Source: an optimization exercise on an open RTL-to-GDS flow (aim: small area and a short achievable clock period). Production flows keep margins and buffers that such runs may drop. At most, simulation tests tie the RTL to the original design; equivalence was not proved. The series may have gaps, and a smaller design here may also do less where the tests do not look. For runs 5 to 12, only the layout was checked, not whether the RTL still works.

$ cat flow/config.mk
export PLATFORM = sky130hd
export DESIGN_NAME = ChecksumRTL_noparam
export DESIGN_NICKNAME = ChecksumRTL_noparam
export VERILOG_FILES = /design/flow/design.v
export SDC_FILE = /design/flow/constraint.sdc
export NUM_CORES = 4
export LEC_CHECK = 0
export CAP_MARGIN = 20
export CORE_MARGIN = 2
export CORE_UTILIZATION = 40
export CTS_BUF_LIST = sky130_fd_sc_hd__clkbuf_4
export SLEW_MARGIN = 20
export SYNTH_HIERARCHICAL = 1
$ cat flow/constraint.sdc
create_clock -name core_clock -period 16.0 [get_ports {clk}]
set_input_delay 3.2000 -clock core_clock [delete_from_list [all_inputs] [get_ports {clk}]]
set_output_delay 3.2000 -clock core_clock [all_outputs]
set_load 0.01 [all_outputs]
$ cat flow/design.v
module ChecksumRTL_noparam
(
  input  logic [0:0] clk ,
  input  logic [0:0] reset ,
  input  logic [0:0] recv__en  ,
  input  logic [127:0] recv__msg  ,
  output logic [0:0] recv__rdy  ,
  output logic [0:0] send__en  ,
  output logic [31:0] send__msg  ,
  input  logic [0:0] send__rdy
);
  logic [0:0]  full;
  logic [15:0] sum1_q, sum2_q;
  wire s1, c2;
  csa_fa u_s1 (.a(recv__msg[0]), .b(recv__msg[16]), .c(recv__msg[32]), .s(s1), .co(c2));
  wire s3, c4;
  csa_fa u_s3 (.a(recv__msg[1]), .b(recv__msg[17]), .c(recv__msg[33]), .s(s3), .co(c4));
  wire s5, c6;
  csa_fa u_s5 (.a(recv__msg[2]), .b(recv__msg[18]), .c(recv__msg[34]), .s(s5), .co(c6));
  wire s7, c8;
  csa_fa u_s7 (.a(recv__msg[3]), .b(recv__msg[19]), .c(recv__msg[35]), .s(s7), .co(c8));
  wire s9, c10;
  csa_fa u_s9 (.a(recv__msg[4]), .b(recv__msg[20]), .c(recv__msg[36]), .s(s9), .co(c10));
  wire s11, c12;
  csa_fa u_s11 (.a(recv__msg[5]), .b(recv__msg[21]), .c(recv__msg[37]), .s(s11), .co(c12));
  wire s13, c14;
  csa_fa u_s13 (.a(recv__msg[6]), .b(recv__msg[22]), .c(recv__msg[38]), .s(s13), .co(c14));
  wire s15, c16;
  csa_fa u_s15 (.a(recv__msg[7]), .b(recv__msg[23]), .c(recv__msg[39]), .s(s15), .co(c16));
  wire s17, c18;
  csa_fa u_s17 (.a(recv__msg[8]), .b(recv__msg[24]), .c(recv__msg[40]), .s(s17), .co(c18));
  wire s19, c20;
  csa_fa u_s19 (.a(recv__msg[9]), .b(recv__msg[25]), .c(recv__msg[41]), .s(s19), .co(c20));
  wire s21, c22;
  csa_fa u_s21 (.a(recv__msg[10]), .b(recv__msg[26]), .c(recv__msg[42]), .s(s21), .co(c22));
  wire s23, c24;
  csa_fa u_s23 (.a(recv__msg[11]), .b(recv__msg[27]), .c(recv__msg[43]), .s(s23), .co(c24));
  wire s25, c26;
  csa_fa u_s25 (.a(recv__msg[12]), .b(recv__msg[28]), .c(recv__msg[44]), .s(s25), .co(c26));
  wire s27, c28;
  csa_fa u_s27 (.a(recv__msg[13]), .b(recv__msg[29]), .c(recv__msg[45]), .s(s27), .co(c28));
  wire s29, c30;
  csa_fa u_s29 (.a(recv__msg[14]), .b(recv__msg[30]), .c(recv__msg[46]), .s(s29), .co(c30));
  wire s31;
  assign s31 = recv__msg[15] ^ recv__msg[31] ^ recv__msg[47];
  wire s32, c33;
  csa_fa u_s32 (.a(recv__msg[48]), .b(recv__msg[64]), .c(recv__msg[80]), .s(s32), .co(c33));
  wire s34, c35;
  csa_fa u_s34 (.a(recv__msg[49]), .b(recv__msg[65]), .c(recv__msg[81]), .s(s34), .co(c35));
  wire s36, c37;
  csa_fa u_s36 (.a(recv__msg[50]), .b(recv__msg[66]), .c(recv__msg[82]), .s(s36), .co(c37));
  wire s38, c39;
  csa_fa u_s38 (.a(recv__msg[51]), .b(recv__msg[67]), .c(recv__msg[83]), .s(s38), .co(c39));
  wire s40, c41;
  csa_fa u_s40 (.a(recv__msg[52]), .b(recv__msg[68]), .c(recv__msg[84]), .s(s40), .co(c41));
  wire s42, c43;
  csa_fa u_s42 (.a(recv__msg[53]), .b(recv__msg[69]), .c(recv__msg[85]), .s(s42), .co(c43));
  wire s44, c45;
  csa_fa u_s44 (.a(recv__msg[54]), .b(recv__msg[70]), .c(recv__msg[86]), .s(s44), .co(c45));
  wire s46, c47;
  csa_fa u_s46 (.a(recv__msg[55]), .b(recv__msg[71]), .c(recv__msg[87]), .s(s46), .co(c47));
  wire s48, c49;
  csa_fa u_s48 (.a(recv__msg[56]), .b(recv__msg[72]), .c(recv__msg[88]), .s(s48), .co(c49));
  wire s50, c51;
  csa_fa u_s50 (.a(recv__msg[57]), .b(recv__msg[73]), .c(recv__msg[89]), .s(s50), .co(c51));
  wire s52, c53;
  csa_fa u_s52 (.a(recv__msg[58]), .b(recv__msg[74]), .c(recv__msg[90]), .s(s52), .co(c53));
  wire s54, c55;
  csa_fa u_s54 (.a(recv__msg[59]), .b(recv__msg[75]), .c(recv__msg[91]), .s(s54), .co(c55));
  wire s56, c57;
  csa_fa u_s56 (.a(recv__msg[60]), .b(recv__msg[76]), .c(recv__msg[92]), .s(s56), .co(c57));
  wire s58, c59;
  csa_fa u_s58 (.a(recv__msg[61]), .b(recv__msg[77]), .c(recv__msg[93]), .s(s58), .co(c59));
  wire s60, c61;
  csa_fa u_s60 (.a(recv__msg[62]), .b(recv__msg[78]), .c(recv__msg[94]), .s(s60), .co(c61));
  wire s62;
  assign s62 = recv__msg[63] ^ recv__msg[79] ^ recv__msg[95];
  wire s63, c64;
  csa_fa u_s63 (.a(recv__msg[96]), .b(recv__msg[112]), .c(s1), .s(s63), .co(c64));
  wire s65, c66;
  csa_fa u_s65 (.a(recv__msg[97]), .b(recv__msg[113]), .c(c2), .s(s65), .co(c66));
  wire s67, c68;
  csa_fa u_s67 (.a(c33), .b(s3), .c(s34), .s(s67), .co(c68));
  wire s69, c70;
  csa_fa u_s69 (.a(c64), .b(s65), .c(s67), .s(s69), .co(c70));
  wire s71, c72;
  csa_fa u_s71 (.a(recv__msg[98]), .b(recv__msg[114]), .c(c4), .s(s71), .co(c72));
  wire s73, c74;
  csa_fa u_s73 (.a(c35), .b(s5), .c(s36), .s(s73), .co(c74));
  wire s75, c76;
  csa_fa u_s75 (.a(c66), .b(c68), .c(s71), .s(s75), .co(c76));
  wire s77, c78;
  csa_fa u_s77 (.a(s73), .b(c70), .c(s75), .s(s77), .co(c78));
  wire s79, c80;
  csa_fa u_s79 (.a(recv__msg[99]), .b(recv__msg[115]), .c(c6), .s(s79), .co(c80));
  wire s81, c82;
  csa_fa u_s81 (.a(c37), .b(s7), .c(s38), .s(s81), .co(c82));
  wire s83, c84;
  csa_fa u_s83 (.a(c72), .b(c74), .c(s79), .s(s83), .co(c84));
  wire s85, c86;
  csa_fa u_s85 (.a(s81), .b(c76), .c(s83), .s(s85), .co(c86));
  wire s87, c88;
  csa_fa u_s87 (.a(recv__msg[100]), .b(recv__msg[116]), .c(c8), .s(s87), .co(c88));
  wire s89, c90;
  csa_fa u_s89 (.a(c39), .b(s9), .c(s40), .s(s89), .co(c90));
  wire s91, c92;
  csa_fa u_s91 (.a(c80), .b(c82), .c(s87), .s(s91), .co(c92));
  wire s93, c94;
  csa_fa u_s93 (.a(s89), .b(c84), .c(s91), .s(s93), .co(c94));
  wire s95, c96;
  csa_fa u_s95 (.a(recv__msg[101]), .b(recv__msg[117]), .c(c10), .s(s95), .co(c96));
  wire s97, c98;
  csa_fa u_s97 (.a(c41), .b(s11), .c(s42), .s(s97), .co(c98));
  wire s99, c100;
  csa_fa u_s99 (.a(c88), .b(c90), .c(s95), .s(s99), .co(c100));
  wire s101, c102;
  csa_fa u_s101 (.a(s97), .b(c92), .c(s99), .s(s101), .co(c102));
  wire s103, c104;
  csa_fa u_s103 (.a(recv__msg[102]), .b(recv__msg[118]), .c(c12), .s(s103), .co(c104));
  wire s105, c106;
  csa_fa u_s105 (.a(c43), .b(s13), .c(s44), .s(s105), .co(c106));
  wire s107, c108;
  csa_fa u_s107 (.a(c96), .b(c98), .c(s103), .s(s107), .co(c108));
  wire s109, c110;
  csa_fa u_s109 (.a(s105), .b(c100), .c(s107), .s(s109), .co(c110));
  wire s111, c112;
  csa_fa u_s111 (.a(recv__msg[103]), .b(recv__msg[119]), .c(c14), .s(s111), .co(c112));
  wire s113, c114;
  csa_fa u_s113 (.a(c45), .b(s15), .c(s46), .s(s113), .co(c114));
  wire s115, c116;
  csa_fa u_s115 (.a(c104), .b(c106), .c(s111), .s(s115), .co(c116));
  wire s117, c118;
  csa_fa u_s117 (.a(s113), .b(c108), .c(s115), .s(s117), .co(c118));
  wire s119, c120;
  csa_fa u_s119 (.a(recv__msg[104]), .b(recv__msg[120]), .c(c16), .s(s119), .co(c120));
  wire s121, c122;
  csa_fa u_s121 (.a(c47), .b(s17), .c(s48), .s(s121), .co(c122));
  wire s123, c124;
  csa_fa u_s123 (.a(c112), .b(c114), .c(s119), .s(s123), .co(c124));
  wire s125, c126;
  csa_fa u_s125 (.a(s121), .b(c116), .c(s123), .s(s125), .co(c126));
  wire s127, c128;
  csa_fa u_s127 (.a(recv__msg[105]), .b(recv__msg[121]), .c(c18), .s(s127), .co(c128));
  wire s129, c130;
  csa_fa u_s129 (.a(c49), .b(s19), .c(s50), .s(s129), .co(c130));
  wire s131, c132;
  csa_fa u_s131 (.a(c120), .b(c122), .c(s127), .s(s131), .co(c132));
  wire s133, c134;
  csa_fa u_s133 (.a(s129), .b(c124), .c(s131), .s(s133), .co(c134));
  wire s135, c136;
  csa_fa u_s135 (.a(recv__msg[106]), .b(recv__msg[122]), .c(c20), .s(s135), .co(c136));
  wire s137, c138;
  csa_fa u_s137 (.a(c51), .b(s21), .c(s52), .s(s137), .co(c138));
  wire s139, c140;
  csa_fa u_s139 (.a(c128), .b(c130), .c(s135), .s(s139), .co(c140));
  wire s141, c142;
  csa_fa u_s141 (.a(s137), .b(c132), .c(s139), .s(s141), .co(c142));
  wire s143, c144;
  csa_fa u_s143 (.a(recv__msg[107]), .b(recv__msg[123]), .c(c22), .s(s143), .co(c144));
  wire s145, c146;
  csa_fa u_s145 (.a(c53), .b(s23), .c(s54), .s(s145), .co(c146));
  wire s147, c148;
  csa_fa u_s147 (.a(c136), .b(c138), .c(s143), .s(s147), .co(c148));
  wire s149, c150;
  csa_fa u_s149 (.a(s145), .b(c140), .c(s147), .s(s149), .co(c150));
  wire s151, c152;
  csa_fa u_s151 (.a(recv__msg[108]), .b(recv__msg[124]), .c(c24), .s(s151), .co(c152));
  wire s153, c154;
  csa_fa u_s153 (.a(c55), .b(s25), .c(s56), .s(s153), .co(c154));
  wire s155, c156;
  csa_fa u_s155 (.a(c144), .b(c146), .c(s151), .s(s155), .co(c156));
  wire s157, c158;
  csa_fa u_s157 (.a(s153), .b(c148), .c(s155), .s(s157), .co(c158));
  wire s159, c160;
  csa_fa u_s159 (.a(recv__msg[109]), .b(recv__msg[125]), .c(c26), .s(s159), .co(c160));
  wire s161, c162;
  csa_fa u_s161 (.a(c57), .b(s27), .c(s58), .s(s161), .co(c162));
  wire s163, c164;
  csa_fa u_s163 (.a(c152), .b(c154), .c(s159), .s(s163), .co(c164));
  wire s165, c166;
  csa_fa u_s165 (.a(s161), .b(c156), .c(s163), .s(s165), .co(c166));
  wire s167, c168;
  csa_fa u_s167 (.a(recv__msg[110]), .b(recv__msg[126]), .c(c28), .s(s167), .co(c168));
  wire s169, c170;
  csa_fa u_s169 (.a(c59), .b(s29), .c(s60), .s(s169), .co(c170));
  wire s171, c172;
  csa_fa u_s171 (.a(c160), .b(c162), .c(s167), .s(s171), .co(c172));
  wire s173, c174;
  csa_fa u_s173 (.a(s169), .b(c164), .c(s171), .s(s173), .co(c174));
  wire s175;
  assign s175 = recv__msg[111] ^ recv__msg[127] ^ c30;
  wire s176;
  assign s176 = c61 ^ s31 ^ s62;
  wire s177;
  assign s177 = c168 ^ c170 ^ s175;
  wire s178;
  assign s178 = s176 ^ c172 ^ s177;
  wire g179, p180;
  assign g179 = s32 & s63;
  assign p180 = s32 ^ s63;
  wire g181, p182;
  assign g181 = c78 & s85;
  assign p182 = c78 ^ s85;
  wire g183, p184;
  assign g183 = c86 & s93;
  assign p184 = c86 ^ s93;
  wire g185, p186;
  assign g185 = c94 & s101;
  assign p186 = c94 ^ s101;
  wire g187, p188;
  assign g187 = c102 & s109;
  assign p188 = c102 ^ s109;
  wire g189, p190;
  assign g189 = c110 & s117;
  assign p190 = c110 ^ s117;
  wire g191, p192;
  assign g191 = c118 & s125;
  assign p192 = c118 ^ s125;
  wire g193, p194;
  assign g193 = c126 & s133;
  assign p194 = c126 ^ s133;
  wire g195, p196;
  assign g195 = c134 & s141;
  assign p196 = c134 ^ s141;
  wire g197, p198;
  assign g197 = c142 & s149;
  assign p198 = c142 ^ s149;
  wire g199, p200;
  assign g199 = c150 & s157;
  assign p200 = c150 ^ s157;
  wire g201, p202;
  assign g201 = c158 & s165;
  assign p202 = c158 ^ s165;
  wire g203, p204;
  assign g203 = c166 & s173;
  assign p204 = c166 ^ s173;
  wire g205, p206;
  assign g205 = c174 & s178;
  assign p206 = c174 ^ s178;
  wire [15:0] s1_p = {p206, p204, p202, p200, p198, p196, p194, p192, p190, p188, p186, p184, p182, s77, s69, p180};
  wire s1_G1_1 = 1'b0 | (s1_p[1] & g179);
  wire s1_G1_3 = g181 | (s1_p[3] & 1'b0);
  wire s1_P1_3 = s1_p[3] & s1_p[2];
  wire s1_G1_5 = g185 | (s1_p[5] & g183);
  wire s1_P1_5 = s1_p[5] & s1_p[4];
  wire s1_G1_7 = g189 | (s1_p[7] & g187);
  wire s1_P1_7 = s1_p[7] & s1_p[6];
  wire s1_G1_9 = g193 | (s1_p[9] & g191);
  wire s1_P1_9 = s1_p[9] & s1_p[8];
  wire s1_G1_11 = g197 | (s1_p[11] & g195);
  wire s1_P1_11 = s1_p[11] & s1_p[10];
  wire s1_G1_13 = g201 | (s1_p[13] & g199);
  wire s1_P1_13 = s1_p[13] & s1_p[12];
  wire s1_G1_15 = g205 | (s1_p[15] & g203);
  wire s1_P1_15 = s1_p[15] & s1_p[14];
  wire s1_G2_2 = 1'b0 | (s1_p[2] & s1_G1_1);
  wire s1_G2_3 = s1_G1_3 | (s1_P1_3 & s1_G1_1);
  wire s1_G2_6 = g187 | (s1_p[6] & s1_G1_5);
  wire s1_P2_6 = s1_p[6] & s1_P1_5;
  wire s1_G2_7 = s1_G1_7 | (s1_P1_7 & s1_G1_5);
  wire s1_P2_7 = s1_P1_7 & s1_P1_5;
  wire s1_G2_10 = g195 | (s1_p[10] & s1_G1_9);
  wire s1_P2_10 = s1_p[10] & s1_P1_9;
  wire s1_G2_11 = s1_G1_11 | (s1_P1_11 & s1_G1_9);
  wire s1_P2_11 = s1_P1_11 & s1_P1_9;
  wire s1_G2_14 = g203 | (s1_p[14] & s1_G1_13);
  wire s1_P2_14 = s1_p[14] & s1_P1_13;
  wire s1_G2_15 = s1_G1_15 | (s1_P1_15 & s1_G1_13);
  wire s1_P2_15 = s1_P1_15 & s1_P1_13;
  wire s1_G3_4 = g183 | (s1_p[4] & s1_G2_3);
  wire s1_G3_5 = s1_G1_5 | (s1_P1_5 & s1_G2_3);
  wire s1_G3_6 = s1_G2_6 | (s1_P2_6 & s1_G2_3);
  wire s1_G3_7 = s1_G2_7 | (s1_P2_7 & s1_G2_3);
  wire s1_G3_12 = g199 | (s1_p[12] & s1_G2_11);
  wire s1_P3_12 = s1_p[12] & s1_P2_11;
  wire s1_G3_13 = s1_G1_13 | (s1_P1_13 & s1_G2_11);
  wire s1_P3_13 = s1_P1_13 & s1_P2_11;
  wire s1_G3_14 = s1_G2_14 | (s1_P2_14 & s1_G2_11);
  wire s1_P3_14 = s1_P2_14 & s1_P2_11;
  wire s1_G3_15 = s1_G2_15 | (s1_P2_15 & s1_G2_11);
  wire s1_P3_15 = s1_P2_15 & s1_P2_11;
  wire s1_G4_8 = g191 | (s1_p[8] & s1_G3_7);
  wire s1_G4_9 = s1_G1_9 | (s1_P1_9 & s1_G3_7);
  wire s1_G4_10 = s1_G2_10 | (s1_P2_10 & s1_G3_7);
  wire s1_G4_11 = s1_G2_11 | (s1_P2_11 & s1_G3_7);
  wire s1_G4_12 = s1_G3_12 | (s1_P3_12 & s1_G3_7);
  wire s1_G4_13 = s1_G3_13 | (s1_P3_13 & s1_G3_7);
  wire s1_G4_14 = s1_G3_14 | (s1_P3_14 & s1_G3_7);
  wire s1_G4_15 = s1_G3_15 | (s1_P3_15 & s1_G3_7);
  wire [15:0] s1_r;
  assign s1_r[0] = s1_p[0];
  assign s1_r[1] = s1_p[1] ^ g179;
  assign s1_r[2] = s1_p[2] ^ s1_G1_1;
  assign s1_r[3] = s1_p[3] ^ s1_G2_2;
  assign s1_r[4] = s1_p[4] ^ s1_G2_3;
  assign s1_r[5] = s1_p[5] ^ s1_G3_4;
  assign s1_r[6] = s1_p[6] ^ s1_G3_5;
  assign s1_r[7] = s1_p[7] ^ s1_G3_6;
  assign s1_r[8] = s1_p[8] ^ s1_G3_7;
  assign s1_r[9] = s1_p[9] ^ s1_G4_8;
  assign s1_r[10] = s1_p[10] ^ s1_G4_9;
  assign s1_r[11] = s1_p[11] ^ s1_G4_10;
  assign s1_r[12] = s1_p[12] ^ s1_G4_11;
  assign s1_r[13] = s1_p[13] ^ s1_G4_12;
  assign s1_r[14] = s1_p[14] ^ s1_G4_13;
  assign s1_r[15] = s1_p[15] ^ s1_G4_14;
  wire ni207;
  assign ni207 = ~recv__msg[48];
  wire s208, c209;
  csa_fa u_s208 (.a(recv__msg[16]), .b(ni207), .c(recv__msg[80]), .s(s208), .co(c209));
  wire s210, c211;
  csa_fa u_s210 (.a(recv__msg[17]), .b(recv__msg[32]), .c(recv__msg[81]), .s(s210), .co(c211));
  wire s212, c213;
  csa_fa u_s212 (.a(recv__msg[49]), .b(recv__msg[96]), .c(recv__msg[113]), .s(s212), .co(c213));
  wire ni214;
  assign ni214 = ~s212;
  wire s215, c216;
  csa_fa u_s215 (.a(s210), .b(ni214), .c(c209), .s(s215), .co(c216));
  wire s217, c218;
  csa_fa u_s217 (.a(recv__msg[18]), .b(recv__msg[33]), .c(recv__msg[82]), .s(s217), .co(c218));
  wire s219, c220;
  csa_fa u_s219 (.a(recv__msg[50]), .b(recv__msg[97]), .c(recv__msg[114]), .s(s219), .co(c220));
  wire s221, c222;
  csa_fa u_s221 (.a(c213), .b(s32), .c(s219), .s(s221), .co(c222));
  wire s223, c224;
  csa_fa u_s223 (.a(c211), .b(s217), .c(c216), .s(s223), .co(c224));
  wire s225;
  assign s225 = s221 ^ ~s223;
  wire c226;
  assign c226 = s221 | ~s223;
  wire s227, c228;
  csa_fa u_s227 (.a(recv__msg[19]), .b(recv__msg[34]), .c(recv__msg[83]), .s(s227), .co(c228));
  wire s229, c230;
  csa_fa u_s229 (.a(recv__msg[51]), .b(recv__msg[98]), .c(recv__msg[115]), .s(s229), .co(c230));
  wire s231, c232;
  csa_fa u_s231 (.a(c33), .b(c220), .c(s1), .s(s231), .co(c232));
  wire ni233;
  assign ni233 = ~s34;
  wire s234, c235;
  csa_fa u_s234 (.a(c218), .b(ni233), .c(s227), .s(s234), .co(c235));
  wire s236, c237;
  csa_fa u_s236 (.a(s229), .b(c222), .c(s231), .s(s236), .co(c237));
  wire ni238;
  assign ni238 = ~s236;
  wire s239, c240;
  csa_fa u_s239 (.a(s234), .b(c224), .c(ni238), .s(s239), .co(c240));
  wire s241, c242;
  csa_fa u_s241 (.a(recv__msg[20]), .b(recv__msg[35]), .c(recv__msg[84]), .s(s241), .co(c242));
  wire s243, c244;
  csa_fa u_s243 (.a(recv__msg[52]), .b(recv__msg[99]), .c(recv__msg[116]), .s(s243), .co(c244));
  wire s245, c246;
  csa_fa u_s245 (.a(c2), .b(c35), .c(c230), .s(s245), .co(c246));
  wire s247, c248;
  csa_fa u_s247 (.a(s3), .b(s36), .c(s243), .s(s247), .co(c248));
  wire s249, c250;
  csa_fa u_s249 (.a(c232), .b(s245), .c(s247), .s(s249), .co(c250));
  wire s251, c252;
  csa_fa u_s251 (.a(c228), .b(s241), .c(c235), .s(s251), .co(c252));
  wire ni253;
  assign ni253 = ~s251;
  wire s254, c255;
  csa_fa u_s254 (.a(c237), .b(s249), .c(ni253), .s(s254), .co(c255));
  wire s256, c257;
  csa_fa u_s256 (.a(recv__msg[21]), .b(recv__msg[36]), .c(recv__msg[85]), .s(s256), .co(c257));
  wire s258, c259;
  csa_fa u_s258 (.a(recv__msg[53]), .b(recv__msg[100]), .c(recv__msg[117]), .s(s258), .co(c259));
  wire s260, c261;
  csa_fa u_s260 (.a(c4), .b(c37), .c(c244), .s(s260), .co(c261));
  wire s262, c263;
  csa_fa u_s262 (.a(s5), .b(s38), .c(s258), .s(s262), .co(c263));
  wire s264, c265;
  csa_fa u_s264 (.a(c246), .b(c248), .c(s260), .s(s264), .co(c265));
  wire ni266;
  assign ni266 = ~s262;
  wire s267, c268;
  csa_fa u_s267 (.a(c242), .b(s256), .c(ni266), .s(s267), .co(c268));
  wire ni269;
  assign ni269 = ~c252;
  wire s270, c271;
  csa_fa u_s270 (.a(c250), .b(s264), .c(ni269), .s(s270), .co(c271));
  wire ni272;
  assign ni272 = ~s267;
  wire s273, c274;
  csa_fa u_s273 (.a(ni272), .b(c255), .c(s270), .s(s273), .co(c274));
  wire s275, c276;
  csa_fa u_s275 (.a(recv__msg[22]), .b(recv__msg[37]), .c(recv__msg[86]), .s(s275), .co(c276));
  wire s277, c278;
  csa_fa u_s277 (.a(recv__msg[54]), .b(recv__msg[101]), .c(recv__msg[118]), .s(s277), .co(c278));
  wire s279, c280;
  csa_fa u_s279 (.a(c6), .b(c39), .c(c259), .s(s279), .co(c280));
  wire s281, c282;
  csa_fa u_s281 (.a(s7), .b(s40), .c(s277), .s(s281), .co(c282));
  wire s283, c284;
  csa_fa u_s283 (.a(c261), .b(c263), .c(s279), .s(s283), .co(c284));
  wire ni285;
  assign ni285 = ~s281;
  wire s286, c287;
  csa_fa u_s286 (.a(c257), .b(s275), .c(ni285), .s(s286), .co(c287));
  wire ni288;
  assign ni288 = ~c268;
  wire s289, c290;
  csa_fa u_s289 (.a(c265), .b(s283), .c(ni288), .s(s289), .co(c290));
  wire ni291;
  assign ni291 = ~s286;
  wire s292, c293;
  csa_fa u_s292 (.a(ni291), .b(c271), .c(s289), .s(s292), .co(c293));
  wire s294, c295;
  csa_fa u_s294 (.a(recv__msg[23]), .b(recv__msg[38]), .c(recv__msg[87]), .s(s294), .co(c295));
  wire s296, c297;
  csa_fa u_s296 (.a(recv__msg[55]), .b(recv__msg[102]), .c(recv__msg[119]), .s(s296), .co(c297));
  wire s298, c299;
  csa_fa u_s298 (.a(c8), .b(c41), .c(c278), .s(s298), .co(c299));
  wire s300, c301;
  csa_fa u_s300 (.a(s9), .b(s42), .c(s296), .s(s300), .co(c301));
  wire s302, c303;
  csa_fa u_s302 (.a(c280), .b(c282), .c(s298), .s(s302), .co(c303));
  wire ni304;
  assign ni304 = ~s300;
  wire s305, c306;
  csa_fa u_s305 (.a(c276), .b(s294), .c(ni304), .s(s305), .co(c306));
  wire ni307;
  assign ni307 = ~c287;
  wire s308, c309;
  csa_fa u_s308 (.a(c284), .b(s302), .c(ni307), .s(s308), .co(c309));
  wire ni310;
  assign ni310 = ~s305;
  wire s311, c312;
  csa_fa u_s311 (.a(ni310), .b(c290), .c(s308), .s(s311), .co(c312));
  wire s313, c314;
  csa_fa u_s313 (.a(recv__msg[24]), .b(recv__msg[39]), .c(recv__msg[88]), .s(s313), .co(c314));
  wire s315, c316;
  csa_fa u_s315 (.a(recv__msg[56]), .b(recv__msg[103]), .c(recv__msg[120]), .s(s315), .co(c316));
  wire s317, c318;
  csa_fa u_s317 (.a(c10), .b(c43), .c(c297), .s(s317), .co(c318));
  wire s319, c320;
  csa_fa u_s319 (.a(s11), .b(s44), .c(s315), .s(s319), .co(c320));
  wire s321, c322;
  csa_fa u_s321 (.a(c299), .b(c301), .c(s317), .s(s321), .co(c322));
  wire ni323;
  assign ni323 = ~s319;
  wire s324, c325;
  csa_fa u_s324 (.a(c295), .b(s313), .c(ni323), .s(s324), .co(c325));
  wire ni326;
  assign ni326 = ~c306;
  wire s327, c328;
  csa_fa u_s327 (.a(c303), .b(s321), .c(ni326), .s(s327), .co(c328));
  wire ni329;
  assign ni329 = ~s324;
  wire s330, c331;
  csa_fa u_s330 (.a(ni329), .b(c309), .c(s327), .s(s330), .co(c331));
  wire s332, c333;
  csa_fa u_s332 (.a(recv__msg[25]), .b(recv__msg[40]), .c(recv__msg[89]), .s(s332), .co(c333));
  wire s334, c335;
  csa_fa u_s334 (.a(recv__msg[57]), .b(recv__msg[104]), .c(recv__msg[121]), .s(s334), .co(c335));
  wire s336, c337;
  csa_fa u_s336 (.a(c12), .b(c45), .c(c316), .s(s336), .co(c337));
  wire s338, c339;
  csa_fa u_s338 (.a(s13), .b(s46), .c(s334), .s(s338), .co(c339));
  wire s340, c341;
  csa_fa u_s340 (.a(c318), .b(c320), .c(s336), .s(s340), .co(c341));
  wire ni342;
  assign ni342 = ~s338;
  wire s343, c344;
  csa_fa u_s343 (.a(c314), .b(s332), .c(ni342), .s(s343), .co(c344));
  wire ni345;
  assign ni345 = ~c325;
  wire s346, c347;
  csa_fa u_s346 (.a(c322), .b(s340), .c(ni345), .s(s346), .co(c347));
  wire ni348;
  assign ni348 = ~s343;
  wire s349, c350;
  csa_fa u_s349 (.a(ni348), .b(c328), .c(s346), .s(s349), .co(c350));
  wire s351, c352;
  csa_fa u_s351 (.a(recv__msg[26]), .b(recv__msg[41]), .c(recv__msg[90]), .s(s351), .co(c352));
  wire s353, c354;
  csa_fa u_s353 (.a(recv__msg[58]), .b(recv__msg[105]), .c(recv__msg[122]), .s(s353), .co(c354));
  wire s355, c356;
  csa_fa u_s355 (.a(c14), .b(c47), .c(c335), .s(s355), .co(c356));
  wire s357, c358;
  csa_fa u_s357 (.a(s15), .b(s48), .c(s353), .s(s357), .co(c358));
  wire s359, c360;
  csa_fa u_s359 (.a(c337), .b(c339), .c(s355), .s(s359), .co(c360));
  wire ni361;
  assign ni361 = ~s357;
  wire s362, c363;
  csa_fa u_s362 (.a(c333), .b(s351), .c(ni361), .s(s362), .co(c363));
  wire ni364;
  assign ni364 = ~c344;
  wire s365, c366;
  csa_fa u_s365 (.a(c341), .b(s359), .c(ni364), .s(s365), .co(c366));
  wire ni367;
  assign ni367 = ~s362;
  wire s368, c369;
  csa_fa u_s368 (.a(ni367), .b(c347), .c(s365), .s(s368), .co(c369));
  wire s370, c371;
  csa_fa u_s370 (.a(recv__msg[27]), .b(recv__msg[42]), .c(recv__msg[91]), .s(s370), .co(c371));
  wire s372, c373;
  csa_fa u_s372 (.a(recv__msg[59]), .b(recv__msg[106]), .c(recv__msg[123]), .s(s372), .co(c373));
  wire s374, c375;
  csa_fa u_s374 (.a(c16), .b(c49), .c(c354), .s(s374), .co(c375));
  wire s376, c377;
  csa_fa u_s376 (.a(s17), .b(s50), .c(s372), .s(s376), .co(c377));
  wire s378, c379;
  csa_fa u_s378 (.a(c356), .b(c358), .c(s374), .s(s378), .co(c379));
  wire ni380;
  assign ni380 = ~s376;
  wire s381, c382;
  csa_fa u_s381 (.a(c352), .b(s370), .c(ni380), .s(s381), .co(c382));
  wire ni383;
  assign ni383 = ~c363;
  wire s384, c385;
  csa_fa u_s384 (.a(c360), .b(s378), .c(ni383), .s(s384), .co(c385));
  wire ni386;
  assign ni386 = ~s381;
  wire s387, c388;
  csa_fa u_s387 (.a(ni386), .b(c366), .c(s384), .s(s387), .co(c388));
  wire s389, c390;
  csa_fa u_s389 (.a(recv__msg[28]), .b(recv__msg[43]), .c(recv__msg[92]), .s(s389), .co(c390));
  wire s391, c392;
  csa_fa u_s391 (.a(recv__msg[60]), .b(recv__msg[107]), .c(recv__msg[124]), .s(s391), .co(c392));
  wire s393, c394;
  csa_fa u_s393 (.a(c18), .b(c51), .c(c373), .s(s393), .co(c394));
  wire s395, c396;
  csa_fa u_s395 (.a(s19), .b(s52), .c(s391), .s(s395), .co(c396));
  wire s397, c398;
  csa_fa u_s397 (.a(c375), .b(c377), .c(s393), .s(s397), .co(c398));
  wire ni399;
  assign ni399 = ~s395;
  wire s400, c401;
  csa_fa u_s400 (.a(c371), .b(s389), .c(ni399), .s(s400), .co(c401));
  wire ni402;
  assign ni402 = ~c382;
  wire s403, c404;
  csa_fa u_s403 (.a(c379), .b(s397), .c(ni402), .s(s403), .co(c404));
  wire ni405;
  assign ni405 = ~s400;
  wire s406, c407;
  csa_fa u_s406 (.a(ni405), .b(c385), .c(s403), .s(s406), .co(c407));
  wire s408, c409;
  csa_fa u_s408 (.a(recv__msg[29]), .b(recv__msg[44]), .c(recv__msg[93]), .s(s408), .co(c409));
  wire s410, c411;
  csa_fa u_s410 (.a(recv__msg[61]), .b(recv__msg[108]), .c(recv__msg[125]), .s(s410), .co(c411));
  wire s412, c413;
  csa_fa u_s412 (.a(c20), .b(c53), .c(c392), .s(s412), .co(c413));
  wire s414, c415;
  csa_fa u_s414 (.a(s21), .b(s54), .c(s410), .s(s414), .co(c415));
  wire s416, c417;
  csa_fa u_s416 (.a(c394), .b(c396), .c(s412), .s(s416), .co(c417));
  wire ni418;
  assign ni418 = ~s414;
  wire s419, c420;
  csa_fa u_s419 (.a(c390), .b(s408), .c(ni418), .s(s419), .co(c420));
  wire ni421;
  assign ni421 = ~c401;
  wire s422, c423;
  csa_fa u_s422 (.a(c398), .b(s416), .c(ni421), .s(s422), .co(c423));
  wire ni424;
  assign ni424 = ~s419;
  wire s425, c426;
  csa_fa u_s425 (.a(ni424), .b(c404), .c(s422), .s(s425), .co(c426));
  wire s427, c428;
  csa_fa u_s427 (.a(recv__msg[30]), .b(recv__msg[45]), .c(recv__msg[94]), .s(s427), .co(c428));
  wire s429, c430;
  csa_fa u_s429 (.a(recv__msg[62]), .b(recv__msg[109]), .c(recv__msg[126]), .s(s429), .co(c430));
  wire s431, c432;
  csa_fa u_s431 (.a(c22), .b(c55), .c(c411), .s(s431), .co(c432));
  wire s433, c434;
  csa_fa u_s433 (.a(s23), .b(s56), .c(s429), .s(s433), .co(c434));
  wire s435, c436;
  csa_fa u_s435 (.a(c413), .b(c415), .c(s431), .s(s435), .co(c436));
  wire ni437;
  assign ni437 = ~s433;
  wire s438, c439;
  csa_fa u_s438 (.a(c409), .b(s427), .c(ni437), .s(s438), .co(c439));
  wire ni440;
  assign ni440 = ~c420;
  wire s441, c442;
  csa_fa u_s441 (.a(c417), .b(s435), .c(ni440), .s(s441), .co(c442));
  wire ni443;
  assign ni443 = ~s438;
  wire s444, c445;
  csa_fa u_s444 (.a(ni443), .b(c423), .c(s441), .s(s444), .co(c445));
  wire s446;
  assign s446 = recv__msg[31] ^ recv__msg[46] ^ recv__msg[95];
  wire s447;
  assign s447 = recv__msg[63] ^ recv__msg[110] ^ recv__msg[127];
  wire s448;
  assign s448 = c24 ^ c57 ^ c430;
  wire s449;
  assign s449 = s25 ^ s58 ^ s447;
  wire s450;
  assign s450 = c432 ^ c434 ^ s448;
  wire s451;
  assign s451 = c428 ^ s446 ^ s449;
  wire s452;
  assign s452 = c436 ^ s450 ^ s451;
  wire s453;
  assign s453 = c439 ^ s452 ^ c442;
  wire g454, p455;
  assign g454 = recv__msg[112] & ~s208;
  assign p455 = recv__msg[112] ^ ~s208;
  wire g456, p457;
  assign g456 = c226 & ~s239;
  assign p457 = c226 ^ ~s239;
  wire g458, p459;
  assign g458 = ~c240 & s254;
  assign p459 = ~c240 ^ s254;
  wire g460, p461;
  assign g460 = c274 & s292;
  assign p461 = c274 ^ s292;
  wire g462, p463;
  assign g462 = c293 & s311;
  assign p463 = c293 ^ s311;
  wire g464, p465;
  assign g464 = c312 & s330;
  assign p465 = c312 ^ s330;
  wire g466, p467;
  assign g466 = c331 & s349;
  assign p467 = c331 ^ s349;
  wire g468, p469;
  assign g468 = c350 & s368;
  assign p469 = c350 ^ s368;
  wire g470, p471;
  assign g470 = c369 & s387;
  assign p471 = c369 ^ s387;
  wire g472, p473;
  assign g472 = c388 & s406;
  assign p473 = c388 ^ s406;
  wire g474, p475;
  assign g474 = c407 & s425;
  assign p475 = c407 ^ s425;
  wire g476, p477;
  assign g476 = c426 & s444;
  assign p477 = c426 ^ s444;
  wire g478, p479;
  assign g478 = ~s453 & c445;
  assign p479 = ~s453 ^ c445;
  wire [15:0] s2_p = {p479, p477, p475, p473, p471, p469, p467, p465, p463, p461, s273, p459, p457, ~s225, ~s215, p455};
  wire s2_G1_1 = 1'b0 | (s2_p[1] & g454);
  wire s2_G1_3 = g456 | (s2_p[3] & 1'b0);
  wire s2_P1_3 = s2_p[3] & s2_p[2];
  wire s2_G1_5 = 1'b0 | (s2_p[5] & g458);
  wire s2_P1_5 = s2_p[5] & s2_p[4];
  wire s2_G1_7 = g462 | (s2_p[7] & g460);
  wire s2_P1_7 = s2_p[7] & s2_p[6];
  wire s2_G1_9 = g466 | (s2_p[9] & g464);
  wire s2_P1_9 = s2_p[9] & s2_p[8];
  wire s2_G1_11 = g470 | (s2_p[11] & g468);
  wire s2_P1_11 = s2_p[11] & s2_p[10];
  wire s2_G1_13 = g474 | (s2_p[13] & g472);
  wire s2_P1_13 = s2_p[13] & s2_p[12];
  wire s2_G1_15 = g478 | (s2_p[15] & g476);
  wire s2_P1_15 = s2_p[15] & s2_p[14];
  wire s2_G2_2 = 1'b0 | (s2_p[2] & s2_G1_1);
  wire s2_G2_3 = s2_G1_3 | (s2_P1_3 & s2_G1_1);
  wire s2_G2_6 = g460 | (s2_p[6] & s2_G1_5);
  wire s2_P2_6 = s2_p[6] & s2_P1_5;
  wire s2_G2_7 = s2_G1_7 | (s2_P1_7 & s2_G1_5);
  wire s2_P2_7 = s2_P1_7 & s2_P1_5;
  wire s2_G2_10 = g468 | (s2_p[10] & s2_G1_9);
  wire s2_P2_10 = s2_p[10] & s2_P1_9;
  wire s2_G2_11 = s2_G1_11 | (s2_P1_11 & s2_G1_9);
  wire s2_P2_11 = s2_P1_11 & s2_P1_9;
  wire s2_G2_14 = g476 | (s2_p[14] & s2_G1_13);
  wire s2_P2_14 = s2_p[14] & s2_P1_13;
  wire s2_G2_15 = s2_G1_15 | (s2_P1_15 & s2_G1_13);
  wire s2_P2_15 = s2_P1_15 & s2_P1_13;
  wire s2_G3_4 = g458 | (s2_p[4] & s2_G2_3);
  wire s2_G3_5 = s2_G1_5 | (s2_P1_5 & s2_G2_3);
  wire s2_G3_6 = s2_G2_6 | (s2_P2_6 & s2_G2_3);
  wire s2_G3_7 = s2_G2_7 | (s2_P2_7 & s2_G2_3);
  wire s2_G3_12 = g472 | (s2_p[12] & s2_G2_11);
  wire s2_P3_12 = s2_p[12] & s2_P2_11;
  wire s2_G3_13 = s2_G1_13 | (s2_P1_13 & s2_G2_11);
  wire s2_P3_13 = s2_P1_13 & s2_P2_11;
  wire s2_G3_14 = s2_G2_14 | (s2_P2_14 & s2_G2_11);
  wire s2_P3_14 = s2_P2_14 & s2_P2_11;
  wire s2_G3_15 = s2_G2_15 | (s2_P2_15 & s2_G2_11);
  wire s2_P3_15 = s2_P2_15 & s2_P2_11;
  wire s2_G4_8 = g464 | (s2_p[8] & s2_G3_7);
  wire s2_G4_9 = s2_G1_9 | (s2_P1_9 & s2_G3_7);
  wire s2_G4_10 = s2_G2_10 | (s2_P2_10 & s2_G3_7);
  wire s2_G4_11 = s2_G2_11 | (s2_P2_11 & s2_G3_7);
  wire s2_G4_12 = s2_G3_12 | (s2_P3_12 & s2_G3_7);
  wire s2_G4_13 = s2_G3_13 | (s2_P3_13 & s2_G3_7);
  wire s2_G4_14 = s2_G3_14 | (s2_P3_14 & s2_G3_7);
  wire s2_G4_15 = s2_G3_15 | (s2_P3_15 & s2_G3_7);
  wire [15:0] s2_r;
  assign s2_r[0] = s2_p[0];
  assign s2_r[1] = s2_p[1] ^ g454;
  assign s2_r[2] = s2_p[2] ^ s2_G1_1;
  assign s2_r[3] = s2_p[3] ^ s2_G2_2;
  assign s2_r[4] = s2_p[4] ^ s2_G2_3;
  assign s2_r[5] = s2_p[5] ^ s2_G3_4;
  assign s2_r[6] = s2_p[6] ^ s2_G3_5;
  assign s2_r[7] = s2_p[7] ^ s2_G3_6;
  assign s2_r[8] = s2_p[8] ^ s2_G3_7;
  assign s2_r[9] = s2_p[9] ^ s2_G4_8;
  assign s2_r[10] = s2_p[10] ^ s2_G4_9;
  assign s2_r[11] = s2_p[11] ^ s2_G4_10;
  assign s2_r[12] = s2_p[12] ^ s2_G4_11;
  assign s2_r[13] = s2_p[13] ^ s2_G4_12;
  assign s2_r[14] = s2_p[14] ^ s2_G4_13;
  assign s2_r[15] = s2_p[15] ^ s2_G4_14;
  assign send__en  = full & ~reset & send__rdy;
  assign recv__rdy = ~reset & (~full | send__en);
  always_ff @(posedge clk) begin
    full <= ~reset & (recv__en | (full & ~send__en));
    if (recv__en) begin
      sum1_q <= s1_r;
      sum2_q <= s2_r;
    end
  end
  assign send__msg = {sum2_q, sum1_q};
endmodule
module csa_fa (input logic a, input logic b, input logic c, output logic s, output logic co);
  assign s  = a ^ b ^ c;
  assign co = (a & b) | (a & c) | (b & c);
endmodule
$ cat flow/run.sh
#!/bin/bash
# synth_recipe.tcl (not shown) runs the flow's synth.tcl, then flattens the netlist and writes it again
# the make line also repeats each setting of config.mk as NAME=value (left out here)
make -C /OpenROAD-flow-scripts/flow DESIGN_CONFIG=/design/flow/config.mk WORK_HOME=/design/flow/orfs CLKGATE_MAP_FILE= SYNTH_SCRIPT=/design/flow/synth_recipe.tcl finish
Run 1, placed cells, one colour a class:
Bar = 50 um. Fill, decap, tap and diode cells in grey.
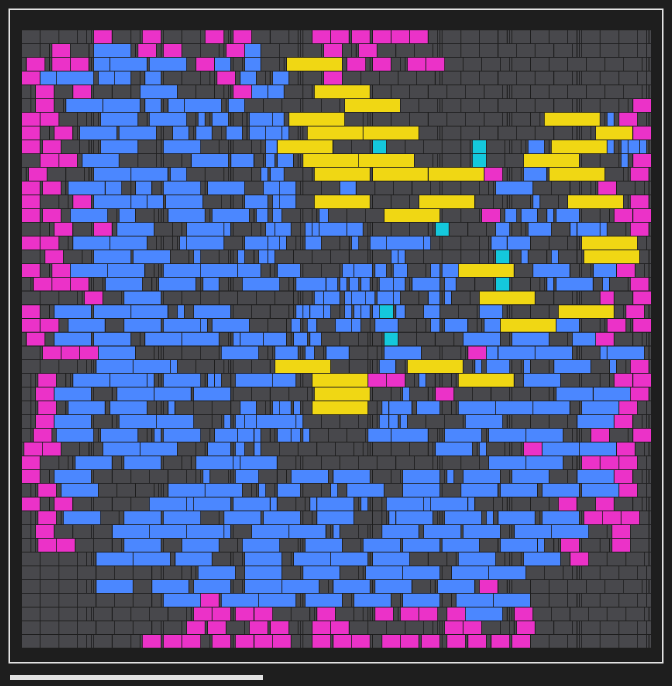
class	colour	cells	share of their area
all other logic	blue	401	66%
other buffers and delay cells	magenta	166	21%
flip-flops	yellow	33	12%
clock drivers and dummy loads	cyan	8	0.75%
utilization of the core after routing: 54.01%
final instance area: 8240 um^2
core area: 15260 um^2

Run 1, sizing map:
Bar = 50 um.
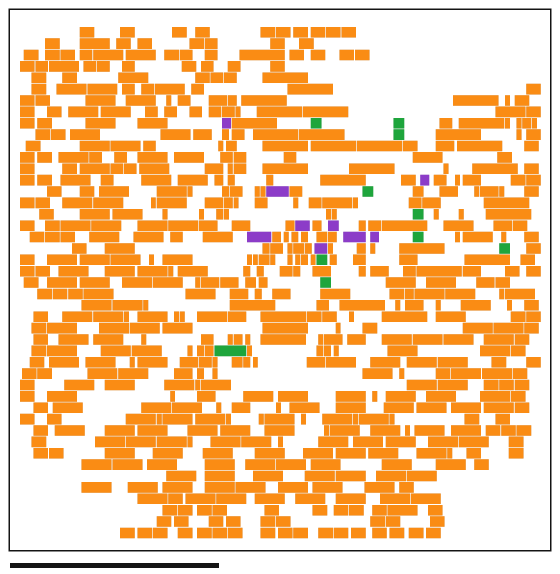
size	colour	cells	share	most used
drive 2	purple	9	1.5%	or2_2
drive 3 to 4	green	10	1.6%	clkbuf_4
drive 1 or less	orange	589	97%	fa_1
final setup slack of the worst path: 8.433 ns
area grow syn2layout: 31.69%
number of buffers outside the clock class in the layout: 166

Run 1, routed metal, one colour a layer:
Bar = 50 um.
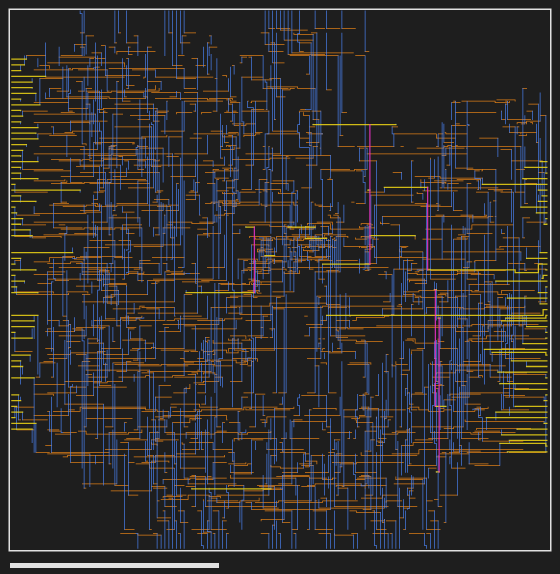
layer	colour	wire length
met3	yellow	679 um
met4	magenta	133 um
met2	blue	7130 um
met1	orange	5650 um
total global-route track usage: 17.96%
final WL: 13600 um
number of vias after detailed routing: 3799
mean routed wirelength per cell: 16.60 um

Run 1, path with the least slack:
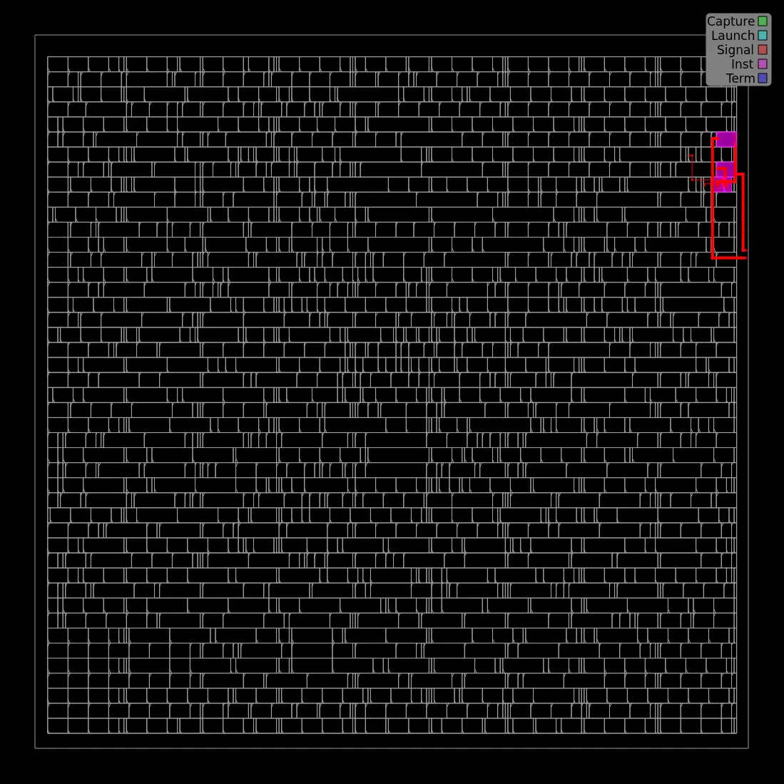
setup_tns: 0 ns
fin cells: 819
clock period minus worst slack: 7.567 ns

==> summary.md, run 1 <==
| Metric | Value |
|---|---|
| Kind of critical path | input port to output port |
| Worst slew margin relative to its limit | 72.20% |
| Hold crit path type | register to register |
| Clock latency of the later-clocked register in the worst-skew pair | roughly 0.33 ns |
| Depth of the worst register-to-register path | 3 |
| Hold_buf cts | 0 |
| Instance count of the mapped netlist | 434 |
| Pin count of the biggest net entering global routing | 34 |
| Combined area of the multi-input logic cells | 5074 um^2 |
| Post-synthesis register bit count | 33 |
| Run status | finished clean |
| Num CTS Buffers | 5 |
| Parity-gate share of the synthesized area counting xor and xnor cells | 6.299% |
| Post-Route Skew | 0 ns |
| Startpoint of the worst setup timing path | send__rdy[0] |
| Synthesized Nets | 787 |
| Capture point of the worst reg-to-reg path | full |
| Routability Congestion | 0.7999 |
| Number of different library cells in the post-synthesis netlist | 37 |
| Worst setup endpoint | recv__rdy[0] |
| Area fraction in and, or, nand and nor cells after synthesis | around 3.7% |
| Portion of the post-synthesis area used by sequential elements | between 10% and 20% |
| Iteration count of the initial detailed-routing pass | 4 |
| Die outline area | 16660 um^2 |
| Number of placement rows | 45 |
| Initial Utilization | around 41% |
| Ys flop type | sky130_fd_sc_hd__edfxtp_1 |
| Hold Violations, Final | 0 |
| Setup repair after global routing missed its margin | false |
| Number of max-slew violations in the final report | 0 |
| Synth Warn # | 7 |
| Number of max-cap violations | 0 |
| Iteration-0 DRC count of the detailed router | 77 |
| Setup slack of the most critical reg-to-reg path | 15.29 ns |
| Post-synth EDFFs | 32 |
| Global-route wire length before repair | 23050 um |
## run 1: modules after synthesis, one instance, submodules excluded
module,times used,cells,area [um^2],flops+latches
ChecksumRTL_noparam,1,247,2514,33
csa_fa,187,1,20.02,0
## run 1: worst min-delay path by stage
stage                     from   end  slack, ns  cells past startpoint
after floorplan           full  full       0.57                      3
after global placement    full  full       0.59                      3
after detailed placement  full  full       0.61                      3
after CTS                 full  full       0.62                      3
after global routing      full  full       0.67                      3
final                     full  full       0.62                      3
## run 1: stage by stage
stage               hold slack [ns]  utilization (%)  area (um^2)  setup WS, ns  instances
floorplan                    0.5679                -         6257         8.871        434
global placement             0.5855            53.61         8180         8.122        811
detailed placement           0.6090            53.61         8180         8.086        811
CTS                          0.6244            54.01         8240         8.413        819
global route                 0.6739            54.01         8240         8.298        819
finish                       0.6172            54.01         8240         8.433        819
## run 1: state kept, by name, summed over array words and instances, names as in the netlist
register	cells
sum1_q	16
sum2_q	16
full	1
## run 1: kinds of logic (layout without fill, tap and decap cells)
| logic type | count (synthesis) | count (layout) |
|---|---|---|
| XOR/XNOR | 45 | 45 |
| flip-flops | 33 | 33 |
| AND/OR/NAND/NOR | 48 | 48 |
| AO/OA/AOI/OAI | 33 | 33 |
| adder cells (fa/ha/maj) | 221 | 221 |
| buffers and inverters | 54 | 228 |
## run 1: worst max-delay path, cell delays in order
cell                              delay, ns
sky130_fd_sc_hd__clkdlybuf4s50_1       0.48
sky130_fd_sc_hd__nor2b_1               0.06
sky130_fd_sc_hd__nor2_1                0.08
sky130_fd_sc_hd__clkdlybuf4s50_1       0.54
## run 1: layout by cell type (no fill, tap or decap), drive strengths merged, types with 3 or more instances in the layout
cell           synthesis  final
nand3                  4      4
o21ai                  6      6
inv                   54     54
clkinvlp               0      3
nor2b                  3      3
a21oi                 10     10
o21a                   3      3
clkbuf                 0      5
nand2                  9      9
ha                    30     30
xnor2                 36     36
xor2                   9      9
nor2                  17     17
and2                   3      3
a31oi                  4      4
clkdlybuf4s50          0    165
nor3                   3      3
or2                    4      4
fa                   191    191
edfxtp                32     32
## run 1: metal layers
layer,GRT usage [%],wire length [um],up-vias
li1,-,-,1726
met1,23.03,5651,1938
met2,33.30,7131,123
met4,2.430,133,0
met3,2.642,679,12
met5,0,0,-
## run 1: final cells by class
cell class | instances | area share, %
multi-input combinational | 347 | 61.57
timing repair buffer | 166 | 20.13
sequential | 33 | 11.90
tap | 211 | 3.204
inverter | 54 | 2.460
clock buffer | 5 | 0.4555
clock inverter | 3 | 0.2733
==> run 2, diff against run 1 <==
--- a/flow/config.mk
+++ b/flow/config.mk
@@ -8,6 +8,5 @@
 export CAP_MARGIN = 20
 export CORE_MARGIN = 2
 export CORE_UTILIZATION = 40
-export CTS_BUF_LIST = sky130_fd_sc_hd__clkbuf_4
 export SLEW_MARGIN = 20
 export SYNTH_HIERARCHICAL = 1
Run 2, sizing map:
Bar = 50 um.
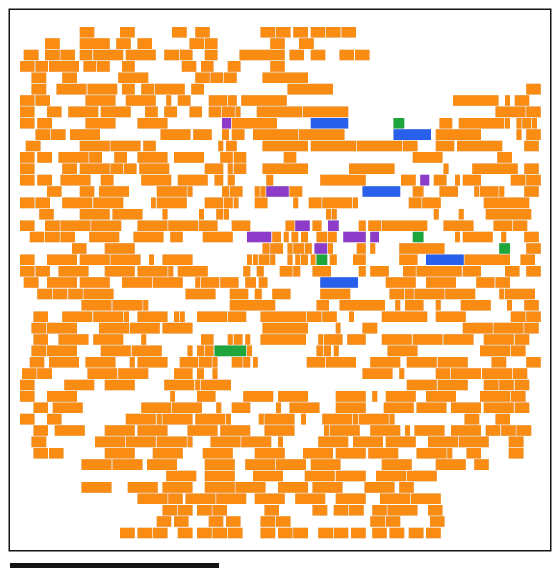
size	colour	cells	share	most used
drive 3 to 4	green	5	0.82%	clkinvlp_4
drive 6 and up	blue	5	0.82%	clkbuf_16
drive 1 or less	orange	589	97%	fa_1
drive 2	purple	9	1.5%	or2_2
final instance area: 8328 um^2
final setup slack of the worst path: 8.408 ns
area grow syn2layout: 33.09%

Run 2, routed metal, one colour a layer:
Bar = 50 um.
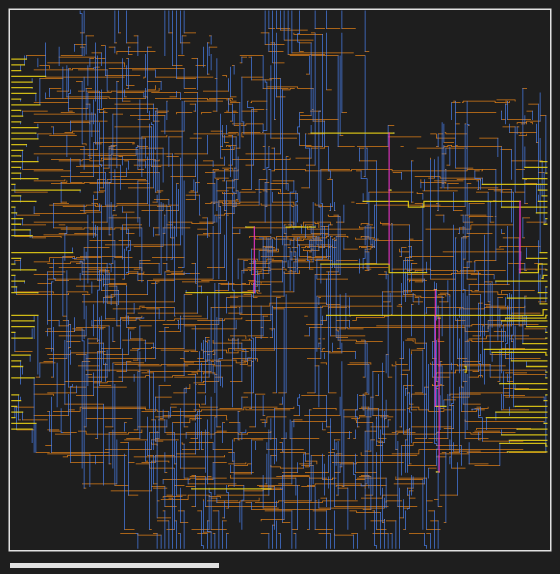
layer	colour	wire length
met1	orange	5650 um
met3	yellow	680 um
met4	magenta	129 um
met2	blue	7150 um
number of vias after detailed routing: 3780
mean routed wirelength per cell: 16.60 um
total global-route track usage: 17.99%
final WL: 13600 um

==> run 2 against run 1 <==
Still clean on timing, DRC and antenna. Count of clock-buffer cells in the layout stayed put. Non-clock buffer count stayed put. Via count is 0.50% lower. Register-to-register slack hardly changed. Final cell count stayed put. Clock skew stayed put. Final area is 1.1% higher. Sequential cell count stayed put. Synthesized cell count stayed put. Die area stayed put. First-iteration DRC count is 34% higher. Highest routed layer unchanged.
==> summary.md, run 2 <==
| Metric | Value |
|---|---|
| Clock period minus worst slack | 7.592 ns (was 7.567 ns) |
| Portion of the post-synthesis area used by sequential elements | 15.68% (unchanged) |
| Hold_buf cts | 0 (unchanged) |
| M2 GR Usage | 33.30% (unchanged) |
| Pre-CTS worst setup slack | 8.086 ns (unchanged) |
| Cell Chain, Critical Path | clkdlybuf4s50_1 -> fa_1 -> fa_1 -> inv_1 -> fa_1 -> inv_1 -> fa_1 -> fa_1 -> ha_1 -> o21a_1 -> o2111ai_1 -> a21oi_1 -> a21bo_2 -> a311oi_2 -> xor2_1 (was clkdlybuf4s50_1 -> nor2b_1 -> nor2_1 -> clkdlybuf4s50_1) |
| Num CTS Buffers | 5 (unchanged) |
| Crit-path leading delay family | adder cells (was buffers and inverters) |
| DP Area | 8180 um^2 (unchanged) |
| Kind of critical path | input port to register (was input port to output port) |
| Largest regs | sum1_q (16), sum2_q (16), full (1) (unchanged) |
| Worst slew margin relative to its limit | 72.23% (was 72.20%) |
| Commonest non-fill, non-tap cell in the layout | sky130_fd_sc_hd__fa_1 (unchanged) |
| Clock latency of the later-clocked register in the worst-skew pair | 0.27 ns (was 0.33 ns) |
| Setup repair after global routing missed its margin | false (unchanged) |
| Instance count of the mapped netlist | 434 (unchanged) |
| Run status | finished clean (unchanged) |
| Number of max-cap violations | 0 (unchanged) |
| Synth Warn # | 7 (unchanged) |
| Number of placement rows | 45 (unchanged) |
| Initial Utilization | 41.01% (unchanged) |
| Die outline area | 16660 um^2 (unchanged) |
| Iteration count of the initial detailed-routing pass | 4 (unchanged) |
| CP Buf/Inv Count | 3 (was 2) |
| Most utilized layer in the global route result | met2 (unchanged) |
| Area fraction in and, or, nand and nor cells after synthesis | 3.679% (unchanged) |
| Post-synthesis register bit count | 33 (unchanged) |
| Slowest library cell on the worst path | sky130_fd_sc_hd__fa_1 (was sky130_fd_sc_hd__clkdlybuf4s50_1) |
| Number of different library cells in the post-synthesis netlist | 37 (unchanged) |
run 2: worst register-to-register path, stage by stage (launching register included):
cell	delay [ns]
sky130_fd_sc_hd__dfxtp_1	0.31
sky130_fd_sc_hd__nor2b_1	0.18
sky130_fd_sc_hd__nor2_1	0.06
sky130_fd_sc_hd__nor2_1	0.09
run 2: cell families (layout without fill, tap and decap cells):
group	after synthesis	in the layout
xor+xnor	45	45
fa+ha+maj	221	221
flops	33	33
compound gates	33	33
simple gates	48	48
buf+inv	54	228
run 2: cell type report:
type	count	area, um^2	area share [%]
inverters	54	202.7	2.434
clock inverters	3	22.52	0.2704
flip-flops and latches	33	980.9	11.78
repair buffers	166	1659	19.92
well taps	211	264.0	3.170
multi-input cells	347	5074	60.92
clock buffers	5	125.1	1.502
run 2: layer usage:
layer | part of all wire [%] | vias to the layer above
met1 | 42 | 1920
met3 | 5.0 | 11
met2 | 53 | 122
met5 | 0 | -
li1 | - | 1727
met4 | 0.94 | 0
run 2: per-stage QoR:
step / std cells / utilization (%) / hold slack (ns)
after floorplan: 434 / - / 0.5679
after global placement: 811 / 53.61 / 0.5855
after detailed placement: 811 / 53.61 / 0.6090
after CTS: 819 / 54.58 / 0.6164
after global routing: 819 / 54.58 / 0.6645
final: 819 / 54.58 / 0.6099
run 2: worst paths after layout:
kind	start	to	slack [ns]	depth (start not counted)
worst min-delay path	full	full	0.61	3
worst max register to register	full	full	15.30	3
worst min register to register	full	full	0.61	3
worst max-delay path	recv__msg[21]	sum2_q[15]	8.41	15
run 2: Yosys stat by module (local to each module, per instance):
module	copies in the design	flip-flops and latches	area, um^2	cells inside
ChecksumRTL_noparam	1	33	2514	247
csa_fa	187	0	20.02	1
==> run 3, diff against run 2 <==
--- a/flow/config.mk
+++ b/flow/config.mk
@@ -5,8 +5,10 @@
 export SDC_FILE = /design/flow/constraint.sdc
 export NUM_CORES = 4
 export LEC_CHECK = 0
+export ABC_AREA = 1
 export CAP_MARGIN = 20
 export CORE_MARGIN = 2
 export CORE_UTILIZATION = 40
+export CTS_BUF_LIST = sky130_fd_sc_hd__clkbuf_4
 export SLEW_MARGIN = 20
 export SYNTH_HIERARCHICAL = 1
Run 3, path with the least slack:
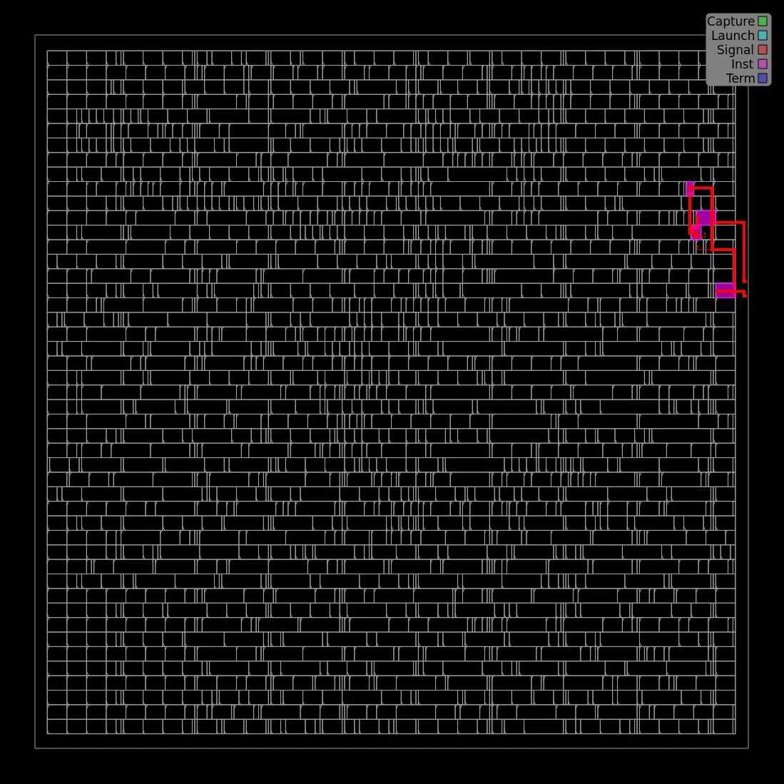
clock period minus worst slack: 7.626 ns
utilization of the core after routing: 52.83%
final setup slack of the worst path: 8.374 ns

Run 3, signal wires on met3:
Bar = 50 um.
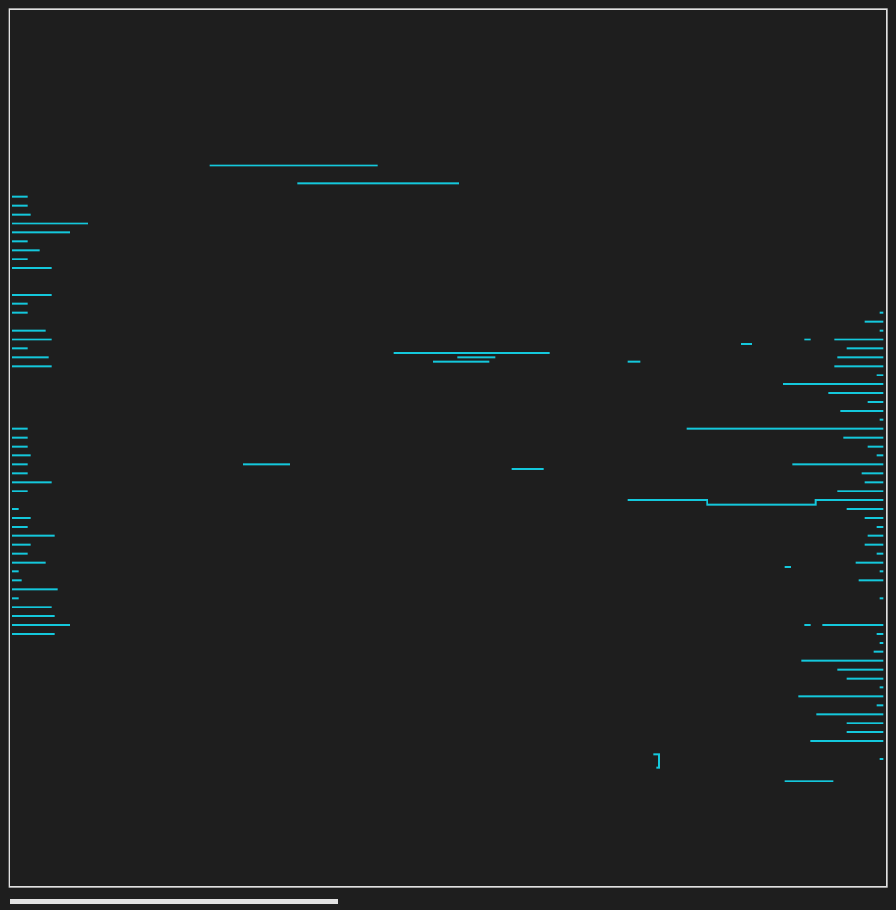
share of all routed wire	3.5%
wire length on this layer	532 um
main direction	horizontal
longest straight run	29.7 um
nets with wire on the layer	98
number of vias after detailed routing: 4452
final WL: 15420 um
M3 GR Usage: 1.636%

==> run 3 against run 2 <==
Die area is 7.0% higher. Critical path depth down 11. Routed wire length rose by 13%. Clock skew stayed put. Non-clock buffer count stayed put. Register-to-register slack better by 0.06 ns. Critical endpoint is now recv__rdy[0]. Maximum frequency decreased by 0.44%. Sequential cell count did not move. Setup slack worse by 0.034 ns. Final area grew 4.5%.
==> summary.md, run 3 <==
| Metric | Value |
|---|---|
| Kind of critical path | input port to output port (was input port to register) |
| Grt ovf | 0 (unchanged) |
| Setup repair after global routing missed its margin | false (unchanged) |
| Source of the worst register-to-register timing path | full (unchanged) |
| Global-route wire length before repair | 26720 um (was 23050 um) |
| Iteration count of the initial detailed-routing pass | 4 (unchanged) |
| Commonest non-fill, non-tap cell in the layout | sky130_fd_sc_hd__fa_1 (unchanged) |
| Met1 usage in global routing | 26.44% (was 23.17%) |
| Initial Utilization | 40.75% (was 41.01%) |
| Crit-path leading delay family | buffers and inverters (was adder cells) |
| Post-Route Skew | 0 ns (unchanged) |
| Routability Congestion | 0.8254 (was 0.7999) |
| Final Hold Slack | 0.5149 ns (was 0.6099 ns) |
| Instance count of the mapped netlist | 587 (was 434) |
| Cell Chain, Critical Path | clkdlybuf4s50_1 -> inv_1 -> a21oi_1 -> clkdlybuf4s50_1 (was clkdlybuf4s50_1 -> fa_1 -> fa_1 -> inv_1 -> fa_1 -> inv_1 -> fa_1 -> fa_1 -> ha_1 -> o21a_1 -> o2111ai_1 -> a21oi_1 -> a21bo_2 -> a311oi_2 -> xor2_1) |
| Root Buffer | sky130_fd_sc_hd__clkbuf_4 (was sky130_fd_sc_hd__clkbuf_16) |
| Slowest library cell on the worst path | sky130_fd_sc_hd__clkdlybuf4s50_1 (was sky130_fd_sc_hd__fa_1) |
| Portion of the post-synthesis area used by sequential elements | 14.62% (was 15.68%) |
| Pin count of the biggest net entering global routing | 34 (unchanged) |
| Num CTS Buffers | 5 (unchanged) |
| Most utilized layer in the global route result | met2 (unchanged) |
| Num ports | 166 (unchanged) |
| FF/Latch Area | 980.9 um^2 (unchanged) |
| Startpoint of the worst setup timing path | send__rdy[0] (was recv__msg[21]) |
| Die outline area | 17830 um^2 (was 16660 um^2) |
| Setup_tns | 0 ns (unchanged) |
| Clock latency of the later-clocked register in the worst-skew pair | 0.32 ns (was 0.27 ns) |
| Area grow syn2layout | 29.65% (was 33.09%) |
| Post-synth top area cell | sky130_fd_sc_hd__fa_1 (unchanged) |
| Hold crit path type | register to register (unchanged) |
| Number of placement rows | 47 (was 45) |
| Run status | finished clean (unchanged) |
| Iteration-0 DRC count of the detailed router | 123 (was 103) |
| Largest regs | sum1_q (16), sum2_q (16), full (1) (unchanged) |
| Core area | 16470 um^2 (was 15260 um^2) |
| CP Buf/Inv Count | 3 (unchanged) |
| Synthesized Nets | 940 (was 787) |
| M2 GR Usage | 33.71% (was 33.30%) |
| Register clock-pin slew on the reported worst setup and hold paths | 0.10 ns (was 0.05 ns) |
| Hold Violations, Final | 0 (unchanged) |
| Number of different library cells in the post-synthesis netlist | 24 (was 37) |
| Combined area of the multi-input logic cells | 5309 um^2 (was 5074 um^2) |
| Delay of the slowest cell on the worst path | 0.55 ns (was 0.56 ns) |
| Most frequent cells in the layout | sky130_fd_sc_hd__fa_1, sky130_fd_sc_hd__clkdlybuf4s50_1, sky130_fd_sc_hd__nand2_1 (was sky130_fd_sc_hd__fa_1, sky130_fd_sc_hd__clkdlybuf4s50_1, sky130_fd_sc_hd__inv_1) |
| Ys flop type | sky130_fd_sc_hd__edfxtp_1 (unchanged) |
| Hold_buf cts | 0 (unchanged) |
| Post-synthesis register bit count | 33 (unchanged) |
| Post-synth EDFFs | 32 (unchanged) |
| Cell occurring most often along the worst timing path | sky130_fd_sc_hd__clkdlybuf4s50_1 (was sky130_fd_sc_hd__fa_1) |
| Horizontal extent of the die | 133.5 um (was 129.1 um) |
| Number of max-cap violations | 0 (unchanged) |
| Total global-route track usage | 18.97% (was 17.99%) |
-- run 3: layout make-up --
cell class	instances	share of cell area, %
timing repair buffer	166	19.07
inverter	112	4.832
sequential	33	11.28
multi-input combinational	442	61.02
clock buffer	6	0.5178
clock inverter	2	0.1151
tap	220	3.164
-- run 3: worst reg2reg max path, delay by kind of cell (launching register included) --
kind | cells | cell delay (ns)
AO/OA/AOI/OAI | 2 | 0.22
flip-flops | 1 | 0.36
-- run 3: per-stage QoR --
stage	std cells	worst slack (ns)	instance area (um^2)
4_1_cts	981	8.355	8700
2_1_floorplan	587	8.913	6710
6_report	981	8.374	8700
3_5_place_dp	973	8.171	8645
5_1_grt	981	8.279	8700
3_3_place_gp	973	8.231	8645
-- run 3: final timing paths --
| check | end | slack [ns] | depth (start not counted) |
|---|---|---|---|
| worst max-delay path | recv__rdy[0] | 8.37 | 4 |
| worst min-delay path | full | 0.51 | 2 |
| worst max register to register | full | 15.36 | 2 |
| worst min register to register | full | 0.51 | 2 |
-- run 3: cell families after synthesis --
| group | share of synthesized area [%] |
|---|---|
| buffers and inverters | 6.265 |
| DFF | 14.62 |
| adders and majority gates | 62.58 |
| AOI/OAI and AO/OA | 2.890 |
| and+or+nand+nor | 9.733 |
| xor gates and xnor gates | 3.916 |
-- run 3: routing by layer --
layer	up-vias	wire length (um)
met5	-	0
met4	0	97
met3	6	532
met2	109	7839
met1	2209	6949
li1	2128	-
-- run 3: per-module statistics from Yosys, one instance, submodules excluded --
module | flip-flops and latches | cells | cell area (um^2)
csa_fa | 0 | 1 | 20.02
ChecksumRTL_noparam | 33 | 400 | 2967
==> run 4, diff against run 3 <==
--- a/flow/config.mk
+++ b/flow/config.mk
@@ -5,10 +5,11 @@
 export SDC_FILE = /design/flow/constraint.sdc
 export NUM_CORES = 4
 export LEC_CHECK = 0
-export ABC_AREA = 1
 export CAP_MARGIN = 20
 export CORE_MARGIN = 2
 export CORE_UTILIZATION = 40
-export CTS_BUF_LIST = sky130_fd_sc_hd__clkbuf_4
+export CTS_BUF_LIST = sky130_fd_sc_hd__clkbuf_8
+export CTS_CLUSTER_DIAMETER = 200
+export CTS_CLUSTER_SIZE = 40
 export SLEW_MARGIN = 20
 export SYNTH_HIERARCHICAL = 1
Run 4, signal wires on met3:
Bar = 50 um.
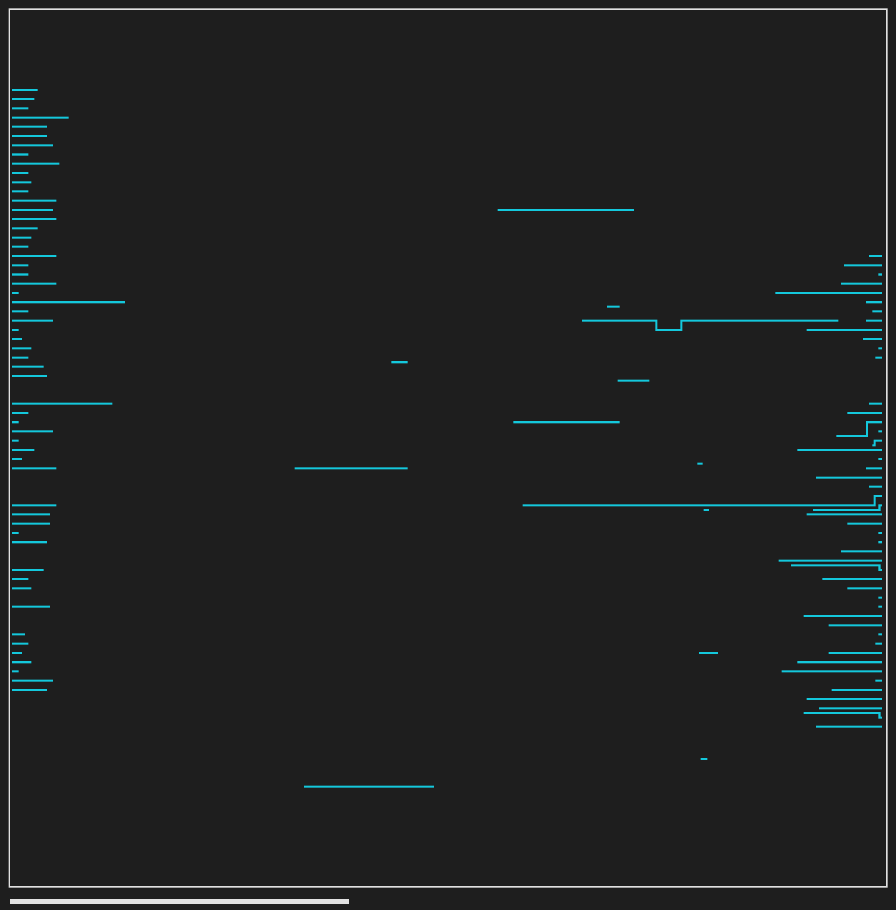
wire length on this layer	665 um
main direction	horizontal
nets with wire on the layer	109
share of all routed wire	4.9%
number of vias after detailed routing: 3769
final WL: 13600 um
M3 GR Usage: 2.601%

Run 4, placed cells, one colour a class:
Bar = 50 um. Fill, decap, tap and diode cells in grey.
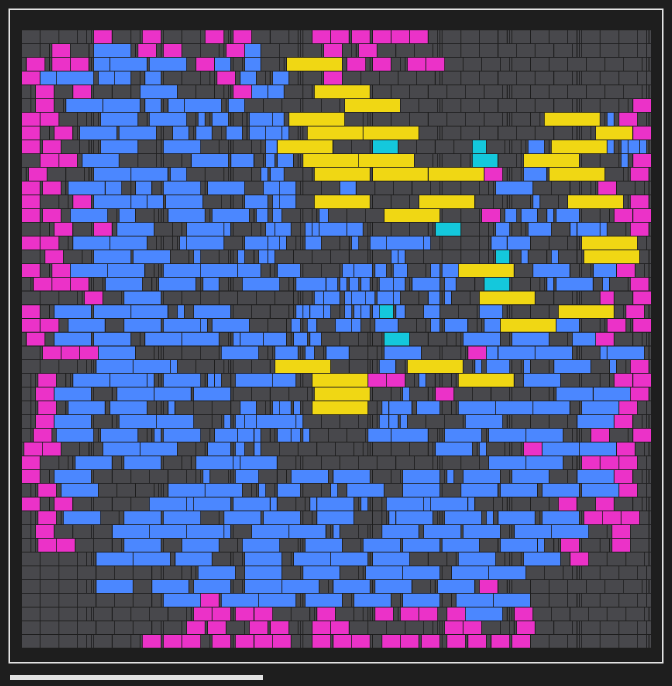
class	colour	cells	share of their area
flip-flops	yellow	33	12%
all other logic	blue	401	66%
other buffers and delay cells	magenta	166	21%
clock drivers and dummy loads	cyan	8	1.1%
sequential share of cell area: 11.86%
final instance area: 8272 um^2
utilization of the core after routing: 54.21%
number of placement rows: 45

==> run 4 against run 3 <==
Largest cell class unchanged. Core utilization increased by 1.4 points. Global-route usage is 1.0 points lower. Critical path depth is 11 higher. First-iteration DRC count decreased by 31%. Maximum frequency rose by 0.57%.
==> summary.md, run 4 <==
| Metric | Value |
|---|---|
| Run status | finished clean (unchanged) |
| Portion of the post-synthesis area used by sequential elements | 15.68% (was 14.62%) |
| Source of the worst register-to-register timing path | full (unchanged) |
| Post-synth top area cell | sky130_fd_sc_hd__fa_1 (unchanged) |
| Num CTS Buffers | 5 (unchanged) |
| Commonest non-fill, non-tap cell in the layout | sky130_fd_sc_hd__fa_1 (unchanged) |
| Initial Utilization | 41.01% (was 40.75%) |
| Num ports | 166 (unchanged) |
| Routability Congestion | 0.7999 (was 0.8254) |
| DP Area | 8180 um^2 (was 8645 um^2) |
| Post-synth EDFFs | 32 (unchanged) |
| Final Hold Slack | 0.6121 ns (was 0.5149 ns) |
| Post-synthesis register bit count | 33 (unchanged) |
| Cell Chain, Critical Path | clkdlybuf4s50_1 -> fa_1 -> fa_1 -> inv_1 -> fa_1 -> inv_1 -> fa_1 -> fa_1 -> ha_1 -> o21a_1 -> o2111ai_1 -> a21oi_1 -> a21bo_2 -> a311oi_2 -> xor2_1 (was clkdlybuf4s50_1 -> inv_1 -> a21oi_1 -> clkdlybuf4s50_1) |
| Number of max-slew violations in the final report | 0 (unchanged) |
| Hold crit path type | register to register (unchanged) |
| Mean routed wirelength per cell | 16.61 um (was 15.72 um) |
| Setup repair after global routing missed its margin | false (unchanged) |
| Clock latency of the later-clocked register in the worst-skew pair | 0.28 ns (was 0.32 ns) |
| Area grow syn2layout | 32.19% (was 29.65%) |
| Root Buffer | sky130_fd_sc_hd__clkbuf_8 (was sky130_fd_sc_hd__clkbuf_4) |
| Total global-route track usage | 17.97% (was 18.97%) |
| Synthesized Nets | 787 (was 940) |
| Pin count of the biggest net entering global routing | 34 (unchanged) |
| Most frequent cells in the layout | sky130_fd_sc_hd__fa_1, sky130_fd_sc_hd__clkdlybuf4s50_1, sky130_fd_sc_hd__inv_1 (was sky130_fd_sc_hd__fa_1, sky130_fd_sc_hd__clkdlybuf4s50_1, sky130_fd_sc_hd__nand2_1) |
| Delay of the slowest cell on the worst path | 0.56 ns (was 0.55 ns) |
| Post-Route Skew | 0 ns (unchanged) |
| Hold_buf cts | 0 (unchanged) |
| Ys flop type | sky130_fd_sc_hd__edfxtp_1 (unchanged) |
| Horizontal extent of the die | 129.1 um (was 133.5 um) |
| Grt ovf | 0 (unchanged) |
| Slowest library cell on the worst path | sky130_fd_sc_hd__fa_1 (was sky130_fd_sc_hd__clkdlybuf4s50_1) |
| Global-route wire length before repair | 23040 um (was 26720 um) |
| Core area | 15260 um^2 (was 16470 um^2) |
| Kind of critical path | input port to register (was input port to output port) |
| Number of max-cap violations | 0 (unchanged) |
| Startpoint of the tightest hold check path | full (unchanged) |
[run 4: area by class of cell]
cell class                 instances  area, um^2
fill                            1302        6987
multi-input combinational        347        5074
timing repair buffer             166        1659
sequential                        33       980.9
tap                              211       264.0
inverter                          54       202.7
clock buffer                       5       68.82
clock inverter                     3       22.52
[run 4: through the flow]
stage / util (%) / instances
floorplan: - / 434
global placement: 53.61 / 811
finish: 54.21 / 819
detailed placement: 53.61 / 811
CTS: 54.21 / 819
global route: 54.21 / 819
[run 4: cell families after synthesis]
logic type	after synthesis	synth area share [%]
xor+xnor	45	6.299
simple gates	48	3.680
fa+ha+maj	221	67.11
flops	33	15.68
buf+inv	54	3.239
compound gates	33	3.999
[run 4: metal layers]
| metal | routed length (um) | vias to the layer above | GRT usage (%) |
|---|---|---|---|
| met1 | 5674 | 1917 | 23.08 |
| met4 | 128 | 0 | 2.430 |
| li1 | - | 1723 | - |
| met5 | 0 | - | 0 |
| met3 | 664 | 12 | 2.601 |
| met2 | 7134 | 117 | 33.30 |
[run 4: worst paths after layout]
kind | slack, ns | cells after the start | endpoint
worst max register to register | 15.30 | 3 | full
worst max-delay path | 8.42 | 15 | sum2_q[15]
worst min-delay path | 0.61 | 3 | full
worst min register to register | 0.61 | 3 | full
[run 4: critical path, delay by kind of cell]
family                   cells  cell delay (ns)
AO/OA/AOI/OAI                5             0.91
XOR/XNOR                     1             0.10
adder cells (fa/ha/maj)      6             2.71
buffers and inverters        3             0.68
[run 4: Yosys stat by module (local to each module, per instance)]
| module | area, um^2 | times used |
|---|---|---|
| ChecksumRTL_noparam | 2514 | 1 |
| csa_fa | 20.02 | 187 |
## Run 5: files that changed since run 4, shown whole
==> flow/design.v <==
module ChecksumRTL_noparam
(
  input  logic [0:0] clk ,
  input  logic [0:0] reset ,
  input  logic [0:0] recv__en  ,
  input  logic [127:0] recv__msg  ,
  output logic [0:0] recv__rdy  ,
  output logic [0:0] send__en  ,
  output logic [31:0] send__msg  ,
  input  logic [0:0] send__rdy
);
  logic [0:0]  full;
  logic [15:0] sum1_q, sum2_q;
  logic [15:0] s1, s2;
  always_comb begin
    s1 = 16'd0;
    s2 = 16'd0;
    for (int k = 0; k < 8; k = k + 1) begin
      s1 = s1 + recv__msg[16*k +: 16];
      s2 = s2 + s1;
    end
  end
  assign send__en  = full & ~reset & send__rdy;
  assign recv__rdy = ~reset & (~full | send__en);
  always_ff @(posedge clk) begin
    full <= ~reset & (recv__en | (full & ~send__en));
    if (recv__en) begin
      sum1_q <= s1;
      sum2_q <= s2;
    end
  end
  assign send__msg = {sum2_q, sum1_q};
endmodule
==> flow/config.mk <==
export PLATFORM = sky130hd
export DESIGN_NAME = ChecksumRTL_noparam
export DESIGN_NICKNAME = ChecksumRTL_noparam
export VERILOG_FILES = /design/flow/design.v
export SDC_FILE = /design/flow/constraint.sdc
export NUM_CORES = 4
export LEC_CHECK = 0
export CAP_MARGIN = 20
export CORE_MARGIN = 2
export CORE_UTILIZATION = 40
export SLEW_MARGIN = 20
Run 5, path with the least slack:
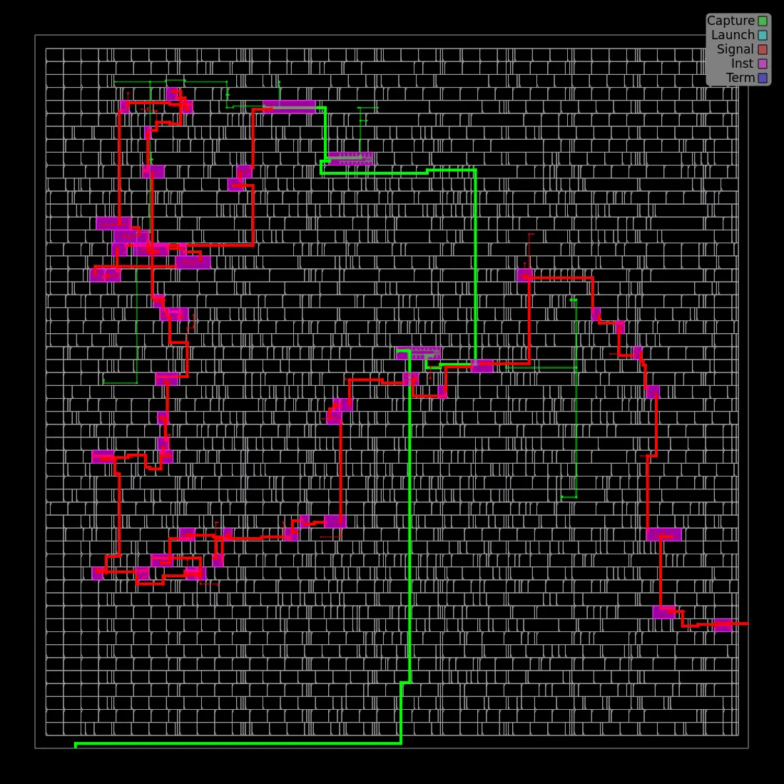
fin cells: 1421
utilization of the core after routing: 50.72%
final setup slack of the worst path: 0.9401 ns
clock period minus worst slack: 15.06 ns

Run 5, placed cells, one colour a class:
Bar = 50 um. Fill, decap, tap and diode cells in grey.
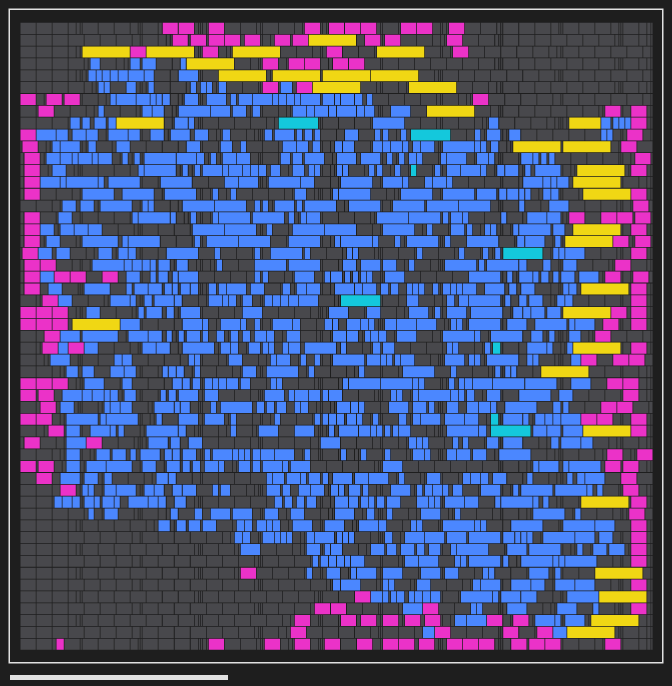
class	colour	cells	share of their area
all other logic	blue	940	73%
clock drivers and dummy loads	cyan	8	1.4%
other buffers and delay cells	magenta	165	16%
flip-flops	yellow	33	9.5%
final instance area: 10630 um^2
core area: 20960 um^2
sequential share of cell area: 9.230%

==> run 5 against run 4 <==
Sequential share of layout area fell by 2.6 points. Die area rose by 35%. Non-clock buffer count fell by 1. Area after synthesis rose by 36%. Register-to-register slack barely moved. Largest cell class unchanged. Final area rose by 28%.
==> summary.md, run 5 <==
| Metric | Value |
|---|---|
| Root Buffer | sky130_fd_sc_hd__clkbuf_16 (was sky130_fd_sc_hd__clkbuf_8) |
| Number of max-slew violations in the final report | 0 (unchanged) |
| Register clock-pin slew on the reported worst setup and hold paths | 0.06 ns (was 0.07 ns) |
| Clock latency of the later-clocked register in the worst-skew pair | 0.29 ns (was 0.28 ns) |
| Setup repair after global routing missed its margin | false (unchanged) |
| Synth Warn # | 1 (was 7) |
| Iteration count of the initial detailed-routing pass | 4 (unchanged) |
| Area grow syn2layout | 25.10% (was 32.19%) |
| Number of vias after detailed routing | 7074 (was 3769) |
| Worst setup endpoint | sum2_q[15] (unchanged) |
| Kind of critical path | input port to register (unchanged) |
| Combined area of the multi-input logic cells | 6804 um^2 (was 5074 um^2) |
| Placed cell count | 1413 (was 811) |
| Slowest library cell on the worst path | sky130_fd_sc_hd__fa_1 (unchanged) |
| DP Area | 10480 um^2 (was 8180 um^2) |
| Initial Utilization | 40.54% (was 41.01%) |
| Die outline area | 22420 um^2 (was 16660 um^2) |
| Post-Route Skew | 0 ns (unchanged) |
| CP Buf/Inv Count | 3 (unchanged) |
| Num CTS Buffers | 5 (unchanged) |
| Routability Congestion | 0.8546 (was 0.7999) |
| Global-route wire length before repair | 36180 um (was 23040 um) |
| Hold_buf cts | 0 (unchanged) |
| Pin count of the biggest net entering global routing | 34 (unchanged) |
| Num ports | 166 (unchanged) |
| Hold crit path type | register to register (unchanged) |
| Horizontal extent of the die | 149.7 um (was 129.1 um) |
| Post-synthesis register bit count | 33 (unchanged) |
| Cell occurring most often along the worst timing path | sky130_fd_sc_hd__xnor2_1 (was sky130_fd_sc_hd__fa_1) |
| Setup slack of the most critical reg-to-reg path | 15.29 ns (was 15.30 ns) |
| Ys flop type | sky130_fd_sc_hd__edfxtp_1 (unchanged) |
| Startpoint of the worst setup timing path | recv__msg[0] (was recv__msg[21]) |
| Depth of the worst register-to-register path | 3 (unchanged) |
| Post-synth top area cell | sky130_fd_sc_hd__fa_1 (unchanged) |
| Capture point of the worst reg-to-reg path | full (unchanged) |
| Post-synth EDFFs | 32 (unchanged) |
| Final WL | 22190 um (was 13600 um) |
| Iteration-0 DRC count of the detailed router | 242 (was 85) |
| Synthesized Nets | 1327 (was 787) |
| Most frequent cells in the layout | sky130_fd_sc_hd__inv_1, sky130_fd_sc_hd__clkdlybuf4s50_1, sky130_fd_sc_hd__ha_1 (was sky130_fd_sc_hd__fa_1, sky130_fd_sc_hd__clkdlybuf4s50_1, sky130_fd_sc_hd__inv_1) |
| Grt ovf | 0 (unchanged) |
| Run status | finished clean (unchanged) |
| FF/Latch Area | 980.9 um^2 (unchanged) |
| Crit-path leading delay family | adder cells (unchanged) |
| Total global-route track usage | 21.06% (was 17.97%) |
| Worst hold path stage count | 3 (unchanged) |
| Instance count of the mapped netlist | 974 (was 434) |
| Number of fill cells | 2015 (was 1302) |
| Worst slew margin relative to its limit | 38.95% (was 72.29%) |
| Delay of the slowest cell on the worst path | 0.49 ns (was 0.56 ns) |
| Commonest non-fill, non-tap cell in the layout | sky130_fd_sc_hd__inv_1 (was sky130_fd_sc_hd__fa_1) |
| Mean routed wirelength per cell | 15.61 um (was 16.61 um) |
[run 5: changes by cell type after synthesis, sizes merged, moves of 12 or more]
cell | before | now
inv | 54 | 190
fa | 191 | 92
ha | 30 | 129
nor2 | 17 | 67
a21oi | 10 | 59
xnor2 | 36 | 85
o21ai | 6 | 50
nand2 | 9 | 51
nor3 | 3 | 27
a21o | 0 | 23
xor2 | 9 | 26
a21boi | 1 | 14
nor2b | 3 | 15
[run 5: logic make-up (layout without fill, tap and decap cells)]
group,count (synthesis),after routing,share of synthesized area (%)
AOI/OAI and AO/OA,203,203,15.41
xor gates and xnor gates,113,113,12.06
adders and majority gates,221,221,40.68
buffers and inverters,191,363,8.439
DFF,33,33,11.55
muxes,2,2,0.2357
and+or+nand+nor,211,211,11.63
[run 5: layout make-up]
cell class / count / share of cell area (%)
multi-input combinational: 750 / 64.02
inverter: 190 / 6.711
tap: 275 / 3.238
timing repair buffer: 165 / 15.49
clock buffer: 6 / 1.213
clock inverter: 2 / 0.09418
sequential: 33 / 9.230
[run 5: how the worst min path moves through the flow]
stage	from	to	slack, ns
floorplan	full	full	0.57
detailed placement	full	full	0.59
global route	full	full	0.65
finish	full	full	0.60
CTS	full	full	0.60
global placement	full	full	0.59
[run 5: through the flow]
stage,setup WS (ns),hold slack [ns]
global route,0.07378,0.6470
floorplan,2.406,0.5679
finish,0.9401,0.6027
CTS,0.8511,0.6040
detailed placement,0.5726,0.5940
global placement,0.7852,0.5850
[run 5: worst register-to-register path: cells and delay by family, from the launching register on]
family           cells  cell delay [ns]
and+or+nand+nor      3             0.34
DFF                  1             0.32
[run 5: repair_timing]
action                                  CTS  global route
gates resized for setup                   0             2
setup buffers                             0             0
endpoints found under the setup margin    0             1
[run 5: metal layers]
layer | share of wire, % | global-route usage [%]
met4 | 2.4 | 6.179
met1 | 44 | 26.78
met5 | 0 | 0
met2 | 49 | 37.34
met3 | 4.8 | 2.744
--- run 6 (changed files replaced; the others as in run 5) ---
==> flow/design.v <==
module PipeQueue1EntryRTL__EntryType_Bits128
(
  input  logic [0:0] clk ,
  output logic [0:0] count ,
  input  logic [0:0] reset ,
  input logic [0:0] deq__en  ,
  output logic [0:0] deq__rdy  ,
  output logic [127:0] deq__ret  ,
  input logic [0:0] enq__en  ,
  input logic [127:0] enq__msg  ,
  output logic [0:0] enq__rdy  
);
  logic [127:0] entry;
  logic [0:0] full;
  always_comb begin : _lambda__s_in_q_q_deq_rdy
    deq__rdy = full & ( ~reset );
  end
  always_comb begin : _lambda__s_in_q_q_enq_rdy
    enq__rdy = ( ~reset ) & ( ( ~full ) | deq__en );
  end
  always_ff @(posedge clk) begin : ff_pipe1
    full <= ( ~reset ) & ( enq__en | ( full & ( ~deq__en ) ) );
    if ( enq__en ) begin
      entry <= enq__msg;
    end
  end
  assign count = full;
  assign deq__ret = entry;
endmodule
module PipeQueueRTL__EntryType_Bits128__num_entries_1
(
  input  logic [0:0] clk ,
  output logic [0:0] count ,
  input  logic [0:0] reset ,
  input logic [0:0] deq__en  ,
  output logic [0:0] deq__rdy  ,
  output logic [127:0] deq__ret  ,
  input logic [0:0] enq__en  ,
  input logic [127:0] enq__msg  ,
  output logic [0:0] enq__rdy  
);
  logic [0:0] q__clk;
  logic [0:0] q__count;
  logic [0:0] q__reset;
  logic [0:0] q__deq__en;
  logic [0:0] q__deq__rdy;
  logic [127:0] q__deq__ret;
  logic [0:0] q__enq__en;
  logic [127:0] q__enq__msg;
  logic [0:0] q__enq__rdy;
  PipeQueue1EntryRTL__EntryType_Bits128 q
  (
    .clk( q__clk ),
    .count( q__count ),
    .reset( q__reset ),
    .deq__en( q__deq__en ),
    .deq__rdy( q__deq__rdy ),
    .deq__ret( q__deq__ret ),
    .enq__en( q__enq__en ),
    .enq__msg( q__enq__msg ),
    .enq__rdy( q__enq__rdy )
  );
  assign q__clk = clk;
  assign q__reset = reset;
  assign q__enq__en = enq__en;
  assign q__enq__msg = enq__msg;
  assign enq__rdy = q__enq__rdy;
  assign q__deq__en = deq__en;
  assign deq__rdy = q__deq__rdy;
  assign deq__ret = q__deq__ret;
  assign count = q__count;
endmodule
module StepUnit_noparam
(
  input  logic [0:0] clk ,
  input  logic [0:0] reset ,
  input  logic [31:0] sum1_in ,
  output logic [31:0] sum1_out ,
  input  logic [31:0] sum2_in ,
  output logic [31:0] sum2_out ,
  input  logic [15:0] word_in 
);
  logic [31:0] __tmpvar__up_step_temp1;
  logic [31:0] __tmpvar__up_step_temp2;
  always_comb begin : up_step
    __tmpvar__up_step_temp1 = { { 16 { 1'b0 } }, word_in } + sum1_in;
    sum1_out = __tmpvar__up_step_temp1 & 32'd65535;
    __tmpvar__up_step_temp2 = sum1_out + sum2_in;
    sum2_out = __tmpvar__up_step_temp2 & 32'd65535;
  end
endmodule
module ChecksumRTL_noparam
(
  input  logic [0:0] clk ,
  input  logic [0:0] reset ,
  input logic [0:0] recv__en  ,
  input logic [127:0] recv__msg  ,
  output logic [0:0] recv__rdy  ,
  output logic [0:0] send__en  ,
  output logic [31:0] send__msg  ,
  input logic [0:0] send__rdy  
);
  logic [31:0] sum1;
  logic [31:0] sum2;
  logic [15:0] words [0:7];
  logic [0:0] in_q__clk;
  logic [0:0] in_q__count;
  logic [0:0] in_q__reset;
  logic [0:0] in_q__deq__en;
  logic [0:0] in_q__deq__rdy;
  logic [127:0] in_q__deq__ret;
  logic [0:0] in_q__enq__en;
  logic [127:0] in_q__enq__msg;
  logic [0:0] in_q__enq__rdy;
  PipeQueueRTL__EntryType_Bits128__num_entries_1 in_q
  (
    .clk( in_q__clk ),
    .count( in_q__count ),
    .reset( in_q__reset ),
    .deq__en( in_q__deq__en ),
    .deq__rdy( in_q__deq__rdy ),
    .deq__ret( in_q__deq__ret ),
    .enq__en( in_q__enq__en ),
    .enq__msg( in_q__enq__msg ),
    .enq__rdy( in_q__enq__rdy )
  );
  logic [0:0] steps__clk [0:7];
  logic [0:0] steps__reset [0:7];
  logic [31:0] steps__sum1_in [0:7];
  logic [31:0] steps__sum1_out [0:7];
  logic [31:0] steps__sum2_in [0:7];
  logic [31:0] steps__sum2_out [0:7];
  logic [15:0] steps__word_in [0:7];
  StepUnit_noparam steps__0
  (
    .clk( steps__clk[0] ),
    .reset( steps__reset[0] ),
    .sum1_in( steps__sum1_in[0] ),
    .sum1_out( steps__sum1_out[0] ),
    .sum2_in( steps__sum2_in[0] ),
    .sum2_out( steps__sum2_out[0] ),
    .word_in( steps__word_in[0] )
  );
  StepUnit_noparam steps__1
  (
    .clk( steps__clk[1] ),
    .reset( steps__reset[1] ),
    .sum1_in( steps__sum1_in[1] ),
    .sum1_out( steps__sum1_out[1] ),
    .sum2_in( steps__sum2_in[1] ),
    .sum2_out( steps__sum2_out[1] ),
    .word_in( steps__word_in[1] )
  );
  StepUnit_noparam steps__2
  (
    .clk( steps__clk[2] ),
    .reset( steps__reset[2] ),
    .sum1_in( steps__sum1_in[2] ),
    .sum1_out( steps__sum1_out[2] ),
    .sum2_in( steps__sum2_in[2] ),
    .sum2_out( steps__sum2_out[2] ),
    .word_in( steps__word_in[2] )
  );
  StepUnit_noparam steps__3
  (
    .clk( steps__clk[3] ),
    .reset( steps__reset[3] ),
    .sum1_in( steps__sum1_in[3] ),
    .sum1_out( steps__sum1_out[3] ),
    .sum2_in( steps__sum2_in[3] ),
    .sum2_out( steps__sum2_out[3] ),
    .word_in( steps__word_in[3] )
  );
  StepUnit_noparam steps__4
  (
    .clk( steps__clk[4] ),
    .reset( steps__reset[4] ),
    .sum1_in( steps__sum1_in[4] ),
    .sum1_out( steps__sum1_out[4] ),
    .sum2_in( steps__sum2_in[4] ),
    .sum2_out( steps__sum2_out[4] ),
    .word_in( steps__word_in[4] )
  );
  StepUnit_noparam steps__5
  (
    .clk( steps__clk[5] ),
    .reset( steps__reset[5] ),
    .sum1_in( steps__sum1_in[5] ),
    .sum1_out( steps__sum1_out[5] ),
    .sum2_in( steps__sum2_in[5] ),
    .sum2_out( steps__sum2_out[5] ),
    .word_in( steps__word_in[5] )
  );
  StepUnit_noparam steps__6
  (
    .clk( steps__clk[6] ),
    .reset( steps__reset[6] ),
    .sum1_in( steps__sum1_in[6] ),
    .sum1_out( steps__sum1_out[6] ),
    .sum2_in( steps__sum2_in[6] ),
    .sum2_out( steps__sum2_out[6] ),
    .word_in( steps__word_in[6] )
  );
  StepUnit_noparam steps__7
  (
    .clk( steps__clk[7] ),
    .reset( steps__reset[7] ),
    .sum1_in( steps__sum1_in[7] ),
    .sum1_out( steps__sum1_out[7] ),
    .sum2_in( steps__sum2_in[7] ),
    .sum2_out( steps__sum2_out[7] ),
    .word_in( steps__word_in[7] )
  );
  logic [0:0] __tmpvar__up_rtl_send_go;
  always_comb begin : up_rtl_send
    __tmpvar__up_rtl_send_go = in_q__deq__rdy & send__rdy;
    send__en = __tmpvar__up_rtl_send_go;
    in_q__deq__en = __tmpvar__up_rtl_send_go;
  end
  always_comb begin : up_rtl_sum
    send__msg = ( sum2 << 5'd16 ) | sum1;
  end
  assign in_q__clk = clk;
  assign in_q__reset = reset;
  assign steps__clk[0] = clk;
  assign steps__reset[0] = reset;
  assign steps__clk[1] = clk;
  assign steps__reset[1] = reset;
  assign steps__clk[2] = clk;
  assign steps__reset[2] = reset;
  assign steps__clk[3] = clk;
  assign steps__reset[3] = reset;
  assign steps__clk[4] = clk;
  assign steps__reset[4] = reset;
  assign steps__clk[5] = clk;
  assign steps__reset[5] = reset;
  assign steps__clk[6] = clk;
  assign steps__reset[6] = reset;
  assign steps__clk[7] = clk;
  assign steps__reset[7] = reset;
  assign in_q__enq__en = recv__en;
  assign in_q__enq__msg = recv__msg;
  assign recv__rdy = in_q__enq__rdy;
  assign words[0] = in_q__deq__ret[15:0];
  assign words[1] = in_q__deq__ret[31:16];
  assign words[2] = in_q__deq__ret[47:32];
  assign words[3] = in_q__deq__ret[63:48];
  assign words[4] = in_q__deq__ret[79:64];
  assign words[5] = in_q__deq__ret[95:80];
  assign words[6] = in_q__deq__ret[111:96];
  assign words[7] = in_q__deq__ret[127:112];
  assign steps__word_in[0] = words[0];
  assign steps__sum1_in[0] = 32'd0;
  assign steps__sum2_in[0] = 32'd0;
  assign steps__word_in[1] = words[1];
  assign steps__sum1_in[1] = steps__sum1_out[0];
  assign steps__sum2_in[1] = steps__sum2_out[0];
  assign steps__word_in[2] = words[2];
  assign steps__sum1_in[2] = steps__sum1_out[1];
  assign steps__sum2_in[2] = steps__sum2_out[1];
  assign steps__word_in[3] = words[3];
  assign steps__sum1_in[3] = steps__sum1_out[2];
  assign steps__sum2_in[3] = steps__sum2_out[2];
  assign steps__word_in[4] = words[4];
  assign steps__sum1_in[4] = steps__sum1_out[3];
  assign steps__sum2_in[4] = steps__sum2_out[3];
  assign steps__word_in[5] = words[5];
  assign steps__sum1_in[5] = steps__sum1_out[4];
  assign steps__sum2_in[5] = steps__sum2_out[4];
  assign steps__word_in[6] = words[6];
  assign steps__sum1_in[6] = steps__sum1_out[5];
  assign steps__sum2_in[6] = steps__sum2_out[5];
  assign steps__word_in[7] = words[7];
  assign steps__sum1_in[7] = steps__sum1_out[6];
  assign steps__sum2_in[7] = steps__sum2_out[6];
  assign sum1 = steps__sum1_out[7];
  assign sum2 = steps__sum2_out[7];
endmodule
Run 6, routed metal, one colour a layer:
Bar = 50 um.
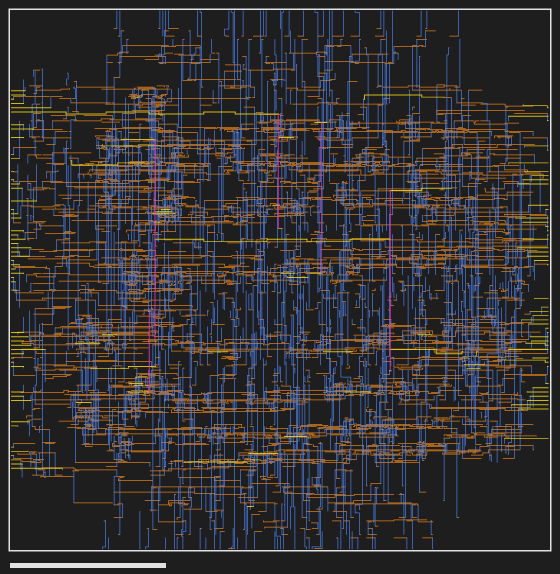
layer	colour	wire length
met2	blue	13700 um
met3	yellow	965 um
met4	magenta	233 um
met1	orange	11800 um
final WL: 26680 um
number of vias after detailed routing: 8064
total global-route track usage: 18.31%
mean routed wirelength per cell: 16.27 um

Run 6, sizing map:
Bar = 50 um.
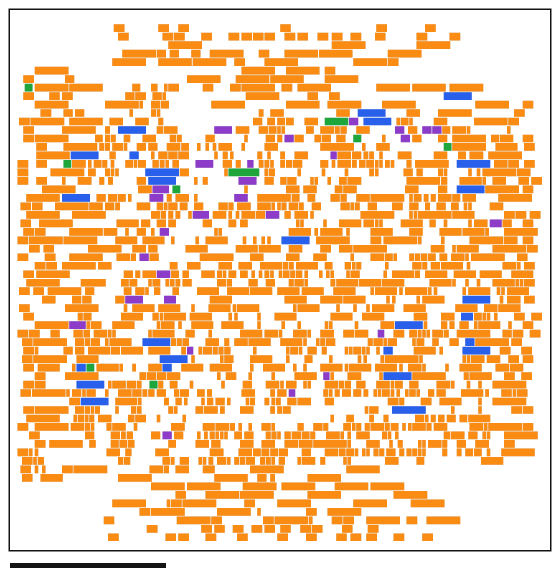
size	colour	cells	share	most used
drive 6 and up	blue	26	2.1%	clkbuf_16
drive 2	purple	28	2.2%	or2_2
drive 3 to 4	green	9	0.71%	clkinvlp_4
drive 1 or less	orange	1199	95%	inv_1
area grow syn2layout: 24.59%
number of buffers outside the clock class in the layout: 167
final setup slack of the worst path: 0.6650 ns
final instance area: 14250 um^2

==> run 6 against run 5 <==
Final area grew 34%. Core utilization increased by 0.30 points. Critical path depth is 2 higher. Largest cell class unchanged. Highest routed layer unchanged.
==> summary.md, run 6 <==
| Metric | Value |
|---|---|
| Number of max-slew violations in the final report | 0 (unchanged) |
| Num ports | 166 (unchanged) |
| Post-Route Skew | 0 ns (unchanged) |
| Die outline area | 29970 um^2 (was 22420 um^2) |
| Parity-gate share of the synthesized area counting xor and xnor cells | 8.313% (was 12.06%) |
| Number of different library cells in the post-synthesis netlist | 63 (was 55) |
| Horizontal extent of the die | 173.1 um (was 149.7 um) |
| Delay of the slowest cell on the worst path | 0.59 ns (was 0.49 ns) |
| Min-Delay Endpoint | in_q.q.full (was full) |
| Cell occurring most often along the worst timing path | sky130_fd_sc_hd__ha_1 (was sky130_fd_sc_hd__xnor2_1) |
| Post-synth EDFFs | 128 (was 32) |
| Post-synthesis share of cell area spent on full adders, half adders and majority gates | 30.21% (was 40.68%) |
| Worst hold path stage count | 3 (unchanged) |
| Post-synthesis register bit count | 129 (was 33) |
| Synthesized Nets | 1417 (was 1327) |
| Pin count of the biggest net entering global routing | 73 (was 34) |
| Compound-Gate Fraction of Synth Area | 12.20% (was 15.41%) |
| Depth of the worst register-to-register path | 3 (unchanged) |
| Grt ovf | 0 (unchanged) |
| Routability Congestion | 0.8278 (was 0.8546) |
| Capture point of the worst reg-to-reg path | in_q.q.full (was full) |
| Clock period minus worst slack | 15.34 ns (was 15.06 ns) |
| Synth Warn # | 17 (was 1) |
| Run status | finished clean (unchanged) |
| Clock latency of the later-clocked register in the worst-skew pair | 0.43 ns (was 0.29 ns) |
| Hold_buf cts | 0 (unchanged) |
| Worst slew margin relative to its limit | 34.66% (was 38.95%) |
| Slowest library cell on the worst path | sky130_fd_sc_hd__or4b_1 (was sky130_fd_sc_hd__fa_1) |
| Core area | 27930 um^2 (was 20960 um^2) |
| Startpoint of the tightest hold check path | in_q.q.full (was full) |
| Instance count of the mapped netlist | 1064 (was 974) |
| Hold crit path type | register to register (unchanged) |
| Iteration-0 DRC count of the detailed router | 409 (was 242) |
| Register ranked first by flip-flop count | in_q.q.entry |
| Iteration count of the initial detailed-routing pass | 4 (unchanged) |
| Hold Violations, Final | 0 (unchanged) |
| Commonest non-fill, non-tap cell in the layout | sky130_fd_sc_hd__inv_1 (unchanged) |
| Post-synth top area cell | sky130_fd_sc_hd__edfxtp_1 (was sky130_fd_sc_hd__fa_1) |
| Initial Utilization | 40.95% (was 40.54%) |
| Number of placement rows | 61 (was 53) |
| Combinational family with the most area after synthesis | adder cells (unchanged) |
| Kind of critical path | register to output port (was input port to register) |
| Number of flip-flops in the largest register | between 100 and 150 |
| Source of the worst register-to-register timing path | in_q.q.full (was full) |
| Ys flop type | sky130_fd_sc_hd__edfxtp_1 (unchanged) |
| Portion of the post-synthesis area used by sequential elements | 33.78% (was 11.55%) |
| Setup slack of the most critical reg-to-reg path | 15.28 ns (was 15.29 ns) |
| Most frequent cells in the layout | sky130_fd_sc_hd__inv_1, sky130_fd_sc_hd__clkdlybuf4s50_1, sky130_fd_sc_hd__ha_1, sky130_fd_sc_hd__edfxtp_1, sky130_fd_sc_hd__fa_1 (was sky130_fd_sc_hd__inv_1, sky130_fd_sc_hd__clkdlybuf4s50_1, sky130_fd_sc_hd__ha_1) |
| Share of synthesized area spent on multiplexers | 0.6344% (was 0.2356%) |
-- run 6: cell count changes in the layout (fill, tap and decap cells not counted), moves of 8 or more --
cell	change
sky130_fd_sc_hd__a21oi_1	-8
sky130_fd_sc_hd__clkbuf_16	+12
sky130_fd_sc_hd__edfxtp_1	+96
sky130_fd_sc_hd__nand2_1	-13
sky130_fd_sc_hd__nor3_1	-9
sky130_fd_sc_hd__o21ai_0	-8
sky130_fd_sc_hd__o21ai_1	+13
sky130_fd_sc_hd__xnor2_1	-13
sky130_fd_sc_hd__xor2_1	+8
-- run 6: final cells by class --
cell class / instances / area, um^2
multi-input combinational: 751 / 6953
fill: 2607 / 13680
inverter: 183 / 686.9
sequential: 129 / 3864
timing repair buffer: 167 / 1667
clock inverter: 14 / 178.9
clock buffer: 18 / 429.2
tap: 378 / 473.0
-- run 6: logic make-up (layout without fill, tap and decap cells) --
| family | after synthesis | after routing |
|---|---|---|
| adders and majority gates | 221 | 221 |
| AOI/OAI and AO/OA | 210 | 210 |
| and+or+nand+nor | 206 | 206 |
| DFF | 129 | 129 |
| xor gates and xnor gates | 107 | 107 |
| muxes | 7 | 7 |
| buffers and inverters | 184 | 382 |
-- run 6: metrics by stage --
stage	setup TNS [ns]	instances	cell area, um^2
floorplan	0	1064	11440
global placement	0	1607	13560
detailed placement	0	1607	13560
CTS	0	1639	14170
global route	-0.03027	1640	14250
finish	0	1640	14250
-- run 6: worst max-delay path by stage --
stage	startpoint	end	slack (ns)	depth (start not counted)
6_report	in_q.q.entry[0]	send__msg[31]	0.66	51
5_1_grt	in_q.q.entry[0]	send__msg[31]	-0.03	55
3_5_place_dp	in_q.q.entry[0]	send__msg[31]	0.55	53
4_1_cts	in_q.q.entry[0]	send__msg[31]	0.08	56
2_1_floorplan	in_q.q.entry[0]	send__msg[31]	2.07	54
3_3_place_gp	in_q.q.entry[0]	send__msg[31]	0.83	52
-- run 6: metal layers --
metal	wire [um]	vias up	GRT usage, %
met5	0	-	0
met4	233	0	4.061
met3	965	16	3.452
met2	13730	180	32.98
met1	11760	3840	22.73
li1	-	4028	-
-- run 6: critical path: cells and delay by family, from the launching register on --
family,cells,cell delay [ns]
adder cells (fa/ha/maj),11,4.22
AO/OA/AOI/OAI,15,2.87
AND/OR/NAND/NOR,13,2.56
XOR/XNOR,5,0.80
buffers and inverters,4,0.45
multiplexers,3,0.42
flip-flops,1,0.40
-- run 6: repair_timing --
action | in CTS | in global routing
pin swaps | 0 | 3
endpoints found under the setup margin | 1 | 2
setup buffers | 0 | 1
resized for setup | 1 | 15
cloned | 0 | 0
==> run 7: a larger rewrite; changed files in full <==
==> flow/design.v <==
module ChecksumRTL_noparam
(
  input  logic [0:0] clk ,
  input  logic [0:0] reset ,
  input  logic [0:0] recv__en  ,
  input  logic [127:0] recv__msg  ,
  output logic [0:0] recv__rdy  ,
  output logic [0:0] send__en  ,
  output logic [31:0] send__msg  ,
  input  logic [0:0] send__rdy
);
  logic [0:0]  full;
  logic [15:0] sum1_q, sum2_q;
  wire a_s1, a_c2;
  csa_fa u_a_s1 (.a(recv__msg[0]), .b(recv__msg[16]), .c(recv__msg[32]), .s(a_s1), .co(a_c2));
  wire a_s3, a_c4;
  csa_fa u_a_s3 (.a(recv__msg[48]), .b(recv__msg[64]), .c(recv__msg[80]), .s(a_s3), .co(a_c4));
  wire a_s5, a_c6;
  csa_fa u_a_s5 (.a(recv__msg[96]), .b(recv__msg[112]), .c(a_s1), .s(a_s5), .co(a_c6));
  wire a_s7, a_c8;
  csa_fa u_a_s7 (.a(recv__msg[1]), .b(recv__msg[17]), .c(recv__msg[33]), .s(a_s7), .co(a_c8));
  wire a_s9, a_c10;
  csa_fa u_a_s9 (.a(recv__msg[49]), .b(recv__msg[65]), .c(recv__msg[81]), .s(a_s9), .co(a_c10));
  wire a_s11, a_c12;
  csa_fa u_a_s11 (.a(recv__msg[97]), .b(recv__msg[113]), .c(a_c2), .s(a_s11), .co(a_c12));
  wire a_s13, a_c14;
  csa_fa u_a_s13 (.a(a_c4), .b(a_s7), .c(a_s9), .s(a_s13), .co(a_c14));
  wire a_s15, a_c16;
  csa_fa u_a_s15 (.a(a_c6), .b(a_s11), .c(a_s13), .s(a_s15), .co(a_c16));
  wire a_s17, a_c18;
  csa_fa u_a_s17 (.a(recv__msg[2]), .b(recv__msg[18]), .c(recv__msg[34]), .s(a_s17), .co(a_c18));
  wire a_s19, a_c20;
  csa_fa u_a_s19 (.a(recv__msg[50]), .b(recv__msg[66]), .c(recv__msg[82]), .s(a_s19), .co(a_c20));
  wire a_s21, a_c22;
  csa_fa u_a_s21 (.a(recv__msg[98]), .b(recv__msg[114]), .c(a_c8), .s(a_s21), .co(a_c22));
  wire a_s23, a_c24;
  csa_fa u_a_s23 (.a(a_c10), .b(a_s17), .c(a_s19), .s(a_s23), .co(a_c24));
  wire a_s25, a_c26;
  csa_fa u_a_s25 (.a(a_c12), .b(a_c14), .c(a_s21), .s(a_s25), .co(a_c26));
  wire a_s27, a_c28;
  csa_fa u_a_s27 (.a(a_s23), .b(a_c16), .c(a_s25), .s(a_s27), .co(a_c28));
  wire a_s29, a_c30;
  csa_fa u_a_s29 (.a(recv__msg[3]), .b(recv__msg[19]), .c(recv__msg[35]), .s(a_s29), .co(a_c30));
  wire a_s31, a_c32;
  csa_fa u_a_s31 (.a(recv__msg[51]), .b(recv__msg[67]), .c(recv__msg[83]), .s(a_s31), .co(a_c32));
  wire a_s33, a_c34;
  csa_fa u_a_s33 (.a(recv__msg[99]), .b(recv__msg[115]), .c(a_c18), .s(a_s33), .co(a_c34));
  wire a_s35, a_c36;
  csa_fa u_a_s35 (.a(a_c20), .b(a_s29), .c(a_s31), .s(a_s35), .co(a_c36));
  wire a_s37, a_c38;
  csa_fa u_a_s37 (.a(a_c22), .b(a_c24), .c(a_s33), .s(a_s37), .co(a_c38));
  wire a_s39, a_c40;
  csa_fa u_a_s39 (.a(a_s35), .b(a_c26), .c(a_s37), .s(a_s39), .co(a_c40));
  wire a_s41, a_c42;
  csa_fa u_a_s41 (.a(recv__msg[4]), .b(recv__msg[20]), .c(recv__msg[36]), .s(a_s41), .co(a_c42));
  wire a_s43, a_c44;
  csa_fa u_a_s43 (.a(recv__msg[52]), .b(recv__msg[68]), .c(recv__msg[84]), .s(a_s43), .co(a_c44));
  wire a_s45, a_c46;
  csa_fa u_a_s45 (.a(recv__msg[100]), .b(recv__msg[116]), .c(a_c30), .s(a_s45), .co(a_c46));
  wire a_s47, a_c48;
  csa_fa u_a_s47 (.a(a_c32), .b(a_s41), .c(a_s43), .s(a_s47), .co(a_c48));
  wire a_s49, a_c50;
  csa_fa u_a_s49 (.a(a_c34), .b(a_c36), .c(a_s45), .s(a_s49), .co(a_c50));
  wire a_s51, a_c52;
  csa_fa u_a_s51 (.a(a_s47), .b(a_c38), .c(a_s49), .s(a_s51), .co(a_c52));
  wire a_s53, a_c54;
  csa_fa u_a_s53 (.a(recv__msg[5]), .b(recv__msg[21]), .c(recv__msg[37]), .s(a_s53), .co(a_c54));
  wire a_s55, a_c56;
  csa_fa u_a_s55 (.a(recv__msg[53]), .b(recv__msg[69]), .c(recv__msg[85]), .s(a_s55), .co(a_c56));
  wire a_s57, a_c58;
  csa_fa u_a_s57 (.a(recv__msg[101]), .b(recv__msg[117]), .c(a_c42), .s(a_s57), .co(a_c58));
  wire a_s59, a_c60;
  csa_fa u_a_s59 (.a(a_c44), .b(a_s53), .c(a_s55), .s(a_s59), .co(a_c60));
  wire a_s61, a_c62;
  csa_fa u_a_s61 (.a(a_c46), .b(a_c48), .c(a_s57), .s(a_s61), .co(a_c62));
  wire a_s63, a_c64;
  csa_fa u_a_s63 (.a(a_s59), .b(a_c50), .c(a_s61), .s(a_s63), .co(a_c64));
  wire a_s65, a_c66;
  csa_fa u_a_s65 (.a(recv__msg[6]), .b(recv__msg[22]), .c(recv__msg[38]), .s(a_s65), .co(a_c66));
  wire a_s67, a_c68;
  csa_fa u_a_s67 (.a(recv__msg[54]), .b(recv__msg[70]), .c(recv__msg[86]), .s(a_s67), .co(a_c68));
  wire a_s69, a_c70;
  csa_fa u_a_s69 (.a(recv__msg[102]), .b(recv__msg[118]), .c(a_c54), .s(a_s69), .co(a_c70));
  wire a_s71, a_c72;
  csa_fa u_a_s71 (.a(a_c56), .b(a_s65), .c(a_s67), .s(a_s71), .co(a_c72));
  wire a_s73, a_c74;
  csa_fa u_a_s73 (.a(a_c58), .b(a_c60), .c(a_s69), .s(a_s73), .co(a_c74));
  wire a_s75, a_c76;
  csa_fa u_a_s75 (.a(a_s71), .b(a_c62), .c(a_s73), .s(a_s75), .co(a_c76));
  wire a_s77, a_c78;
  csa_fa u_a_s77 (.a(recv__msg[7]), .b(recv__msg[23]), .c(recv__msg[39]), .s(a_s77), .co(a_c78));
  wire a_s79, a_c80;
  csa_fa u_a_s79 (.a(recv__msg[55]), .b(recv__msg[71]), .c(recv__msg[87]), .s(a_s79), .co(a_c80));
  wire a_s81, a_c82;
  csa_fa u_a_s81 (.a(recv__msg[103]), .b(recv__msg[119]), .c(a_c66), .s(a_s81), .co(a_c82));
  wire a_s83, a_c84;
  csa_fa u_a_s83 (.a(a_c68), .b(a_s77), .c(a_s79), .s(a_s83), .co(a_c84));
  wire a_s85, a_c86;
  csa_fa u_a_s85 (.a(a_c70), .b(a_c72), .c(a_s81), .s(a_s85), .co(a_c86));
  wire a_s87, a_c88;
  csa_fa u_a_s87 (.a(a_s83), .b(a_c74), .c(a_s85), .s(a_s87), .co(a_c88));
  wire a_s89, a_c90;
  csa_fa u_a_s89 (.a(recv__msg[8]), .b(recv__msg[24]), .c(recv__msg[40]), .s(a_s89), .co(a_c90));
  wire a_s91, a_c92;
  csa_fa u_a_s91 (.a(recv__msg[56]), .b(recv__msg[72]), .c(recv__msg[88]), .s(a_s91), .co(a_c92));
  wire a_s93, a_c94;
  csa_fa u_a_s93 (.a(recv__msg[104]), .b(recv__msg[120]), .c(a_c78), .s(a_s93), .co(a_c94));
  wire a_s95, a_c96;
  csa_fa u_a_s95 (.a(a_c80), .b(a_s89), .c(a_s91), .s(a_s95), .co(a_c96));
  wire a_s97, a_c98;
  csa_fa u_a_s97 (.a(a_c82), .b(a_c84), .c(a_s93), .s(a_s97), .co(a_c98));
  wire a_s99, a_c100;
  csa_fa u_a_s99 (.a(a_s95), .b(a_c86), .c(a_s97), .s(a_s99), .co(a_c100));
  wire a_s101, a_c102;
  csa_fa u_a_s101 (.a(recv__msg[9]), .b(recv__msg[25]), .c(recv__msg[41]), .s(a_s101), .co(a_c102));
  wire a_s103, a_c104;
  csa_fa u_a_s103 (.a(recv__msg[57]), .b(recv__msg[73]), .c(recv__msg[89]), .s(a_s103), .co(a_c104));
  wire a_s105, a_c106;
  csa_fa u_a_s105 (.a(recv__msg[105]), .b(recv__msg[121]), .c(a_c90), .s(a_s105), .co(a_c106));
  wire a_s107, a_c108;
  csa_fa u_a_s107 (.a(a_c92), .b(a_s101), .c(a_s103), .s(a_s107), .co(a_c108));
  wire a_s109, a_c110;
  csa_fa u_a_s109 (.a(a_c94), .b(a_c96), .c(a_s105), .s(a_s109), .co(a_c110));
  wire a_s111, a_c112;
  csa_fa u_a_s111 (.a(a_s107), .b(a_c98), .c(a_s109), .s(a_s111), .co(a_c112));
  wire a_s113, a_c114;
  csa_fa u_a_s113 (.a(recv__msg[10]), .b(recv__msg[26]), .c(recv__msg[42]), .s(a_s113), .co(a_c114));
  wire a_s115, a_c116;
  csa_fa u_a_s115 (.a(recv__msg[58]), .b(recv__msg[74]), .c(recv__msg[90]), .s(a_s115), .co(a_c116));
  wire a_s117, a_c118;
  csa_fa u_a_s117 (.a(recv__msg[106]), .b(recv__msg[122]), .c(a_c102), .s(a_s117), .co(a_c118));
  wire a_s119, a_c120;
  csa_fa u_a_s119 (.a(a_c104), .b(a_s113), .c(a_s115), .s(a_s119), .co(a_c120));
  wire a_s121, a_c122;
  csa_fa u_a_s121 (.a(a_c106), .b(a_c108), .c(a_s117), .s(a_s121), .co(a_c122));
  wire a_s123, a_c124;
  csa_fa u_a_s123 (.a(a_s119), .b(a_c110), .c(a_s121), .s(a_s123), .co(a_c124));
  wire a_s125, a_c126;
  csa_fa u_a_s125 (.a(recv__msg[11]), .b(recv__msg[27]), .c(recv__msg[43]), .s(a_s125), .co(a_c126));
  wire a_s127, a_c128;
  csa_fa u_a_s127 (.a(recv__msg[59]), .b(recv__msg[75]), .c(recv__msg[91]), .s(a_s127), .co(a_c128));
  wire a_s129, a_c130;
  csa_fa u_a_s129 (.a(recv__msg[107]), .b(recv__msg[123]), .c(a_c114), .s(a_s129), .co(a_c130));
  wire a_s131, a_c132;
  csa_fa u_a_s131 (.a(a_c116), .b(a_s125), .c(a_s127), .s(a_s131), .co(a_c132));
  wire a_s133, a_c134;
  csa_fa u_a_s133 (.a(a_c118), .b(a_c120), .c(a_s129), .s(a_s133), .co(a_c134));
  wire a_s135, a_c136;
  csa_fa u_a_s135 (.a(a_s131), .b(a_c122), .c(a_s133), .s(a_s135), .co(a_c136));
  wire a_s137, a_c138;
  csa_fa u_a_s137 (.a(recv__msg[12]), .b(recv__msg[28]), .c(recv__msg[44]), .s(a_s137), .co(a_c138));
  wire a_s139, a_c140;
  csa_fa u_a_s139 (.a(recv__msg[60]), .b(recv__msg[76]), .c(recv__msg[92]), .s(a_s139), .co(a_c140));
  wire a_s141, a_c142;
  csa_fa u_a_s141 (.a(recv__msg[108]), .b(recv__msg[124]), .c(a_c126), .s(a_s141), .co(a_c142));
  wire a_s143, a_c144;
  csa_fa u_a_s143 (.a(a_c128), .b(a_s137), .c(a_s139), .s(a_s143), .co(a_c144));
  wire a_s145, a_c146;
  csa_fa u_a_s145 (.a(a_c130), .b(a_c132), .c(a_s141), .s(a_s145), .co(a_c146));
  wire a_s147, a_c148;
  csa_fa u_a_s147 (.a(a_s143), .b(a_c134), .c(a_s145), .s(a_s147), .co(a_c148));
  wire a_s149, a_c150;
  csa_fa u_a_s149 (.a(recv__msg[13]), .b(recv__msg[29]), .c(recv__msg[45]), .s(a_s149), .co(a_c150));
  wire a_s151, a_c152;
  csa_fa u_a_s151 (.a(recv__msg[61]), .b(recv__msg[77]), .c(recv__msg[93]), .s(a_s151), .co(a_c152));
  wire a_s153, a_c154;
  csa_fa u_a_s153 (.a(recv__msg[109]), .b(recv__msg[125]), .c(a_c138), .s(a_s153), .co(a_c154));
  wire a_s155, a_c156;
  csa_fa u_a_s155 (.a(a_c140), .b(a_s149), .c(a_s151), .s(a_s155), .co(a_c156));
  wire a_s157, a_c158;
  csa_fa u_a_s157 (.a(a_c142), .b(a_c144), .c(a_s153), .s(a_s157), .co(a_c158));
  wire a_s159, a_c160;
  csa_fa u_a_s159 (.a(a_s155), .b(a_c146), .c(a_s157), .s(a_s159), .co(a_c160));
  wire a_s161, a_c162;
  csa_fa u_a_s161 (.a(recv__msg[14]), .b(recv__msg[30]), .c(recv__msg[46]), .s(a_s161), .co(a_c162));
  wire a_s163, a_c164;
  csa_fa u_a_s163 (.a(recv__msg[62]), .b(recv__msg[78]), .c(recv__msg[94]), .s(a_s163), .co(a_c164));
  wire a_s165, a_c166;
  csa_fa u_a_s165 (.a(recv__msg[110]), .b(recv__msg[126]), .c(a_c150), .s(a_s165), .co(a_c166));
  wire a_s167, a_c168;
  csa_fa u_a_s167 (.a(a_c152), .b(a_s161), .c(a_s163), .s(a_s167), .co(a_c168));
  wire a_s169, a_c170;
  csa_fa u_a_s169 (.a(a_c154), .b(a_c156), .c(a_s165), .s(a_s169), .co(a_c170));
  wire a_s171, a_c172;
  csa_fa u_a_s171 (.a(a_s167), .b(a_c158), .c(a_s169), .s(a_s171), .co(a_c172));
  wire a_s173;
  assign a_s173 = recv__msg[15] ^ recv__msg[31] ^ recv__msg[47];
  wire a_s174;
  assign a_s174 = recv__msg[63] ^ recv__msg[79] ^ recv__msg[95];
  wire a_s175;
  assign a_s175 = recv__msg[111] ^ recv__msg[127] ^ a_c162;
  wire a_s176;
  assign a_s176 = a_c164 ^ a_s173 ^ a_s174;
  wire a_s177;
  assign a_s177 = a_c166 ^ a_c168 ^ a_s175;
  wire a_s178;
  assign a_s178 = a_s176 ^ a_c170 ^ a_s177;
  wire b_s179, b_c180;
  csa_fa u_b_s179 (.a(recv__msg[48]), .b(recv__msg[112]), .c(~recv__msg[16]), .s(b_s179), .co(b_c180));
  wire b_s181, b_c182;
  csa_fa u_b_s181 (.a(recv__msg[96]), .b(recv__msg[49]), .c(recv__msg[113]), .s(b_s181), .co(b_c182));
  wire b_s183, b_c184;
  csa_fa u_b_s183 (.a(~recv__msg[17]), .b(~recv__msg[81]), .c(~recv__msg[32]), .s(b_s183), .co(b_c184));
  wire b_s185, b_c186;
  csa_fa u_b_s185 (.a(b_c180), .b(b_s181), .c(b_s183), .s(b_s185), .co(b_c186));
  wire b_s187, b_c188;
  csa_fa u_b_s187 (.a(recv__msg[48]), .b(recv__msg[64]), .c(recv__msg[80]), .s(b_s187), .co(b_c188));
  wire b_s189, b_c190;
  csa_fa u_b_s189 (.a(recv__msg[97]), .b(recv__msg[50]), .c(recv__msg[114]), .s(b_s189), .co(b_c190));
  wire b_s191, b_c192;
  csa_fa u_b_s191 (.a(~recv__msg[18]), .b(~recv__msg[82]), .c(~recv__msg[33]), .s(b_s191), .co(b_c192));
  wire b_s193, b_c194;
  csa_fa u_b_s193 (.a(1'b1), .b(b_c182), .c(b_c184), .s(b_s193), .co(b_c194));
  wire b_s195, b_c196;
  csa_fa u_b_s195 (.a(b_s187), .b(b_s189), .c(b_s191), .s(b_s195), .co(b_c196));
  wire b_s197, b_c198;
  csa_fa u_b_s197 (.a(b_c186), .b(b_s193), .c(b_s195), .s(b_s197), .co(b_c198));
  wire b_s199, b_c200;
  csa_fa u_b_s199 (.a(recv__msg[0]), .b(recv__msg[16]), .c(recv__msg[32]), .s(b_s199), .co(b_c200));
  wire b_s201, b_c202;
  csa_fa u_b_s201 (.a(recv__msg[49]), .b(recv__msg[65]), .c(recv__msg[81]), .s(b_s201), .co(b_c202));
  wire b_s203, b_c204;
  csa_fa u_b_s203 (.a(recv__msg[98]), .b(recv__msg[51]), .c(recv__msg[115]), .s(b_s203), .co(b_c204));
  wire b_s205, b_c206;
  csa_fa u_b_s205 (.a(~recv__msg[19]), .b(~recv__msg[83]), .c(~recv__msg[34]), .s(b_s205), .co(b_c206));
  wire b_s207, b_c208;
  csa_fa u_b_s207 (.a(b_c188), .b(b_c190), .c(b_c192), .s(b_s207), .co(b_c208));
  wire b_s209, b_c210;
  csa_fa u_b_s209 (.a(b_s199), .b(b_s201), .c(b_s203), .s(b_s209), .co(b_c210));
  wire b_s211, b_c212;
  csa_fa u_b_s211 (.a(b_s205), .b(b_c194), .c(b_c196), .s(b_s211), .co(b_c212));
  wire b_s213, b_c214;
  csa_fa u_b_s213 (.a(b_s207), .b(b_s209), .c(b_c198), .s(b_s213), .co(b_c214));
  wire b_s215, b_c216;
  csa_fa u_b_s215 (.a(recv__msg[1]), .b(recv__msg[17]), .c(recv__msg[33]), .s(b_s215), .co(b_c216));
  wire b_s217, b_c218;
  csa_fa u_b_s217 (.a(recv__msg[50]), .b(recv__msg[66]), .c(recv__msg[82]), .s(b_s217), .co(b_c218));
  wire b_s219, b_c220;
  csa_fa u_b_s219 (.a(recv__msg[99]), .b(recv__msg[52]), .c(recv__msg[116]), .s(b_s219), .co(b_c220));
  wire b_s221, b_c222;
  csa_fa u_b_s221 (.a(~recv__msg[20]), .b(~recv__msg[84]), .c(~recv__msg[35]), .s(b_s221), .co(b_c222));
  wire b_s223, b_c224;
  csa_fa u_b_s223 (.a(b_c200), .b(b_c202), .c(b_c204), .s(b_s223), .co(b_c224));
  wire b_s225, b_c226;
  csa_fa u_b_s225 (.a(b_c206), .b(b_s215), .c(b_s217), .s(b_s225), .co(b_c226));
  wire b_s227, b_c228;
  csa_fa u_b_s227 (.a(b_s219), .b(b_s221), .c(b_c208), .s(b_s227), .co(b_c228));
  wire b_s229, b_c230;
  csa_fa u_b_s229 (.a(b_c210), .b(b_s223), .c(b_s225), .s(b_s229), .co(b_c230));
  wire b_s231, b_c232;
  csa_fa u_b_s231 (.a(b_c212), .b(b_s227), .c(b_s229), .s(b_s231), .co(b_c232));
  wire b_s233, b_c234;
  csa_fa u_b_s233 (.a(recv__msg[2]), .b(recv__msg[18]), .c(recv__msg[34]), .s(b_s233), .co(b_c234));
  wire b_s235, b_c236;
  csa_fa u_b_s235 (.a(recv__msg[51]), .b(recv__msg[67]), .c(recv__msg[83]), .s(b_s235), .co(b_c236));
  wire b_s237, b_c238;
  csa_fa u_b_s237 (.a(recv__msg[100]), .b(recv__msg[53]), .c(recv__msg[117]), .s(b_s237), .co(b_c238));
  wire b_s239, b_c240;
  csa_fa u_b_s239 (.a(~recv__msg[21]), .b(~recv__msg[85]), .c(~recv__msg[36]), .s(b_s239), .co(b_c240));
  wire b_s241, b_c242;
  csa_fa u_b_s241 (.a(b_c216), .b(b_c218), .c(b_c220), .s(b_s241), .co(b_c242));
  wire b_s243, b_c244;
  csa_fa u_b_s243 (.a(b_c222), .b(b_s233), .c(b_s235), .s(b_s243), .co(b_c244));
  wire b_s245, b_c246;
  csa_fa u_b_s245 (.a(b_s237), .b(b_s239), .c(b_c224), .s(b_s245), .co(b_c246));
  wire b_s247, b_c248;
  csa_fa u_b_s247 (.a(b_c226), .b(b_s241), .c(b_s243), .s(b_s247), .co(b_c248));
  wire b_s249, b_c250;
  csa_fa u_b_s249 (.a(b_c228), .b(b_s245), .c(b_c230), .s(b_s249), .co(b_c250));
  wire b_s251, b_c252;
  csa_fa u_b_s251 (.a(b_s247), .b(b_s249), .c(b_c232), .s(b_s251), .co(b_c252));
  wire b_s253, b_c254;
  csa_fa u_b_s253 (.a(recv__msg[3]), .b(recv__msg[19]), .c(recv__msg[35]), .s(b_s253), .co(b_c254));
  wire b_s255, b_c256;
  csa_fa u_b_s255 (.a(recv__msg[52]), .b(recv__msg[68]), .c(recv__msg[84]), .s(b_s255), .co(b_c256));
  wire b_s257, b_c258;
  csa_fa u_b_s257 (.a(recv__msg[101]), .b(recv__msg[54]), .c(recv__msg[118]), .s(b_s257), .co(b_c258));
  wire b_s259, b_c260;
  csa_fa u_b_s259 (.a(~recv__msg[22]), .b(~recv__msg[86]), .c(~recv__msg[37]), .s(b_s259), .co(b_c260));
  wire b_s261, b_c262;
  csa_fa u_b_s261 (.a(b_c234), .b(b_c236), .c(b_c238), .s(b_s261), .co(b_c262));
  wire b_s263, b_c264;
  csa_fa u_b_s263 (.a(b_c240), .b(b_s253), .c(b_s255), .s(b_s263), .co(b_c264));
  wire b_s265, b_c266;
  csa_fa u_b_s265 (.a(b_s257), .b(b_s259), .c(b_c242), .s(b_s265), .co(b_c266));
  wire b_s267, b_c268;
  csa_fa u_b_s267 (.a(b_c244), .b(b_s261), .c(b_s263), .s(b_s267), .co(b_c268));
  wire b_s269, b_c270;
  csa_fa u_b_s269 (.a(b_c246), .b(b_s265), .c(b_c248), .s(b_s269), .co(b_c270));
  wire b_s271, b_c272;
  csa_fa u_b_s271 (.a(b_s267), .b(b_c250), .c(b_s269), .s(b_s271), .co(b_c272));
  wire b_s273, b_c274;
  csa_fa u_b_s273 (.a(recv__msg[4]), .b(recv__msg[20]), .c(recv__msg[36]), .s(b_s273), .co(b_c274));
  wire b_s275, b_c276;
  csa_fa u_b_s275 (.a(recv__msg[53]), .b(recv__msg[69]), .c(recv__msg[85]), .s(b_s275), .co(b_c276));
  wire b_s277, b_c278;
  csa_fa u_b_s277 (.a(recv__msg[102]), .b(recv__msg[55]), .c(recv__msg[119]), .s(b_s277), .co(b_c278));
  wire b_s279, b_c280;
  csa_fa u_b_s279 (.a(~recv__msg[23]), .b(~recv__msg[87]), .c(~recv__msg[38]), .s(b_s279), .co(b_c280));
  wire b_s281, b_c282;
  csa_fa u_b_s281 (.a(b_c254), .b(b_c256), .c(b_c258), .s(b_s281), .co(b_c282));
  wire b_s283, b_c284;
  csa_fa u_b_s283 (.a(b_c260), .b(b_s273), .c(b_s275), .s(b_s283), .co(b_c284));
  wire b_s285, b_c286;
  csa_fa u_b_s285 (.a(b_s277), .b(b_s279), .c(b_c262), .s(b_s285), .co(b_c286));
  wire b_s287, b_c288;
  csa_fa u_b_s287 (.a(b_c264), .b(b_s281), .c(b_s283), .s(b_s287), .co(b_c288));
  wire b_s289, b_c290;
  csa_fa u_b_s289 (.a(b_c266), .b(b_s285), .c(b_c268), .s(b_s289), .co(b_c290));
  wire b_s291, b_c292;
  csa_fa u_b_s291 (.a(b_s287), .b(b_c270), .c(b_s289), .s(b_s291), .co(b_c292));
  wire b_s293, b_c294;
  csa_fa u_b_s293 (.a(recv__msg[5]), .b(recv__msg[21]), .c(recv__msg[37]), .s(b_s293), .co(b_c294));
  wire b_s295, b_c296;
  csa_fa u_b_s295 (.a(recv__msg[54]), .b(recv__msg[70]), .c(recv__msg[86]), .s(b_s295), .co(b_c296));
  wire b_s297, b_c298;
  csa_fa u_b_s297 (.a(recv__msg[103]), .b(recv__msg[56]), .c(recv__msg[120]), .s(b_s297), .co(b_c298));
  wire b_s299, b_c300;
  csa_fa u_b_s299 (.a(~recv__msg[24]), .b(~recv__msg[88]), .c(~recv__msg[39]), .s(b_s299), .co(b_c300));
  wire b_s301, b_c302;
  csa_fa u_b_s301 (.a(b_c274), .b(b_c276), .c(b_c278), .s(b_s301), .co(b_c302));
  wire b_s303, b_c304;
  csa_fa u_b_s303 (.a(b_c280), .b(b_s293), .c(b_s295), .s(b_s303), .co(b_c304));
  wire b_s305, b_c306;
  csa_fa u_b_s305 (.a(b_s297), .b(b_s299), .c(b_c282), .s(b_s305), .co(b_c306));
  wire b_s307, b_c308;
  csa_fa u_b_s307 (.a(b_c284), .b(b_s301), .c(b_s303), .s(b_s307), .co(b_c308));
  wire b_s309, b_c310;
  csa_fa u_b_s309 (.a(b_c286), .b(b_s305), .c(b_c288), .s(b_s309), .co(b_c310));
  wire b_s311, b_c312;
  csa_fa u_b_s311 (.a(b_s307), .b(b_c290), .c(b_s309), .s(b_s311), .co(b_c312));
  wire b_s313, b_c314;
  csa_fa u_b_s313 (.a(recv__msg[6]), .b(recv__msg[22]), .c(recv__msg[38]), .s(b_s313), .co(b_c314));
  wire b_s315, b_c316;
  csa_fa u_b_s315 (.a(recv__msg[55]), .b(recv__msg[71]), .c(recv__msg[87]), .s(b_s315), .co(b_c316));
  wire b_s317, b_c318;
  csa_fa u_b_s317 (.a(recv__msg[104]), .b(recv__msg[57]), .c(recv__msg[121]), .s(b_s317), .co(b_c318));
  wire b_s319, b_c320;
  csa_fa u_b_s319 (.a(~recv__msg[25]), .b(~recv__msg[89]), .c(~recv__msg[40]), .s(b_s319), .co(b_c320));
  wire b_s321, b_c322;
  csa_fa u_b_s321 (.a(b_c294), .b(b_c296), .c(b_c298), .s(b_s321), .co(b_c322));
  wire b_s323, b_c324;
  csa_fa u_b_s323 (.a(b_c300), .b(b_s313), .c(b_s315), .s(b_s323), .co(b_c324));
  wire b_s325, b_c326;
  csa_fa u_b_s325 (.a(b_s317), .b(b_s319), .c(b_c302), .s(b_s325), .co(b_c326));
  wire b_s327, b_c328;
  csa_fa u_b_s327 (.a(b_c304), .b(b_s321), .c(b_s323), .s(b_s327), .co(b_c328));
  wire b_s329, b_c330;
  csa_fa u_b_s329 (.a(b_c306), .b(b_s325), .c(b_c308), .s(b_s329), .co(b_c330));
  wire b_s331, b_c332;
  csa_fa u_b_s331 (.a(b_s327), .b(b_c310), .c(b_s329), .s(b_s331), .co(b_c332));
  wire b_s333, b_c334;
  csa_fa u_b_s333 (.a(recv__msg[7]), .b(recv__msg[23]), .c(recv__msg[39]), .s(b_s333), .co(b_c334));
  wire b_s335, b_c336;
  csa_fa u_b_s335 (.a(recv__msg[56]), .b(recv__msg[72]), .c(recv__msg[88]), .s(b_s335), .co(b_c336));
  wire b_s337, b_c338;
  csa_fa u_b_s337 (.a(recv__msg[105]), .b(recv__msg[58]), .c(recv__msg[122]), .s(b_s337), .co(b_c338));
  wire b_s339, b_c340;
  csa_fa u_b_s339 (.a(~recv__msg[26]), .b(~recv__msg[90]), .c(~recv__msg[41]), .s(b_s339), .co(b_c340));
  wire b_s341, b_c342;
  csa_fa u_b_s341 (.a(b_c314), .b(b_c316), .c(b_c318), .s(b_s341), .co(b_c342));
  wire b_s343, b_c344;
  csa_fa u_b_s343 (.a(b_c320), .b(b_s333), .c(b_s335), .s(b_s343), .co(b_c344));
  wire b_s345, b_c346;
  csa_fa u_b_s345 (.a(b_s337), .b(b_s339), .c(b_c322), .s(b_s345), .co(b_c346));
  wire b_s347, b_c348;
  csa_fa u_b_s347 (.a(b_c324), .b(b_s341), .c(b_s343), .s(b_s347), .co(b_c348));
  wire b_s349, b_c350;
  csa_fa u_b_s349 (.a(b_c326), .b(b_s345), .c(b_c328), .s(b_s349), .co(b_c350));
  wire b_s351, b_c352;
  csa_fa u_b_s351 (.a(b_s347), .b(b_c330), .c(b_s349), .s(b_s351), .co(b_c352));
  wire b_s353, b_c354;
  csa_fa u_b_s353 (.a(recv__msg[8]), .b(recv__msg[24]), .c(recv__msg[40]), .s(b_s353), .co(b_c354));
  wire b_s355, b_c356;
  csa_fa u_b_s355 (.a(recv__msg[57]), .b(recv__msg[73]), .c(recv__msg[89]), .s(b_s355), .co(b_c356));
  wire b_s357, b_c358;
  csa_fa u_b_s357 (.a(recv__msg[106]), .b(recv__msg[59]), .c(recv__msg[123]), .s(b_s357), .co(b_c358));
  wire b_s359, b_c360;
  csa_fa u_b_s359 (.a(~recv__msg[27]), .b(~recv__msg[91]), .c(~recv__msg[42]), .s(b_s359), .co(b_c360));
  wire b_s361, b_c362;
  csa_fa u_b_s361 (.a(b_c334), .b(b_c336), .c(b_c338), .s(b_s361), .co(b_c362));
  wire b_s363, b_c364;
  csa_fa u_b_s363 (.a(b_c340), .b(b_s353), .c(b_s355), .s(b_s363), .co(b_c364));
  wire b_s365, b_c366;
  csa_fa u_b_s365 (.a(b_s357), .b(b_s359), .c(b_c342), .s(b_s365), .co(b_c366));
  wire b_s367, b_c368;
  csa_fa u_b_s367 (.a(b_c344), .b(b_s361), .c(b_s363), .s(b_s367), .co(b_c368));
  wire b_s369, b_c370;
  csa_fa u_b_s369 (.a(b_c346), .b(b_s365), .c(b_c348), .s(b_s369), .co(b_c370));
  wire b_s371, b_c372;
  csa_fa u_b_s371 (.a(b_s367), .b(b_c350), .c(b_s369), .s(b_s371), .co(b_c372));
  wire b_s373, b_c374;
  csa_fa u_b_s373 (.a(recv__msg[9]), .b(recv__msg[25]), .c(recv__msg[41]), .s(b_s373), .co(b_c374));
  wire b_s375, b_c376;
  csa_fa u_b_s375 (.a(recv__msg[58]), .b(recv__msg[74]), .c(recv__msg[90]), .s(b_s375), .co(b_c376));
  wire b_s377, b_c378;
  csa_fa u_b_s377 (.a(recv__msg[107]), .b(recv__msg[60]), .c(recv__msg[124]), .s(b_s377), .co(b_c378));
  wire b_s379, b_c380;
  csa_fa u_b_s379 (.a(~recv__msg[28]), .b(~recv__msg[92]), .c(~recv__msg[43]), .s(b_s379), .co(b_c380));
  wire b_s381, b_c382;
  csa_fa u_b_s381 (.a(b_c354), .b(b_c356), .c(b_c358), .s(b_s381), .co(b_c382));
  wire b_s383, b_c384;
  csa_fa u_b_s383 (.a(b_c360), .b(b_s373), .c(b_s375), .s(b_s383), .co(b_c384));
  wire b_s385, b_c386;
  csa_fa u_b_s385 (.a(b_s377), .b(b_s379), .c(b_c362), .s(b_s385), .co(b_c386));
  wire b_s387, b_c388;
  csa_fa u_b_s387 (.a(b_c364), .b(b_s381), .c(b_s383), .s(b_s387), .co(b_c388));
  wire b_s389, b_c390;
  csa_fa u_b_s389 (.a(b_c366), .b(b_s385), .c(b_c368), .s(b_s389), .co(b_c390));
  wire b_s391, b_c392;
  csa_fa u_b_s391 (.a(b_s387), .b(b_c370), .c(b_s389), .s(b_s391), .co(b_c392));
  wire b_s393, b_c394;
  csa_fa u_b_s393 (.a(recv__msg[10]), .b(recv__msg[26]), .c(recv__msg[42]), .s(b_s393), .co(b_c394));
  wire b_s395, b_c396;
  csa_fa u_b_s395 (.a(recv__msg[59]), .b(recv__msg[75]), .c(recv__msg[91]), .s(b_s395), .co(b_c396));
  wire b_s397, b_c398;
  csa_fa u_b_s397 (.a(recv__msg[108]), .b(recv__msg[61]), .c(recv__msg[125]), .s(b_s397), .co(b_c398));
  wire b_s399, b_c400;
  csa_fa u_b_s399 (.a(~recv__msg[29]), .b(~recv__msg[93]), .c(~recv__msg[44]), .s(b_s399), .co(b_c400));
  wire b_s401, b_c402;
  csa_fa u_b_s401 (.a(b_c374), .b(b_c376), .c(b_c378), .s(b_s401), .co(b_c402));
  wire b_s403, b_c404;
  csa_fa u_b_s403 (.a(b_c380), .b(b_s393), .c(b_s395), .s(b_s403), .co(b_c404));
  wire b_s405, b_c406;
  csa_fa u_b_s405 (.a(b_s397), .b(b_s399), .c(b_c382), .s(b_s405), .co(b_c406));
  wire b_s407, b_c408;
  csa_fa u_b_s407 (.a(b_c384), .b(b_s401), .c(b_s403), .s(b_s407), .co(b_c408));
  wire b_s409, b_c410;
  csa_fa u_b_s409 (.a(b_c386), .b(b_s405), .c(b_c388), .s(b_s409), .co(b_c410));
  wire b_s411, b_c412;
  csa_fa u_b_s411 (.a(b_s407), .b(b_c390), .c(b_s409), .s(b_s411), .co(b_c412));
  wire b_s413, b_c414;
  csa_fa u_b_s413 (.a(recv__msg[11]), .b(recv__msg[27]), .c(recv__msg[43]), .s(b_s413), .co(b_c414));
  wire b_s415, b_c416;
  csa_fa u_b_s415 (.a(recv__msg[60]), .b(recv__msg[76]), .c(recv__msg[92]), .s(b_s415), .co(b_c416));
  wire b_s417, b_c418;
  csa_fa u_b_s417 (.a(recv__msg[109]), .b(recv__msg[62]), .c(recv__msg[126]), .s(b_s417), .co(b_c418));
  wire b_s419, b_c420;
  csa_fa u_b_s419 (.a(~recv__msg[30]), .b(~recv__msg[94]), .c(~recv__msg[45]), .s(b_s419), .co(b_c420));
  wire b_s421, b_c422;
  csa_fa u_b_s421 (.a(b_c394), .b(b_c396), .c(b_c398), .s(b_s421), .co(b_c422));
  wire b_s423, b_c424;
  csa_fa u_b_s423 (.a(b_c400), .b(b_s413), .c(b_s415), .s(b_s423), .co(b_c424));
  wire b_s425, b_c426;
  csa_fa u_b_s425 (.a(b_s417), .b(b_s419), .c(b_c402), .s(b_s425), .co(b_c426));
  wire b_s427, b_c428;
  csa_fa u_b_s427 (.a(b_c404), .b(b_s421), .c(b_s423), .s(b_s427), .co(b_c428));
  wire b_s429, b_c430;
  csa_fa u_b_s429 (.a(b_c406), .b(b_s425), .c(b_c408), .s(b_s429), .co(b_c430));
  wire b_s431, b_c432;
  csa_fa u_b_s431 (.a(b_s427), .b(b_c410), .c(b_s429), .s(b_s431), .co(b_c432));
  wire b_s433;
  assign b_s433 = recv__msg[12] ^ recv__msg[28] ^ recv__msg[44];
  wire b_s434;
  assign b_s434 = recv__msg[61] ^ recv__msg[77] ^ recv__msg[93];
  wire b_s435;
  assign b_s435 = recv__msg[110] ^ recv__msg[63] ^ recv__msg[127];
  wire b_s436;
  assign b_s436 = ~recv__msg[31] ^ ~recv__msg[95] ^ ~recv__msg[46];
  wire b_s437;
  assign b_s437 = b_c414 ^ b_c416 ^ b_c418;
  wire b_s438;
  assign b_s438 = b_c420 ^ b_s433 ^ b_s434;
  wire b_s439;
  assign b_s439 = b_s435 ^ b_s436 ^ b_c422;
  wire b_s440;
  assign b_s440 = b_c424 ^ b_s437 ^ b_s438;
  wire b_s441;
  assign b_s441 = b_c426 ^ b_s439 ^ b_c428;
  wire b_s442;
  assign b_s442 = b_s440 ^ b_c430 ^ b_s441;
  wire [15:0] s1_a = {a_c172, a_c160, a_c148, a_c136, a_c124, a_c112, a_c100, a_c88, a_c76, a_c64, a_c52, a_c40, a_c28, a_s27, a_s15, a_s3};
  wire [15:0] s1_b = {a_s178, a_s171, a_s159, a_s147, a_s135, a_s123, a_s111, a_s99, a_s87, a_s75, a_s63, a_s51, a_s39, 1'b0, 1'b0, a_s5};
  wire [15:0] s1_r;
  assign s1_r = s1_a + s1_b;
  wire [15:0] s2_a = {b_c432, b_c412, b_c392, b_c372, b_c352, b_c332, b_c312, b_c292, b_c272, b_c252, b_s251, b_c214, b_s211, b_s197, b_s185, ~recv__msg[80]};
  wire [15:0] s2_b = {b_s442, b_s431, b_s411, b_s391, b_s371, b_s351, b_s331, b_s311, b_s291, b_s271, 1'b0, b_s231, b_s213, 1'b0, 1'b0, b_s179};
  wire [15:0] s2_r;
  assign s2_r = s2_a + s2_b;
  assign send__en  = full & ~reset & send__rdy;
  assign recv__rdy = ~reset & (~full | send__en);
  always_ff @(posedge clk) begin
    full <= ~reset & (recv__en | (full & ~send__en));
    if (recv__en) begin
      sum1_q <= s1_r;
      sum2_q <= s2_r;
    end
  end
  assign send__msg = {sum2_q, sum1_q};
endmodule
module csa_fa (input logic a, input logic b, input logic c, output logic s, output logic co);
  assign s  = a ^ b ^ c;
  assign co = (a & b) | (a & c) | (b & c);
endmodule
==> flow/config.mk <==
export PLATFORM = sky130hd
export DESIGN_NAME = ChecksumRTL_noparam
export DESIGN_NICKNAME = ChecksumRTL_noparam
export VERILOG_FILES = /design/flow/design.v
export SDC_FILE = /design/flow/constraint.sdc
export NUM_CORES = 4
export LEC_CHECK = 0
export CAP_MARGIN = 20
export CORE_MARGIN = 2
export CORE_UTILIZATION = 40
export SLEW_MARGIN = 20
export SYNTH_HIERARCHICAL = 1
Run 7, signal wires on met3:
Bar = 50 um.
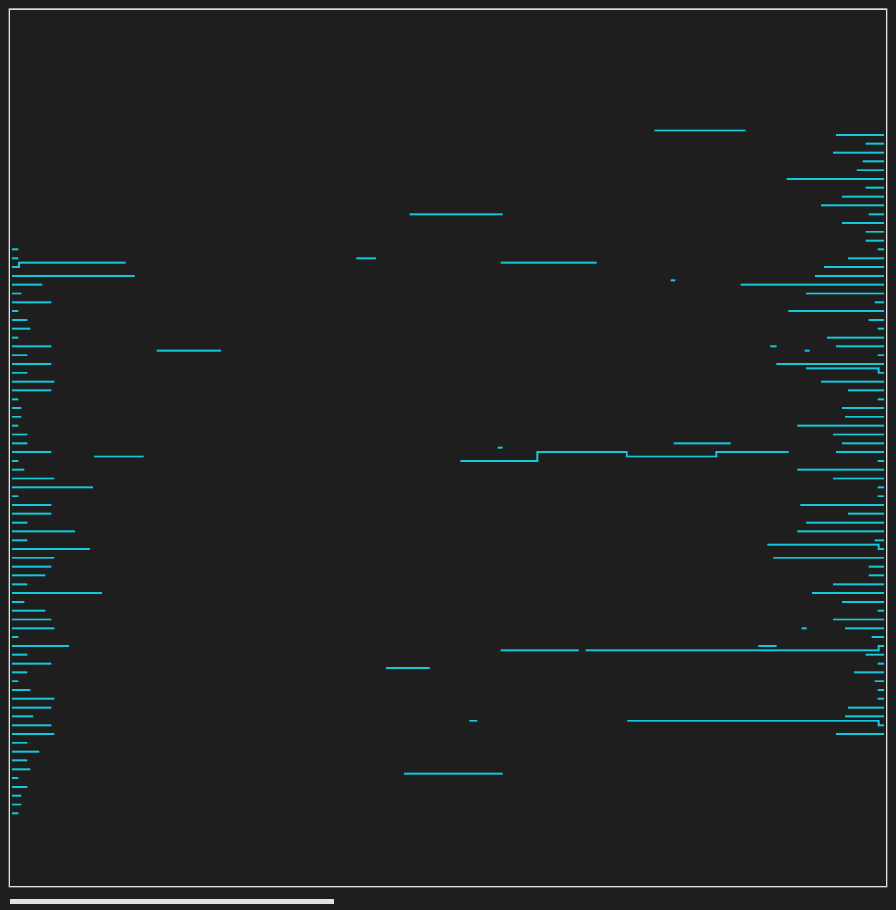
share of all routed wire	5.5%
nets with wire on the layer	144
longest straight run	45.1 um
main direction	horizontal
wire length on this layer	948 um
M3 GR Usage: 3.217%
number of vias after detailed routing: 4280
final WL: 17120 um

Run 7, routed metal, one colour a layer:
Bar = 50 um.
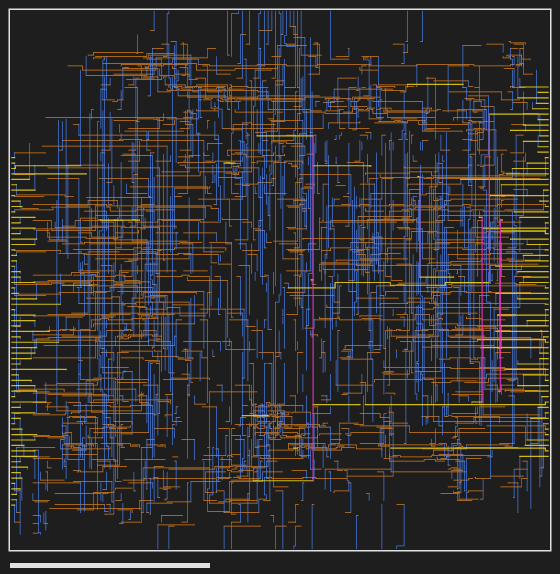
layer	colour	wire length
met3	yellow	948 um
met1	orange	6910 um
met2	blue	9020 um
met4	magenta	243 um
mean routed wirelength per cell: 19.79 um
total global-route track usage: 20.52%

==> run 7 against run 6 <==
Still clean. Count of clock-buffer cells in the layout fell by 11. Critical endpoint is now sum2_q[15]. Area after synthesis fell by 40%. Setup slack improved by 7.6 ns.
==> summary.md, run 7 <==
| Metric | Value |
|---|---|
| Met1 usage in global routing | 26.25% (was 22.73%) |
| Global-route wire length before repair | 27410 um (was 42420 um) |
| Fin cells | 865 (was 1640) |
| Initial Utilization | 41.24% (was 40.95%) |
| Num ports | 166 (unchanged) |
| Commonest non-fill, non-tap cell in the layout | sky130_fd_sc_hd__fa_1 (was sky130_fd_sc_hd__inv_1) |
| M2 GR Usage | 37.11% (was 32.98%) |
| Horizontal extent of the die | 135.2 um (was 173.1 um) |
| Most utilized layer in the global route result | met2 (unchanged) |
| Area grow syn2layout | 30.03% (was 24.59%) |
| Worst slew margin relative to its limit | 45.12% (was 34.66%) |
| Post-synth EDFFs | 32 (was 128) |
| Clock period minus worst slack | 7.764 ns (was 15.34 ns) |
| Number of different library cells in the post-synthesis netlist | 44 (was 63) |
| Kind of critical path | input port to register (was register to output port) |
| Synth Warn # | 7 (was 17) |
| Post-synthesis register bit count | 33 (was 129) |
| Num CTS Buffers | 5 (was 17) |
| Clock latency of the later-clocked register in the worst-skew pair | 0.29 ns (was 0.43 ns) |
| Number of max-slew violations in the final report | 0 (unchanged) |
| Portion of the post-synthesis area used by sequential elements | 14.24% (was 33.78%) |
| Number of setup buffers added after CTS | 0 (unchanged) |
| Placed cell count | 857 (was 1607) |
| Hold_buf cts | 0 (unchanged) |
| Run status | finished clean (unchanged) |
| Synthesized Nets | 847 (was 1417) |
| Setup repair after global routing missed its margin | false |
| Routability Congestion | 0.9273 (was 0.8278) |
| Largest regs | sum1_q (16), sum2_q (16), full (1) (was in_q.q.entry (128), in_q.q.full (1)) |
| Post-Route Skew | 0 ns (unchanged) |
| Core area | 16700 um^2 (was 27930 um^2) |
| Die outline area | 18290 um^2 (was 29970 um^2) |
run 7: cell types whose count changed after synthesis, moves of 23 or more:
cell and change:
sky130_fd_sc_hd__inv_1 -134, sky130_fd_sc_hd__fa_1 +121, sky130_fd_sc_hd__ha_1 -102, sky130_fd_sc_hd__edfxtp_1 -96, sky130_fd_sc_hd__nor2_1 -61, sky130_fd_sc_hd__a21oi_1 -34
sky130_fd_sc_hd__o21ai_0 -32, sky130_fd_sc_hd__nand2_1 -29, sky130_fd_sc_hd__xor2_1 -24, sky130_fd_sc_hd__xnor2_1 -23
run 7: cell families (layout without fill, tap and decap cells):
logic type | after synthesis | count (layout) | synth area share [%]
adder cells (fa/ha/maj) | 240 | 240 | 66.81
buffers and inverters | 52 | 222 | 2.834
flip-flops | 33 | 33 | 14.24
multiplexers | 1 | 1 | 0.1453
AND/OR/NAND/NOR | 30 | 30 | 2.125
AO/OA/AOI/OAI | 59 | 59 | 6.285
XOR/XNOR | 59 | 59 | 7.502
other | 1 | 1 | 0.05444
run 7: path summary, 6_finish.rpt:
check	from	to	slack [ns]	cells after the start
setup / recovery	recv__msg[25]	sum2_q[15]	8.24	13
hold / removal	full	full	0.60	3
setup reg to reg	full	full	15.30	3
hold reg to reg	full	full	0.60	3
run 7: per-layer routing:
metal	vias to the layer above	share of wire, %
met5	-	0
met4	0	1.4
met3	13	5.5
met2	157	53
met1	2239	40
li1	1871	-
run 7: stage by stage:
| stage | instance area [um^2] | hold WS [ns] | utilization (%) | setup slack, ns |
|---|---|---|---|---|
| after floorplan | 6888 | 0.5679 | - | 8.773 |
| after global placement | 8798 | 0.5840 | 52.68 | 8.016 |
| after detailed placement | 8798 | 0.5947 | 52.68 | 7.895 |
| after CTS | 8956 | 0.6041 | 53.63 | 8.224 |
| after global routing | 8956 | 0.6723 | 53.63 | 8.045 |
| final | 8956 | 0.6012 | 53.63 | 8.236 |
run 7: per-module statistics from Yosys (local to each module, per instance):
| module | flip-flops and latches | cells inside |
|---|---|---|
| ChecksumRTL_noparam | 33 | 262 |
| csa_fa | 0 | 1 |
run 7: cell type report:
class	count	area (um^2)
fill	1409	7745
multi-input combinational	390	5712
timing repair buffer	165	1647
sequential	33	980.9
tap	220	275.3
inverter	49	183.9
clock buffer	7	152.6
clock inverter	1	5.005
run 7: critical path, cell delays in order:
cell and delay, ns:
sky130_fd_sc_hd__clkdlybuf4s50_1 0.57, sky130_fd_sc_hd__inv_1 0.09, sky130_fd_sc_hd__fa_1 0.46, sky130_fd_sc_hd__fa_1 0.47, sky130_fd_sc_hd__fa_1 0.44, sky130_fd_sc_hd__fa_1 0.51
sky130_fd_sc_hd__fa_1 0.42, sky130_fd_sc_hd__ha_1 0.33, sky130_fd_sc_hd__a21oi_1 0.28, sky130_fd_sc_hd__or2b_1 0.26, sky130_fd_sc_hd__or4_4 0.50, sky130_fd_sc_hd__a31oi_4 0.17
sky130_fd_sc_hd__xnor2_1 0.09
==> run 8: a larger rewrite; changed files in full <==
==> flow/design.v <==
module ChecksumRTL_noparam
(
  input  logic [0:0] clk ,
  input  logic [0:0] reset ,
  input  logic [0:0] recv__en  ,
  input  logic [127:0] recv__msg  ,
  output logic [0:0] recv__rdy  ,
  output logic [0:0] send__en  ,
  output logic [31:0] send__msg  ,
  input  logic [0:0] send__rdy
);
  logic [0:0]  full;
  logic [15:0] sum1_q, sum2_q;
  wire a_s1, a_c2;
  assign a_s1 = recv__msg[0] ^ recv__msg[16] ^ recv__msg[32];
  assign a_c2 = (recv__msg[0] & recv__msg[16]) | (recv__msg[0] & recv__msg[32]) | (recv__msg[16] & recv__msg[32]);
  wire a_s3, a_c4;
  assign a_s3 = recv__msg[48] ^ recv__msg[64] ^ recv__msg[80];
  assign a_c4 = (recv__msg[48] & recv__msg[64]) | (recv__msg[48] & recv__msg[80]) | (recv__msg[64] & recv__msg[80]);
  wire a_s5, a_c6;
  assign a_s5 = recv__msg[96] ^ recv__msg[112] ^ a_s1;
  assign a_c6 = (recv__msg[96] & recv__msg[112]) | (recv__msg[96] & a_s1) | (recv__msg[112] & a_s1);
  wire a_s7, a_c8;
  assign a_s7 = recv__msg[1] ^ recv__msg[17] ^ recv__msg[33];
  assign a_c8 = (recv__msg[1] & recv__msg[17]) | (recv__msg[1] & recv__msg[33]) | (recv__msg[17] & recv__msg[33]);
  wire a_s9, a_c10;
  assign a_s9 = recv__msg[49] ^ recv__msg[65] ^ recv__msg[81];
  assign a_c10 = (recv__msg[49] & recv__msg[65]) | (recv__msg[49] & recv__msg[81]) | (recv__msg[65] & recv__msg[81]);
  wire a_s11, a_c12;
  assign a_s11 = recv__msg[97] ^ recv__msg[113] ^ a_c2;
  assign a_c12 = (recv__msg[97] & recv__msg[113]) | (recv__msg[97] & a_c2) | (recv__msg[113] & a_c2);
  wire a_s13, a_c14;
  assign a_s13 = a_c4 ^ a_s7 ^ a_s9;
  assign a_c14 = (a_c4 & a_s7) | (a_c4 & a_s9) | (a_s7 & a_s9);
  wire a_s15, a_c16;
  assign a_s15 = a_c6 ^ a_s11 ^ a_s13;
  assign a_c16 = (a_c6 & a_s11) | (a_c6 & a_s13) | (a_s11 & a_s13);
  wire a_s17, a_c18;
  assign a_s17 = recv__msg[2] ^ recv__msg[18] ^ recv__msg[34];
  assign a_c18 = (recv__msg[2] & recv__msg[18]) | (recv__msg[2] & recv__msg[34]) | (recv__msg[18] & recv__msg[34]);
  wire a_s19, a_c20;
  assign a_s19 = recv__msg[50] ^ recv__msg[66] ^ recv__msg[82];
  assign a_c20 = (recv__msg[50] & recv__msg[66]) | (recv__msg[50] & recv__msg[82]) | (recv__msg[66] & recv__msg[82]);
  wire a_s21, a_c22;
  assign a_s21 = recv__msg[98] ^ recv__msg[114] ^ a_c8;
  assign a_c22 = (recv__msg[98] & recv__msg[114]) | (recv__msg[98] & a_c8) | (recv__msg[114] & a_c8);
  wire a_s23, a_c24;
  assign a_s23 = a_c10 ^ a_s17 ^ a_s19;
  assign a_c24 = (a_c10 & a_s17) | (a_c10 & a_s19) | (a_s17 & a_s19);
  wire a_s25, a_c26;
  assign a_s25 = a_c12 ^ a_c14 ^ a_s21;
  assign a_c26 = (a_c12 & a_c14) | (a_c12 & a_s21) | (a_c14 & a_s21);
  wire a_s27, a_c28;
  assign a_s27 = a_s23 ^ a_c16 ^ a_s25;
  assign a_c28 = (a_s23 & a_c16) | (a_s23 & a_s25) | (a_c16 & a_s25);
  wire a_s29, a_c30;
  assign a_s29 = recv__msg[3] ^ recv__msg[19] ^ recv__msg[35];
  assign a_c30 = (recv__msg[3] & recv__msg[19]) | (recv__msg[3] & recv__msg[35]) | (recv__msg[19] & recv__msg[35]);
  wire a_s31, a_c32;
  assign a_s31 = recv__msg[51] ^ recv__msg[67] ^ recv__msg[83];
  assign a_c32 = (recv__msg[51] & recv__msg[67]) | (recv__msg[51] & recv__msg[83]) | (recv__msg[67] & recv__msg[83]);
  wire a_s33, a_c34;
  assign a_s33 = recv__msg[99] ^ recv__msg[115] ^ a_c18;
  assign a_c34 = (recv__msg[99] & recv__msg[115]) | (recv__msg[99] & a_c18) | (recv__msg[115] & a_c18);
  wire a_s35, a_c36;
  assign a_s35 = a_c20 ^ a_s29 ^ a_s31;
  assign a_c36 = (a_c20 & a_s29) | (a_c20 & a_s31) | (a_s29 & a_s31);
  wire a_s37, a_c38;
  assign a_s37 = a_c22 ^ a_c24 ^ a_s33;
  assign a_c38 = (a_c22 & a_c24) | (a_c22 & a_s33) | (a_c24 & a_s33);
  wire a_s39, a_c40;
  assign a_s39 = a_s35 ^ a_c26 ^ a_s37;
  assign a_c40 = (a_s35 & a_c26) | (a_s35 & a_s37) | (a_c26 & a_s37);
  wire a_s41, a_c42;
  assign a_s41 = recv__msg[4] ^ recv__msg[20] ^ recv__msg[36];
  assign a_c42 = (recv__msg[4] & recv__msg[20]) | (recv__msg[4] & recv__msg[36]) | (recv__msg[20] & recv__msg[36]);
  wire a_s43, a_c44;
  assign a_s43 = recv__msg[52] ^ recv__msg[68] ^ recv__msg[84];
  assign a_c44 = (recv__msg[52] & recv__msg[68]) | (recv__msg[52] & recv__msg[84]) | (recv__msg[68] & recv__msg[84]);
  wire a_s45, a_c46;
  assign a_s45 = recv__msg[100] ^ recv__msg[116] ^ a_c30;
  assign a_c46 = (recv__msg[100] & recv__msg[116]) | (recv__msg[100] & a_c30) | (recv__msg[116] & a_c30);
  wire a_s47, a_c48;
  assign a_s47 = a_c32 ^ a_s41 ^ a_s43;
  assign a_c48 = (a_c32 & a_s41) | (a_c32 & a_s43) | (a_s41 & a_s43);
  wire a_s49, a_c50;
  assign a_s49 = a_c34 ^ a_c36 ^ a_s45;
  assign a_c50 = (a_c34 & a_c36) | (a_c34 & a_s45) | (a_c36 & a_s45);
  wire a_s51, a_c52;
  assign a_s51 = a_s47 ^ a_c38 ^ a_s49;
  assign a_c52 = (a_s47 & a_c38) | (a_s47 & a_s49) | (a_c38 & a_s49);
  wire a_s53, a_c54;
  assign a_s53 = recv__msg[5] ^ recv__msg[21] ^ recv__msg[37];
  assign a_c54 = (recv__msg[5] & recv__msg[21]) | (recv__msg[5] & recv__msg[37]) | (recv__msg[21] & recv__msg[37]);
  wire a_s55, a_c56;
  assign a_s55 = recv__msg[53] ^ recv__msg[69] ^ recv__msg[85];
  assign a_c56 = (recv__msg[53] & recv__msg[69]) | (recv__msg[53] & recv__msg[85]) | (recv__msg[69] & recv__msg[85]);
  wire a_s57, a_c58;
  assign a_s57 = recv__msg[101] ^ recv__msg[117] ^ a_c42;
  assign a_c58 = (recv__msg[101] & recv__msg[117]) | (recv__msg[101] & a_c42) | (recv__msg[117] & a_c42);
  wire a_s59, a_c60;
  assign a_s59 = a_c44 ^ a_s53 ^ a_s55;
  assign a_c60 = (a_c44 & a_s53) | (a_c44 & a_s55) | (a_s53 & a_s55);
  wire a_s61, a_c62;
  assign a_s61 = a_c46 ^ a_c48 ^ a_s57;
  assign a_c62 = (a_c46 & a_c48) | (a_c46 & a_s57) | (a_c48 & a_s57);
  wire a_s63, a_c64;
  assign a_s63 = a_s59 ^ a_c50 ^ a_s61;
  assign a_c64 = (a_s59 & a_c50) | (a_s59 & a_s61) | (a_c50 & a_s61);
  wire a_s65, a_c66;
  assign a_s65 = recv__msg[6] ^ recv__msg[22] ^ recv__msg[38];
  assign a_c66 = (recv__msg[6] & recv__msg[22]) | (recv__msg[6] & recv__msg[38]) | (recv__msg[22] & recv__msg[38]);
  wire a_s67, a_c68;
  assign a_s67 = recv__msg[54] ^ recv__msg[70] ^ recv__msg[86];
  assign a_c68 = (recv__msg[54] & recv__msg[70]) | (recv__msg[54] & recv__msg[86]) | (recv__msg[70] & recv__msg[86]);
  wire a_s69, a_c70;
  assign a_s69 = recv__msg[102] ^ recv__msg[118] ^ a_c54;
  assign a_c70 = (recv__msg[102] & recv__msg[118]) | (recv__msg[102] & a_c54) | (recv__msg[118] & a_c54);
  wire a_s71, a_c72;
  assign a_s71 = a_c56 ^ a_s65 ^ a_s67;
  assign a_c72 = (a_c56 & a_s65) | (a_c56 & a_s67) | (a_s65 & a_s67);
  wire a_s73, a_c74;
  assign a_s73 = a_c58 ^ a_c60 ^ a_s69;
  assign a_c74 = (a_c58 & a_c60) | (a_c58 & a_s69) | (a_c60 & a_s69);
  wire a_s75, a_c76;
  assign a_s75 = a_s71 ^ a_c62 ^ a_s73;
  assign a_c76 = (a_s71 & a_c62) | (a_s71 & a_s73) | (a_c62 & a_s73);
  wire a_s77, a_c78;
  assign a_s77 = recv__msg[7] ^ recv__msg[23] ^ recv__msg[39];
  assign a_c78 = (recv__msg[7] & recv__msg[23]) | (recv__msg[7] & recv__msg[39]) | (recv__msg[23] & recv__msg[39]);
  wire a_s79, a_c80;
  assign a_s79 = recv__msg[55] ^ recv__msg[71] ^ recv__msg[87];
  assign a_c80 = (recv__msg[55] & recv__msg[71]) | (recv__msg[55] & recv__msg[87]) | (recv__msg[71] & recv__msg[87]);
  wire a_s81, a_c82;
  assign a_s81 = recv__msg[103] ^ recv__msg[119] ^ a_c66;
  assign a_c82 = (recv__msg[103] & recv__msg[119]) | (recv__msg[103] & a_c66) | (recv__msg[119] & a_c66);
  wire a_s83, a_c84;
  assign a_s83 = a_c68 ^ a_s77 ^ a_s79;
  assign a_c84 = (a_c68 & a_s77) | (a_c68 & a_s79) | (a_s77 & a_s79);
  wire a_s85, a_c86;
  assign a_s85 = a_c70 ^ a_c72 ^ a_s81;
  assign a_c86 = (a_c70 & a_c72) | (a_c70 & a_s81) | (a_c72 & a_s81);
  wire a_s87, a_c88;
  assign a_s87 = a_s83 ^ a_c74 ^ a_s85;
  assign a_c88 = (a_s83 & a_c74) | (a_s83 & a_s85) | (a_c74 & a_s85);
  wire a_s89, a_c90;
  assign a_s89 = recv__msg[8] ^ recv__msg[24] ^ recv__msg[40];
  assign a_c90 = (recv__msg[8] & recv__msg[24]) | (recv__msg[8] & recv__msg[40]) | (recv__msg[24] & recv__msg[40]);
  wire a_s91, a_c92;
  assign a_s91 = recv__msg[56] ^ recv__msg[72] ^ recv__msg[88];
  assign a_c92 = (recv__msg[56] & recv__msg[72]) | (recv__msg[56] & recv__msg[88]) | (recv__msg[72] & recv__msg[88]);
  wire a_s93, a_c94;
  assign a_s93 = recv__msg[104] ^ recv__msg[120] ^ a_c78;
  assign a_c94 = (recv__msg[104] & recv__msg[120]) | (recv__msg[104] & a_c78) | (recv__msg[120] & a_c78);
  wire a_s95, a_c96;
  assign a_s95 = a_c80 ^ a_s89 ^ a_s91;
  assign a_c96 = (a_c80 & a_s89) | (a_c80 & a_s91) | (a_s89 & a_s91);
  wire a_s97, a_c98;
  assign a_s97 = a_c82 ^ a_c84 ^ a_s93;
  assign a_c98 = (a_c82 & a_c84) | (a_c82 & a_s93) | (a_c84 & a_s93);
  wire a_s99, a_c100;
  assign a_s99 = a_s95 ^ a_c86 ^ a_s97;
  assign a_c100 = (a_s95 & a_c86) | (a_s95 & a_s97) | (a_c86 & a_s97);
  wire a_s101, a_c102;
  assign a_s101 = recv__msg[9] ^ recv__msg[25] ^ recv__msg[41];
  assign a_c102 = (recv__msg[9] & recv__msg[25]) | (recv__msg[9] & recv__msg[41]) | (recv__msg[25] & recv__msg[41]);
  wire a_s103, a_c104;
  assign a_s103 = recv__msg[57] ^ recv__msg[73] ^ recv__msg[89];
  assign a_c104 = (recv__msg[57] & recv__msg[73]) | (recv__msg[57] & recv__msg[89]) | (recv__msg[73] & recv__msg[89]);
  wire a_s105, a_c106;
  assign a_s105 = recv__msg[105] ^ recv__msg[121] ^ a_c90;
  assign a_c106 = (recv__msg[105] & recv__msg[121]) | (recv__msg[105] & a_c90) | (recv__msg[121] & a_c90);
  wire a_s107, a_c108;
  assign a_s107 = a_c92 ^ a_s101 ^ a_s103;
  assign a_c108 = (a_c92 & a_s101) | (a_c92 & a_s103) | (a_s101 & a_s103);
  wire a_s109, a_c110;
  assign a_s109 = a_c94 ^ a_c96 ^ a_s105;
  assign a_c110 = (a_c94 & a_c96) | (a_c94 & a_s105) | (a_c96 & a_s105);
  wire a_s111, a_c112;
  assign a_s111 = a_s107 ^ a_c98 ^ a_s109;
  assign a_c112 = (a_s107 & a_c98) | (a_s107 & a_s109) | (a_c98 & a_s109);
  wire a_s113, a_c114;
  assign a_s113 = recv__msg[10] ^ recv__msg[26] ^ recv__msg[42];
  assign a_c114 = (recv__msg[10] & recv__msg[26]) | (recv__msg[10] & recv__msg[42]) | (recv__msg[26] & recv__msg[42]);
  wire a_s115, a_c116;
  assign a_s115 = recv__msg[58] ^ recv__msg[74] ^ recv__msg[90];
  assign a_c116 = (recv__msg[58] & recv__msg[74]) | (recv__msg[58] & recv__msg[90]) | (recv__msg[74] & recv__msg[90]);
  wire a_s117, a_c118;
  assign a_s117 = recv__msg[106] ^ recv__msg[122] ^ a_c102;
  assign a_c118 = (recv__msg[106] & recv__msg[122]) | (recv__msg[106] & a_c102) | (recv__msg[122] & a_c102);
  wire a_s119, a_c120;
  assign a_s119 = a_c104 ^ a_s113 ^ a_s115;
  assign a_c120 = (a_c104 & a_s113) | (a_c104 & a_s115) | (a_s113 & a_s115);
  wire a_s121, a_c122;
  assign a_s121 = a_c106 ^ a_c108 ^ a_s117;
  assign a_c122 = (a_c106 & a_c108) | (a_c106 & a_s117) | (a_c108 & a_s117);
  wire a_s123, a_c124;
  assign a_s123 = a_s119 ^ a_c110 ^ a_s121;
  assign a_c124 = (a_s119 & a_c110) | (a_s119 & a_s121) | (a_c110 & a_s121);
  wire a_s125, a_c126;
  assign a_s125 = recv__msg[11] ^ recv__msg[27] ^ recv__msg[43];
  assign a_c126 = (recv__msg[11] & recv__msg[27]) | (recv__msg[11] & recv__msg[43]) | (recv__msg[27] & recv__msg[43]);
  wire a_s127, a_c128;
  assign a_s127 = recv__msg[59] ^ recv__msg[75] ^ recv__msg[91];
  assign a_c128 = (recv__msg[59] & recv__msg[75]) | (recv__msg[59] & recv__msg[91]) | (recv__msg[75] & recv__msg[91]);
  wire a_s129, a_c130;
  assign a_s129 = recv__msg[107] ^ recv__msg[123] ^ a_c114;
  assign a_c130 = (recv__msg[107] & recv__msg[123]) | (recv__msg[107] & a_c114) | (recv__msg[123] & a_c114);
  wire a_s131, a_c132;
  assign a_s131 = a_c116 ^ a_s125 ^ a_s127;
  assign a_c132 = (a_c116 & a_s125) | (a_c116 & a_s127) | (a_s125 & a_s127);
  wire a_s133, a_c134;
  assign a_s133 = a_c118 ^ a_c120 ^ a_s129;
  assign a_c134 = (a_c118 & a_c120) | (a_c118 & a_s129) | (a_c120 & a_s129);
  wire a_s135, a_c136;
  assign a_s135 = a_s131 ^ a_c122 ^ a_s133;
  assign a_c136 = (a_s131 & a_c122) | (a_s131 & a_s133) | (a_c122 & a_s133);
  wire a_s137, a_c138;
  assign a_s137 = recv__msg[12] ^ recv__msg[28] ^ recv__msg[44];
  assign a_c138 = (recv__msg[12] & recv__msg[28]) | (recv__msg[12] & recv__msg[44]) | (recv__msg[28] & recv__msg[44]);
  wire a_s139, a_c140;
  assign a_s139 = recv__msg[60] ^ recv__msg[76] ^ recv__msg[92];
  assign a_c140 = (recv__msg[60] & recv__msg[76]) | (recv__msg[60] & recv__msg[92]) | (recv__msg[76] & recv__msg[92]);
  wire a_s141, a_c142;
  assign a_s141 = recv__msg[108] ^ recv__msg[124] ^ a_c126;
  assign a_c142 = (recv__msg[108] & recv__msg[124]) | (recv__msg[108] & a_c126) | (recv__msg[124] & a_c126);
  wire a_s143, a_c144;
  assign a_s143 = a_c128 ^ a_s137 ^ a_s139;
  assign a_c144 = (a_c128 & a_s137) | (a_c128 & a_s139) | (a_s137 & a_s139);
  wire a_s145, a_c146;
  assign a_s145 = a_c130 ^ a_c132 ^ a_s141;
  assign a_c146 = (a_c130 & a_c132) | (a_c130 & a_s141) | (a_c132 & a_s141);
  wire a_s147, a_c148;
  assign a_s147 = a_s143 ^ a_c134 ^ a_s145;
  assign a_c148 = (a_s143 & a_c134) | (a_s143 & a_s145) | (a_c134 & a_s145);
  wire a_s149, a_c150;
  assign a_s149 = recv__msg[13] ^ recv__msg[29] ^ recv__msg[45];
  assign a_c150 = (recv__msg[13] & recv__msg[29]) | (recv__msg[13] & recv__msg[45]) | (recv__msg[29] & recv__msg[45]);
  wire a_s151, a_c152;
  assign a_s151 = recv__msg[61] ^ recv__msg[77] ^ recv__msg[93];
  assign a_c152 = (recv__msg[61] & recv__msg[77]) | (recv__msg[61] & recv__msg[93]) | (recv__msg[77] & recv__msg[93]);
  wire a_s153, a_c154;
  assign a_s153 = recv__msg[109] ^ recv__msg[125] ^ a_c138;
  assign a_c154 = (recv__msg[109] & recv__msg[125]) | (recv__msg[109] & a_c138) | (recv__msg[125] & a_c138);
  wire a_s155, a_c156;
  assign a_s155 = a_c140 ^ a_s149 ^ a_s151;
  assign a_c156 = (a_c140 & a_s149) | (a_c140 & a_s151) | (a_s149 & a_s151);
  wire a_s157, a_c158;
  assign a_s157 = a_c142 ^ a_c144 ^ a_s153;
  assign a_c158 = (a_c142 & a_c144) | (a_c142 & a_s153) | (a_c144 & a_s153);
  wire a_s159, a_c160;
  assign a_s159 = a_s155 ^ a_c146 ^ a_s157;
  assign a_c160 = (a_s155 & a_c146) | (a_s155 & a_s157) | (a_c146 & a_s157);
  wire a_s161, a_c162;
  assign a_s161 = recv__msg[14] ^ recv__msg[30] ^ recv__msg[46];
  assign a_c162 = (recv__msg[14] & recv__msg[30]) | (recv__msg[14] & recv__msg[46]) | (recv__msg[30] & recv__msg[46]);
  wire a_s163, a_c164;
  assign a_s163 = recv__msg[62] ^ recv__msg[78] ^ recv__msg[94];
  assign a_c164 = (recv__msg[62] & recv__msg[78]) | (recv__msg[62] & recv__msg[94]) | (recv__msg[78] & recv__msg[94]);
  wire a_s165, a_c166;
  assign a_s165 = recv__msg[110] ^ recv__msg[126] ^ a_c150;
  assign a_c166 = (recv__msg[110] & recv__msg[126]) | (recv__msg[110] & a_c150) | (recv__msg[126] & a_c150);
  wire a_s167, a_c168;
  assign a_s167 = a_c152 ^ a_s161 ^ a_s163;
  assign a_c168 = (a_c152 & a_s161) | (a_c152 & a_s163) | (a_s161 & a_s163);
  wire a_s169, a_c170;
  assign a_s169 = a_c154 ^ a_c156 ^ a_s165;
  assign a_c170 = (a_c154 & a_c156) | (a_c154 & a_s165) | (a_c156 & a_s165);
  wire a_s171, a_c172;
  assign a_s171 = a_s167 ^ a_c158 ^ a_s169;
  assign a_c172 = (a_s167 & a_c158) | (a_s167 & a_s169) | (a_c158 & a_s169);
  wire a_s173;
  assign a_s173 = recv__msg[15] ^ recv__msg[31] ^ recv__msg[47];
  wire a_s174;
  assign a_s174 = recv__msg[63] ^ recv__msg[79] ^ recv__msg[95];
  wire a_s175;
  assign a_s175 = recv__msg[111] ^ recv__msg[127] ^ a_c162;
  wire a_s176;
  assign a_s176 = a_c164 ^ a_s173 ^ a_s174;
  wire a_s177;
  assign a_s177 = a_c166 ^ a_c168 ^ a_s175;
  wire a_s178;
  assign a_s178 = a_s176 ^ a_c170 ^ a_s177;
  wire b_s179, b_c180;
  assign b_s179 = recv__msg[16] ^ recv__msg[48] ^ recv__msg[80];
  assign b_c180 = (recv__msg[16] & recv__msg[48]) | (recv__msg[16] & recv__msg[80]) | (recv__msg[48] & recv__msg[80]);
  wire b_s181, b_c182;
  assign b_s181 = recv__msg[16] ^ recv__msg[32] ^ recv__msg[80];
  assign b_c182 = (recv__msg[16] & recv__msg[32]) | (recv__msg[16] & recv__msg[80]) | (recv__msg[32] & recv__msg[80]);
  wire b_s183, b_c184;
  assign b_s183 = recv__msg[96] ^ recv__msg[17] ^ recv__msg[49];
  assign b_c184 = (recv__msg[96] & recv__msg[17]) | (recv__msg[96] & recv__msg[49]) | (recv__msg[17] & recv__msg[49]);
  wire b_s185, b_c186;
  assign b_s185 = recv__msg[81] ^ recv__msg[113] ^ b_c180;
  assign b_c186 = (recv__msg[81] & recv__msg[113]) | (recv__msg[81] & b_c180) | (recv__msg[113] & b_c180);
  wire b_s187, b_c188;
  assign b_s187 = b_s181 ^ b_s183 ^ b_s185;
  assign b_c188 = (b_s181 & b_s183) | (b_s181 & b_s185) | (b_s183 & b_s185);
  wire b_s189, b_c190;
  assign b_s189 = recv__msg[16] ^ recv__msg[32] ^ recv__msg[48];
  assign b_c190 = (recv__msg[16] & recv__msg[32]) | (recv__msg[16] & recv__msg[48]) | (recv__msg[32] & recv__msg[48]);
  wire b_s191, b_c192;
  assign b_s191 = recv__msg[64] ^ recv__msg[17] ^ recv__msg[33];
  assign b_c192 = (recv__msg[64] & recv__msg[17]) | (recv__msg[64] & recv__msg[33]) | (recv__msg[17] & recv__msg[33]);
  wire b_s193, b_c194;
  assign b_s193 = recv__msg[81] ^ recv__msg[97] ^ recv__msg[18];
  assign b_c194 = (recv__msg[81] & recv__msg[97]) | (recv__msg[81] & recv__msg[18]) | (recv__msg[97] & recv__msg[18]);
  wire b_s195, b_c196;
  assign b_s195 = recv__msg[50] ^ recv__msg[82] ^ recv__msg[114];
  assign b_c196 = (recv__msg[50] & recv__msg[82]) | (recv__msg[50] & recv__msg[114]) | (recv__msg[82] & recv__msg[114]);
  wire b_s197, b_c198;
  assign b_s197 = b_c182 ^ b_c184 ^ b_s189;
  assign b_c198 = (b_c182 & b_c184) | (b_c182 & b_s189) | (b_c184 & b_s189);
  wire b_s199, b_c200;
  assign b_s199 = b_s191 ^ b_s193 ^ b_s195;
  assign b_c200 = (b_s191 & b_s193) | (b_s191 & b_s195) | (b_s193 & b_s195);
  wire b_s201, b_c202;
  assign b_s201 = b_c186 ^ b_s197 ^ b_s199;
  assign b_c202 = (b_c186 & b_s197) | (b_c186 & b_s199) | (b_s197 & b_s199);
  wire b_s203, b_c204;
  assign b_s203 = recv__msg[0] ^ recv__msg[17] ^ recv__msg[33];
  assign b_c204 = (recv__msg[0] & recv__msg[17]) | (recv__msg[0] & recv__msg[33]) | (recv__msg[17] & recv__msg[33]);
  wire b_s205, b_c206;
  assign b_s205 = recv__msg[49] ^ recv__msg[65] ^ recv__msg[18];
  assign b_c206 = (recv__msg[49] & recv__msg[65]) | (recv__msg[49] & recv__msg[18]) | (recv__msg[65] & recv__msg[18]);
  wire b_s207, b_c208;
  assign b_s207 = recv__msg[34] ^ recv__msg[82] ^ recv__msg[98];
  assign b_c208 = (recv__msg[34] & recv__msg[82]) | (recv__msg[34] & recv__msg[98]) | (recv__msg[82] & recv__msg[98]);
  wire b_s209, b_c210;
  assign b_s209 = recv__msg[19] ^ recv__msg[51] ^ recv__msg[83];
  assign b_c210 = (recv__msg[19] & recv__msg[51]) | (recv__msg[19] & recv__msg[83]) | (recv__msg[51] & recv__msg[83]);
  wire b_s211, b_c212;
  assign b_s211 = recv__msg[115] ^ b_c190 ^ b_c192;
  assign b_c212 = (recv__msg[115] & b_c190) | (recv__msg[115] & b_c192) | (b_c190 & b_c192);
  wire b_s213, b_c214;
  assign b_s213 = b_c194 ^ b_c196 ^ b_s203;
  assign b_c214 = (b_c194 & b_c196) | (b_c194 & b_s203) | (b_c196 & b_s203);
  wire b_s215, b_c216;
  assign b_s215 = b_s205 ^ b_s207 ^ b_s209;
  assign b_c216 = (b_s205 & b_s207) | (b_s205 & b_s209) | (b_s207 & b_s209);
  wire b_s217, b_c218;
  assign b_s217 = b_c198 ^ b_c200 ^ b_s211;
  assign b_c218 = (b_c198 & b_c200) | (b_c198 & b_s211) | (b_c200 & b_s211);
  wire b_s219, b_c220;
  assign b_s219 = b_s213 ^ b_s215 ^ b_c202;
  assign b_c220 = (b_s213 & b_s215) | (b_s213 & b_c202) | (b_s215 & b_c202);
  wire b_s221, b_c222;
  assign b_s221 = recv__msg[1] ^ recv__msg[18] ^ recv__msg[34];
  assign b_c222 = (recv__msg[1] & recv__msg[18]) | (recv__msg[1] & recv__msg[34]) | (recv__msg[18] & recv__msg[34]);
  wire b_s223, b_c224;
  assign b_s223 = recv__msg[50] ^ recv__msg[66] ^ recv__msg[19];
  assign b_c224 = (recv__msg[50] & recv__msg[66]) | (recv__msg[50] & recv__msg[19]) | (recv__msg[66] & recv__msg[19]);
  wire b_s225, b_c226;
  assign b_s225 = recv__msg[35] ^ recv__msg[83] ^ recv__msg[99];
  assign b_c226 = (recv__msg[35] & recv__msg[83]) | (recv__msg[35] & recv__msg[99]) | (recv__msg[83] & recv__msg[99]);
  wire b_s227, b_c228;
  assign b_s227 = recv__msg[20] ^ recv__msg[52] ^ recv__msg[84];
  assign b_c228 = (recv__msg[20] & recv__msg[52]) | (recv__msg[20] & recv__msg[84]) | (recv__msg[52] & recv__msg[84]);
  wire b_s229, b_c230;
  assign b_s229 = recv__msg[116] ^ b_c204 ^ b_c206;
  assign b_c230 = (recv__msg[116] & b_c204) | (recv__msg[116] & b_c206) | (b_c204 & b_c206);
  wire b_s231, b_c232;
  assign b_s231 = b_c208 ^ b_c210 ^ b_s221;
  assign b_c232 = (b_c208 & b_c210) | (b_c208 & b_s221) | (b_c210 & b_s221);
  wire b_s233, b_c234;
  assign b_s233 = b_s223 ^ b_s225 ^ b_s227;
  assign b_c234 = (b_s223 & b_s225) | (b_s223 & b_s227) | (b_s225 & b_s227);
  wire b_s235, b_c236;
  assign b_s235 = b_c212 ^ b_c214 ^ b_c216;
  assign b_c236 = (b_c212 & b_c214) | (b_c212 & b_c216) | (b_c214 & b_c216);
  wire b_s237, b_c238;
  assign b_s237 = b_s229 ^ b_s231 ^ b_s233;
  assign b_c238 = (b_s229 & b_s231) | (b_s229 & b_s233) | (b_s231 & b_s233);
  wire b_s239, b_c240;
  assign b_s239 = b_c218 ^ b_s235 ^ b_s237;
  assign b_c240 = (b_c218 & b_s235) | (b_c218 & b_s237) | (b_s235 & b_s237);
  wire b_s241, b_c242;
  assign b_s241 = recv__msg[2] ^ recv__msg[19] ^ recv__msg[35];
  assign b_c242 = (recv__msg[2] & recv__msg[19]) | (recv__msg[2] & recv__msg[35]) | (recv__msg[19] & recv__msg[35]);
  wire b_s243, b_c244;
  assign b_s243 = recv__msg[51] ^ recv__msg[67] ^ recv__msg[20];
  assign b_c244 = (recv__msg[51] & recv__msg[67]) | (recv__msg[51] & recv__msg[20]) | (recv__msg[67] & recv__msg[20]);
  wire b_s245, b_c246;
  assign b_s245 = recv__msg[36] ^ recv__msg[84] ^ recv__msg[100];
  assign b_c246 = (recv__msg[36] & recv__msg[84]) | (recv__msg[36] & recv__msg[100]) | (recv__msg[84] & recv__msg[100]);
  wire b_s247, b_c248;
  assign b_s247 = recv__msg[21] ^ recv__msg[53] ^ recv__msg[85];
  assign b_c248 = (recv__msg[21] & recv__msg[53]) | (recv__msg[21] & recv__msg[85]) | (recv__msg[53] & recv__msg[85]);
  wire b_s249, b_c250;
  assign b_s249 = recv__msg[117] ^ b_c222 ^ b_c224;
  assign b_c250 = (recv__msg[117] & b_c222) | (recv__msg[117] & b_c224) | (b_c222 & b_c224);
  wire b_s251, b_c252;
  assign b_s251 = b_c226 ^ b_c228 ^ b_s241;
  assign b_c252 = (b_c226 & b_c228) | (b_c226 & b_s241) | (b_c228 & b_s241);
  wire b_s253, b_c254;
  assign b_s253 = b_s243 ^ b_s245 ^ b_s247;
  assign b_c254 = (b_s243 & b_s245) | (b_s243 & b_s247) | (b_s245 & b_s247);
  wire b_s255, b_c256;
  assign b_s255 = b_c230 ^ b_c232 ^ b_c234;
  assign b_c256 = (b_c230 & b_c232) | (b_c230 & b_c234) | (b_c232 & b_c234);
  wire b_s257, b_c258;
  assign b_s257 = b_s249 ^ b_s251 ^ b_s253;
  assign b_c258 = (b_s249 & b_s251) | (b_s249 & b_s253) | (b_s251 & b_s253);
  wire b_s259, b_c260;
  assign b_s259 = b_c236 ^ b_c238 ^ b_s255;
  assign b_c260 = (b_c236 & b_c238) | (b_c236 & b_s255) | (b_c238 & b_s255);
  wire b_s261, b_c262;
  assign b_s261 = b_s257 ^ b_s259 ^ b_c240;
  assign b_c262 = (b_s257 & b_s259) | (b_s257 & b_c240) | (b_s259 & b_c240);
  wire b_s263, b_c264;
  assign b_s263 = recv__msg[3] ^ recv__msg[20] ^ recv__msg[36];
  assign b_c264 = (recv__msg[3] & recv__msg[20]) | (recv__msg[3] & recv__msg[36]) | (recv__msg[20] & recv__msg[36]);
  wire b_s265, b_c266;
  assign b_s265 = recv__msg[52] ^ recv__msg[68] ^ recv__msg[21];
  assign b_c266 = (recv__msg[52] & recv__msg[68]) | (recv__msg[52] & recv__msg[21]) | (recv__msg[68] & recv__msg[21]);
  wire b_s267, b_c268;
  assign b_s267 = recv__msg[37] ^ recv__msg[85] ^ recv__msg[101];
  assign b_c268 = (recv__msg[37] & recv__msg[85]) | (recv__msg[37] & recv__msg[101]) | (recv__msg[85] & recv__msg[101]);
  wire b_s269, b_c270;
  assign b_s269 = recv__msg[22] ^ recv__msg[54] ^ recv__msg[86];
  assign b_c270 = (recv__msg[22] & recv__msg[54]) | (recv__msg[22] & recv__msg[86]) | (recv__msg[54] & recv__msg[86]);
  wire b_s271, b_c272;
  assign b_s271 = recv__msg[118] ^ b_c242 ^ b_c244;
  assign b_c272 = (recv__msg[118] & b_c242) | (recv__msg[118] & b_c244) | (b_c242 & b_c244);
  wire b_s273, b_c274;
  assign b_s273 = b_c246 ^ b_c248 ^ b_s263;
  assign b_c274 = (b_c246 & b_c248) | (b_c246 & b_s263) | (b_c248 & b_s263);
  wire b_s275, b_c276;
  assign b_s275 = b_s265 ^ b_s267 ^ b_s269;
  assign b_c276 = (b_s265 & b_s267) | (b_s265 & b_s269) | (b_s267 & b_s269);
  wire b_s277, b_c278;
  assign b_s277 = b_c250 ^ b_c252 ^ b_c254;
  assign b_c278 = (b_c250 & b_c252) | (b_c250 & b_c254) | (b_c252 & b_c254);
  wire b_s279, b_c280;
  assign b_s279 = b_s271 ^ b_s273 ^ b_s275;
  assign b_c280 = (b_s271 & b_s273) | (b_s271 & b_s275) | (b_s273 & b_s275);
  wire b_s281, b_c282;
  assign b_s281 = b_c256 ^ b_c258 ^ b_s277;
  assign b_c282 = (b_c256 & b_c258) | (b_c256 & b_s277) | (b_c258 & b_s277);
  wire b_s283, b_c284;
  assign b_s283 = b_s279 ^ b_c260 ^ b_s281;
  assign b_c284 = (b_s279 & b_c260) | (b_s279 & b_s281) | (b_c260 & b_s281);
  wire b_s285, b_c286;
  assign b_s285 = recv__msg[4] ^ recv__msg[21] ^ recv__msg[37];
  assign b_c286 = (recv__msg[4] & recv__msg[21]) | (recv__msg[4] & recv__msg[37]) | (recv__msg[21] & recv__msg[37]);
  wire b_s287, b_c288;
  assign b_s287 = recv__msg[53] ^ recv__msg[69] ^ recv__msg[22];
  assign b_c288 = (recv__msg[53] & recv__msg[69]) | (recv__msg[53] & recv__msg[22]) | (recv__msg[69] & recv__msg[22]);
  wire b_s289, b_c290;
  assign b_s289 = recv__msg[38] ^ recv__msg[86] ^ recv__msg[102];
  assign b_c290 = (recv__msg[38] & recv__msg[86]) | (recv__msg[38] & recv__msg[102]) | (recv__msg[86] & recv__msg[102]);
  wire b_s291, b_c292;
  assign b_s291 = recv__msg[23] ^ recv__msg[55] ^ recv__msg[87];
  assign b_c292 = (recv__msg[23] & recv__msg[55]) | (recv__msg[23] & recv__msg[87]) | (recv__msg[55] & recv__msg[87]);
  wire b_s293, b_c294;
  assign b_s293 = recv__msg[119] ^ b_c264 ^ b_c266;
  assign b_c294 = (recv__msg[119] & b_c264) | (recv__msg[119] & b_c266) | (b_c264 & b_c266);
  wire b_s295, b_c296;
  assign b_s295 = b_c268 ^ b_c270 ^ b_s285;
  assign b_c296 = (b_c268 & b_c270) | (b_c268 & b_s285) | (b_c270 & b_s285);
  wire b_s297, b_c298;
  assign b_s297 = b_s287 ^ b_s289 ^ b_s291;
  assign b_c298 = (b_s287 & b_s289) | (b_s287 & b_s291) | (b_s289 & b_s291);
  wire b_s299, b_c300;
  assign b_s299 = b_c272 ^ b_c274 ^ b_c276;
  assign b_c300 = (b_c272 & b_c274) | (b_c272 & b_c276) | (b_c274 & b_c276);
  wire b_s301, b_c302;
  assign b_s301 = b_s293 ^ b_s295 ^ b_s297;
  assign b_c302 = (b_s293 & b_s295) | (b_s293 & b_s297) | (b_s295 & b_s297);
  wire b_s303, b_c304;
  assign b_s303 = b_c278 ^ b_c280 ^ b_s299;
  assign b_c304 = (b_c278 & b_c280) | (b_c278 & b_s299) | (b_c280 & b_s299);
  wire b_s305, b_c306;
  assign b_s305 = b_s301 ^ b_c282 ^ b_s303;
  assign b_c306 = (b_s301 & b_c282) | (b_s301 & b_s303) | (b_c282 & b_s303);
  wire b_s307, b_c308;
  assign b_s307 = recv__msg[5] ^ recv__msg[22] ^ recv__msg[38];
  assign b_c308 = (recv__msg[5] & recv__msg[22]) | (recv__msg[5] & recv__msg[38]) | (recv__msg[22] & recv__msg[38]);
  wire b_s309, b_c310;
  assign b_s309 = recv__msg[54] ^ recv__msg[70] ^ recv__msg[23];
  assign b_c310 = (recv__msg[54] & recv__msg[70]) | (recv__msg[54] & recv__msg[23]) | (recv__msg[70] & recv__msg[23]);
  wire b_s311, b_c312;
  assign b_s311 = recv__msg[39] ^ recv__msg[87] ^ recv__msg[103];
  assign b_c312 = (recv__msg[39] & recv__msg[87]) | (recv__msg[39] & recv__msg[103]) | (recv__msg[87] & recv__msg[103]);
  wire b_s313, b_c314;
  assign b_s313 = recv__msg[24] ^ recv__msg[56] ^ recv__msg[88];
  assign b_c314 = (recv__msg[24] & recv__msg[56]) | (recv__msg[24] & recv__msg[88]) | (recv__msg[56] & recv__msg[88]);
  wire b_s315, b_c316;
  assign b_s315 = recv__msg[120] ^ b_c286 ^ b_c288;
  assign b_c316 = (recv__msg[120] & b_c286) | (recv__msg[120] & b_c288) | (b_c286 & b_c288);
  wire b_s317, b_c318;
  assign b_s317 = b_c290 ^ b_c292 ^ b_s307;
  assign b_c318 = (b_c290 & b_c292) | (b_c290 & b_s307) | (b_c292 & b_s307);
  wire b_s319, b_c320;
  assign b_s319 = b_s309 ^ b_s311 ^ b_s313;
  assign b_c320 = (b_s309 & b_s311) | (b_s309 & b_s313) | (b_s311 & b_s313);
  wire b_s321, b_c322;
  assign b_s321 = b_c294 ^ b_c296 ^ b_c298;
  assign b_c322 = (b_c294 & b_c296) | (b_c294 & b_c298) | (b_c296 & b_c298);
  wire b_s323, b_c324;
  assign b_s323 = b_s315 ^ b_s317 ^ b_s319;
  assign b_c324 = (b_s315 & b_s317) | (b_s315 & b_s319) | (b_s317 & b_s319);
  wire b_s325, b_c326;
  assign b_s325 = b_c300 ^ b_c302 ^ b_s321;
  assign b_c326 = (b_c300 & b_c302) | (b_c300 & b_s321) | (b_c302 & b_s321);
  wire b_s327, b_c328;
  assign b_s327 = b_s323 ^ b_c304 ^ b_s325;
  assign b_c328 = (b_s323 & b_c304) | (b_s323 & b_s325) | (b_c304 & b_s325);
  wire b_s329, b_c330;
  assign b_s329 = recv__msg[6] ^ recv__msg[23] ^ recv__msg[39];
  assign b_c330 = (recv__msg[6] & recv__msg[23]) | (recv__msg[6] & recv__msg[39]) | (recv__msg[23] & recv__msg[39]);
  wire b_s331, b_c332;
  assign b_s331 = recv__msg[55] ^ recv__msg[71] ^ recv__msg[24];
  assign b_c332 = (recv__msg[55] & recv__msg[71]) | (recv__msg[55] & recv__msg[24]) | (recv__msg[71] & recv__msg[24]);
  wire b_s333, b_c334;
  assign b_s333 = recv__msg[40] ^ recv__msg[88] ^ recv__msg[104];
  assign b_c334 = (recv__msg[40] & recv__msg[88]) | (recv__msg[40] & recv__msg[104]) | (recv__msg[88] & recv__msg[104]);
  wire b_s335, b_c336;
  assign b_s335 = recv__msg[25] ^ recv__msg[57] ^ recv__msg[89];
  assign b_c336 = (recv__msg[25] & recv__msg[57]) | (recv__msg[25] & recv__msg[89]) | (recv__msg[57] & recv__msg[89]);
  wire b_s337, b_c338;
  assign b_s337 = recv__msg[121] ^ b_c308 ^ b_c310;
  assign b_c338 = (recv__msg[121] & b_c308) | (recv__msg[121] & b_c310) | (b_c308 & b_c310);
  wire b_s339, b_c340;
  assign b_s339 = b_c312 ^ b_c314 ^ b_s329;
  assign b_c340 = (b_c312 & b_c314) | (b_c312 & b_s329) | (b_c314 & b_s329);
  wire b_s341, b_c342;
  assign b_s341 = b_s331 ^ b_s333 ^ b_s335;
  assign b_c342 = (b_s331 & b_s333) | (b_s331 & b_s335) | (b_s333 & b_s335);
  wire b_s343, b_c344;
  assign b_s343 = b_c316 ^ b_c318 ^ b_c320;
  assign b_c344 = (b_c316 & b_c318) | (b_c316 & b_c320) | (b_c318 & b_c320);
  wire b_s345, b_c346;
  assign b_s345 = b_s337 ^ b_s339 ^ b_s341;
  assign b_c346 = (b_s337 & b_s339) | (b_s337 & b_s341) | (b_s339 & b_s341);
  wire b_s347, b_c348;
  assign b_s347 = b_c322 ^ b_c324 ^ b_s343;
  assign b_c348 = (b_c322 & b_c324) | (b_c322 & b_s343) | (b_c324 & b_s343);
  wire b_s349, b_c350;
  assign b_s349 = b_s345 ^ b_c326 ^ b_s347;
  assign b_c350 = (b_s345 & b_c326) | (b_s345 & b_s347) | (b_c326 & b_s347);
  wire b_s351, b_c352;
  assign b_s351 = recv__msg[7] ^ recv__msg[24] ^ recv__msg[40];
  assign b_c352 = (recv__msg[7] & recv__msg[24]) | (recv__msg[7] & recv__msg[40]) | (recv__msg[24] & recv__msg[40]);
  wire b_s353, b_c354;
  assign b_s353 = recv__msg[56] ^ recv__msg[72] ^ recv__msg[25];
  assign b_c354 = (recv__msg[56] & recv__msg[72]) | (recv__msg[56] & recv__msg[25]) | (recv__msg[72] & recv__msg[25]);
  wire b_s355, b_c356;
  assign b_s355 = recv__msg[41] ^ recv__msg[89] ^ recv__msg[105];
  assign b_c356 = (recv__msg[41] & recv__msg[89]) | (recv__msg[41] & recv__msg[105]) | (recv__msg[89] & recv__msg[105]);
  wire b_s357, b_c358;
  assign b_s357 = recv__msg[26] ^ recv__msg[58] ^ recv__msg[90];
  assign b_c358 = (recv__msg[26] & recv__msg[58]) | (recv__msg[26] & recv__msg[90]) | (recv__msg[58] & recv__msg[90]);
  wire b_s359, b_c360;
  assign b_s359 = recv__msg[122] ^ b_c330 ^ b_c332;
  assign b_c360 = (recv__msg[122] & b_c330) | (recv__msg[122] & b_c332) | (b_c330 & b_c332);
  wire b_s361, b_c362;
  assign b_s361 = b_c334 ^ b_c336 ^ b_s351;
  assign b_c362 = (b_c334 & b_c336) | (b_c334 & b_s351) | (b_c336 & b_s351);
  wire b_s363, b_c364;
  assign b_s363 = b_s353 ^ b_s355 ^ b_s357;
  assign b_c364 = (b_s353 & b_s355) | (b_s353 & b_s357) | (b_s355 & b_s357);
  wire b_s365, b_c366;
  assign b_s365 = b_c338 ^ b_c340 ^ b_c342;
  assign b_c366 = (b_c338 & b_c340) | (b_c338 & b_c342) | (b_c340 & b_c342);
  wire b_s367, b_c368;
  assign b_s367 = b_s359 ^ b_s361 ^ b_s363;
  assign b_c368 = (b_s359 & b_s361) | (b_s359 & b_s363) | (b_s361 & b_s363);
  wire b_s369, b_c370;
  assign b_s369 = b_c344 ^ b_c346 ^ b_s365;
  assign b_c370 = (b_c344 & b_c346) | (b_c344 & b_s365) | (b_c346 & b_s365);
  wire b_s371, b_c372;
  assign b_s371 = b_s367 ^ b_c348 ^ b_s369;
  assign b_c372 = (b_s367 & b_c348) | (b_s367 & b_s369) | (b_c348 & b_s369);
  wire b_s373, b_c374;
  assign b_s373 = recv__msg[8] ^ recv__msg[25] ^ recv__msg[41];
  assign b_c374 = (recv__msg[8] & recv__msg[25]) | (recv__msg[8] & recv__msg[41]) | (recv__msg[25] & recv__msg[41]);
  wire b_s375, b_c376;
  assign b_s375 = recv__msg[57] ^ recv__msg[73] ^ recv__msg[26];
  assign b_c376 = (recv__msg[57] & recv__msg[73]) | (recv__msg[57] & recv__msg[26]) | (recv__msg[73] & recv__msg[26]);
  wire b_s377, b_c378;
  assign b_s377 = recv__msg[42] ^ recv__msg[90] ^ recv__msg[106];
  assign b_c378 = (recv__msg[42] & recv__msg[90]) | (recv__msg[42] & recv__msg[106]) | (recv__msg[90] & recv__msg[106]);
  wire b_s379, b_c380;
  assign b_s379 = recv__msg[27] ^ recv__msg[59] ^ recv__msg[91];
  assign b_c380 = (recv__msg[27] & recv__msg[59]) | (recv__msg[27] & recv__msg[91]) | (recv__msg[59] & recv__msg[91]);
  wire b_s381, b_c382;
  assign b_s381 = recv__msg[123] ^ b_c352 ^ b_c354;
  assign b_c382 = (recv__msg[123] & b_c352) | (recv__msg[123] & b_c354) | (b_c352 & b_c354);
  wire b_s383, b_c384;
  assign b_s383 = b_c356 ^ b_c358 ^ b_s373;
  assign b_c384 = (b_c356 & b_c358) | (b_c356 & b_s373) | (b_c358 & b_s373);
  wire b_s385, b_c386;
  assign b_s385 = b_s375 ^ b_s377 ^ b_s379;
  assign b_c386 = (b_s375 & b_s377) | (b_s375 & b_s379) | (b_s377 & b_s379);
  wire b_s387, b_c388;
  assign b_s387 = b_c360 ^ b_c362 ^ b_c364;
  assign b_c388 = (b_c360 & b_c362) | (b_c360 & b_c364) | (b_c362 & b_c364);
  wire b_s389, b_c390;
  assign b_s389 = b_s381 ^ b_s383 ^ b_s385;
  assign b_c390 = (b_s381 & b_s383) | (b_s381 & b_s385) | (b_s383 & b_s385);
  wire b_s391, b_c392;
  assign b_s391 = b_c366 ^ b_c368 ^ b_s387;
  assign b_c392 = (b_c366 & b_c368) | (b_c366 & b_s387) | (b_c368 & b_s387);
  wire b_s393, b_c394;
  assign b_s393 = b_s389 ^ b_c370 ^ b_s391;
  assign b_c394 = (b_s389 & b_c370) | (b_s389 & b_s391) | (b_c370 & b_s391);
  wire b_s395, b_c396;
  assign b_s395 = recv__msg[9] ^ recv__msg[26] ^ recv__msg[42];
  assign b_c396 = (recv__msg[9] & recv__msg[26]) | (recv__msg[9] & recv__msg[42]) | (recv__msg[26] & recv__msg[42]);
  wire b_s397, b_c398;
  assign b_s397 = recv__msg[58] ^ recv__msg[74] ^ recv__msg[27];
  assign b_c398 = (recv__msg[58] & recv__msg[74]) | (recv__msg[58] & recv__msg[27]) | (recv__msg[74] & recv__msg[27]);
  wire b_s399, b_c400;
  assign b_s399 = recv__msg[43] ^ recv__msg[91] ^ recv__msg[107];
  assign b_c400 = (recv__msg[43] & recv__msg[91]) | (recv__msg[43] & recv__msg[107]) | (recv__msg[91] & recv__msg[107]);
  wire b_s401, b_c402;
  assign b_s401 = recv__msg[28] ^ recv__msg[60] ^ recv__msg[92];
  assign b_c402 = (recv__msg[28] & recv__msg[60]) | (recv__msg[28] & recv__msg[92]) | (recv__msg[60] & recv__msg[92]);
  wire b_s403, b_c404;
  assign b_s403 = recv__msg[124] ^ b_c374 ^ b_c376;
  assign b_c404 = (recv__msg[124] & b_c374) | (recv__msg[124] & b_c376) | (b_c374 & b_c376);
  wire b_s405, b_c406;
  assign b_s405 = b_c378 ^ b_c380 ^ b_s395;
  assign b_c406 = (b_c378 & b_c380) | (b_c378 & b_s395) | (b_c380 & b_s395);
  wire b_s407, b_c408;
  assign b_s407 = b_s397 ^ b_s399 ^ b_s401;
  assign b_c408 = (b_s397 & b_s399) | (b_s397 & b_s401) | (b_s399 & b_s401);
  wire b_s409, b_c410;
  assign b_s409 = b_c382 ^ b_c384 ^ b_c386;
  assign b_c410 = (b_c382 & b_c384) | (b_c382 & b_c386) | (b_c384 & b_c386);
  wire b_s411, b_c412;
  assign b_s411 = b_s403 ^ b_s405 ^ b_s407;
  assign b_c412 = (b_s403 & b_s405) | (b_s403 & b_s407) | (b_s405 & b_s407);
  wire b_s413, b_c414;
  assign b_s413 = b_c388 ^ b_c390 ^ b_s409;
  assign b_c414 = (b_c388 & b_c390) | (b_c388 & b_s409) | (b_c390 & b_s409);
  wire b_s415, b_c416;
  assign b_s415 = b_s411 ^ b_c392 ^ b_s413;
  assign b_c416 = (b_s411 & b_c392) | (b_s411 & b_s413) | (b_c392 & b_s413);
  wire b_s417, b_c418;
  assign b_s417 = recv__msg[10] ^ recv__msg[27] ^ recv__msg[43];
  assign b_c418 = (recv__msg[10] & recv__msg[27]) | (recv__msg[10] & recv__msg[43]) | (recv__msg[27] & recv__msg[43]);
  wire b_s419, b_c420;
  assign b_s419 = recv__msg[59] ^ recv__msg[75] ^ recv__msg[28];
  assign b_c420 = (recv__msg[59] & recv__msg[75]) | (recv__msg[59] & recv__msg[28]) | (recv__msg[75] & recv__msg[28]);
  wire b_s421, b_c422;
  assign b_s421 = recv__msg[44] ^ recv__msg[92] ^ recv__msg[108];
  assign b_c422 = (recv__msg[44] & recv__msg[92]) | (recv__msg[44] & recv__msg[108]) | (recv__msg[92] & recv__msg[108]);
  wire b_s423, b_c424;
  assign b_s423 = recv__msg[29] ^ recv__msg[61] ^ recv__msg[93];
  assign b_c424 = (recv__msg[29] & recv__msg[61]) | (recv__msg[29] & recv__msg[93]) | (recv__msg[61] & recv__msg[93]);
  wire b_s425, b_c426;
  assign b_s425 = recv__msg[125] ^ b_c396 ^ b_c398;
  assign b_c426 = (recv__msg[125] & b_c396) | (recv__msg[125] & b_c398) | (b_c396 & b_c398);
  wire b_s427, b_c428;
  assign b_s427 = b_c400 ^ b_c402 ^ b_s417;
  assign b_c428 = (b_c400 & b_c402) | (b_c400 & b_s417) | (b_c402 & b_s417);
  wire b_s429, b_c430;
  assign b_s429 = b_s419 ^ b_s421 ^ b_s423;
  assign b_c430 = (b_s419 & b_s421) | (b_s419 & b_s423) | (b_s421 & b_s423);
  wire b_s431, b_c432;
  assign b_s431 = b_c404 ^ b_c406 ^ b_c408;
  assign b_c432 = (b_c404 & b_c406) | (b_c404 & b_c408) | (b_c406 & b_c408);
  wire b_s433, b_c434;
  assign b_s433 = b_s425 ^ b_s427 ^ b_s429;
  assign b_c434 = (b_s425 & b_s427) | (b_s425 & b_s429) | (b_s427 & b_s429);
  wire b_s435, b_c436;
  assign b_s435 = b_c410 ^ b_c412 ^ b_s431;
  assign b_c436 = (b_c410 & b_c412) | (b_c410 & b_s431) | (b_c412 & b_s431);
  wire b_s437, b_c438;
  assign b_s437 = b_s433 ^ b_c414 ^ b_s435;
  assign b_c438 = (b_s433 & b_c414) | (b_s433 & b_s435) | (b_c414 & b_s435);
  wire b_s439, b_c440;
  assign b_s439 = recv__msg[11] ^ recv__msg[28] ^ recv__msg[44];
  assign b_c440 = (recv__msg[11] & recv__msg[28]) | (recv__msg[11] & recv__msg[44]) | (recv__msg[28] & recv__msg[44]);
  wire b_s441, b_c442;
  assign b_s441 = recv__msg[60] ^ recv__msg[76] ^ recv__msg[29];
  assign b_c442 = (recv__msg[60] & recv__msg[76]) | (recv__msg[60] & recv__msg[29]) | (recv__msg[76] & recv__msg[29]);
  wire b_s443, b_c444;
  assign b_s443 = recv__msg[45] ^ recv__msg[93] ^ recv__msg[109];
  assign b_c444 = (recv__msg[45] & recv__msg[93]) | (recv__msg[45] & recv__msg[109]) | (recv__msg[93] & recv__msg[109]);
  wire b_s445, b_c446;
  assign b_s445 = recv__msg[30] ^ recv__msg[62] ^ recv__msg[94];
  assign b_c446 = (recv__msg[30] & recv__msg[62]) | (recv__msg[30] & recv__msg[94]) | (recv__msg[62] & recv__msg[94]);
  wire b_s447, b_c448;
  assign b_s447 = recv__msg[126] ^ b_c418 ^ b_c420;
  assign b_c448 = (recv__msg[126] & b_c418) | (recv__msg[126] & b_c420) | (b_c418 & b_c420);
  wire b_s449, b_c450;
  assign b_s449 = b_c422 ^ b_c424 ^ b_s439;
  assign b_c450 = (b_c422 & b_c424) | (b_c422 & b_s439) | (b_c424 & b_s439);
  wire b_s451, b_c452;
  assign b_s451 = b_s441 ^ b_s443 ^ b_s445;
  assign b_c452 = (b_s441 & b_s443) | (b_s441 & b_s445) | (b_s443 & b_s445);
  wire b_s453, b_c454;
  assign b_s453 = b_c426 ^ b_c428 ^ b_c430;
  assign b_c454 = (b_c426 & b_c428) | (b_c426 & b_c430) | (b_c428 & b_c430);
  wire b_s455, b_c456;
  assign b_s455 = b_s447 ^ b_s449 ^ b_s451;
  assign b_c456 = (b_s447 & b_s449) | (b_s447 & b_s451) | (b_s449 & b_s451);
  wire b_s457, b_c458;
  assign b_s457 = b_c432 ^ b_c434 ^ b_s453;
  assign b_c458 = (b_c432 & b_c434) | (b_c432 & b_s453) | (b_c434 & b_s453);
  wire b_s459, b_c460;
  assign b_s459 = b_s455 ^ b_c436 ^ b_s457;
  assign b_c460 = (b_s455 & b_c436) | (b_s455 & b_s457) | (b_c436 & b_s457);
  wire b_s461;
  assign b_s461 = recv__msg[12] ^ recv__msg[29] ^ recv__msg[45];
  wire b_s462;
  assign b_s462 = recv__msg[61] ^ recv__msg[77] ^ recv__msg[30];
  wire b_s463;
  assign b_s463 = recv__msg[46] ^ recv__msg[94] ^ recv__msg[110];
  wire b_s464;
  assign b_s464 = recv__msg[31] ^ recv__msg[63] ^ recv__msg[95];
  wire b_s465;
  assign b_s465 = recv__msg[127] ^ b_c440 ^ b_c442;
  wire b_s466;
  assign b_s466 = b_c444 ^ b_c446 ^ b_s461;
  wire b_s467;
  assign b_s467 = b_s462 ^ b_s463 ^ b_s464;
  wire b_s468;
  assign b_s468 = b_c448 ^ b_c450 ^ b_c452;
  wire b_s469;
  assign b_s469 = b_s465 ^ b_s466 ^ b_s467;
  wire b_s470;
  assign b_s470 = b_c454 ^ b_c456 ^ b_s468;
  wire b_s471;
  assign b_s471 = b_s469 ^ b_c458 ^ b_s470;
  wire [15:0] s1_a = {a_c172, a_c160, a_c148, a_c136, a_c124, a_c112, a_c100, a_c88, a_c76, a_c64, a_c52, a_c40, a_c28, a_s27, a_s15, a_s3};
  wire [15:0] s1_b = {a_s178, a_s171, a_s159, a_s147, a_s135, a_s123, a_s111, a_s99, a_s87, a_s75, a_s63, a_s51, a_s39, 1'b0, 1'b0, a_s5};
  wire [15:0] s1_r;
  assign s1_r = s1_a + s1_b;
  wire [15:0] s2_a = {b_c460, b_c438, b_c416, b_c394, b_c372, b_c350, b_c328, b_c306, b_c284, b_c262, b_s261, b_c220, b_s217, b_c188, b_s187, recv__msg[112]};
  wire [15:0] s2_b = {b_s471, b_s459, b_s437, b_s415, b_s393, b_s371, b_s349, b_s327, b_s305, b_s283, 1'b0, b_s239, b_s219, b_s201, 1'b0, b_s179};
  wire [15:0] s2_r;
  assign s2_r = s2_a + s2_b;
  assign send__en  = full & ~reset & send__rdy;
  assign recv__rdy = ~reset & (~full | send__en);
  always_ff @(posedge clk) begin
    full <= ~reset & (recv__en | (full & ~send__en));
    if (recv__en) begin
      sum1_q <= s1_r;
      sum2_q <= s2_r;
    end
  end
  assign send__msg = {sum2_q, sum1_q};
endmodule
==> flow/config.mk <==
export PLATFORM = sky130hd
export DESIGN_NAME = ChecksumRTL_noparam
export DESIGN_NICKNAME = ChecksumRTL_noparam
export VERILOG_FILES = /design/flow/design.v
export SDC_FILE = /design/flow/constraint.sdc
export NUM_CORES = 4
export LEC_CHECK = 0
export CAP_MARGIN = 20
export CORE_MARGIN = 2
export CORE_UTILIZATION = 40
export SLEW_MARGIN = 20
Run 8, path with the least slack:
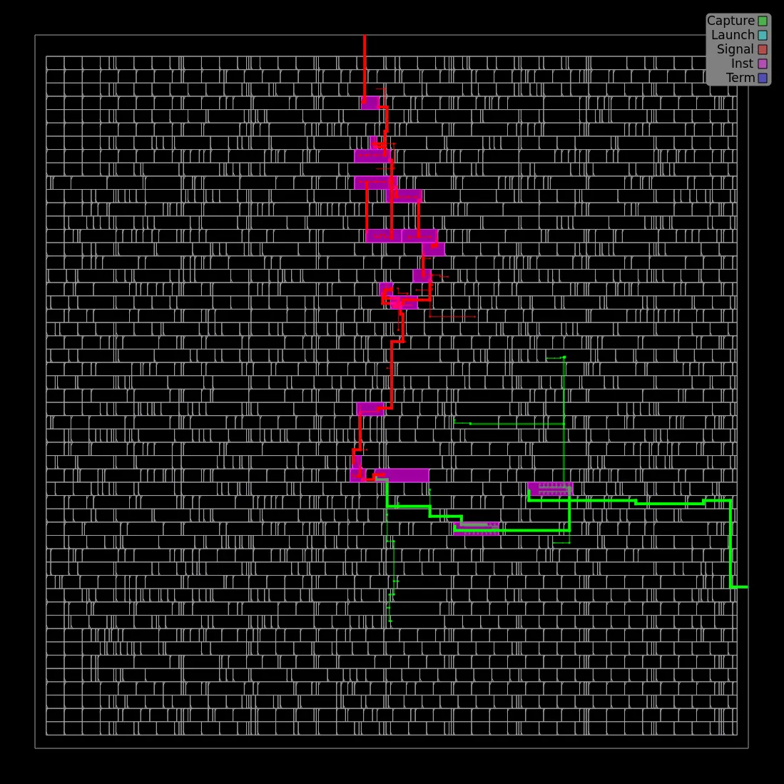
utilization of the core after routing: 51.93%
fin cells: 1155
clock period minus worst slack: 8.045 ns

Run 8, signal wires on met3:
Bar = 50 um.
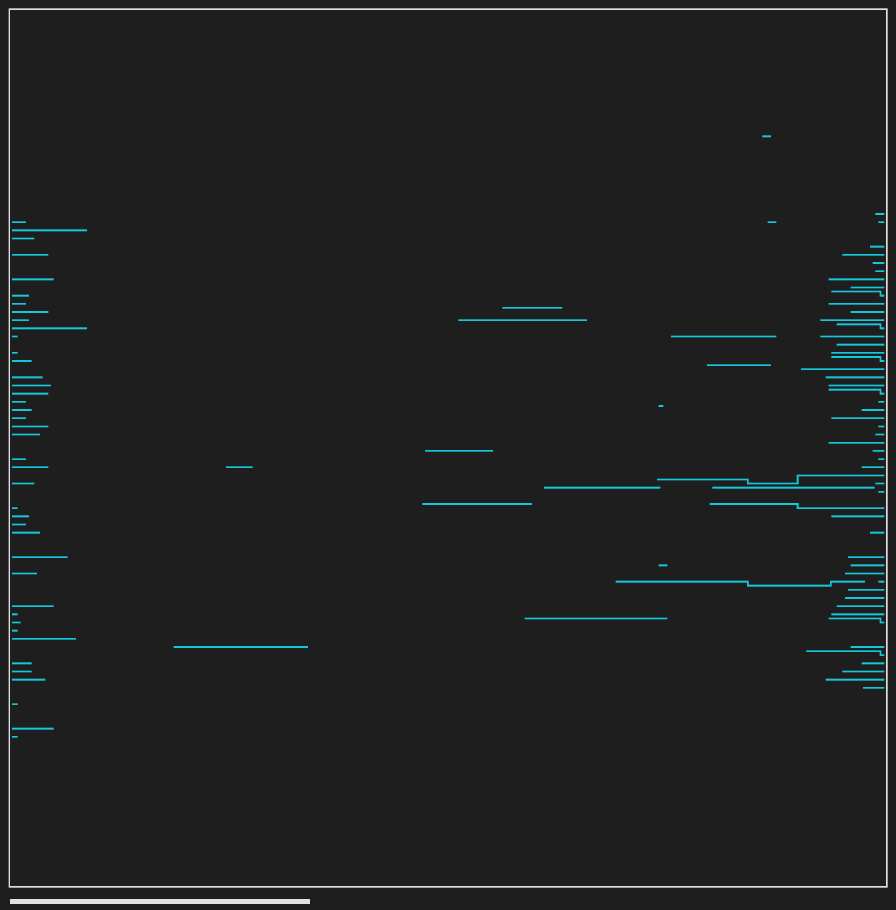
wire length on this layer	753 um
main direction	horizontal
longest straight run	26.7 um
nets with wire on the layer	101
share of all routed wire	4.5%
number of vias after detailed routing: 5025
M3 GR Usage: 2.571%
final WL: 16790 um

==> run 8 against run 7 <==
Critical path depth up 2. Setup slack got worse by 0.28 ns. Routed wire length is 1.9% lower. Count of clock-buffer cells in the layout is 2 lower.
==> summary.md, run 8 <==
| Metric | Value |
|---|---|
| Pin count of the biggest net entering global routing | 34 (unchanged) |
| Synth Warn # | 1 (was 7) |
| Post-synthesis register bit count | 33 (unchanged) |
| M2 GR Usage | 28.49% (was 37.11%) |
| Met1 usage in global routing | 22.32% (was 26.25%) |
| Initial Utilization | 41.06% (was 41.24%) |
| Worst hold path stage count | 3 (unchanged) |
| Setup_tns | 0 ns (unchanged) |
| Global-route wire length before repair | 27880 um (was 27410 um) |
| Mean routed wirelength per cell | 14.54 um (was 19.79 um) |
| Core area | 19590 um^2 (was 16700 um^2) |
| Hold_buf cts | 0 (unchanged) |
| Synthesized Nets | 1104 (was 847) |
| Number of different library cells in the post-synthesis netlist | 39 (was 44) |
| Register clock-pin slew on the reported worst setup and hold paths | 0.05 ns (was 0.06 ns) |
| Grt ovf | 0 (unchanged) |
| Placed cell count | 1147 (was 857) |
| Number of gates given a new drive strength after cts | 0 (unchanged) |
| Iteration count of the initial detailed-routing pass | 4 (unchanged) |
| Iteration-0 DRC count of the detailed router | 104 (was 152) |
| Total global-route track usage | 16.29% (was 20.52%) |
| Clock latency of the later-clocked register in the worst-skew pair | 0.27 ns (was 0.29 ns) |
| Run status | finished clean (unchanged) |
| Cell occurring most often along the worst timing path | sky130_fd_sc_hd__fa_1 (unchanged) |
| Root Buffer | sky130_fd_sc_hd__clkbuf_16 (unchanged) |
| Number of gates on the worst path with buffers counted | 15 (was 13) |
| Number of max-slew violations in the final report | 0 (unchanged) |
| Hold Violations, Final | 0 (unchanged) |
| Cell Chain, Critical Path | clkdlybuf4s50_1 -> inv_1 -> fa_1 -> fa_1 -> fa_1 -> inv_1 -> fa_1 -> fa_1 -> ha_1 -> and4b_1 -> a221oi_2 -> a21boi_1 -> a221oi_2 -> o21ai_1 -> xnor2_1 (was clkdlybuf4s50_1 -> inv_1 -> fa_1 -> fa_1 -> fa_1 -> fa_1 -> fa_1 -> ha_1 -> a21oi_1 -> or2b_1 -> or4_4 -> a31oi_4 -> xnor2_1) |
| Slowest library cell on the worst path | sky130_fd_sc_hd__clkdlybuf4s50_1 (unchanged) |
| Depth of the worst register-to-register path | 3 (unchanged) |
| Die outline area | 21260 um^2 (was 18290 um^2) |
| Hold crit path type | register to register (unchanged) |
| Routability Congestion | 0.8099 (was 0.9273) |
| Final Hold Slack | 0.6048 ns (was 0.6012 ns) |
| Ys flop type | sky130_fd_sc_hd__edfxtp_1 (unchanged) |
| Number of setup buffers added after CTS | 0 (unchanged) |
| Horizontal extent of the die | 145.8 um (was 135.2 um) |
| Crit-path leading delay family | adder cells (unchanged) |
| Largest regs | sum1_q (16), sum2_q (16), full (1) (unchanged) |
| Post-synth top area cell | sky130_fd_sc_hd__fa_1 (unchanged) |
| Worst slew margin relative to its limit | 71.63% (was 45.12%) |
| Most utilized layer in the global route result | met2 (unchanged) |
| Number of max-cap violations | 0 (unchanged) |
| Num ports | 166 (unchanged) |
| Portion of the post-synthesis area used by sequential elements | 12.19% (was 14.24%) |
[run 8: changes by cell type in the layout (fill, tap and decap cells not counted), sizes merged, moves of 4 or more]
cell | previous run | this run
xnor2 | 49 | 45
inv | 49 | 276
nor2 | 8 | 13
a21oi | 20 | 8
nor2b | 3 | 7
a221oi | 0 | 4
fa | 213 | 227
a21o | 8 | 13
[run 8: worst paths after layout]
check                start         end  slack, ns
min                   full        full       0.60
max          recv__msg[21]  sum2_q[15]       7.95
max reg2reg           full        full      15.31
min reg2reg           full        full       0.60
[run 8: cell type report]
class,count,area [um^2]
clock inverter,3,12.51
clock buffer,5,125.1
sequential,33,980.9
multi-input combinational,407,6027
fill,1770,9418
tap,265,331.6
timing repair buffer,166,1659
inverter,276,1036
[run 8: kinds of logic (layout without fill, tap and decap cells)]
| group | Yosys count | count (layout) | share of synthesized area, % |
|---|---|---|---|
| and+or+nand+nor | 44 | 44 | 2.940 |
| adders and majority gates | 256 | 256 | 61.00 |
| DFF | 33 | 33 | 12.19 |
| xor gates and xnor gates | 57 | 57 | 6.206 |
| buffers and inverters | 276 | 450 | 12.88 |
| AOI/OAI and AO/OA | 50 | 50 | 4.775 |
[run 8: per-layer routing]
layer / wire, um / share of wire (%)
met2: 8529 / 51
met1: 7405 / 44
met3: 752 / 4.5
met4: 101 / 0.60
met5: 0 / 0
[run 8: metrics by stage]
stage	util (%)	worst slack (ns)	instance area (um^2)
2_1_floorplan	-	8.504	8044
3_3_place_gp	51.22	7.749	10030
3_5_place_dp	51.22	7.665	10030
4_1_cts	51.93	7.951	10170
5_1_grt	51.93	7.757	10170
6_report	51.93	7.955	10170
[run 8: worst register-to-register path: cells and delay by family, from the launching register on]
kind             cells  cell delay, ns
and+or+nand+nor      3            0.32
DFF                  1            0.32
## Run 9: large edit since run 8, in outline
flow/design.v: 747 -> 703 lines; modules unchanged: 0
  ChecksumRTL_noparam: edited, 747 -> 703 lines
Run 9, path with the least slack:
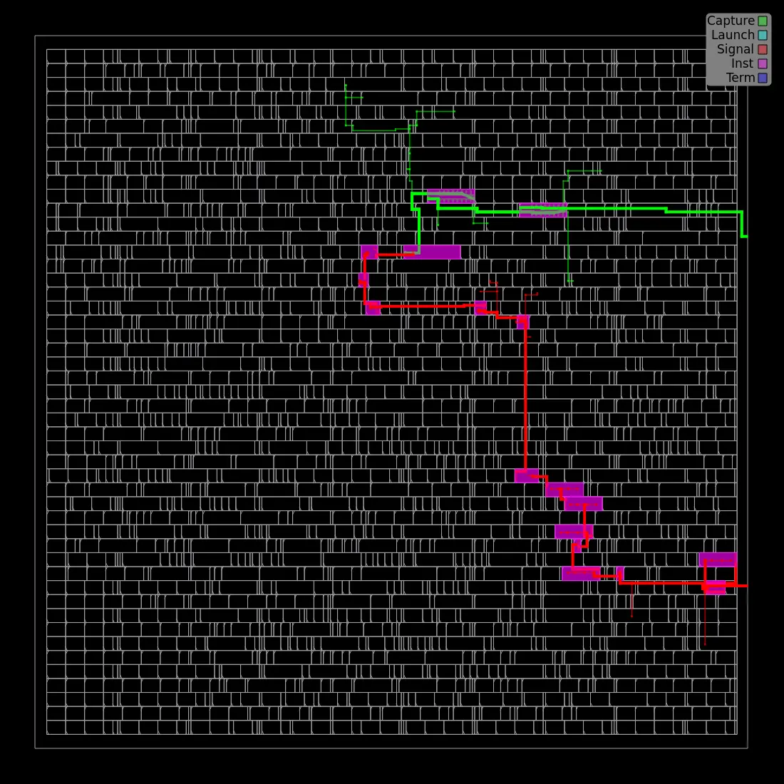
final setup slack of the worst path: 8.163 ns
utilization of the core after routing: 52.17%
fin cells: 1085
clock period minus worst slack: 7.837 ns

Run 9, signal wires on met3:
Bar = 50 um.
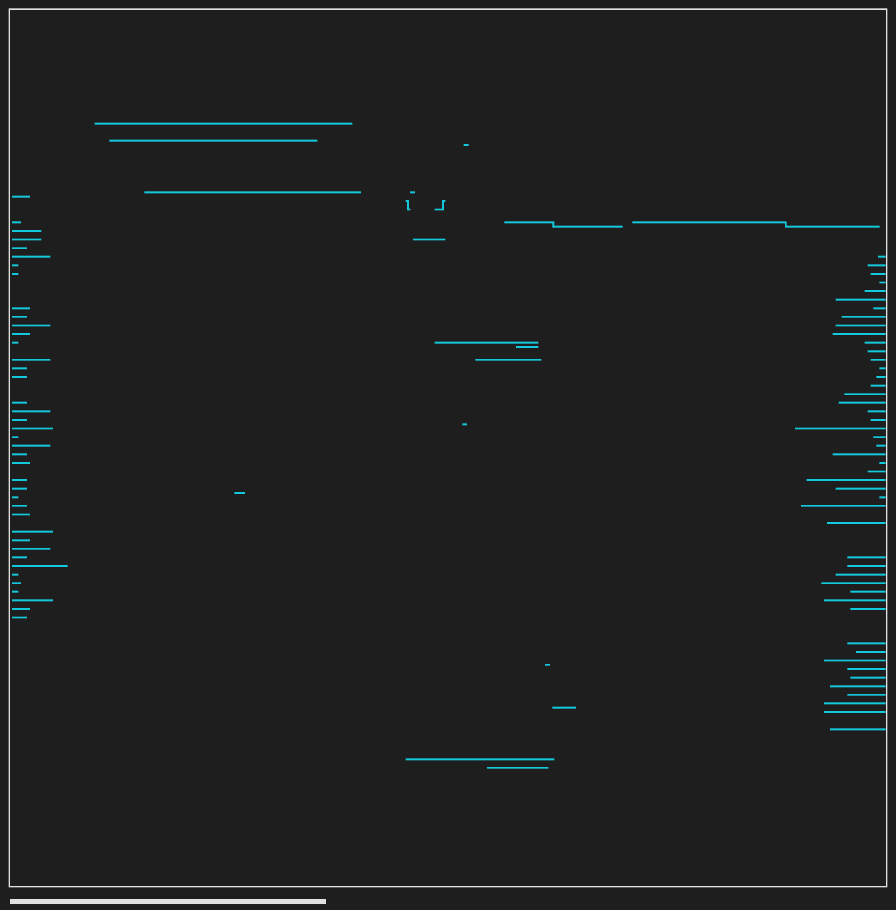
nets with wire on the layer	102
share of all routed wire	3.9%
wire length on this layer	625 um
final WL: 15890 um
number of vias after detailed routing: 4882
M3 GR Usage: 2.244%

==> run 9 against run 8 <==
Sequential share of layout area is 0.86 points higher. Critical path depth is 1 lower. Via count is 2.8% lower.
==> summary.md, run 9 <==
| Metric | Value |
|---|---|
| Post-synthesis register bit count | 33 (unchanged) |
| Run status | finished clean (unchanged) |
| Number of setup buffers added after CTS | 0 (unchanged) |
| Final Hold Slack | 0.6046 ns (was 0.6048 ns) |
| Hold crit path type | register to register (unchanged) |
| Initial Utilization | 40.53% (was 41.06%) |
| Post-synth top area cell | sky130_fd_sc_hd__fa_1 (unchanged) |
| Area grow syn2layout | 28.73% (was 26.46%) |
| Mean routed wirelength per cell | 14.65 um (was 14.54 um) |
| Number of placement rows | 49 (was 51) |
| Root Buffer | sky130_fd_sc_hd__clkbuf_16 (unchanged) |
| Setup_tns | 0 ns (unchanged) |
| Synth Warn # | 1 (unchanged) |
| Die outline area | 19230 um^2 (was 21260 um^2) |
| Number of max-slew violations in the final report | 0 (unchanged) |
| Register clock-pin slew on the reported worst setup and hold paths | 0.05 ns (about the same) |
| Total global-route track usage | 17.55% (was 16.29%) |
| Iteration-0 DRC count of the detailed router | 98 (was 104) |
| Horizontal extent of the die | 138.7 um (was 145.8 um) |
| Clock latency of the later-clocked register in the worst-skew pair | 0.26 ns (was 0.27 ns) |
| Portion of the post-synthesis area used by sequential elements | 13.52% (was 12.19%) |
| Ys flop type | sky130_fd_sc_hd__edfxtp_1 (unchanged) |
| Number of max-cap violations | 0 (unchanged) |
| Most frequent cells in the layout | sky130_fd_sc_hd__inv_1, sky130_fd_sc_hd__fa_1, sky130_fd_sc_hd__clkdlybuf4s50_1 (unchanged) |
| Instance count of the mapped netlist | 682 (was 716) |
| Number of gates given a new drive strength after cts | 0 (unchanged) |
| Global-route wire length before repair | 27740 um (was 27880 um) |
| Core area | 17900 um^2 (was 19590 um^2) |
| Iteration count of the initial detailed-routing pass | 4 (unchanged) |
| Pin count of the biggest net entering global routing | 34 (unchanged) |
| Grt ovf | 0 (unchanged) |
| Number of different library cells in the post-synthesis netlist | 43 (was 39) |
| Setup repair after global routing missed its margin | false (unchanged) |
[run 9: cell types whose count changed in the layout (fill, tap and decap cells not counted), moves of 5 or more]
cell	before	now
sky130_fd_sc_hd__xnor2_1	45	55
sky130_fd_sc_hd__inv_1	276	237
sky130_fd_sc_hd__o21ai_0	1	12
sky130_fd_sc_hd__nand2b_1	1	7
sky130_fd_sc_hd__a21oi_1	8	19
sky130_fd_sc_hd__xor2_1	12	17
sky130_fd_sc_hd__o21bai_1	1	7
sky130_fd_sc_hd__fa_1	227	174
sky130_fd_sc_hd__ha_1	29	34
[run 9: cells by family after synthesis]
| kind of cell | after synthesis | share of synthesized area, % |
|---|---|---|
| AO/OA/AOI/OAI | 79 | 7.657 |
| XOR/XNOR | 72 | 8.691 |
| adder cells (fa/ha/maj) | 209 | 54.01 |
| buffers and inverters | 237 | 12.26 |
| flip-flops | 33 | 13.52 |
| AND/OR/NAND/NOR | 52 | 3.863 |
[run 9: final cells by class]
type | count | area (um^2)
Clock inverter | 2 | 10.01
Sequential cell | 33 | 980.9
Clock buffer | 6 | 128.9
Inverter | 237 | 889.6
Tap cell | 229 | 286.5
Multi-Input combinational cell | 412 | 5385
Fill cell | 1644 | 8562
Timing Repair Buffer | 166 | 1659
[run 9: worst max-delay path, stage by stage]
cell	delay [ns]
sky130_fd_sc_hd__clkdlybuf4s50_1	0.49
sky130_fd_sc_hd__fa_1	0.65
sky130_fd_sc_hd__inv_1	0.09
sky130_fd_sc_hd__fa_1	0.54
sky130_fd_sc_hd__inv_1	0.06
sky130_fd_sc_hd__fa_1	0.50
sky130_fd_sc_hd__fa_1	0.46
sky130_fd_sc_hd__fa_1	0.43
sky130_fd_sc_hd__ha_1	0.38
sky130_fd_sc_hd__a31oi_1	0.32
sky130_fd_sc_hd__a31oi_1	0.16
sky130_fd_sc_hd__o31ai_1	0.30
sky130_fd_sc_hd__o21ai_1	0.13
sky130_fd_sc_hd__xnor2_1	0.13
[run 9: metrics by stage]
stage	cells	setup WS, ns	cell area, um^2
after floorplan	682	8.748	7256
after global placement	1077	7.997	9201
after detailed placement	1077	7.905	9201
after CTS	1085	8.177	9340
after global routing	1085	7.928	9340
final	1085	8.163	9340
[run 9: layer usage]
layer	GRT usage, %	part of all wire (%)	up-vias
li1	-	-	2351
met1	23.02	43	2404
met2	32.49	52	117
met3	2.244	3.9	10
met4	1.595	0.50	0
met5	0	0	-
[run 9: worst paths after layout]
path / startpoint / to / slack [ns] / depth (start not counted)
max: recv__msg[50] / sum2_q[15] / 8.16 / 14
min: full / full / 0.60 / 3
max reg2reg: full / full / 15.31 / 3
min reg2reg: full / full / 0.60 / 3
## Run 10: large edit since run 9, in outline
flow/design.v: 703 -> 858 lines; modules unchanged: 0
  ChecksumRTL_noparam: edited, 703 -> 854 lines
  csa_fa: new, 4 lines
==> module csa_fa as of run 10 <==
module csa_fa (input logic a, input logic b, input logic c, output logic s, output logic co);
  assign s  = a ^ b ^ c;
  assign co = (a & b) | (a & c) | (b & c);
endmodule
--- a/flow/config.mk
+++ b/flow/config.mk
@@ -9,3 +9,5 @@
 export CORE_MARGIN = 2
 export CORE_UTILIZATION = 40
+export CTS_BUF_LIST = sky130_fd_sc_hd__clkbuf_4
 export SLEW_MARGIN = 20
+export SYNTH_HIERARCHICAL = 1
Run 10, routed metal, one colour a layer:
Bar = 50 um.
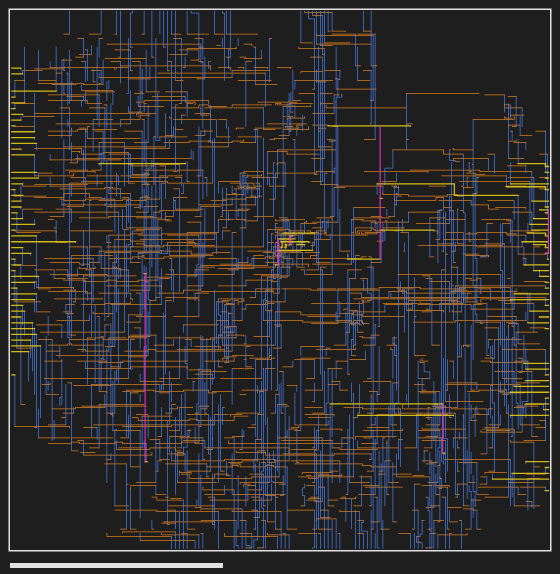
layer	colour	wire length
met2	blue	7320 um
met3	yellow	537 um
met1	orange	5690 um
met4	magenta	106 um
number of vias after detailed routing: 3616
total global-route track usage: 18.48%
mean routed wirelength per cell: 18.33 um
final WL: 13660 um

Run 10, signal wires on met3:
Bar = 50 um.
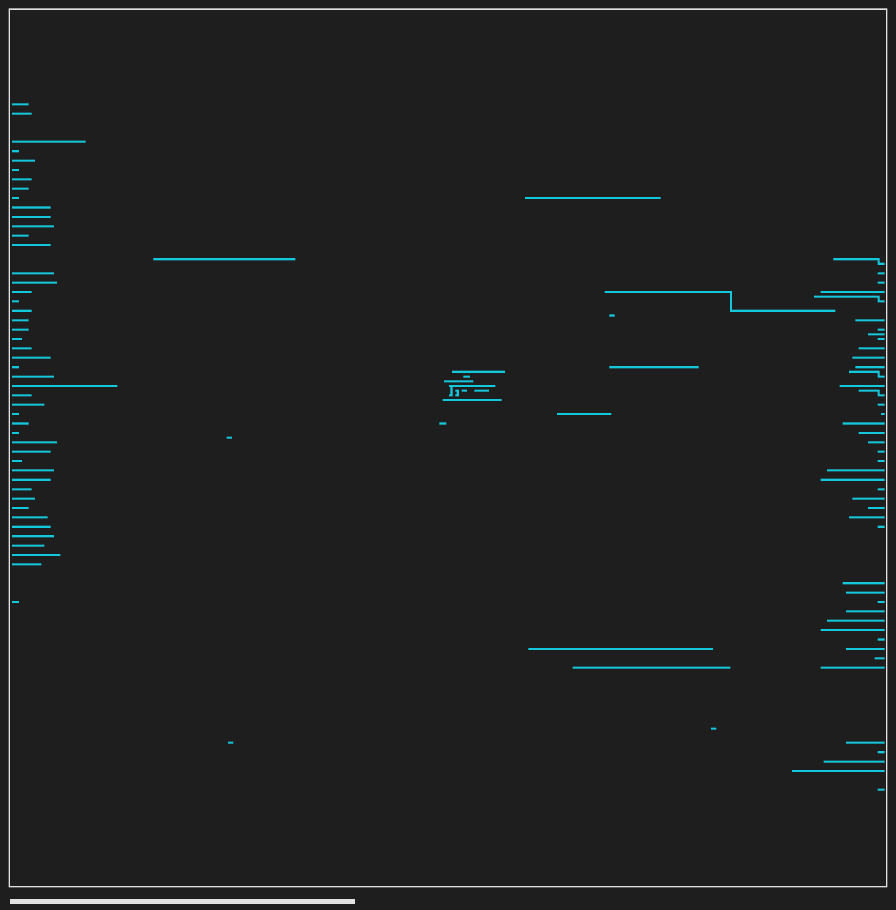
main direction	horizontal
share of all routed wire	3.9%
M3 GR Usage: 2.024%

==> run 10 against run 9 <==
Routed wire length fell by 14%. Sequential share of layout area rose by 1.7 points. Worst hold slack improved by 0.0092 ns. Clock skew did not move. Synthesized cell count fell by 43%. Area after synthesis fell by 17%. Still clean. Core utilization rose by 2.5 points.
==> summary.md, run 10 <==
| Metric | Value |
|---|---|
| Number of max-slew violations in the final report | 0 (unchanged) |
| Crit-path leading delay family | adder cells (unchanged) |
| Combined area of the multi-input logic cells | 4930 um^2 (was 5385 um^2) |
| Iteration count of the initial detailed-routing pass | 4 (unchanged) |
| Placed cell count | 737 (was 1077) |
| Number of gates given a new drive strength after cts | 0 (unchanged) |
| Ys flop type | sky130_fd_sc_hd__edfxtp_1 (unchanged) |
| Slowest library cell on the worst path | sky130_fd_sc_hd__fa_1 (unchanged) |
| Number of placement rows | 44 (was 49) |
| Synthesized Nets | 738 (was 1022) |
| Hold crit path type | register to register (unchanged) |
| Source of the worst register-to-register timing path | full (unchanged) |
| Pin count of the biggest net entering global routing | 34 (unchanged) |
| Initial Utilization | 41.23% (was 40.53%) |
| Post-synthesis register bit count | 33 (unchanged) |
| Depth of the worst register-to-register path | 3 (unchanged) |
| Number of different library cells in the post-synthesis netlist | 31 (was 43) |
| Run status | finished clean (unchanged) |
| Largest regs | sum1_q (16), sum2_q (16), full (1) (unchanged) |
| Post-synth top area cell | sky130_fd_sc_hd__fa_1 (unchanged) |
| Clock latency of the later-clocked register in the worst-skew pair | 0.33 ns (was 0.26 ns) |
| Number of setup buffers added after CTS | 0 (unchanged) |
| Met2 wire length | 7322 um (was 8334 um) |
| Global-route wire length before repair | 22990 um (was 27740 um) |
| Number of fill cells | 1198 (was 1644) |
| Portion of the post-synthesis area used by sequential elements | 16.25% (was 13.52%) |
| Core area | 14640 um^2 (was 17900 um^2) |
| Cell Chain, Critical Path | clkdlybuf4s50_1 -> fa_1 -> fa_1 -> fa_1 -> fa_1 -> fa_1 -> ha_1 -> a21o_1 -> a21o_1 -> a221o_1 -> a221oi_2 -> xnor2_1 (was clkdlybuf4s50_1 -> fa_1 -> inv_1 -> fa_1 -> inv_1 -> fa_1 -> fa_1 -> fa_1 -> ha_1 -> a31oi_1 -> a31oi_1 -> o31ai_1 -> o21ai_1 -> xnor2_1) |
| Post-synth EDFFs | 32 (unchanged) |
| Kind of critical path | input port to register (unchanged) |
| Most frequent cells in the layout | sky130_fd_sc_hd__fa_1, sky130_fd_sc_hd__clkdlybuf4s50_1, sky130_fd_sc_hd__inv_1, sky130_fd_sc_hd__xnor2_1, sky130_fd_sc_hd__edfxtp_1 (was sky130_fd_sc_hd__inv_1, sky130_fd_sc_hd__fa_1, sky130_fd_sc_hd__clkdlybuf4s50_1) |
| Routability Congestion | 0.8292 (was 0.8192) |
| Setup slack of the most critical reg-to-reg path | 15.29 ns (was 15.31 ns) |
| Clock period minus worst slack | 7.660 ns (was 7.837 ns) |
| Setup_tns | 0 ns (unchanged) |
| Min-Delay Endpoint | full (unchanged) |
| Fin cells | 745 (was 1085) |
| Post-Route Skew | 0 ns (unchanged) |
[run 10: cell type report]
class | instances | share of cell area (%)
multi-input combinational | 320 | 61.57
sequential | 33 | 12.25
clock buffer | 5 | 0.4688
inverter | 34 | 1.594
clock inverter | 3 | 0.5157
timing repair buffer | 166 | 20.72
tap | 184 | 2.875
[run 10: modules after synthesis (local to each module, per instance)]
module	cells	flip-flops and latches	cell area [um^2]
ChecksumRTL_noparam	200	33	2295
csa_fa	1	0	20.02
[run 10: worst reg2reg max path, stage by stage (launching register included)]
cell and delay [ns]:
sky130_fd_sc_hd__dfxtp_1 0.34, sky130_fd_sc_hd__nor2b_1 0.17, sky130_fd_sc_hd__nor2_1 0.05, sky130_fd_sc_hd__nor2_1 0.09
[run 10: metrics by stage]
step | instance area [um^2] | setup WS, ns
floorplan | 6038 | 8.746
CTS | 8006 | 8.323
finish | 8006 | 8.340
global placement | 7928 | 8.094
global route | 8006 | 8.157
detailed placement | 7928 | 7.951
[run 10: cell families (layout without fill, tap and decap cells)]
| logic type | after synthesis | count (layout) | synth area share, % |
|---|---|---|---|
| XOR/XNOR | 49 | 49 | 7.107 |
| AO/OA/AOI/OAI | 32 | 32 | 3.792 |
| adder cells (fa/ha/maj) | 219 | 219 | 69.13 |
| flip-flops | 33 | 33 | 16.25 |
| AND/OR/NAND/NOR | 20 | 20 | 1.617 |
| buffers and inverters | 34 | 208 | 2.114 |
[run 10: worst max path at each step]
stage	endpoint	from	slack [ns]	cells after the start
2_1_floorplan	sum2_q[15]	recv__msg[4]	8.75	11
3_3_place_gp	sum2_q[15]	recv__msg[56]	8.09	12
3_5_place_dp	sum2_q[15]	recv__msg[56]	7.95	12
4_1_cts	sum2_q[15]	recv__msg[56]	8.32	12
5_1_grt	sum2_q[15]	recv__msg[56]	8.16	12
6_report	sum2_q[15]	recv__msg[56]	8.34	12
[run 10: layer usage]
| metal | vias to the layer above | track usage [%] |
|---|---|---|
| li1 | 1598 | - |
| met1 | 1884 | 24.31 |
| met2 | 120 | 34.28 |
| met3 | 14 | 2.024 |
| met4 | 0 | 2.004 |
| met5 | - | 0 |
## Run 11: large edit since run 10, in outline
flow/design.v: 858 -> 782 lines; modules unchanged: 1
  ChecksumRTL_noparam: edited, 854 -> 778 lines
Run 11, placed cells, one colour a class:
Bar = 50 um. Fill, decap, tap and diode cells in grey.
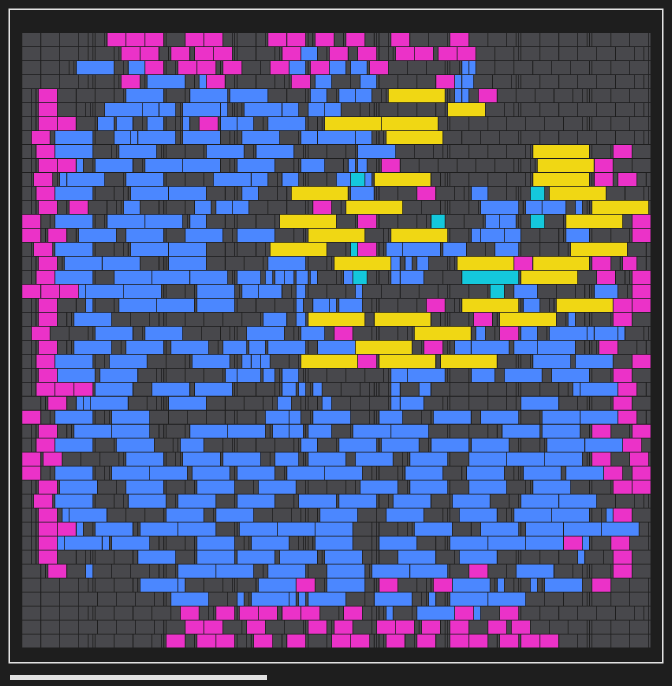
class	colour	cells	share of their area
flip-flops	yellow	33	13%
all other logic	blue	346	65%
other buffers and delay cells	magenta	166	21%
clock drivers and dummy loads	cyan	8	1.0%
core area: 14640 um^2
number of placement rows: 44

Run 11, routed metal, one colour a layer:
Bar = 50 um.
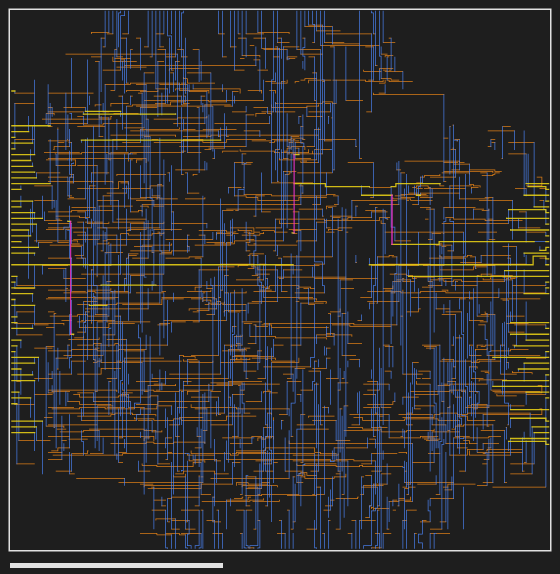
layer	colour	wire length
met4	magenta	56.4 um
met3	yellow	693 um
met2	blue	7290 um
met1	orange	5390 um
total global-route track usage: 18.05%
number of vias after detailed routing: 3459

==> run 11 against run 10 <==
Synthesized cell count shrank 2.1%. Maximum frequency shrank 8.0%. Worst hold slack lost 0.0064 ns. Area after synthesis shrank 0.10%. Final area is essentially flat. Critical path type unchanged. Highest routed layer unchanged.
==> summary.md, run 11 <==
| Metric | Value |
|---|---|
| Run status | finished clean (unchanged) |
| Number of max-cap violations | 0 (unchanged) |
| Register clock-pin slew on the reported worst setup and hold paths | 0.11 ns (was 0.10 ns) |
| Num CTS Buffers | 5 (unchanged) |
| Grt ovf | 0 (unchanged) |
| Clock latency of the later-clocked register in the worst-skew pair | 0.32 ns (was 0.33 ns) |
| Met2 wire length | 7285 um (was 7322 um) |
| Detailed-route wire length on metal 1 | 5394 um (was 5693 um) |
| Hold_buf cts | 0 (unchanged) |
| Root Buffer | sky130_fd_sc_hd__clkbuf_4 (unchanged) |
| Routed length on met3 | 692 um (was 536 um) |
| Kind of critical path | input port to register (unchanged) |
| Post-synth EDFFs | 32 (unchanged) |
| Portion of the post-synthesis area used by sequential elements | 16.26% (was 16.25%) |
| Number of fill cells | 1249 (was 1198) |
| Post-synthesis register bit count | 33 (unchanged) |
| Number of max-slew violations in the final report | 0 (unchanged) |
| Largest regs | sum1_q (16), sum2_q (16), full (1) (unchanged) |
| Setup slack of the most critical reg-to-reg path | 15.31 ns (was 15.29 ns) |
| Iteration count of the initial detailed-routing pass | 4 (unchanged) |
| Global-route wire length before repair | 22470 um (was 22990 um) |
| Commonest non-fill, non-tap cell in the layout | sky130_fd_sc_hd__fa_1 (unchanged) |
| Instance count of the mapped netlist | 379 (was 387) |
| Source of the worst register-to-register timing path | full (unchanged) |
| Depth of the worst register-to-register path | 3 (unchanged) |
| Number of gates given a new drive strength after cts | 0 (unchanged) |
| Most frequent cells in the layout | sky130_fd_sc_hd__fa_1, sky130_fd_sc_hd__clkdlybuf4s50_1, sky130_fd_sc_hd__inv_1 (was sky130_fd_sc_hd__fa_1, sky130_fd_sc_hd__clkdlybuf4s50_1, sky130_fd_sc_hd__inv_1, sky130_fd_sc_hd__xnor2_1, sky130_fd_sc_hd__edfxtp_1) |
| Maximum frequency from static timing analysis | 120.1 MHz (was 130.6 MHz) |
| Horizontal extent of the die | 126.8 um (was 126.9 um) |
| Worst slew margin relative to its limit | 71.55% (was 72.79%) |
| Final WL | 13430 um (was 13660 um) |
| Worst hold path stage count | 3 (unchanged) |
| Clock period minus worst slack | 8.329 ns (was 7.660 ns) |
| Number of setup buffers added after CTS | 0 (unchanged) |
| Die outline area | 16080 um^2 (was 16090 um^2) |
| Post-synth top area cell | sky130_fd_sc_hd__fa_1 (unchanged) |
| Synth Warn # | 7 (unchanged) |
| Setup_tns | 0 ns (unchanged) |
| Mean routed wirelength per cell | 18.22 um (was 18.33 um) |
| Setup repair after global routing missed its margin | false (unchanged) |
| Num ports | 166 (unchanged) |
| Pin count of the biggest net entering global routing | 34 (unchanged) |
| Top layer reached by signal wires | met4 (unchanged) |
| Ys flop type | sky130_fd_sc_hd__edfxtp_1 (unchanged) |
| Routability Congestion | 0.8021 (was 0.8292) |
| Iteration-0 DRC count of the detailed router | 83 (was 82) |
| Capture point of the worst reg-to-reg path | full (unchanged) |
| Area grow syn2layout | 32.63% (was 32.59%) |
| Final Hold Slack | 0.6073 ns (was 0.6137 ns) |
| Number of different library cells in the post-synthesis netlist | 22 (was 31) |
run 11: worst min path at each step:
| stage | startpoint | to |
|---|---|---|
| after floorplan | full | full |
| after global placement | full | full |
| after detailed placement | full | full |
| after CTS | full | full |
| after global routing | full | full |
| final | full | full |
run 11: cell type report:
cell class,instances,area (um^2),share of cell area [%]
clock buffer,6,45.04,0.5630
clock inverter,2,33.78,0.4223
inverter,33,123.9,1.548
multi-input combinational,313,4927,61.59
sequential,33,980.9,12.26
tap,184,230.2,2.878
timing repair buffer,166,1659,20.74
run 11: modules after synthesis, one instance, submodules excluded:
module | area, um^2 | flops+latches
ChecksumRTL_noparam | 2288 | 33
csa_fa | 20.02 | 0
run 11: metal layers:
metal  vias up  GRT usage (%)
li1       1547              -
met3         7          2.699
met2       108          33.93
met4         0          1.616
met1      1797          23.02
met5         -              0
run 11: logic make-up (layout without fill, tap and decap cells):
family,Yosys count,count (layout),share of synthesized area [%]
buf+inv,33,207,2.054
flops,33,33,16.26
xor+xnor,42,42,6.098
simple gates,25,25,2.012
fa+ha+maj,225,225,71.44
compound gates,21,21,2.137
run 11: worst max-delay path, cell delays in order:
cell and delay (ns):
sky130_fd_sc_hd__clkdlybuf4s50_1 0.48, sky130_fd_sc_hd__fa_1 0.65, sky130_fd_sc_hd__fa_1 0.46, sky130_fd_sc_hd__fa_1 0.40
sky130_fd_sc_hd__fa_1 0.51, sky130_fd_sc_hd__fa_1 0.42, sky130_fd_sc_hd__ha_1 0.34, sky130_fd_sc_hd__a21o_1 0.19
sky130_fd_sc_hd__a21o_1 0.17, sky130_fd_sc_hd__a211oi_1 0.32, sky130_fd_sc_hd__a21oi_1 0.15, sky130_fd_sc_hd__fa_1 0.40
sky130_fd_sc_hd__xnor2_1 0.19, sky130_fd_sc_hd__xnor2_1 0.15, sky130_fd_sc_hd__xnor2_1 0.15, sky130_fd_sc_hd__xnor2_1 0.11
sky130_fd_sc_hd__xnor2_1 0.13
run 11: per-stage QoR:
stage / area (um^2) / instances / worst slack [ns]
2_1_floorplan: 6032 / 379 / 8.074
4_1_cts: 8000 / 737 / 7.674
3_5_place_dp: 7921 / 729 / 7.306
5_1_grt: 8000 / 737 / 7.430
3_3_place_gp: 7921 / 729 / 7.354
6_report: 8000 / 737 / 7.671
--- run 12: outline of the changes from run 11 ---
flow/design.v: 782 -> 744 lines; modules unchanged: 1
  ChecksumRTL_noparam: edited, 778 -> 740 lines
Run 12, signal wires on met3:
Bar = 50 um.
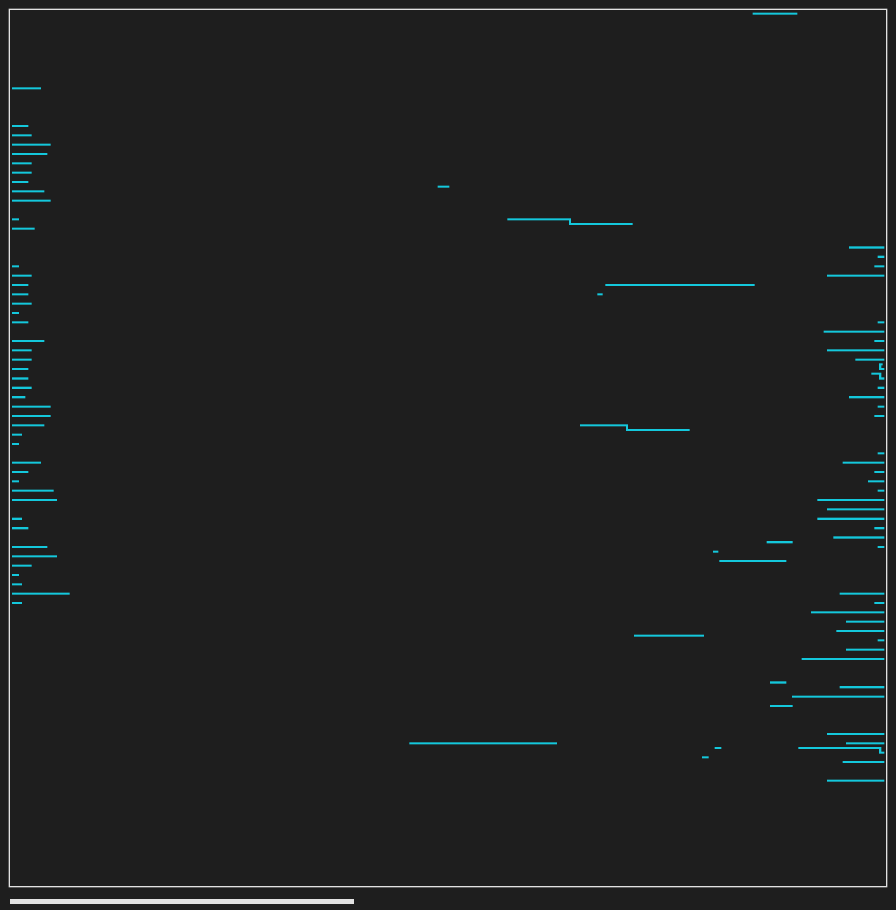
longest straight run	21.4 um
nets with wire on the layer	94
main direction	horizontal
share of all routed wire	3.3%
wire length on this layer	448 um
number of vias after detailed routing: 3572
final WL: 13510 um
M3 GR Usage: 1.633%

Run 12, sizing map:
Bar = 50 um.
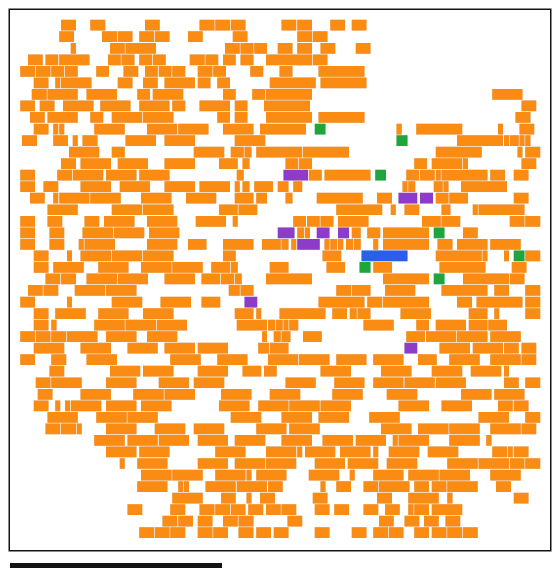
size	colour	cells	share	most used
drive 2	purple	9	1.6%	a31o_2
drive 1 or less	orange	548	97%	fa_1
drive 3 to 4	green	7	1.2%	clkbuf_4
drive 6 and up	blue	1	0.18%	bufinv_16
final instance area: 8059 um^2
area grow syn2layout: 32.42%
final setup slack of the worst path: 7.949 ns
number of buffers outside the clock class in the layout: 166

==> run 12 against run 11 <==
Worst hold slack better by 0.013 ns. Sequential share of layout area is 0.089 points lower. Via count rose by 3.3%. Sequential cell count stayed put. Critical path type unchanged.
==> summary.md, run 12 <==
| Metric | Value |
|---|---|
| Run status | finished clean (unchanged) |
| Final Hold Slack | 0.6199 ns (was 0.6073 ns) |
| Post-synthesis register bit count | 33 (unchanged) |
| Post-synth top area cell | sky130_fd_sc_hd__fa_1 (unchanged) |
| Largest regs | sum1_q (16), sum2_q (16), full (1) (unchanged) |
| Startpoint of the worst setup timing path | recv__msg[49] (was recv__msg[56]) |
| Hold Violations, Final | 0 (unchanged) |
| Mean routed wirelength per cell | 17.94 um (was 18.22 um) |
| Horizontal extent of the die | 127.3 um (was 126.8 um) |
| Total global-route track usage | 18.43% (was 18.05%) |
| Portion of the post-synthesis area used by sequential elements | 16.12% (was 16.26%) |
| Slowest library cell on the worst path | sky130_fd_sc_hd__fa_1 (unchanged) |
| Global-route wire length before repair | 23090 um (was 22470 um) |
| Most frequent cells in the layout | sky130_fd_sc_hd__fa_1, sky130_fd_sc_hd__clkdlybuf4s50_1, sky130_fd_sc_hd__inv_1 (unchanged) |
| Root Buffer | sky130_fd_sc_hd__clkbuf_4 (unchanged) |
| Cell Chain, Critical Path | clkdlybuf4s50_1 -> fa_1 -> fa_1 -> fa_1 -> fa_1 -> ha_1 -> a31o_2 -> a21oi_1 -> o21ai_0 -> a31o_2 -> a21oi_1 -> o21ai_0 -> fa_1 -> xnor2_1 -> xnor2_1 -> xnor2_1 -> xnor2_1 (was clkdlybuf4s50_1 -> fa_1 -> fa_1 -> fa_1 -> fa_1 -> fa_1 -> ha_1 -> a21o_1 -> a21o_1 -> a211oi_1 -> a21oi_1 -> fa_1 -> xnor2_1 -> xnor2_1 -> xnor2_1 -> xnor2_1 -> xnor2_1) |
| Die outline area | 16220 um^2 (was 16080 um^2) |
| Setup repair after global routing missed its margin | false (unchanged) |
| Num CTS Buffers | 5 (unchanged) |
| Number of different library cells in the post-synthesis netlist | 30 (was 22) |
| Capture point of the worst reg-to-reg path | full (unchanged) |
| Min-Delay Endpoint | full (unchanged) |
| Clock period minus worst slack | 8.051 ns (was 8.329 ns) |
| Pin count of the biggest net entering global routing | 34 (unchanged) |
| Detailed-route wire length on metal 1 | 5478 um (was 5394 um) |
| Routed length on met3 | 447 um (was 692 um) |
| Depth of the worst register-to-register path | 3 (unchanged) |
| Met2 wire length | 7434 um (was 7285 um) |
| Post-synth EDFFs | 32 (unchanged) |
| Register clock-pin slew on the reported worst setup and hold paths | 0.10 ns (was 0.11 ns) |
| Post-Route Skew | 0 ns (unchanged) |
| Delay of the slowest cell on the worst path | 0.56 ns (was 0.65 ns) |
| Top layer reached by signal wires | met4 (unchanged) |
| Initial Utilization | 40.48% (was 41.19%) |
| CP Buf/Inv Count | 1 (unchanged) |
| Number of max-cap violations | 0 (unchanged) |
| Source of the worst register-to-register timing path | full (unchanged) |
| Clock latency of the later-clocked register in the worst-skew pair | 0.33 ns (was 0.32 ns) |
## run 12: cell types whose count changed after synthesis, moves of 2 or more
cell and delta:
sky130_fd_sc_hd__fa_1 -4, sky130_fd_sc_hd__inv_1 +7, sky130_fd_sc_hd__nor2b_1 -2, sky130_fd_sc_hd__xor2_1 -2
sky130_fd_sc_hd__a31oi_1 +2, sky130_fd_sc_hd__nor3_1 -2, sky130_fd_sc_hd__o21ai_0 +2, sky130_fd_sc_hd__xnor2_1 +5
## run 12: modules after synthesis, one instance, submodules excluded
module | cells inside | flip-flops and latches
ChecksumRTL_noparam | 204 | 33
csa_fa | 1 | 0
## run 12: worst reg2reg max path, stage by stage, from the launching register on
cell and delay [ns]:
sky130_fd_sc_hd__dfxtp_1 0.34, sky130_fd_sc_hd__nor2b_1 0.17, sky130_fd_sc_hd__nor2_1 0.06, sky130_fd_sc_hd__nor2_1 0.09
## run 12: final cells by class
cell class	instances	area (um^2)	share of cell area, %
inverters	40	150.1	1.863
well taps	188	235.2	2.919
repair buffers	166	1659	20.59
multi-input cells	318	4955	61.48
clock inverters	2	33.78	0.4192
clock buffers	6	45.04	0.5589
flip-flops and latches	33	980.9	12.17
## run 12: routing by layer
metal,up-vias,track usage [%]
li1,1595,-
met1,1860,23.82
met2,105,34.54
met3,12,1.633
met4,0,2.909
met5,-,0
## run 12: kinds of logic after synthesis
logic type / Yosys count / share of synthesized area [%]
adder cells (fa/ha/maj): 222 / 69.70
XOR/XNOR: 45 / 6.476
buffers and inverters: 40 / 2.467
flip-flops: 33 / 16.12
AO/OA/AOI/OAI: 31 / 3.701
AND/OR/NAND/NOR: 20 / 1.542
## run 12: how the worst max path moves through the flow
stage | to | cells past startpoint | slack (ns)
2_1_floorplan | sum1_q[15] | 16 | 8.41
3_3_place_gp | sum1_q[15] | 17 | 7.59
3_5_place_dp | sum1_q[15] | 17 | 7.51
4_1_cts | sum1_q[15] | 17 | 7.87
5_1_grt | sum1_q[15] | 17 | 7.63
6_report | sum1_q[15] | 17 | 7.95
## run 12: per-stage QoR
step	cell area, um^2	std cells	setup slack [ns]	utilization (%)
after floorplan	6086	391	8.407	-
after global placement	7980	745	7.589	53.08
after detailed placement	7980	745	7.514	53.08
after CTS	8059	753	7.875	53.61
after global routing	8059	753	7.626	53.61
final	8059	753	7.949	53.61

## Gallery

Path with the least slack.
(a)
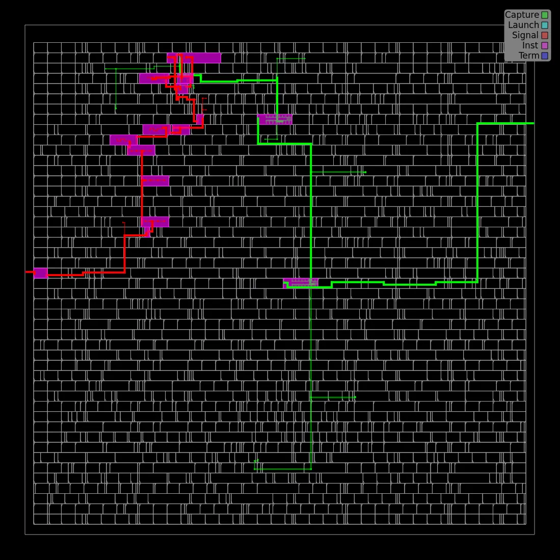
(b)
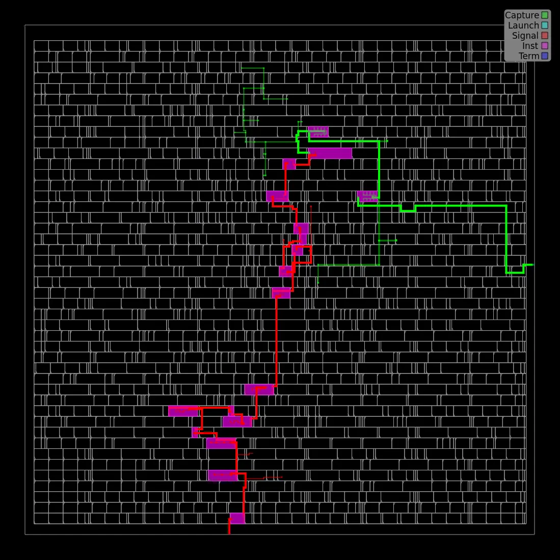
For run 7, see (a).
For run 4, see (b).


==> gallery <==
Placed cells, one colour a class.
Bar = 50 um. Fill, decap, tap and diode cells in grey.
panel A
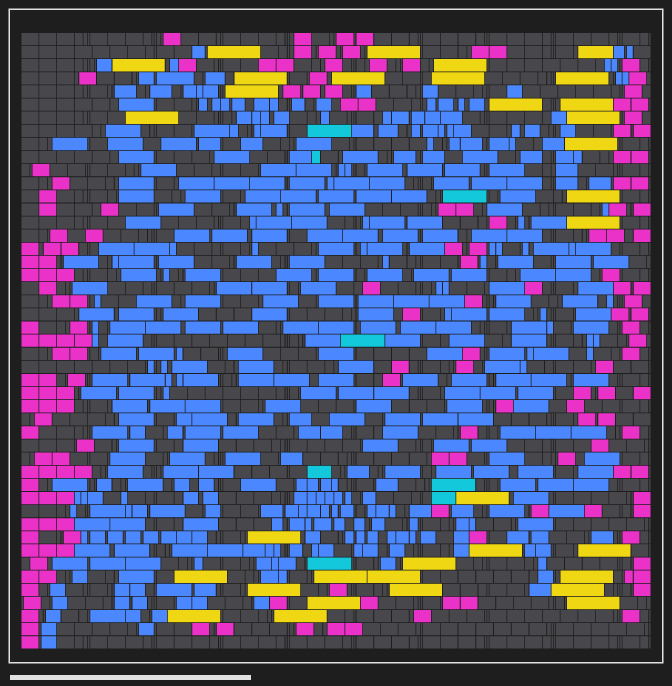
panel B
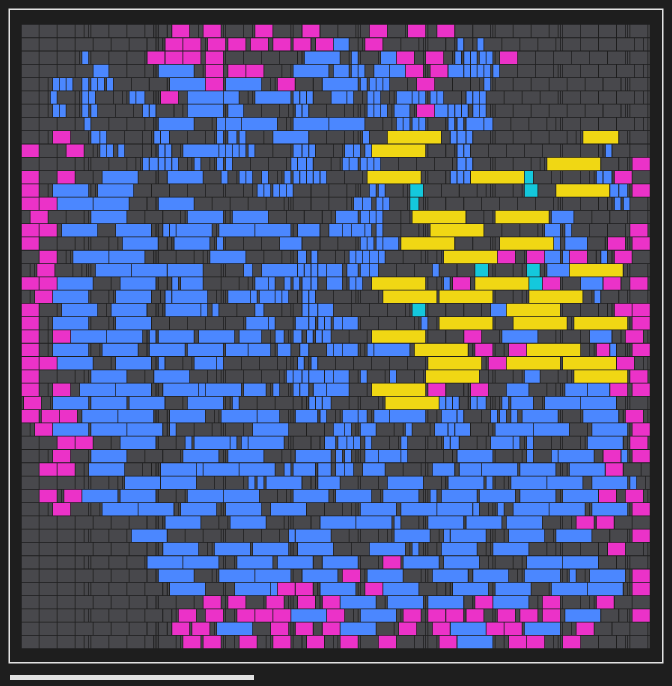
panel C
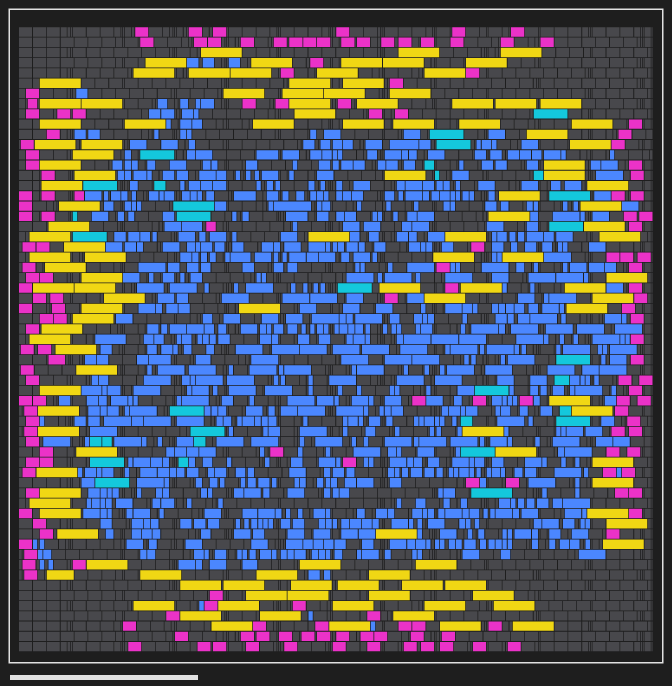
panel D
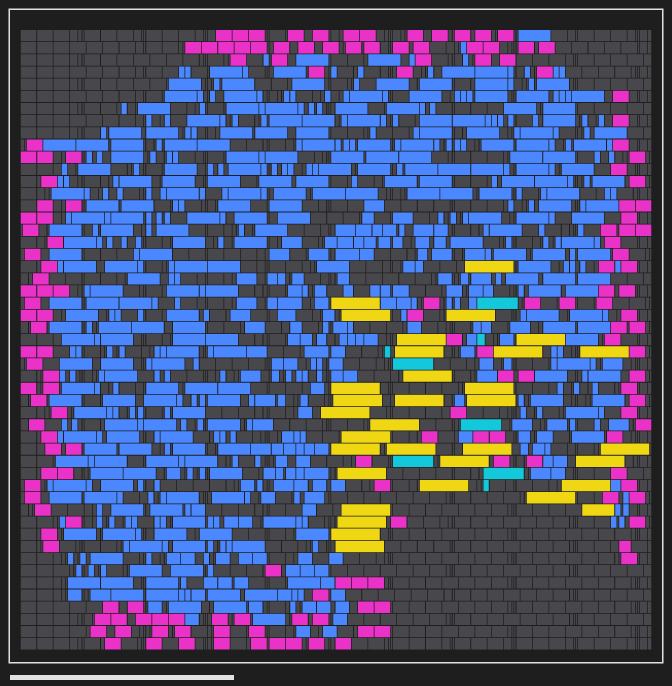
panel A: run 7
panel C: run 6
panel B: run 3
panel D: run 8

Key to panel D:
class	colour	cells	share of their area
all other logic	blue	683	72%
other buffers and delay cells	magenta	166	17%
flip-flops	yellow	33	10%
clock drivers and dummy loads	cyan	8	1.4%

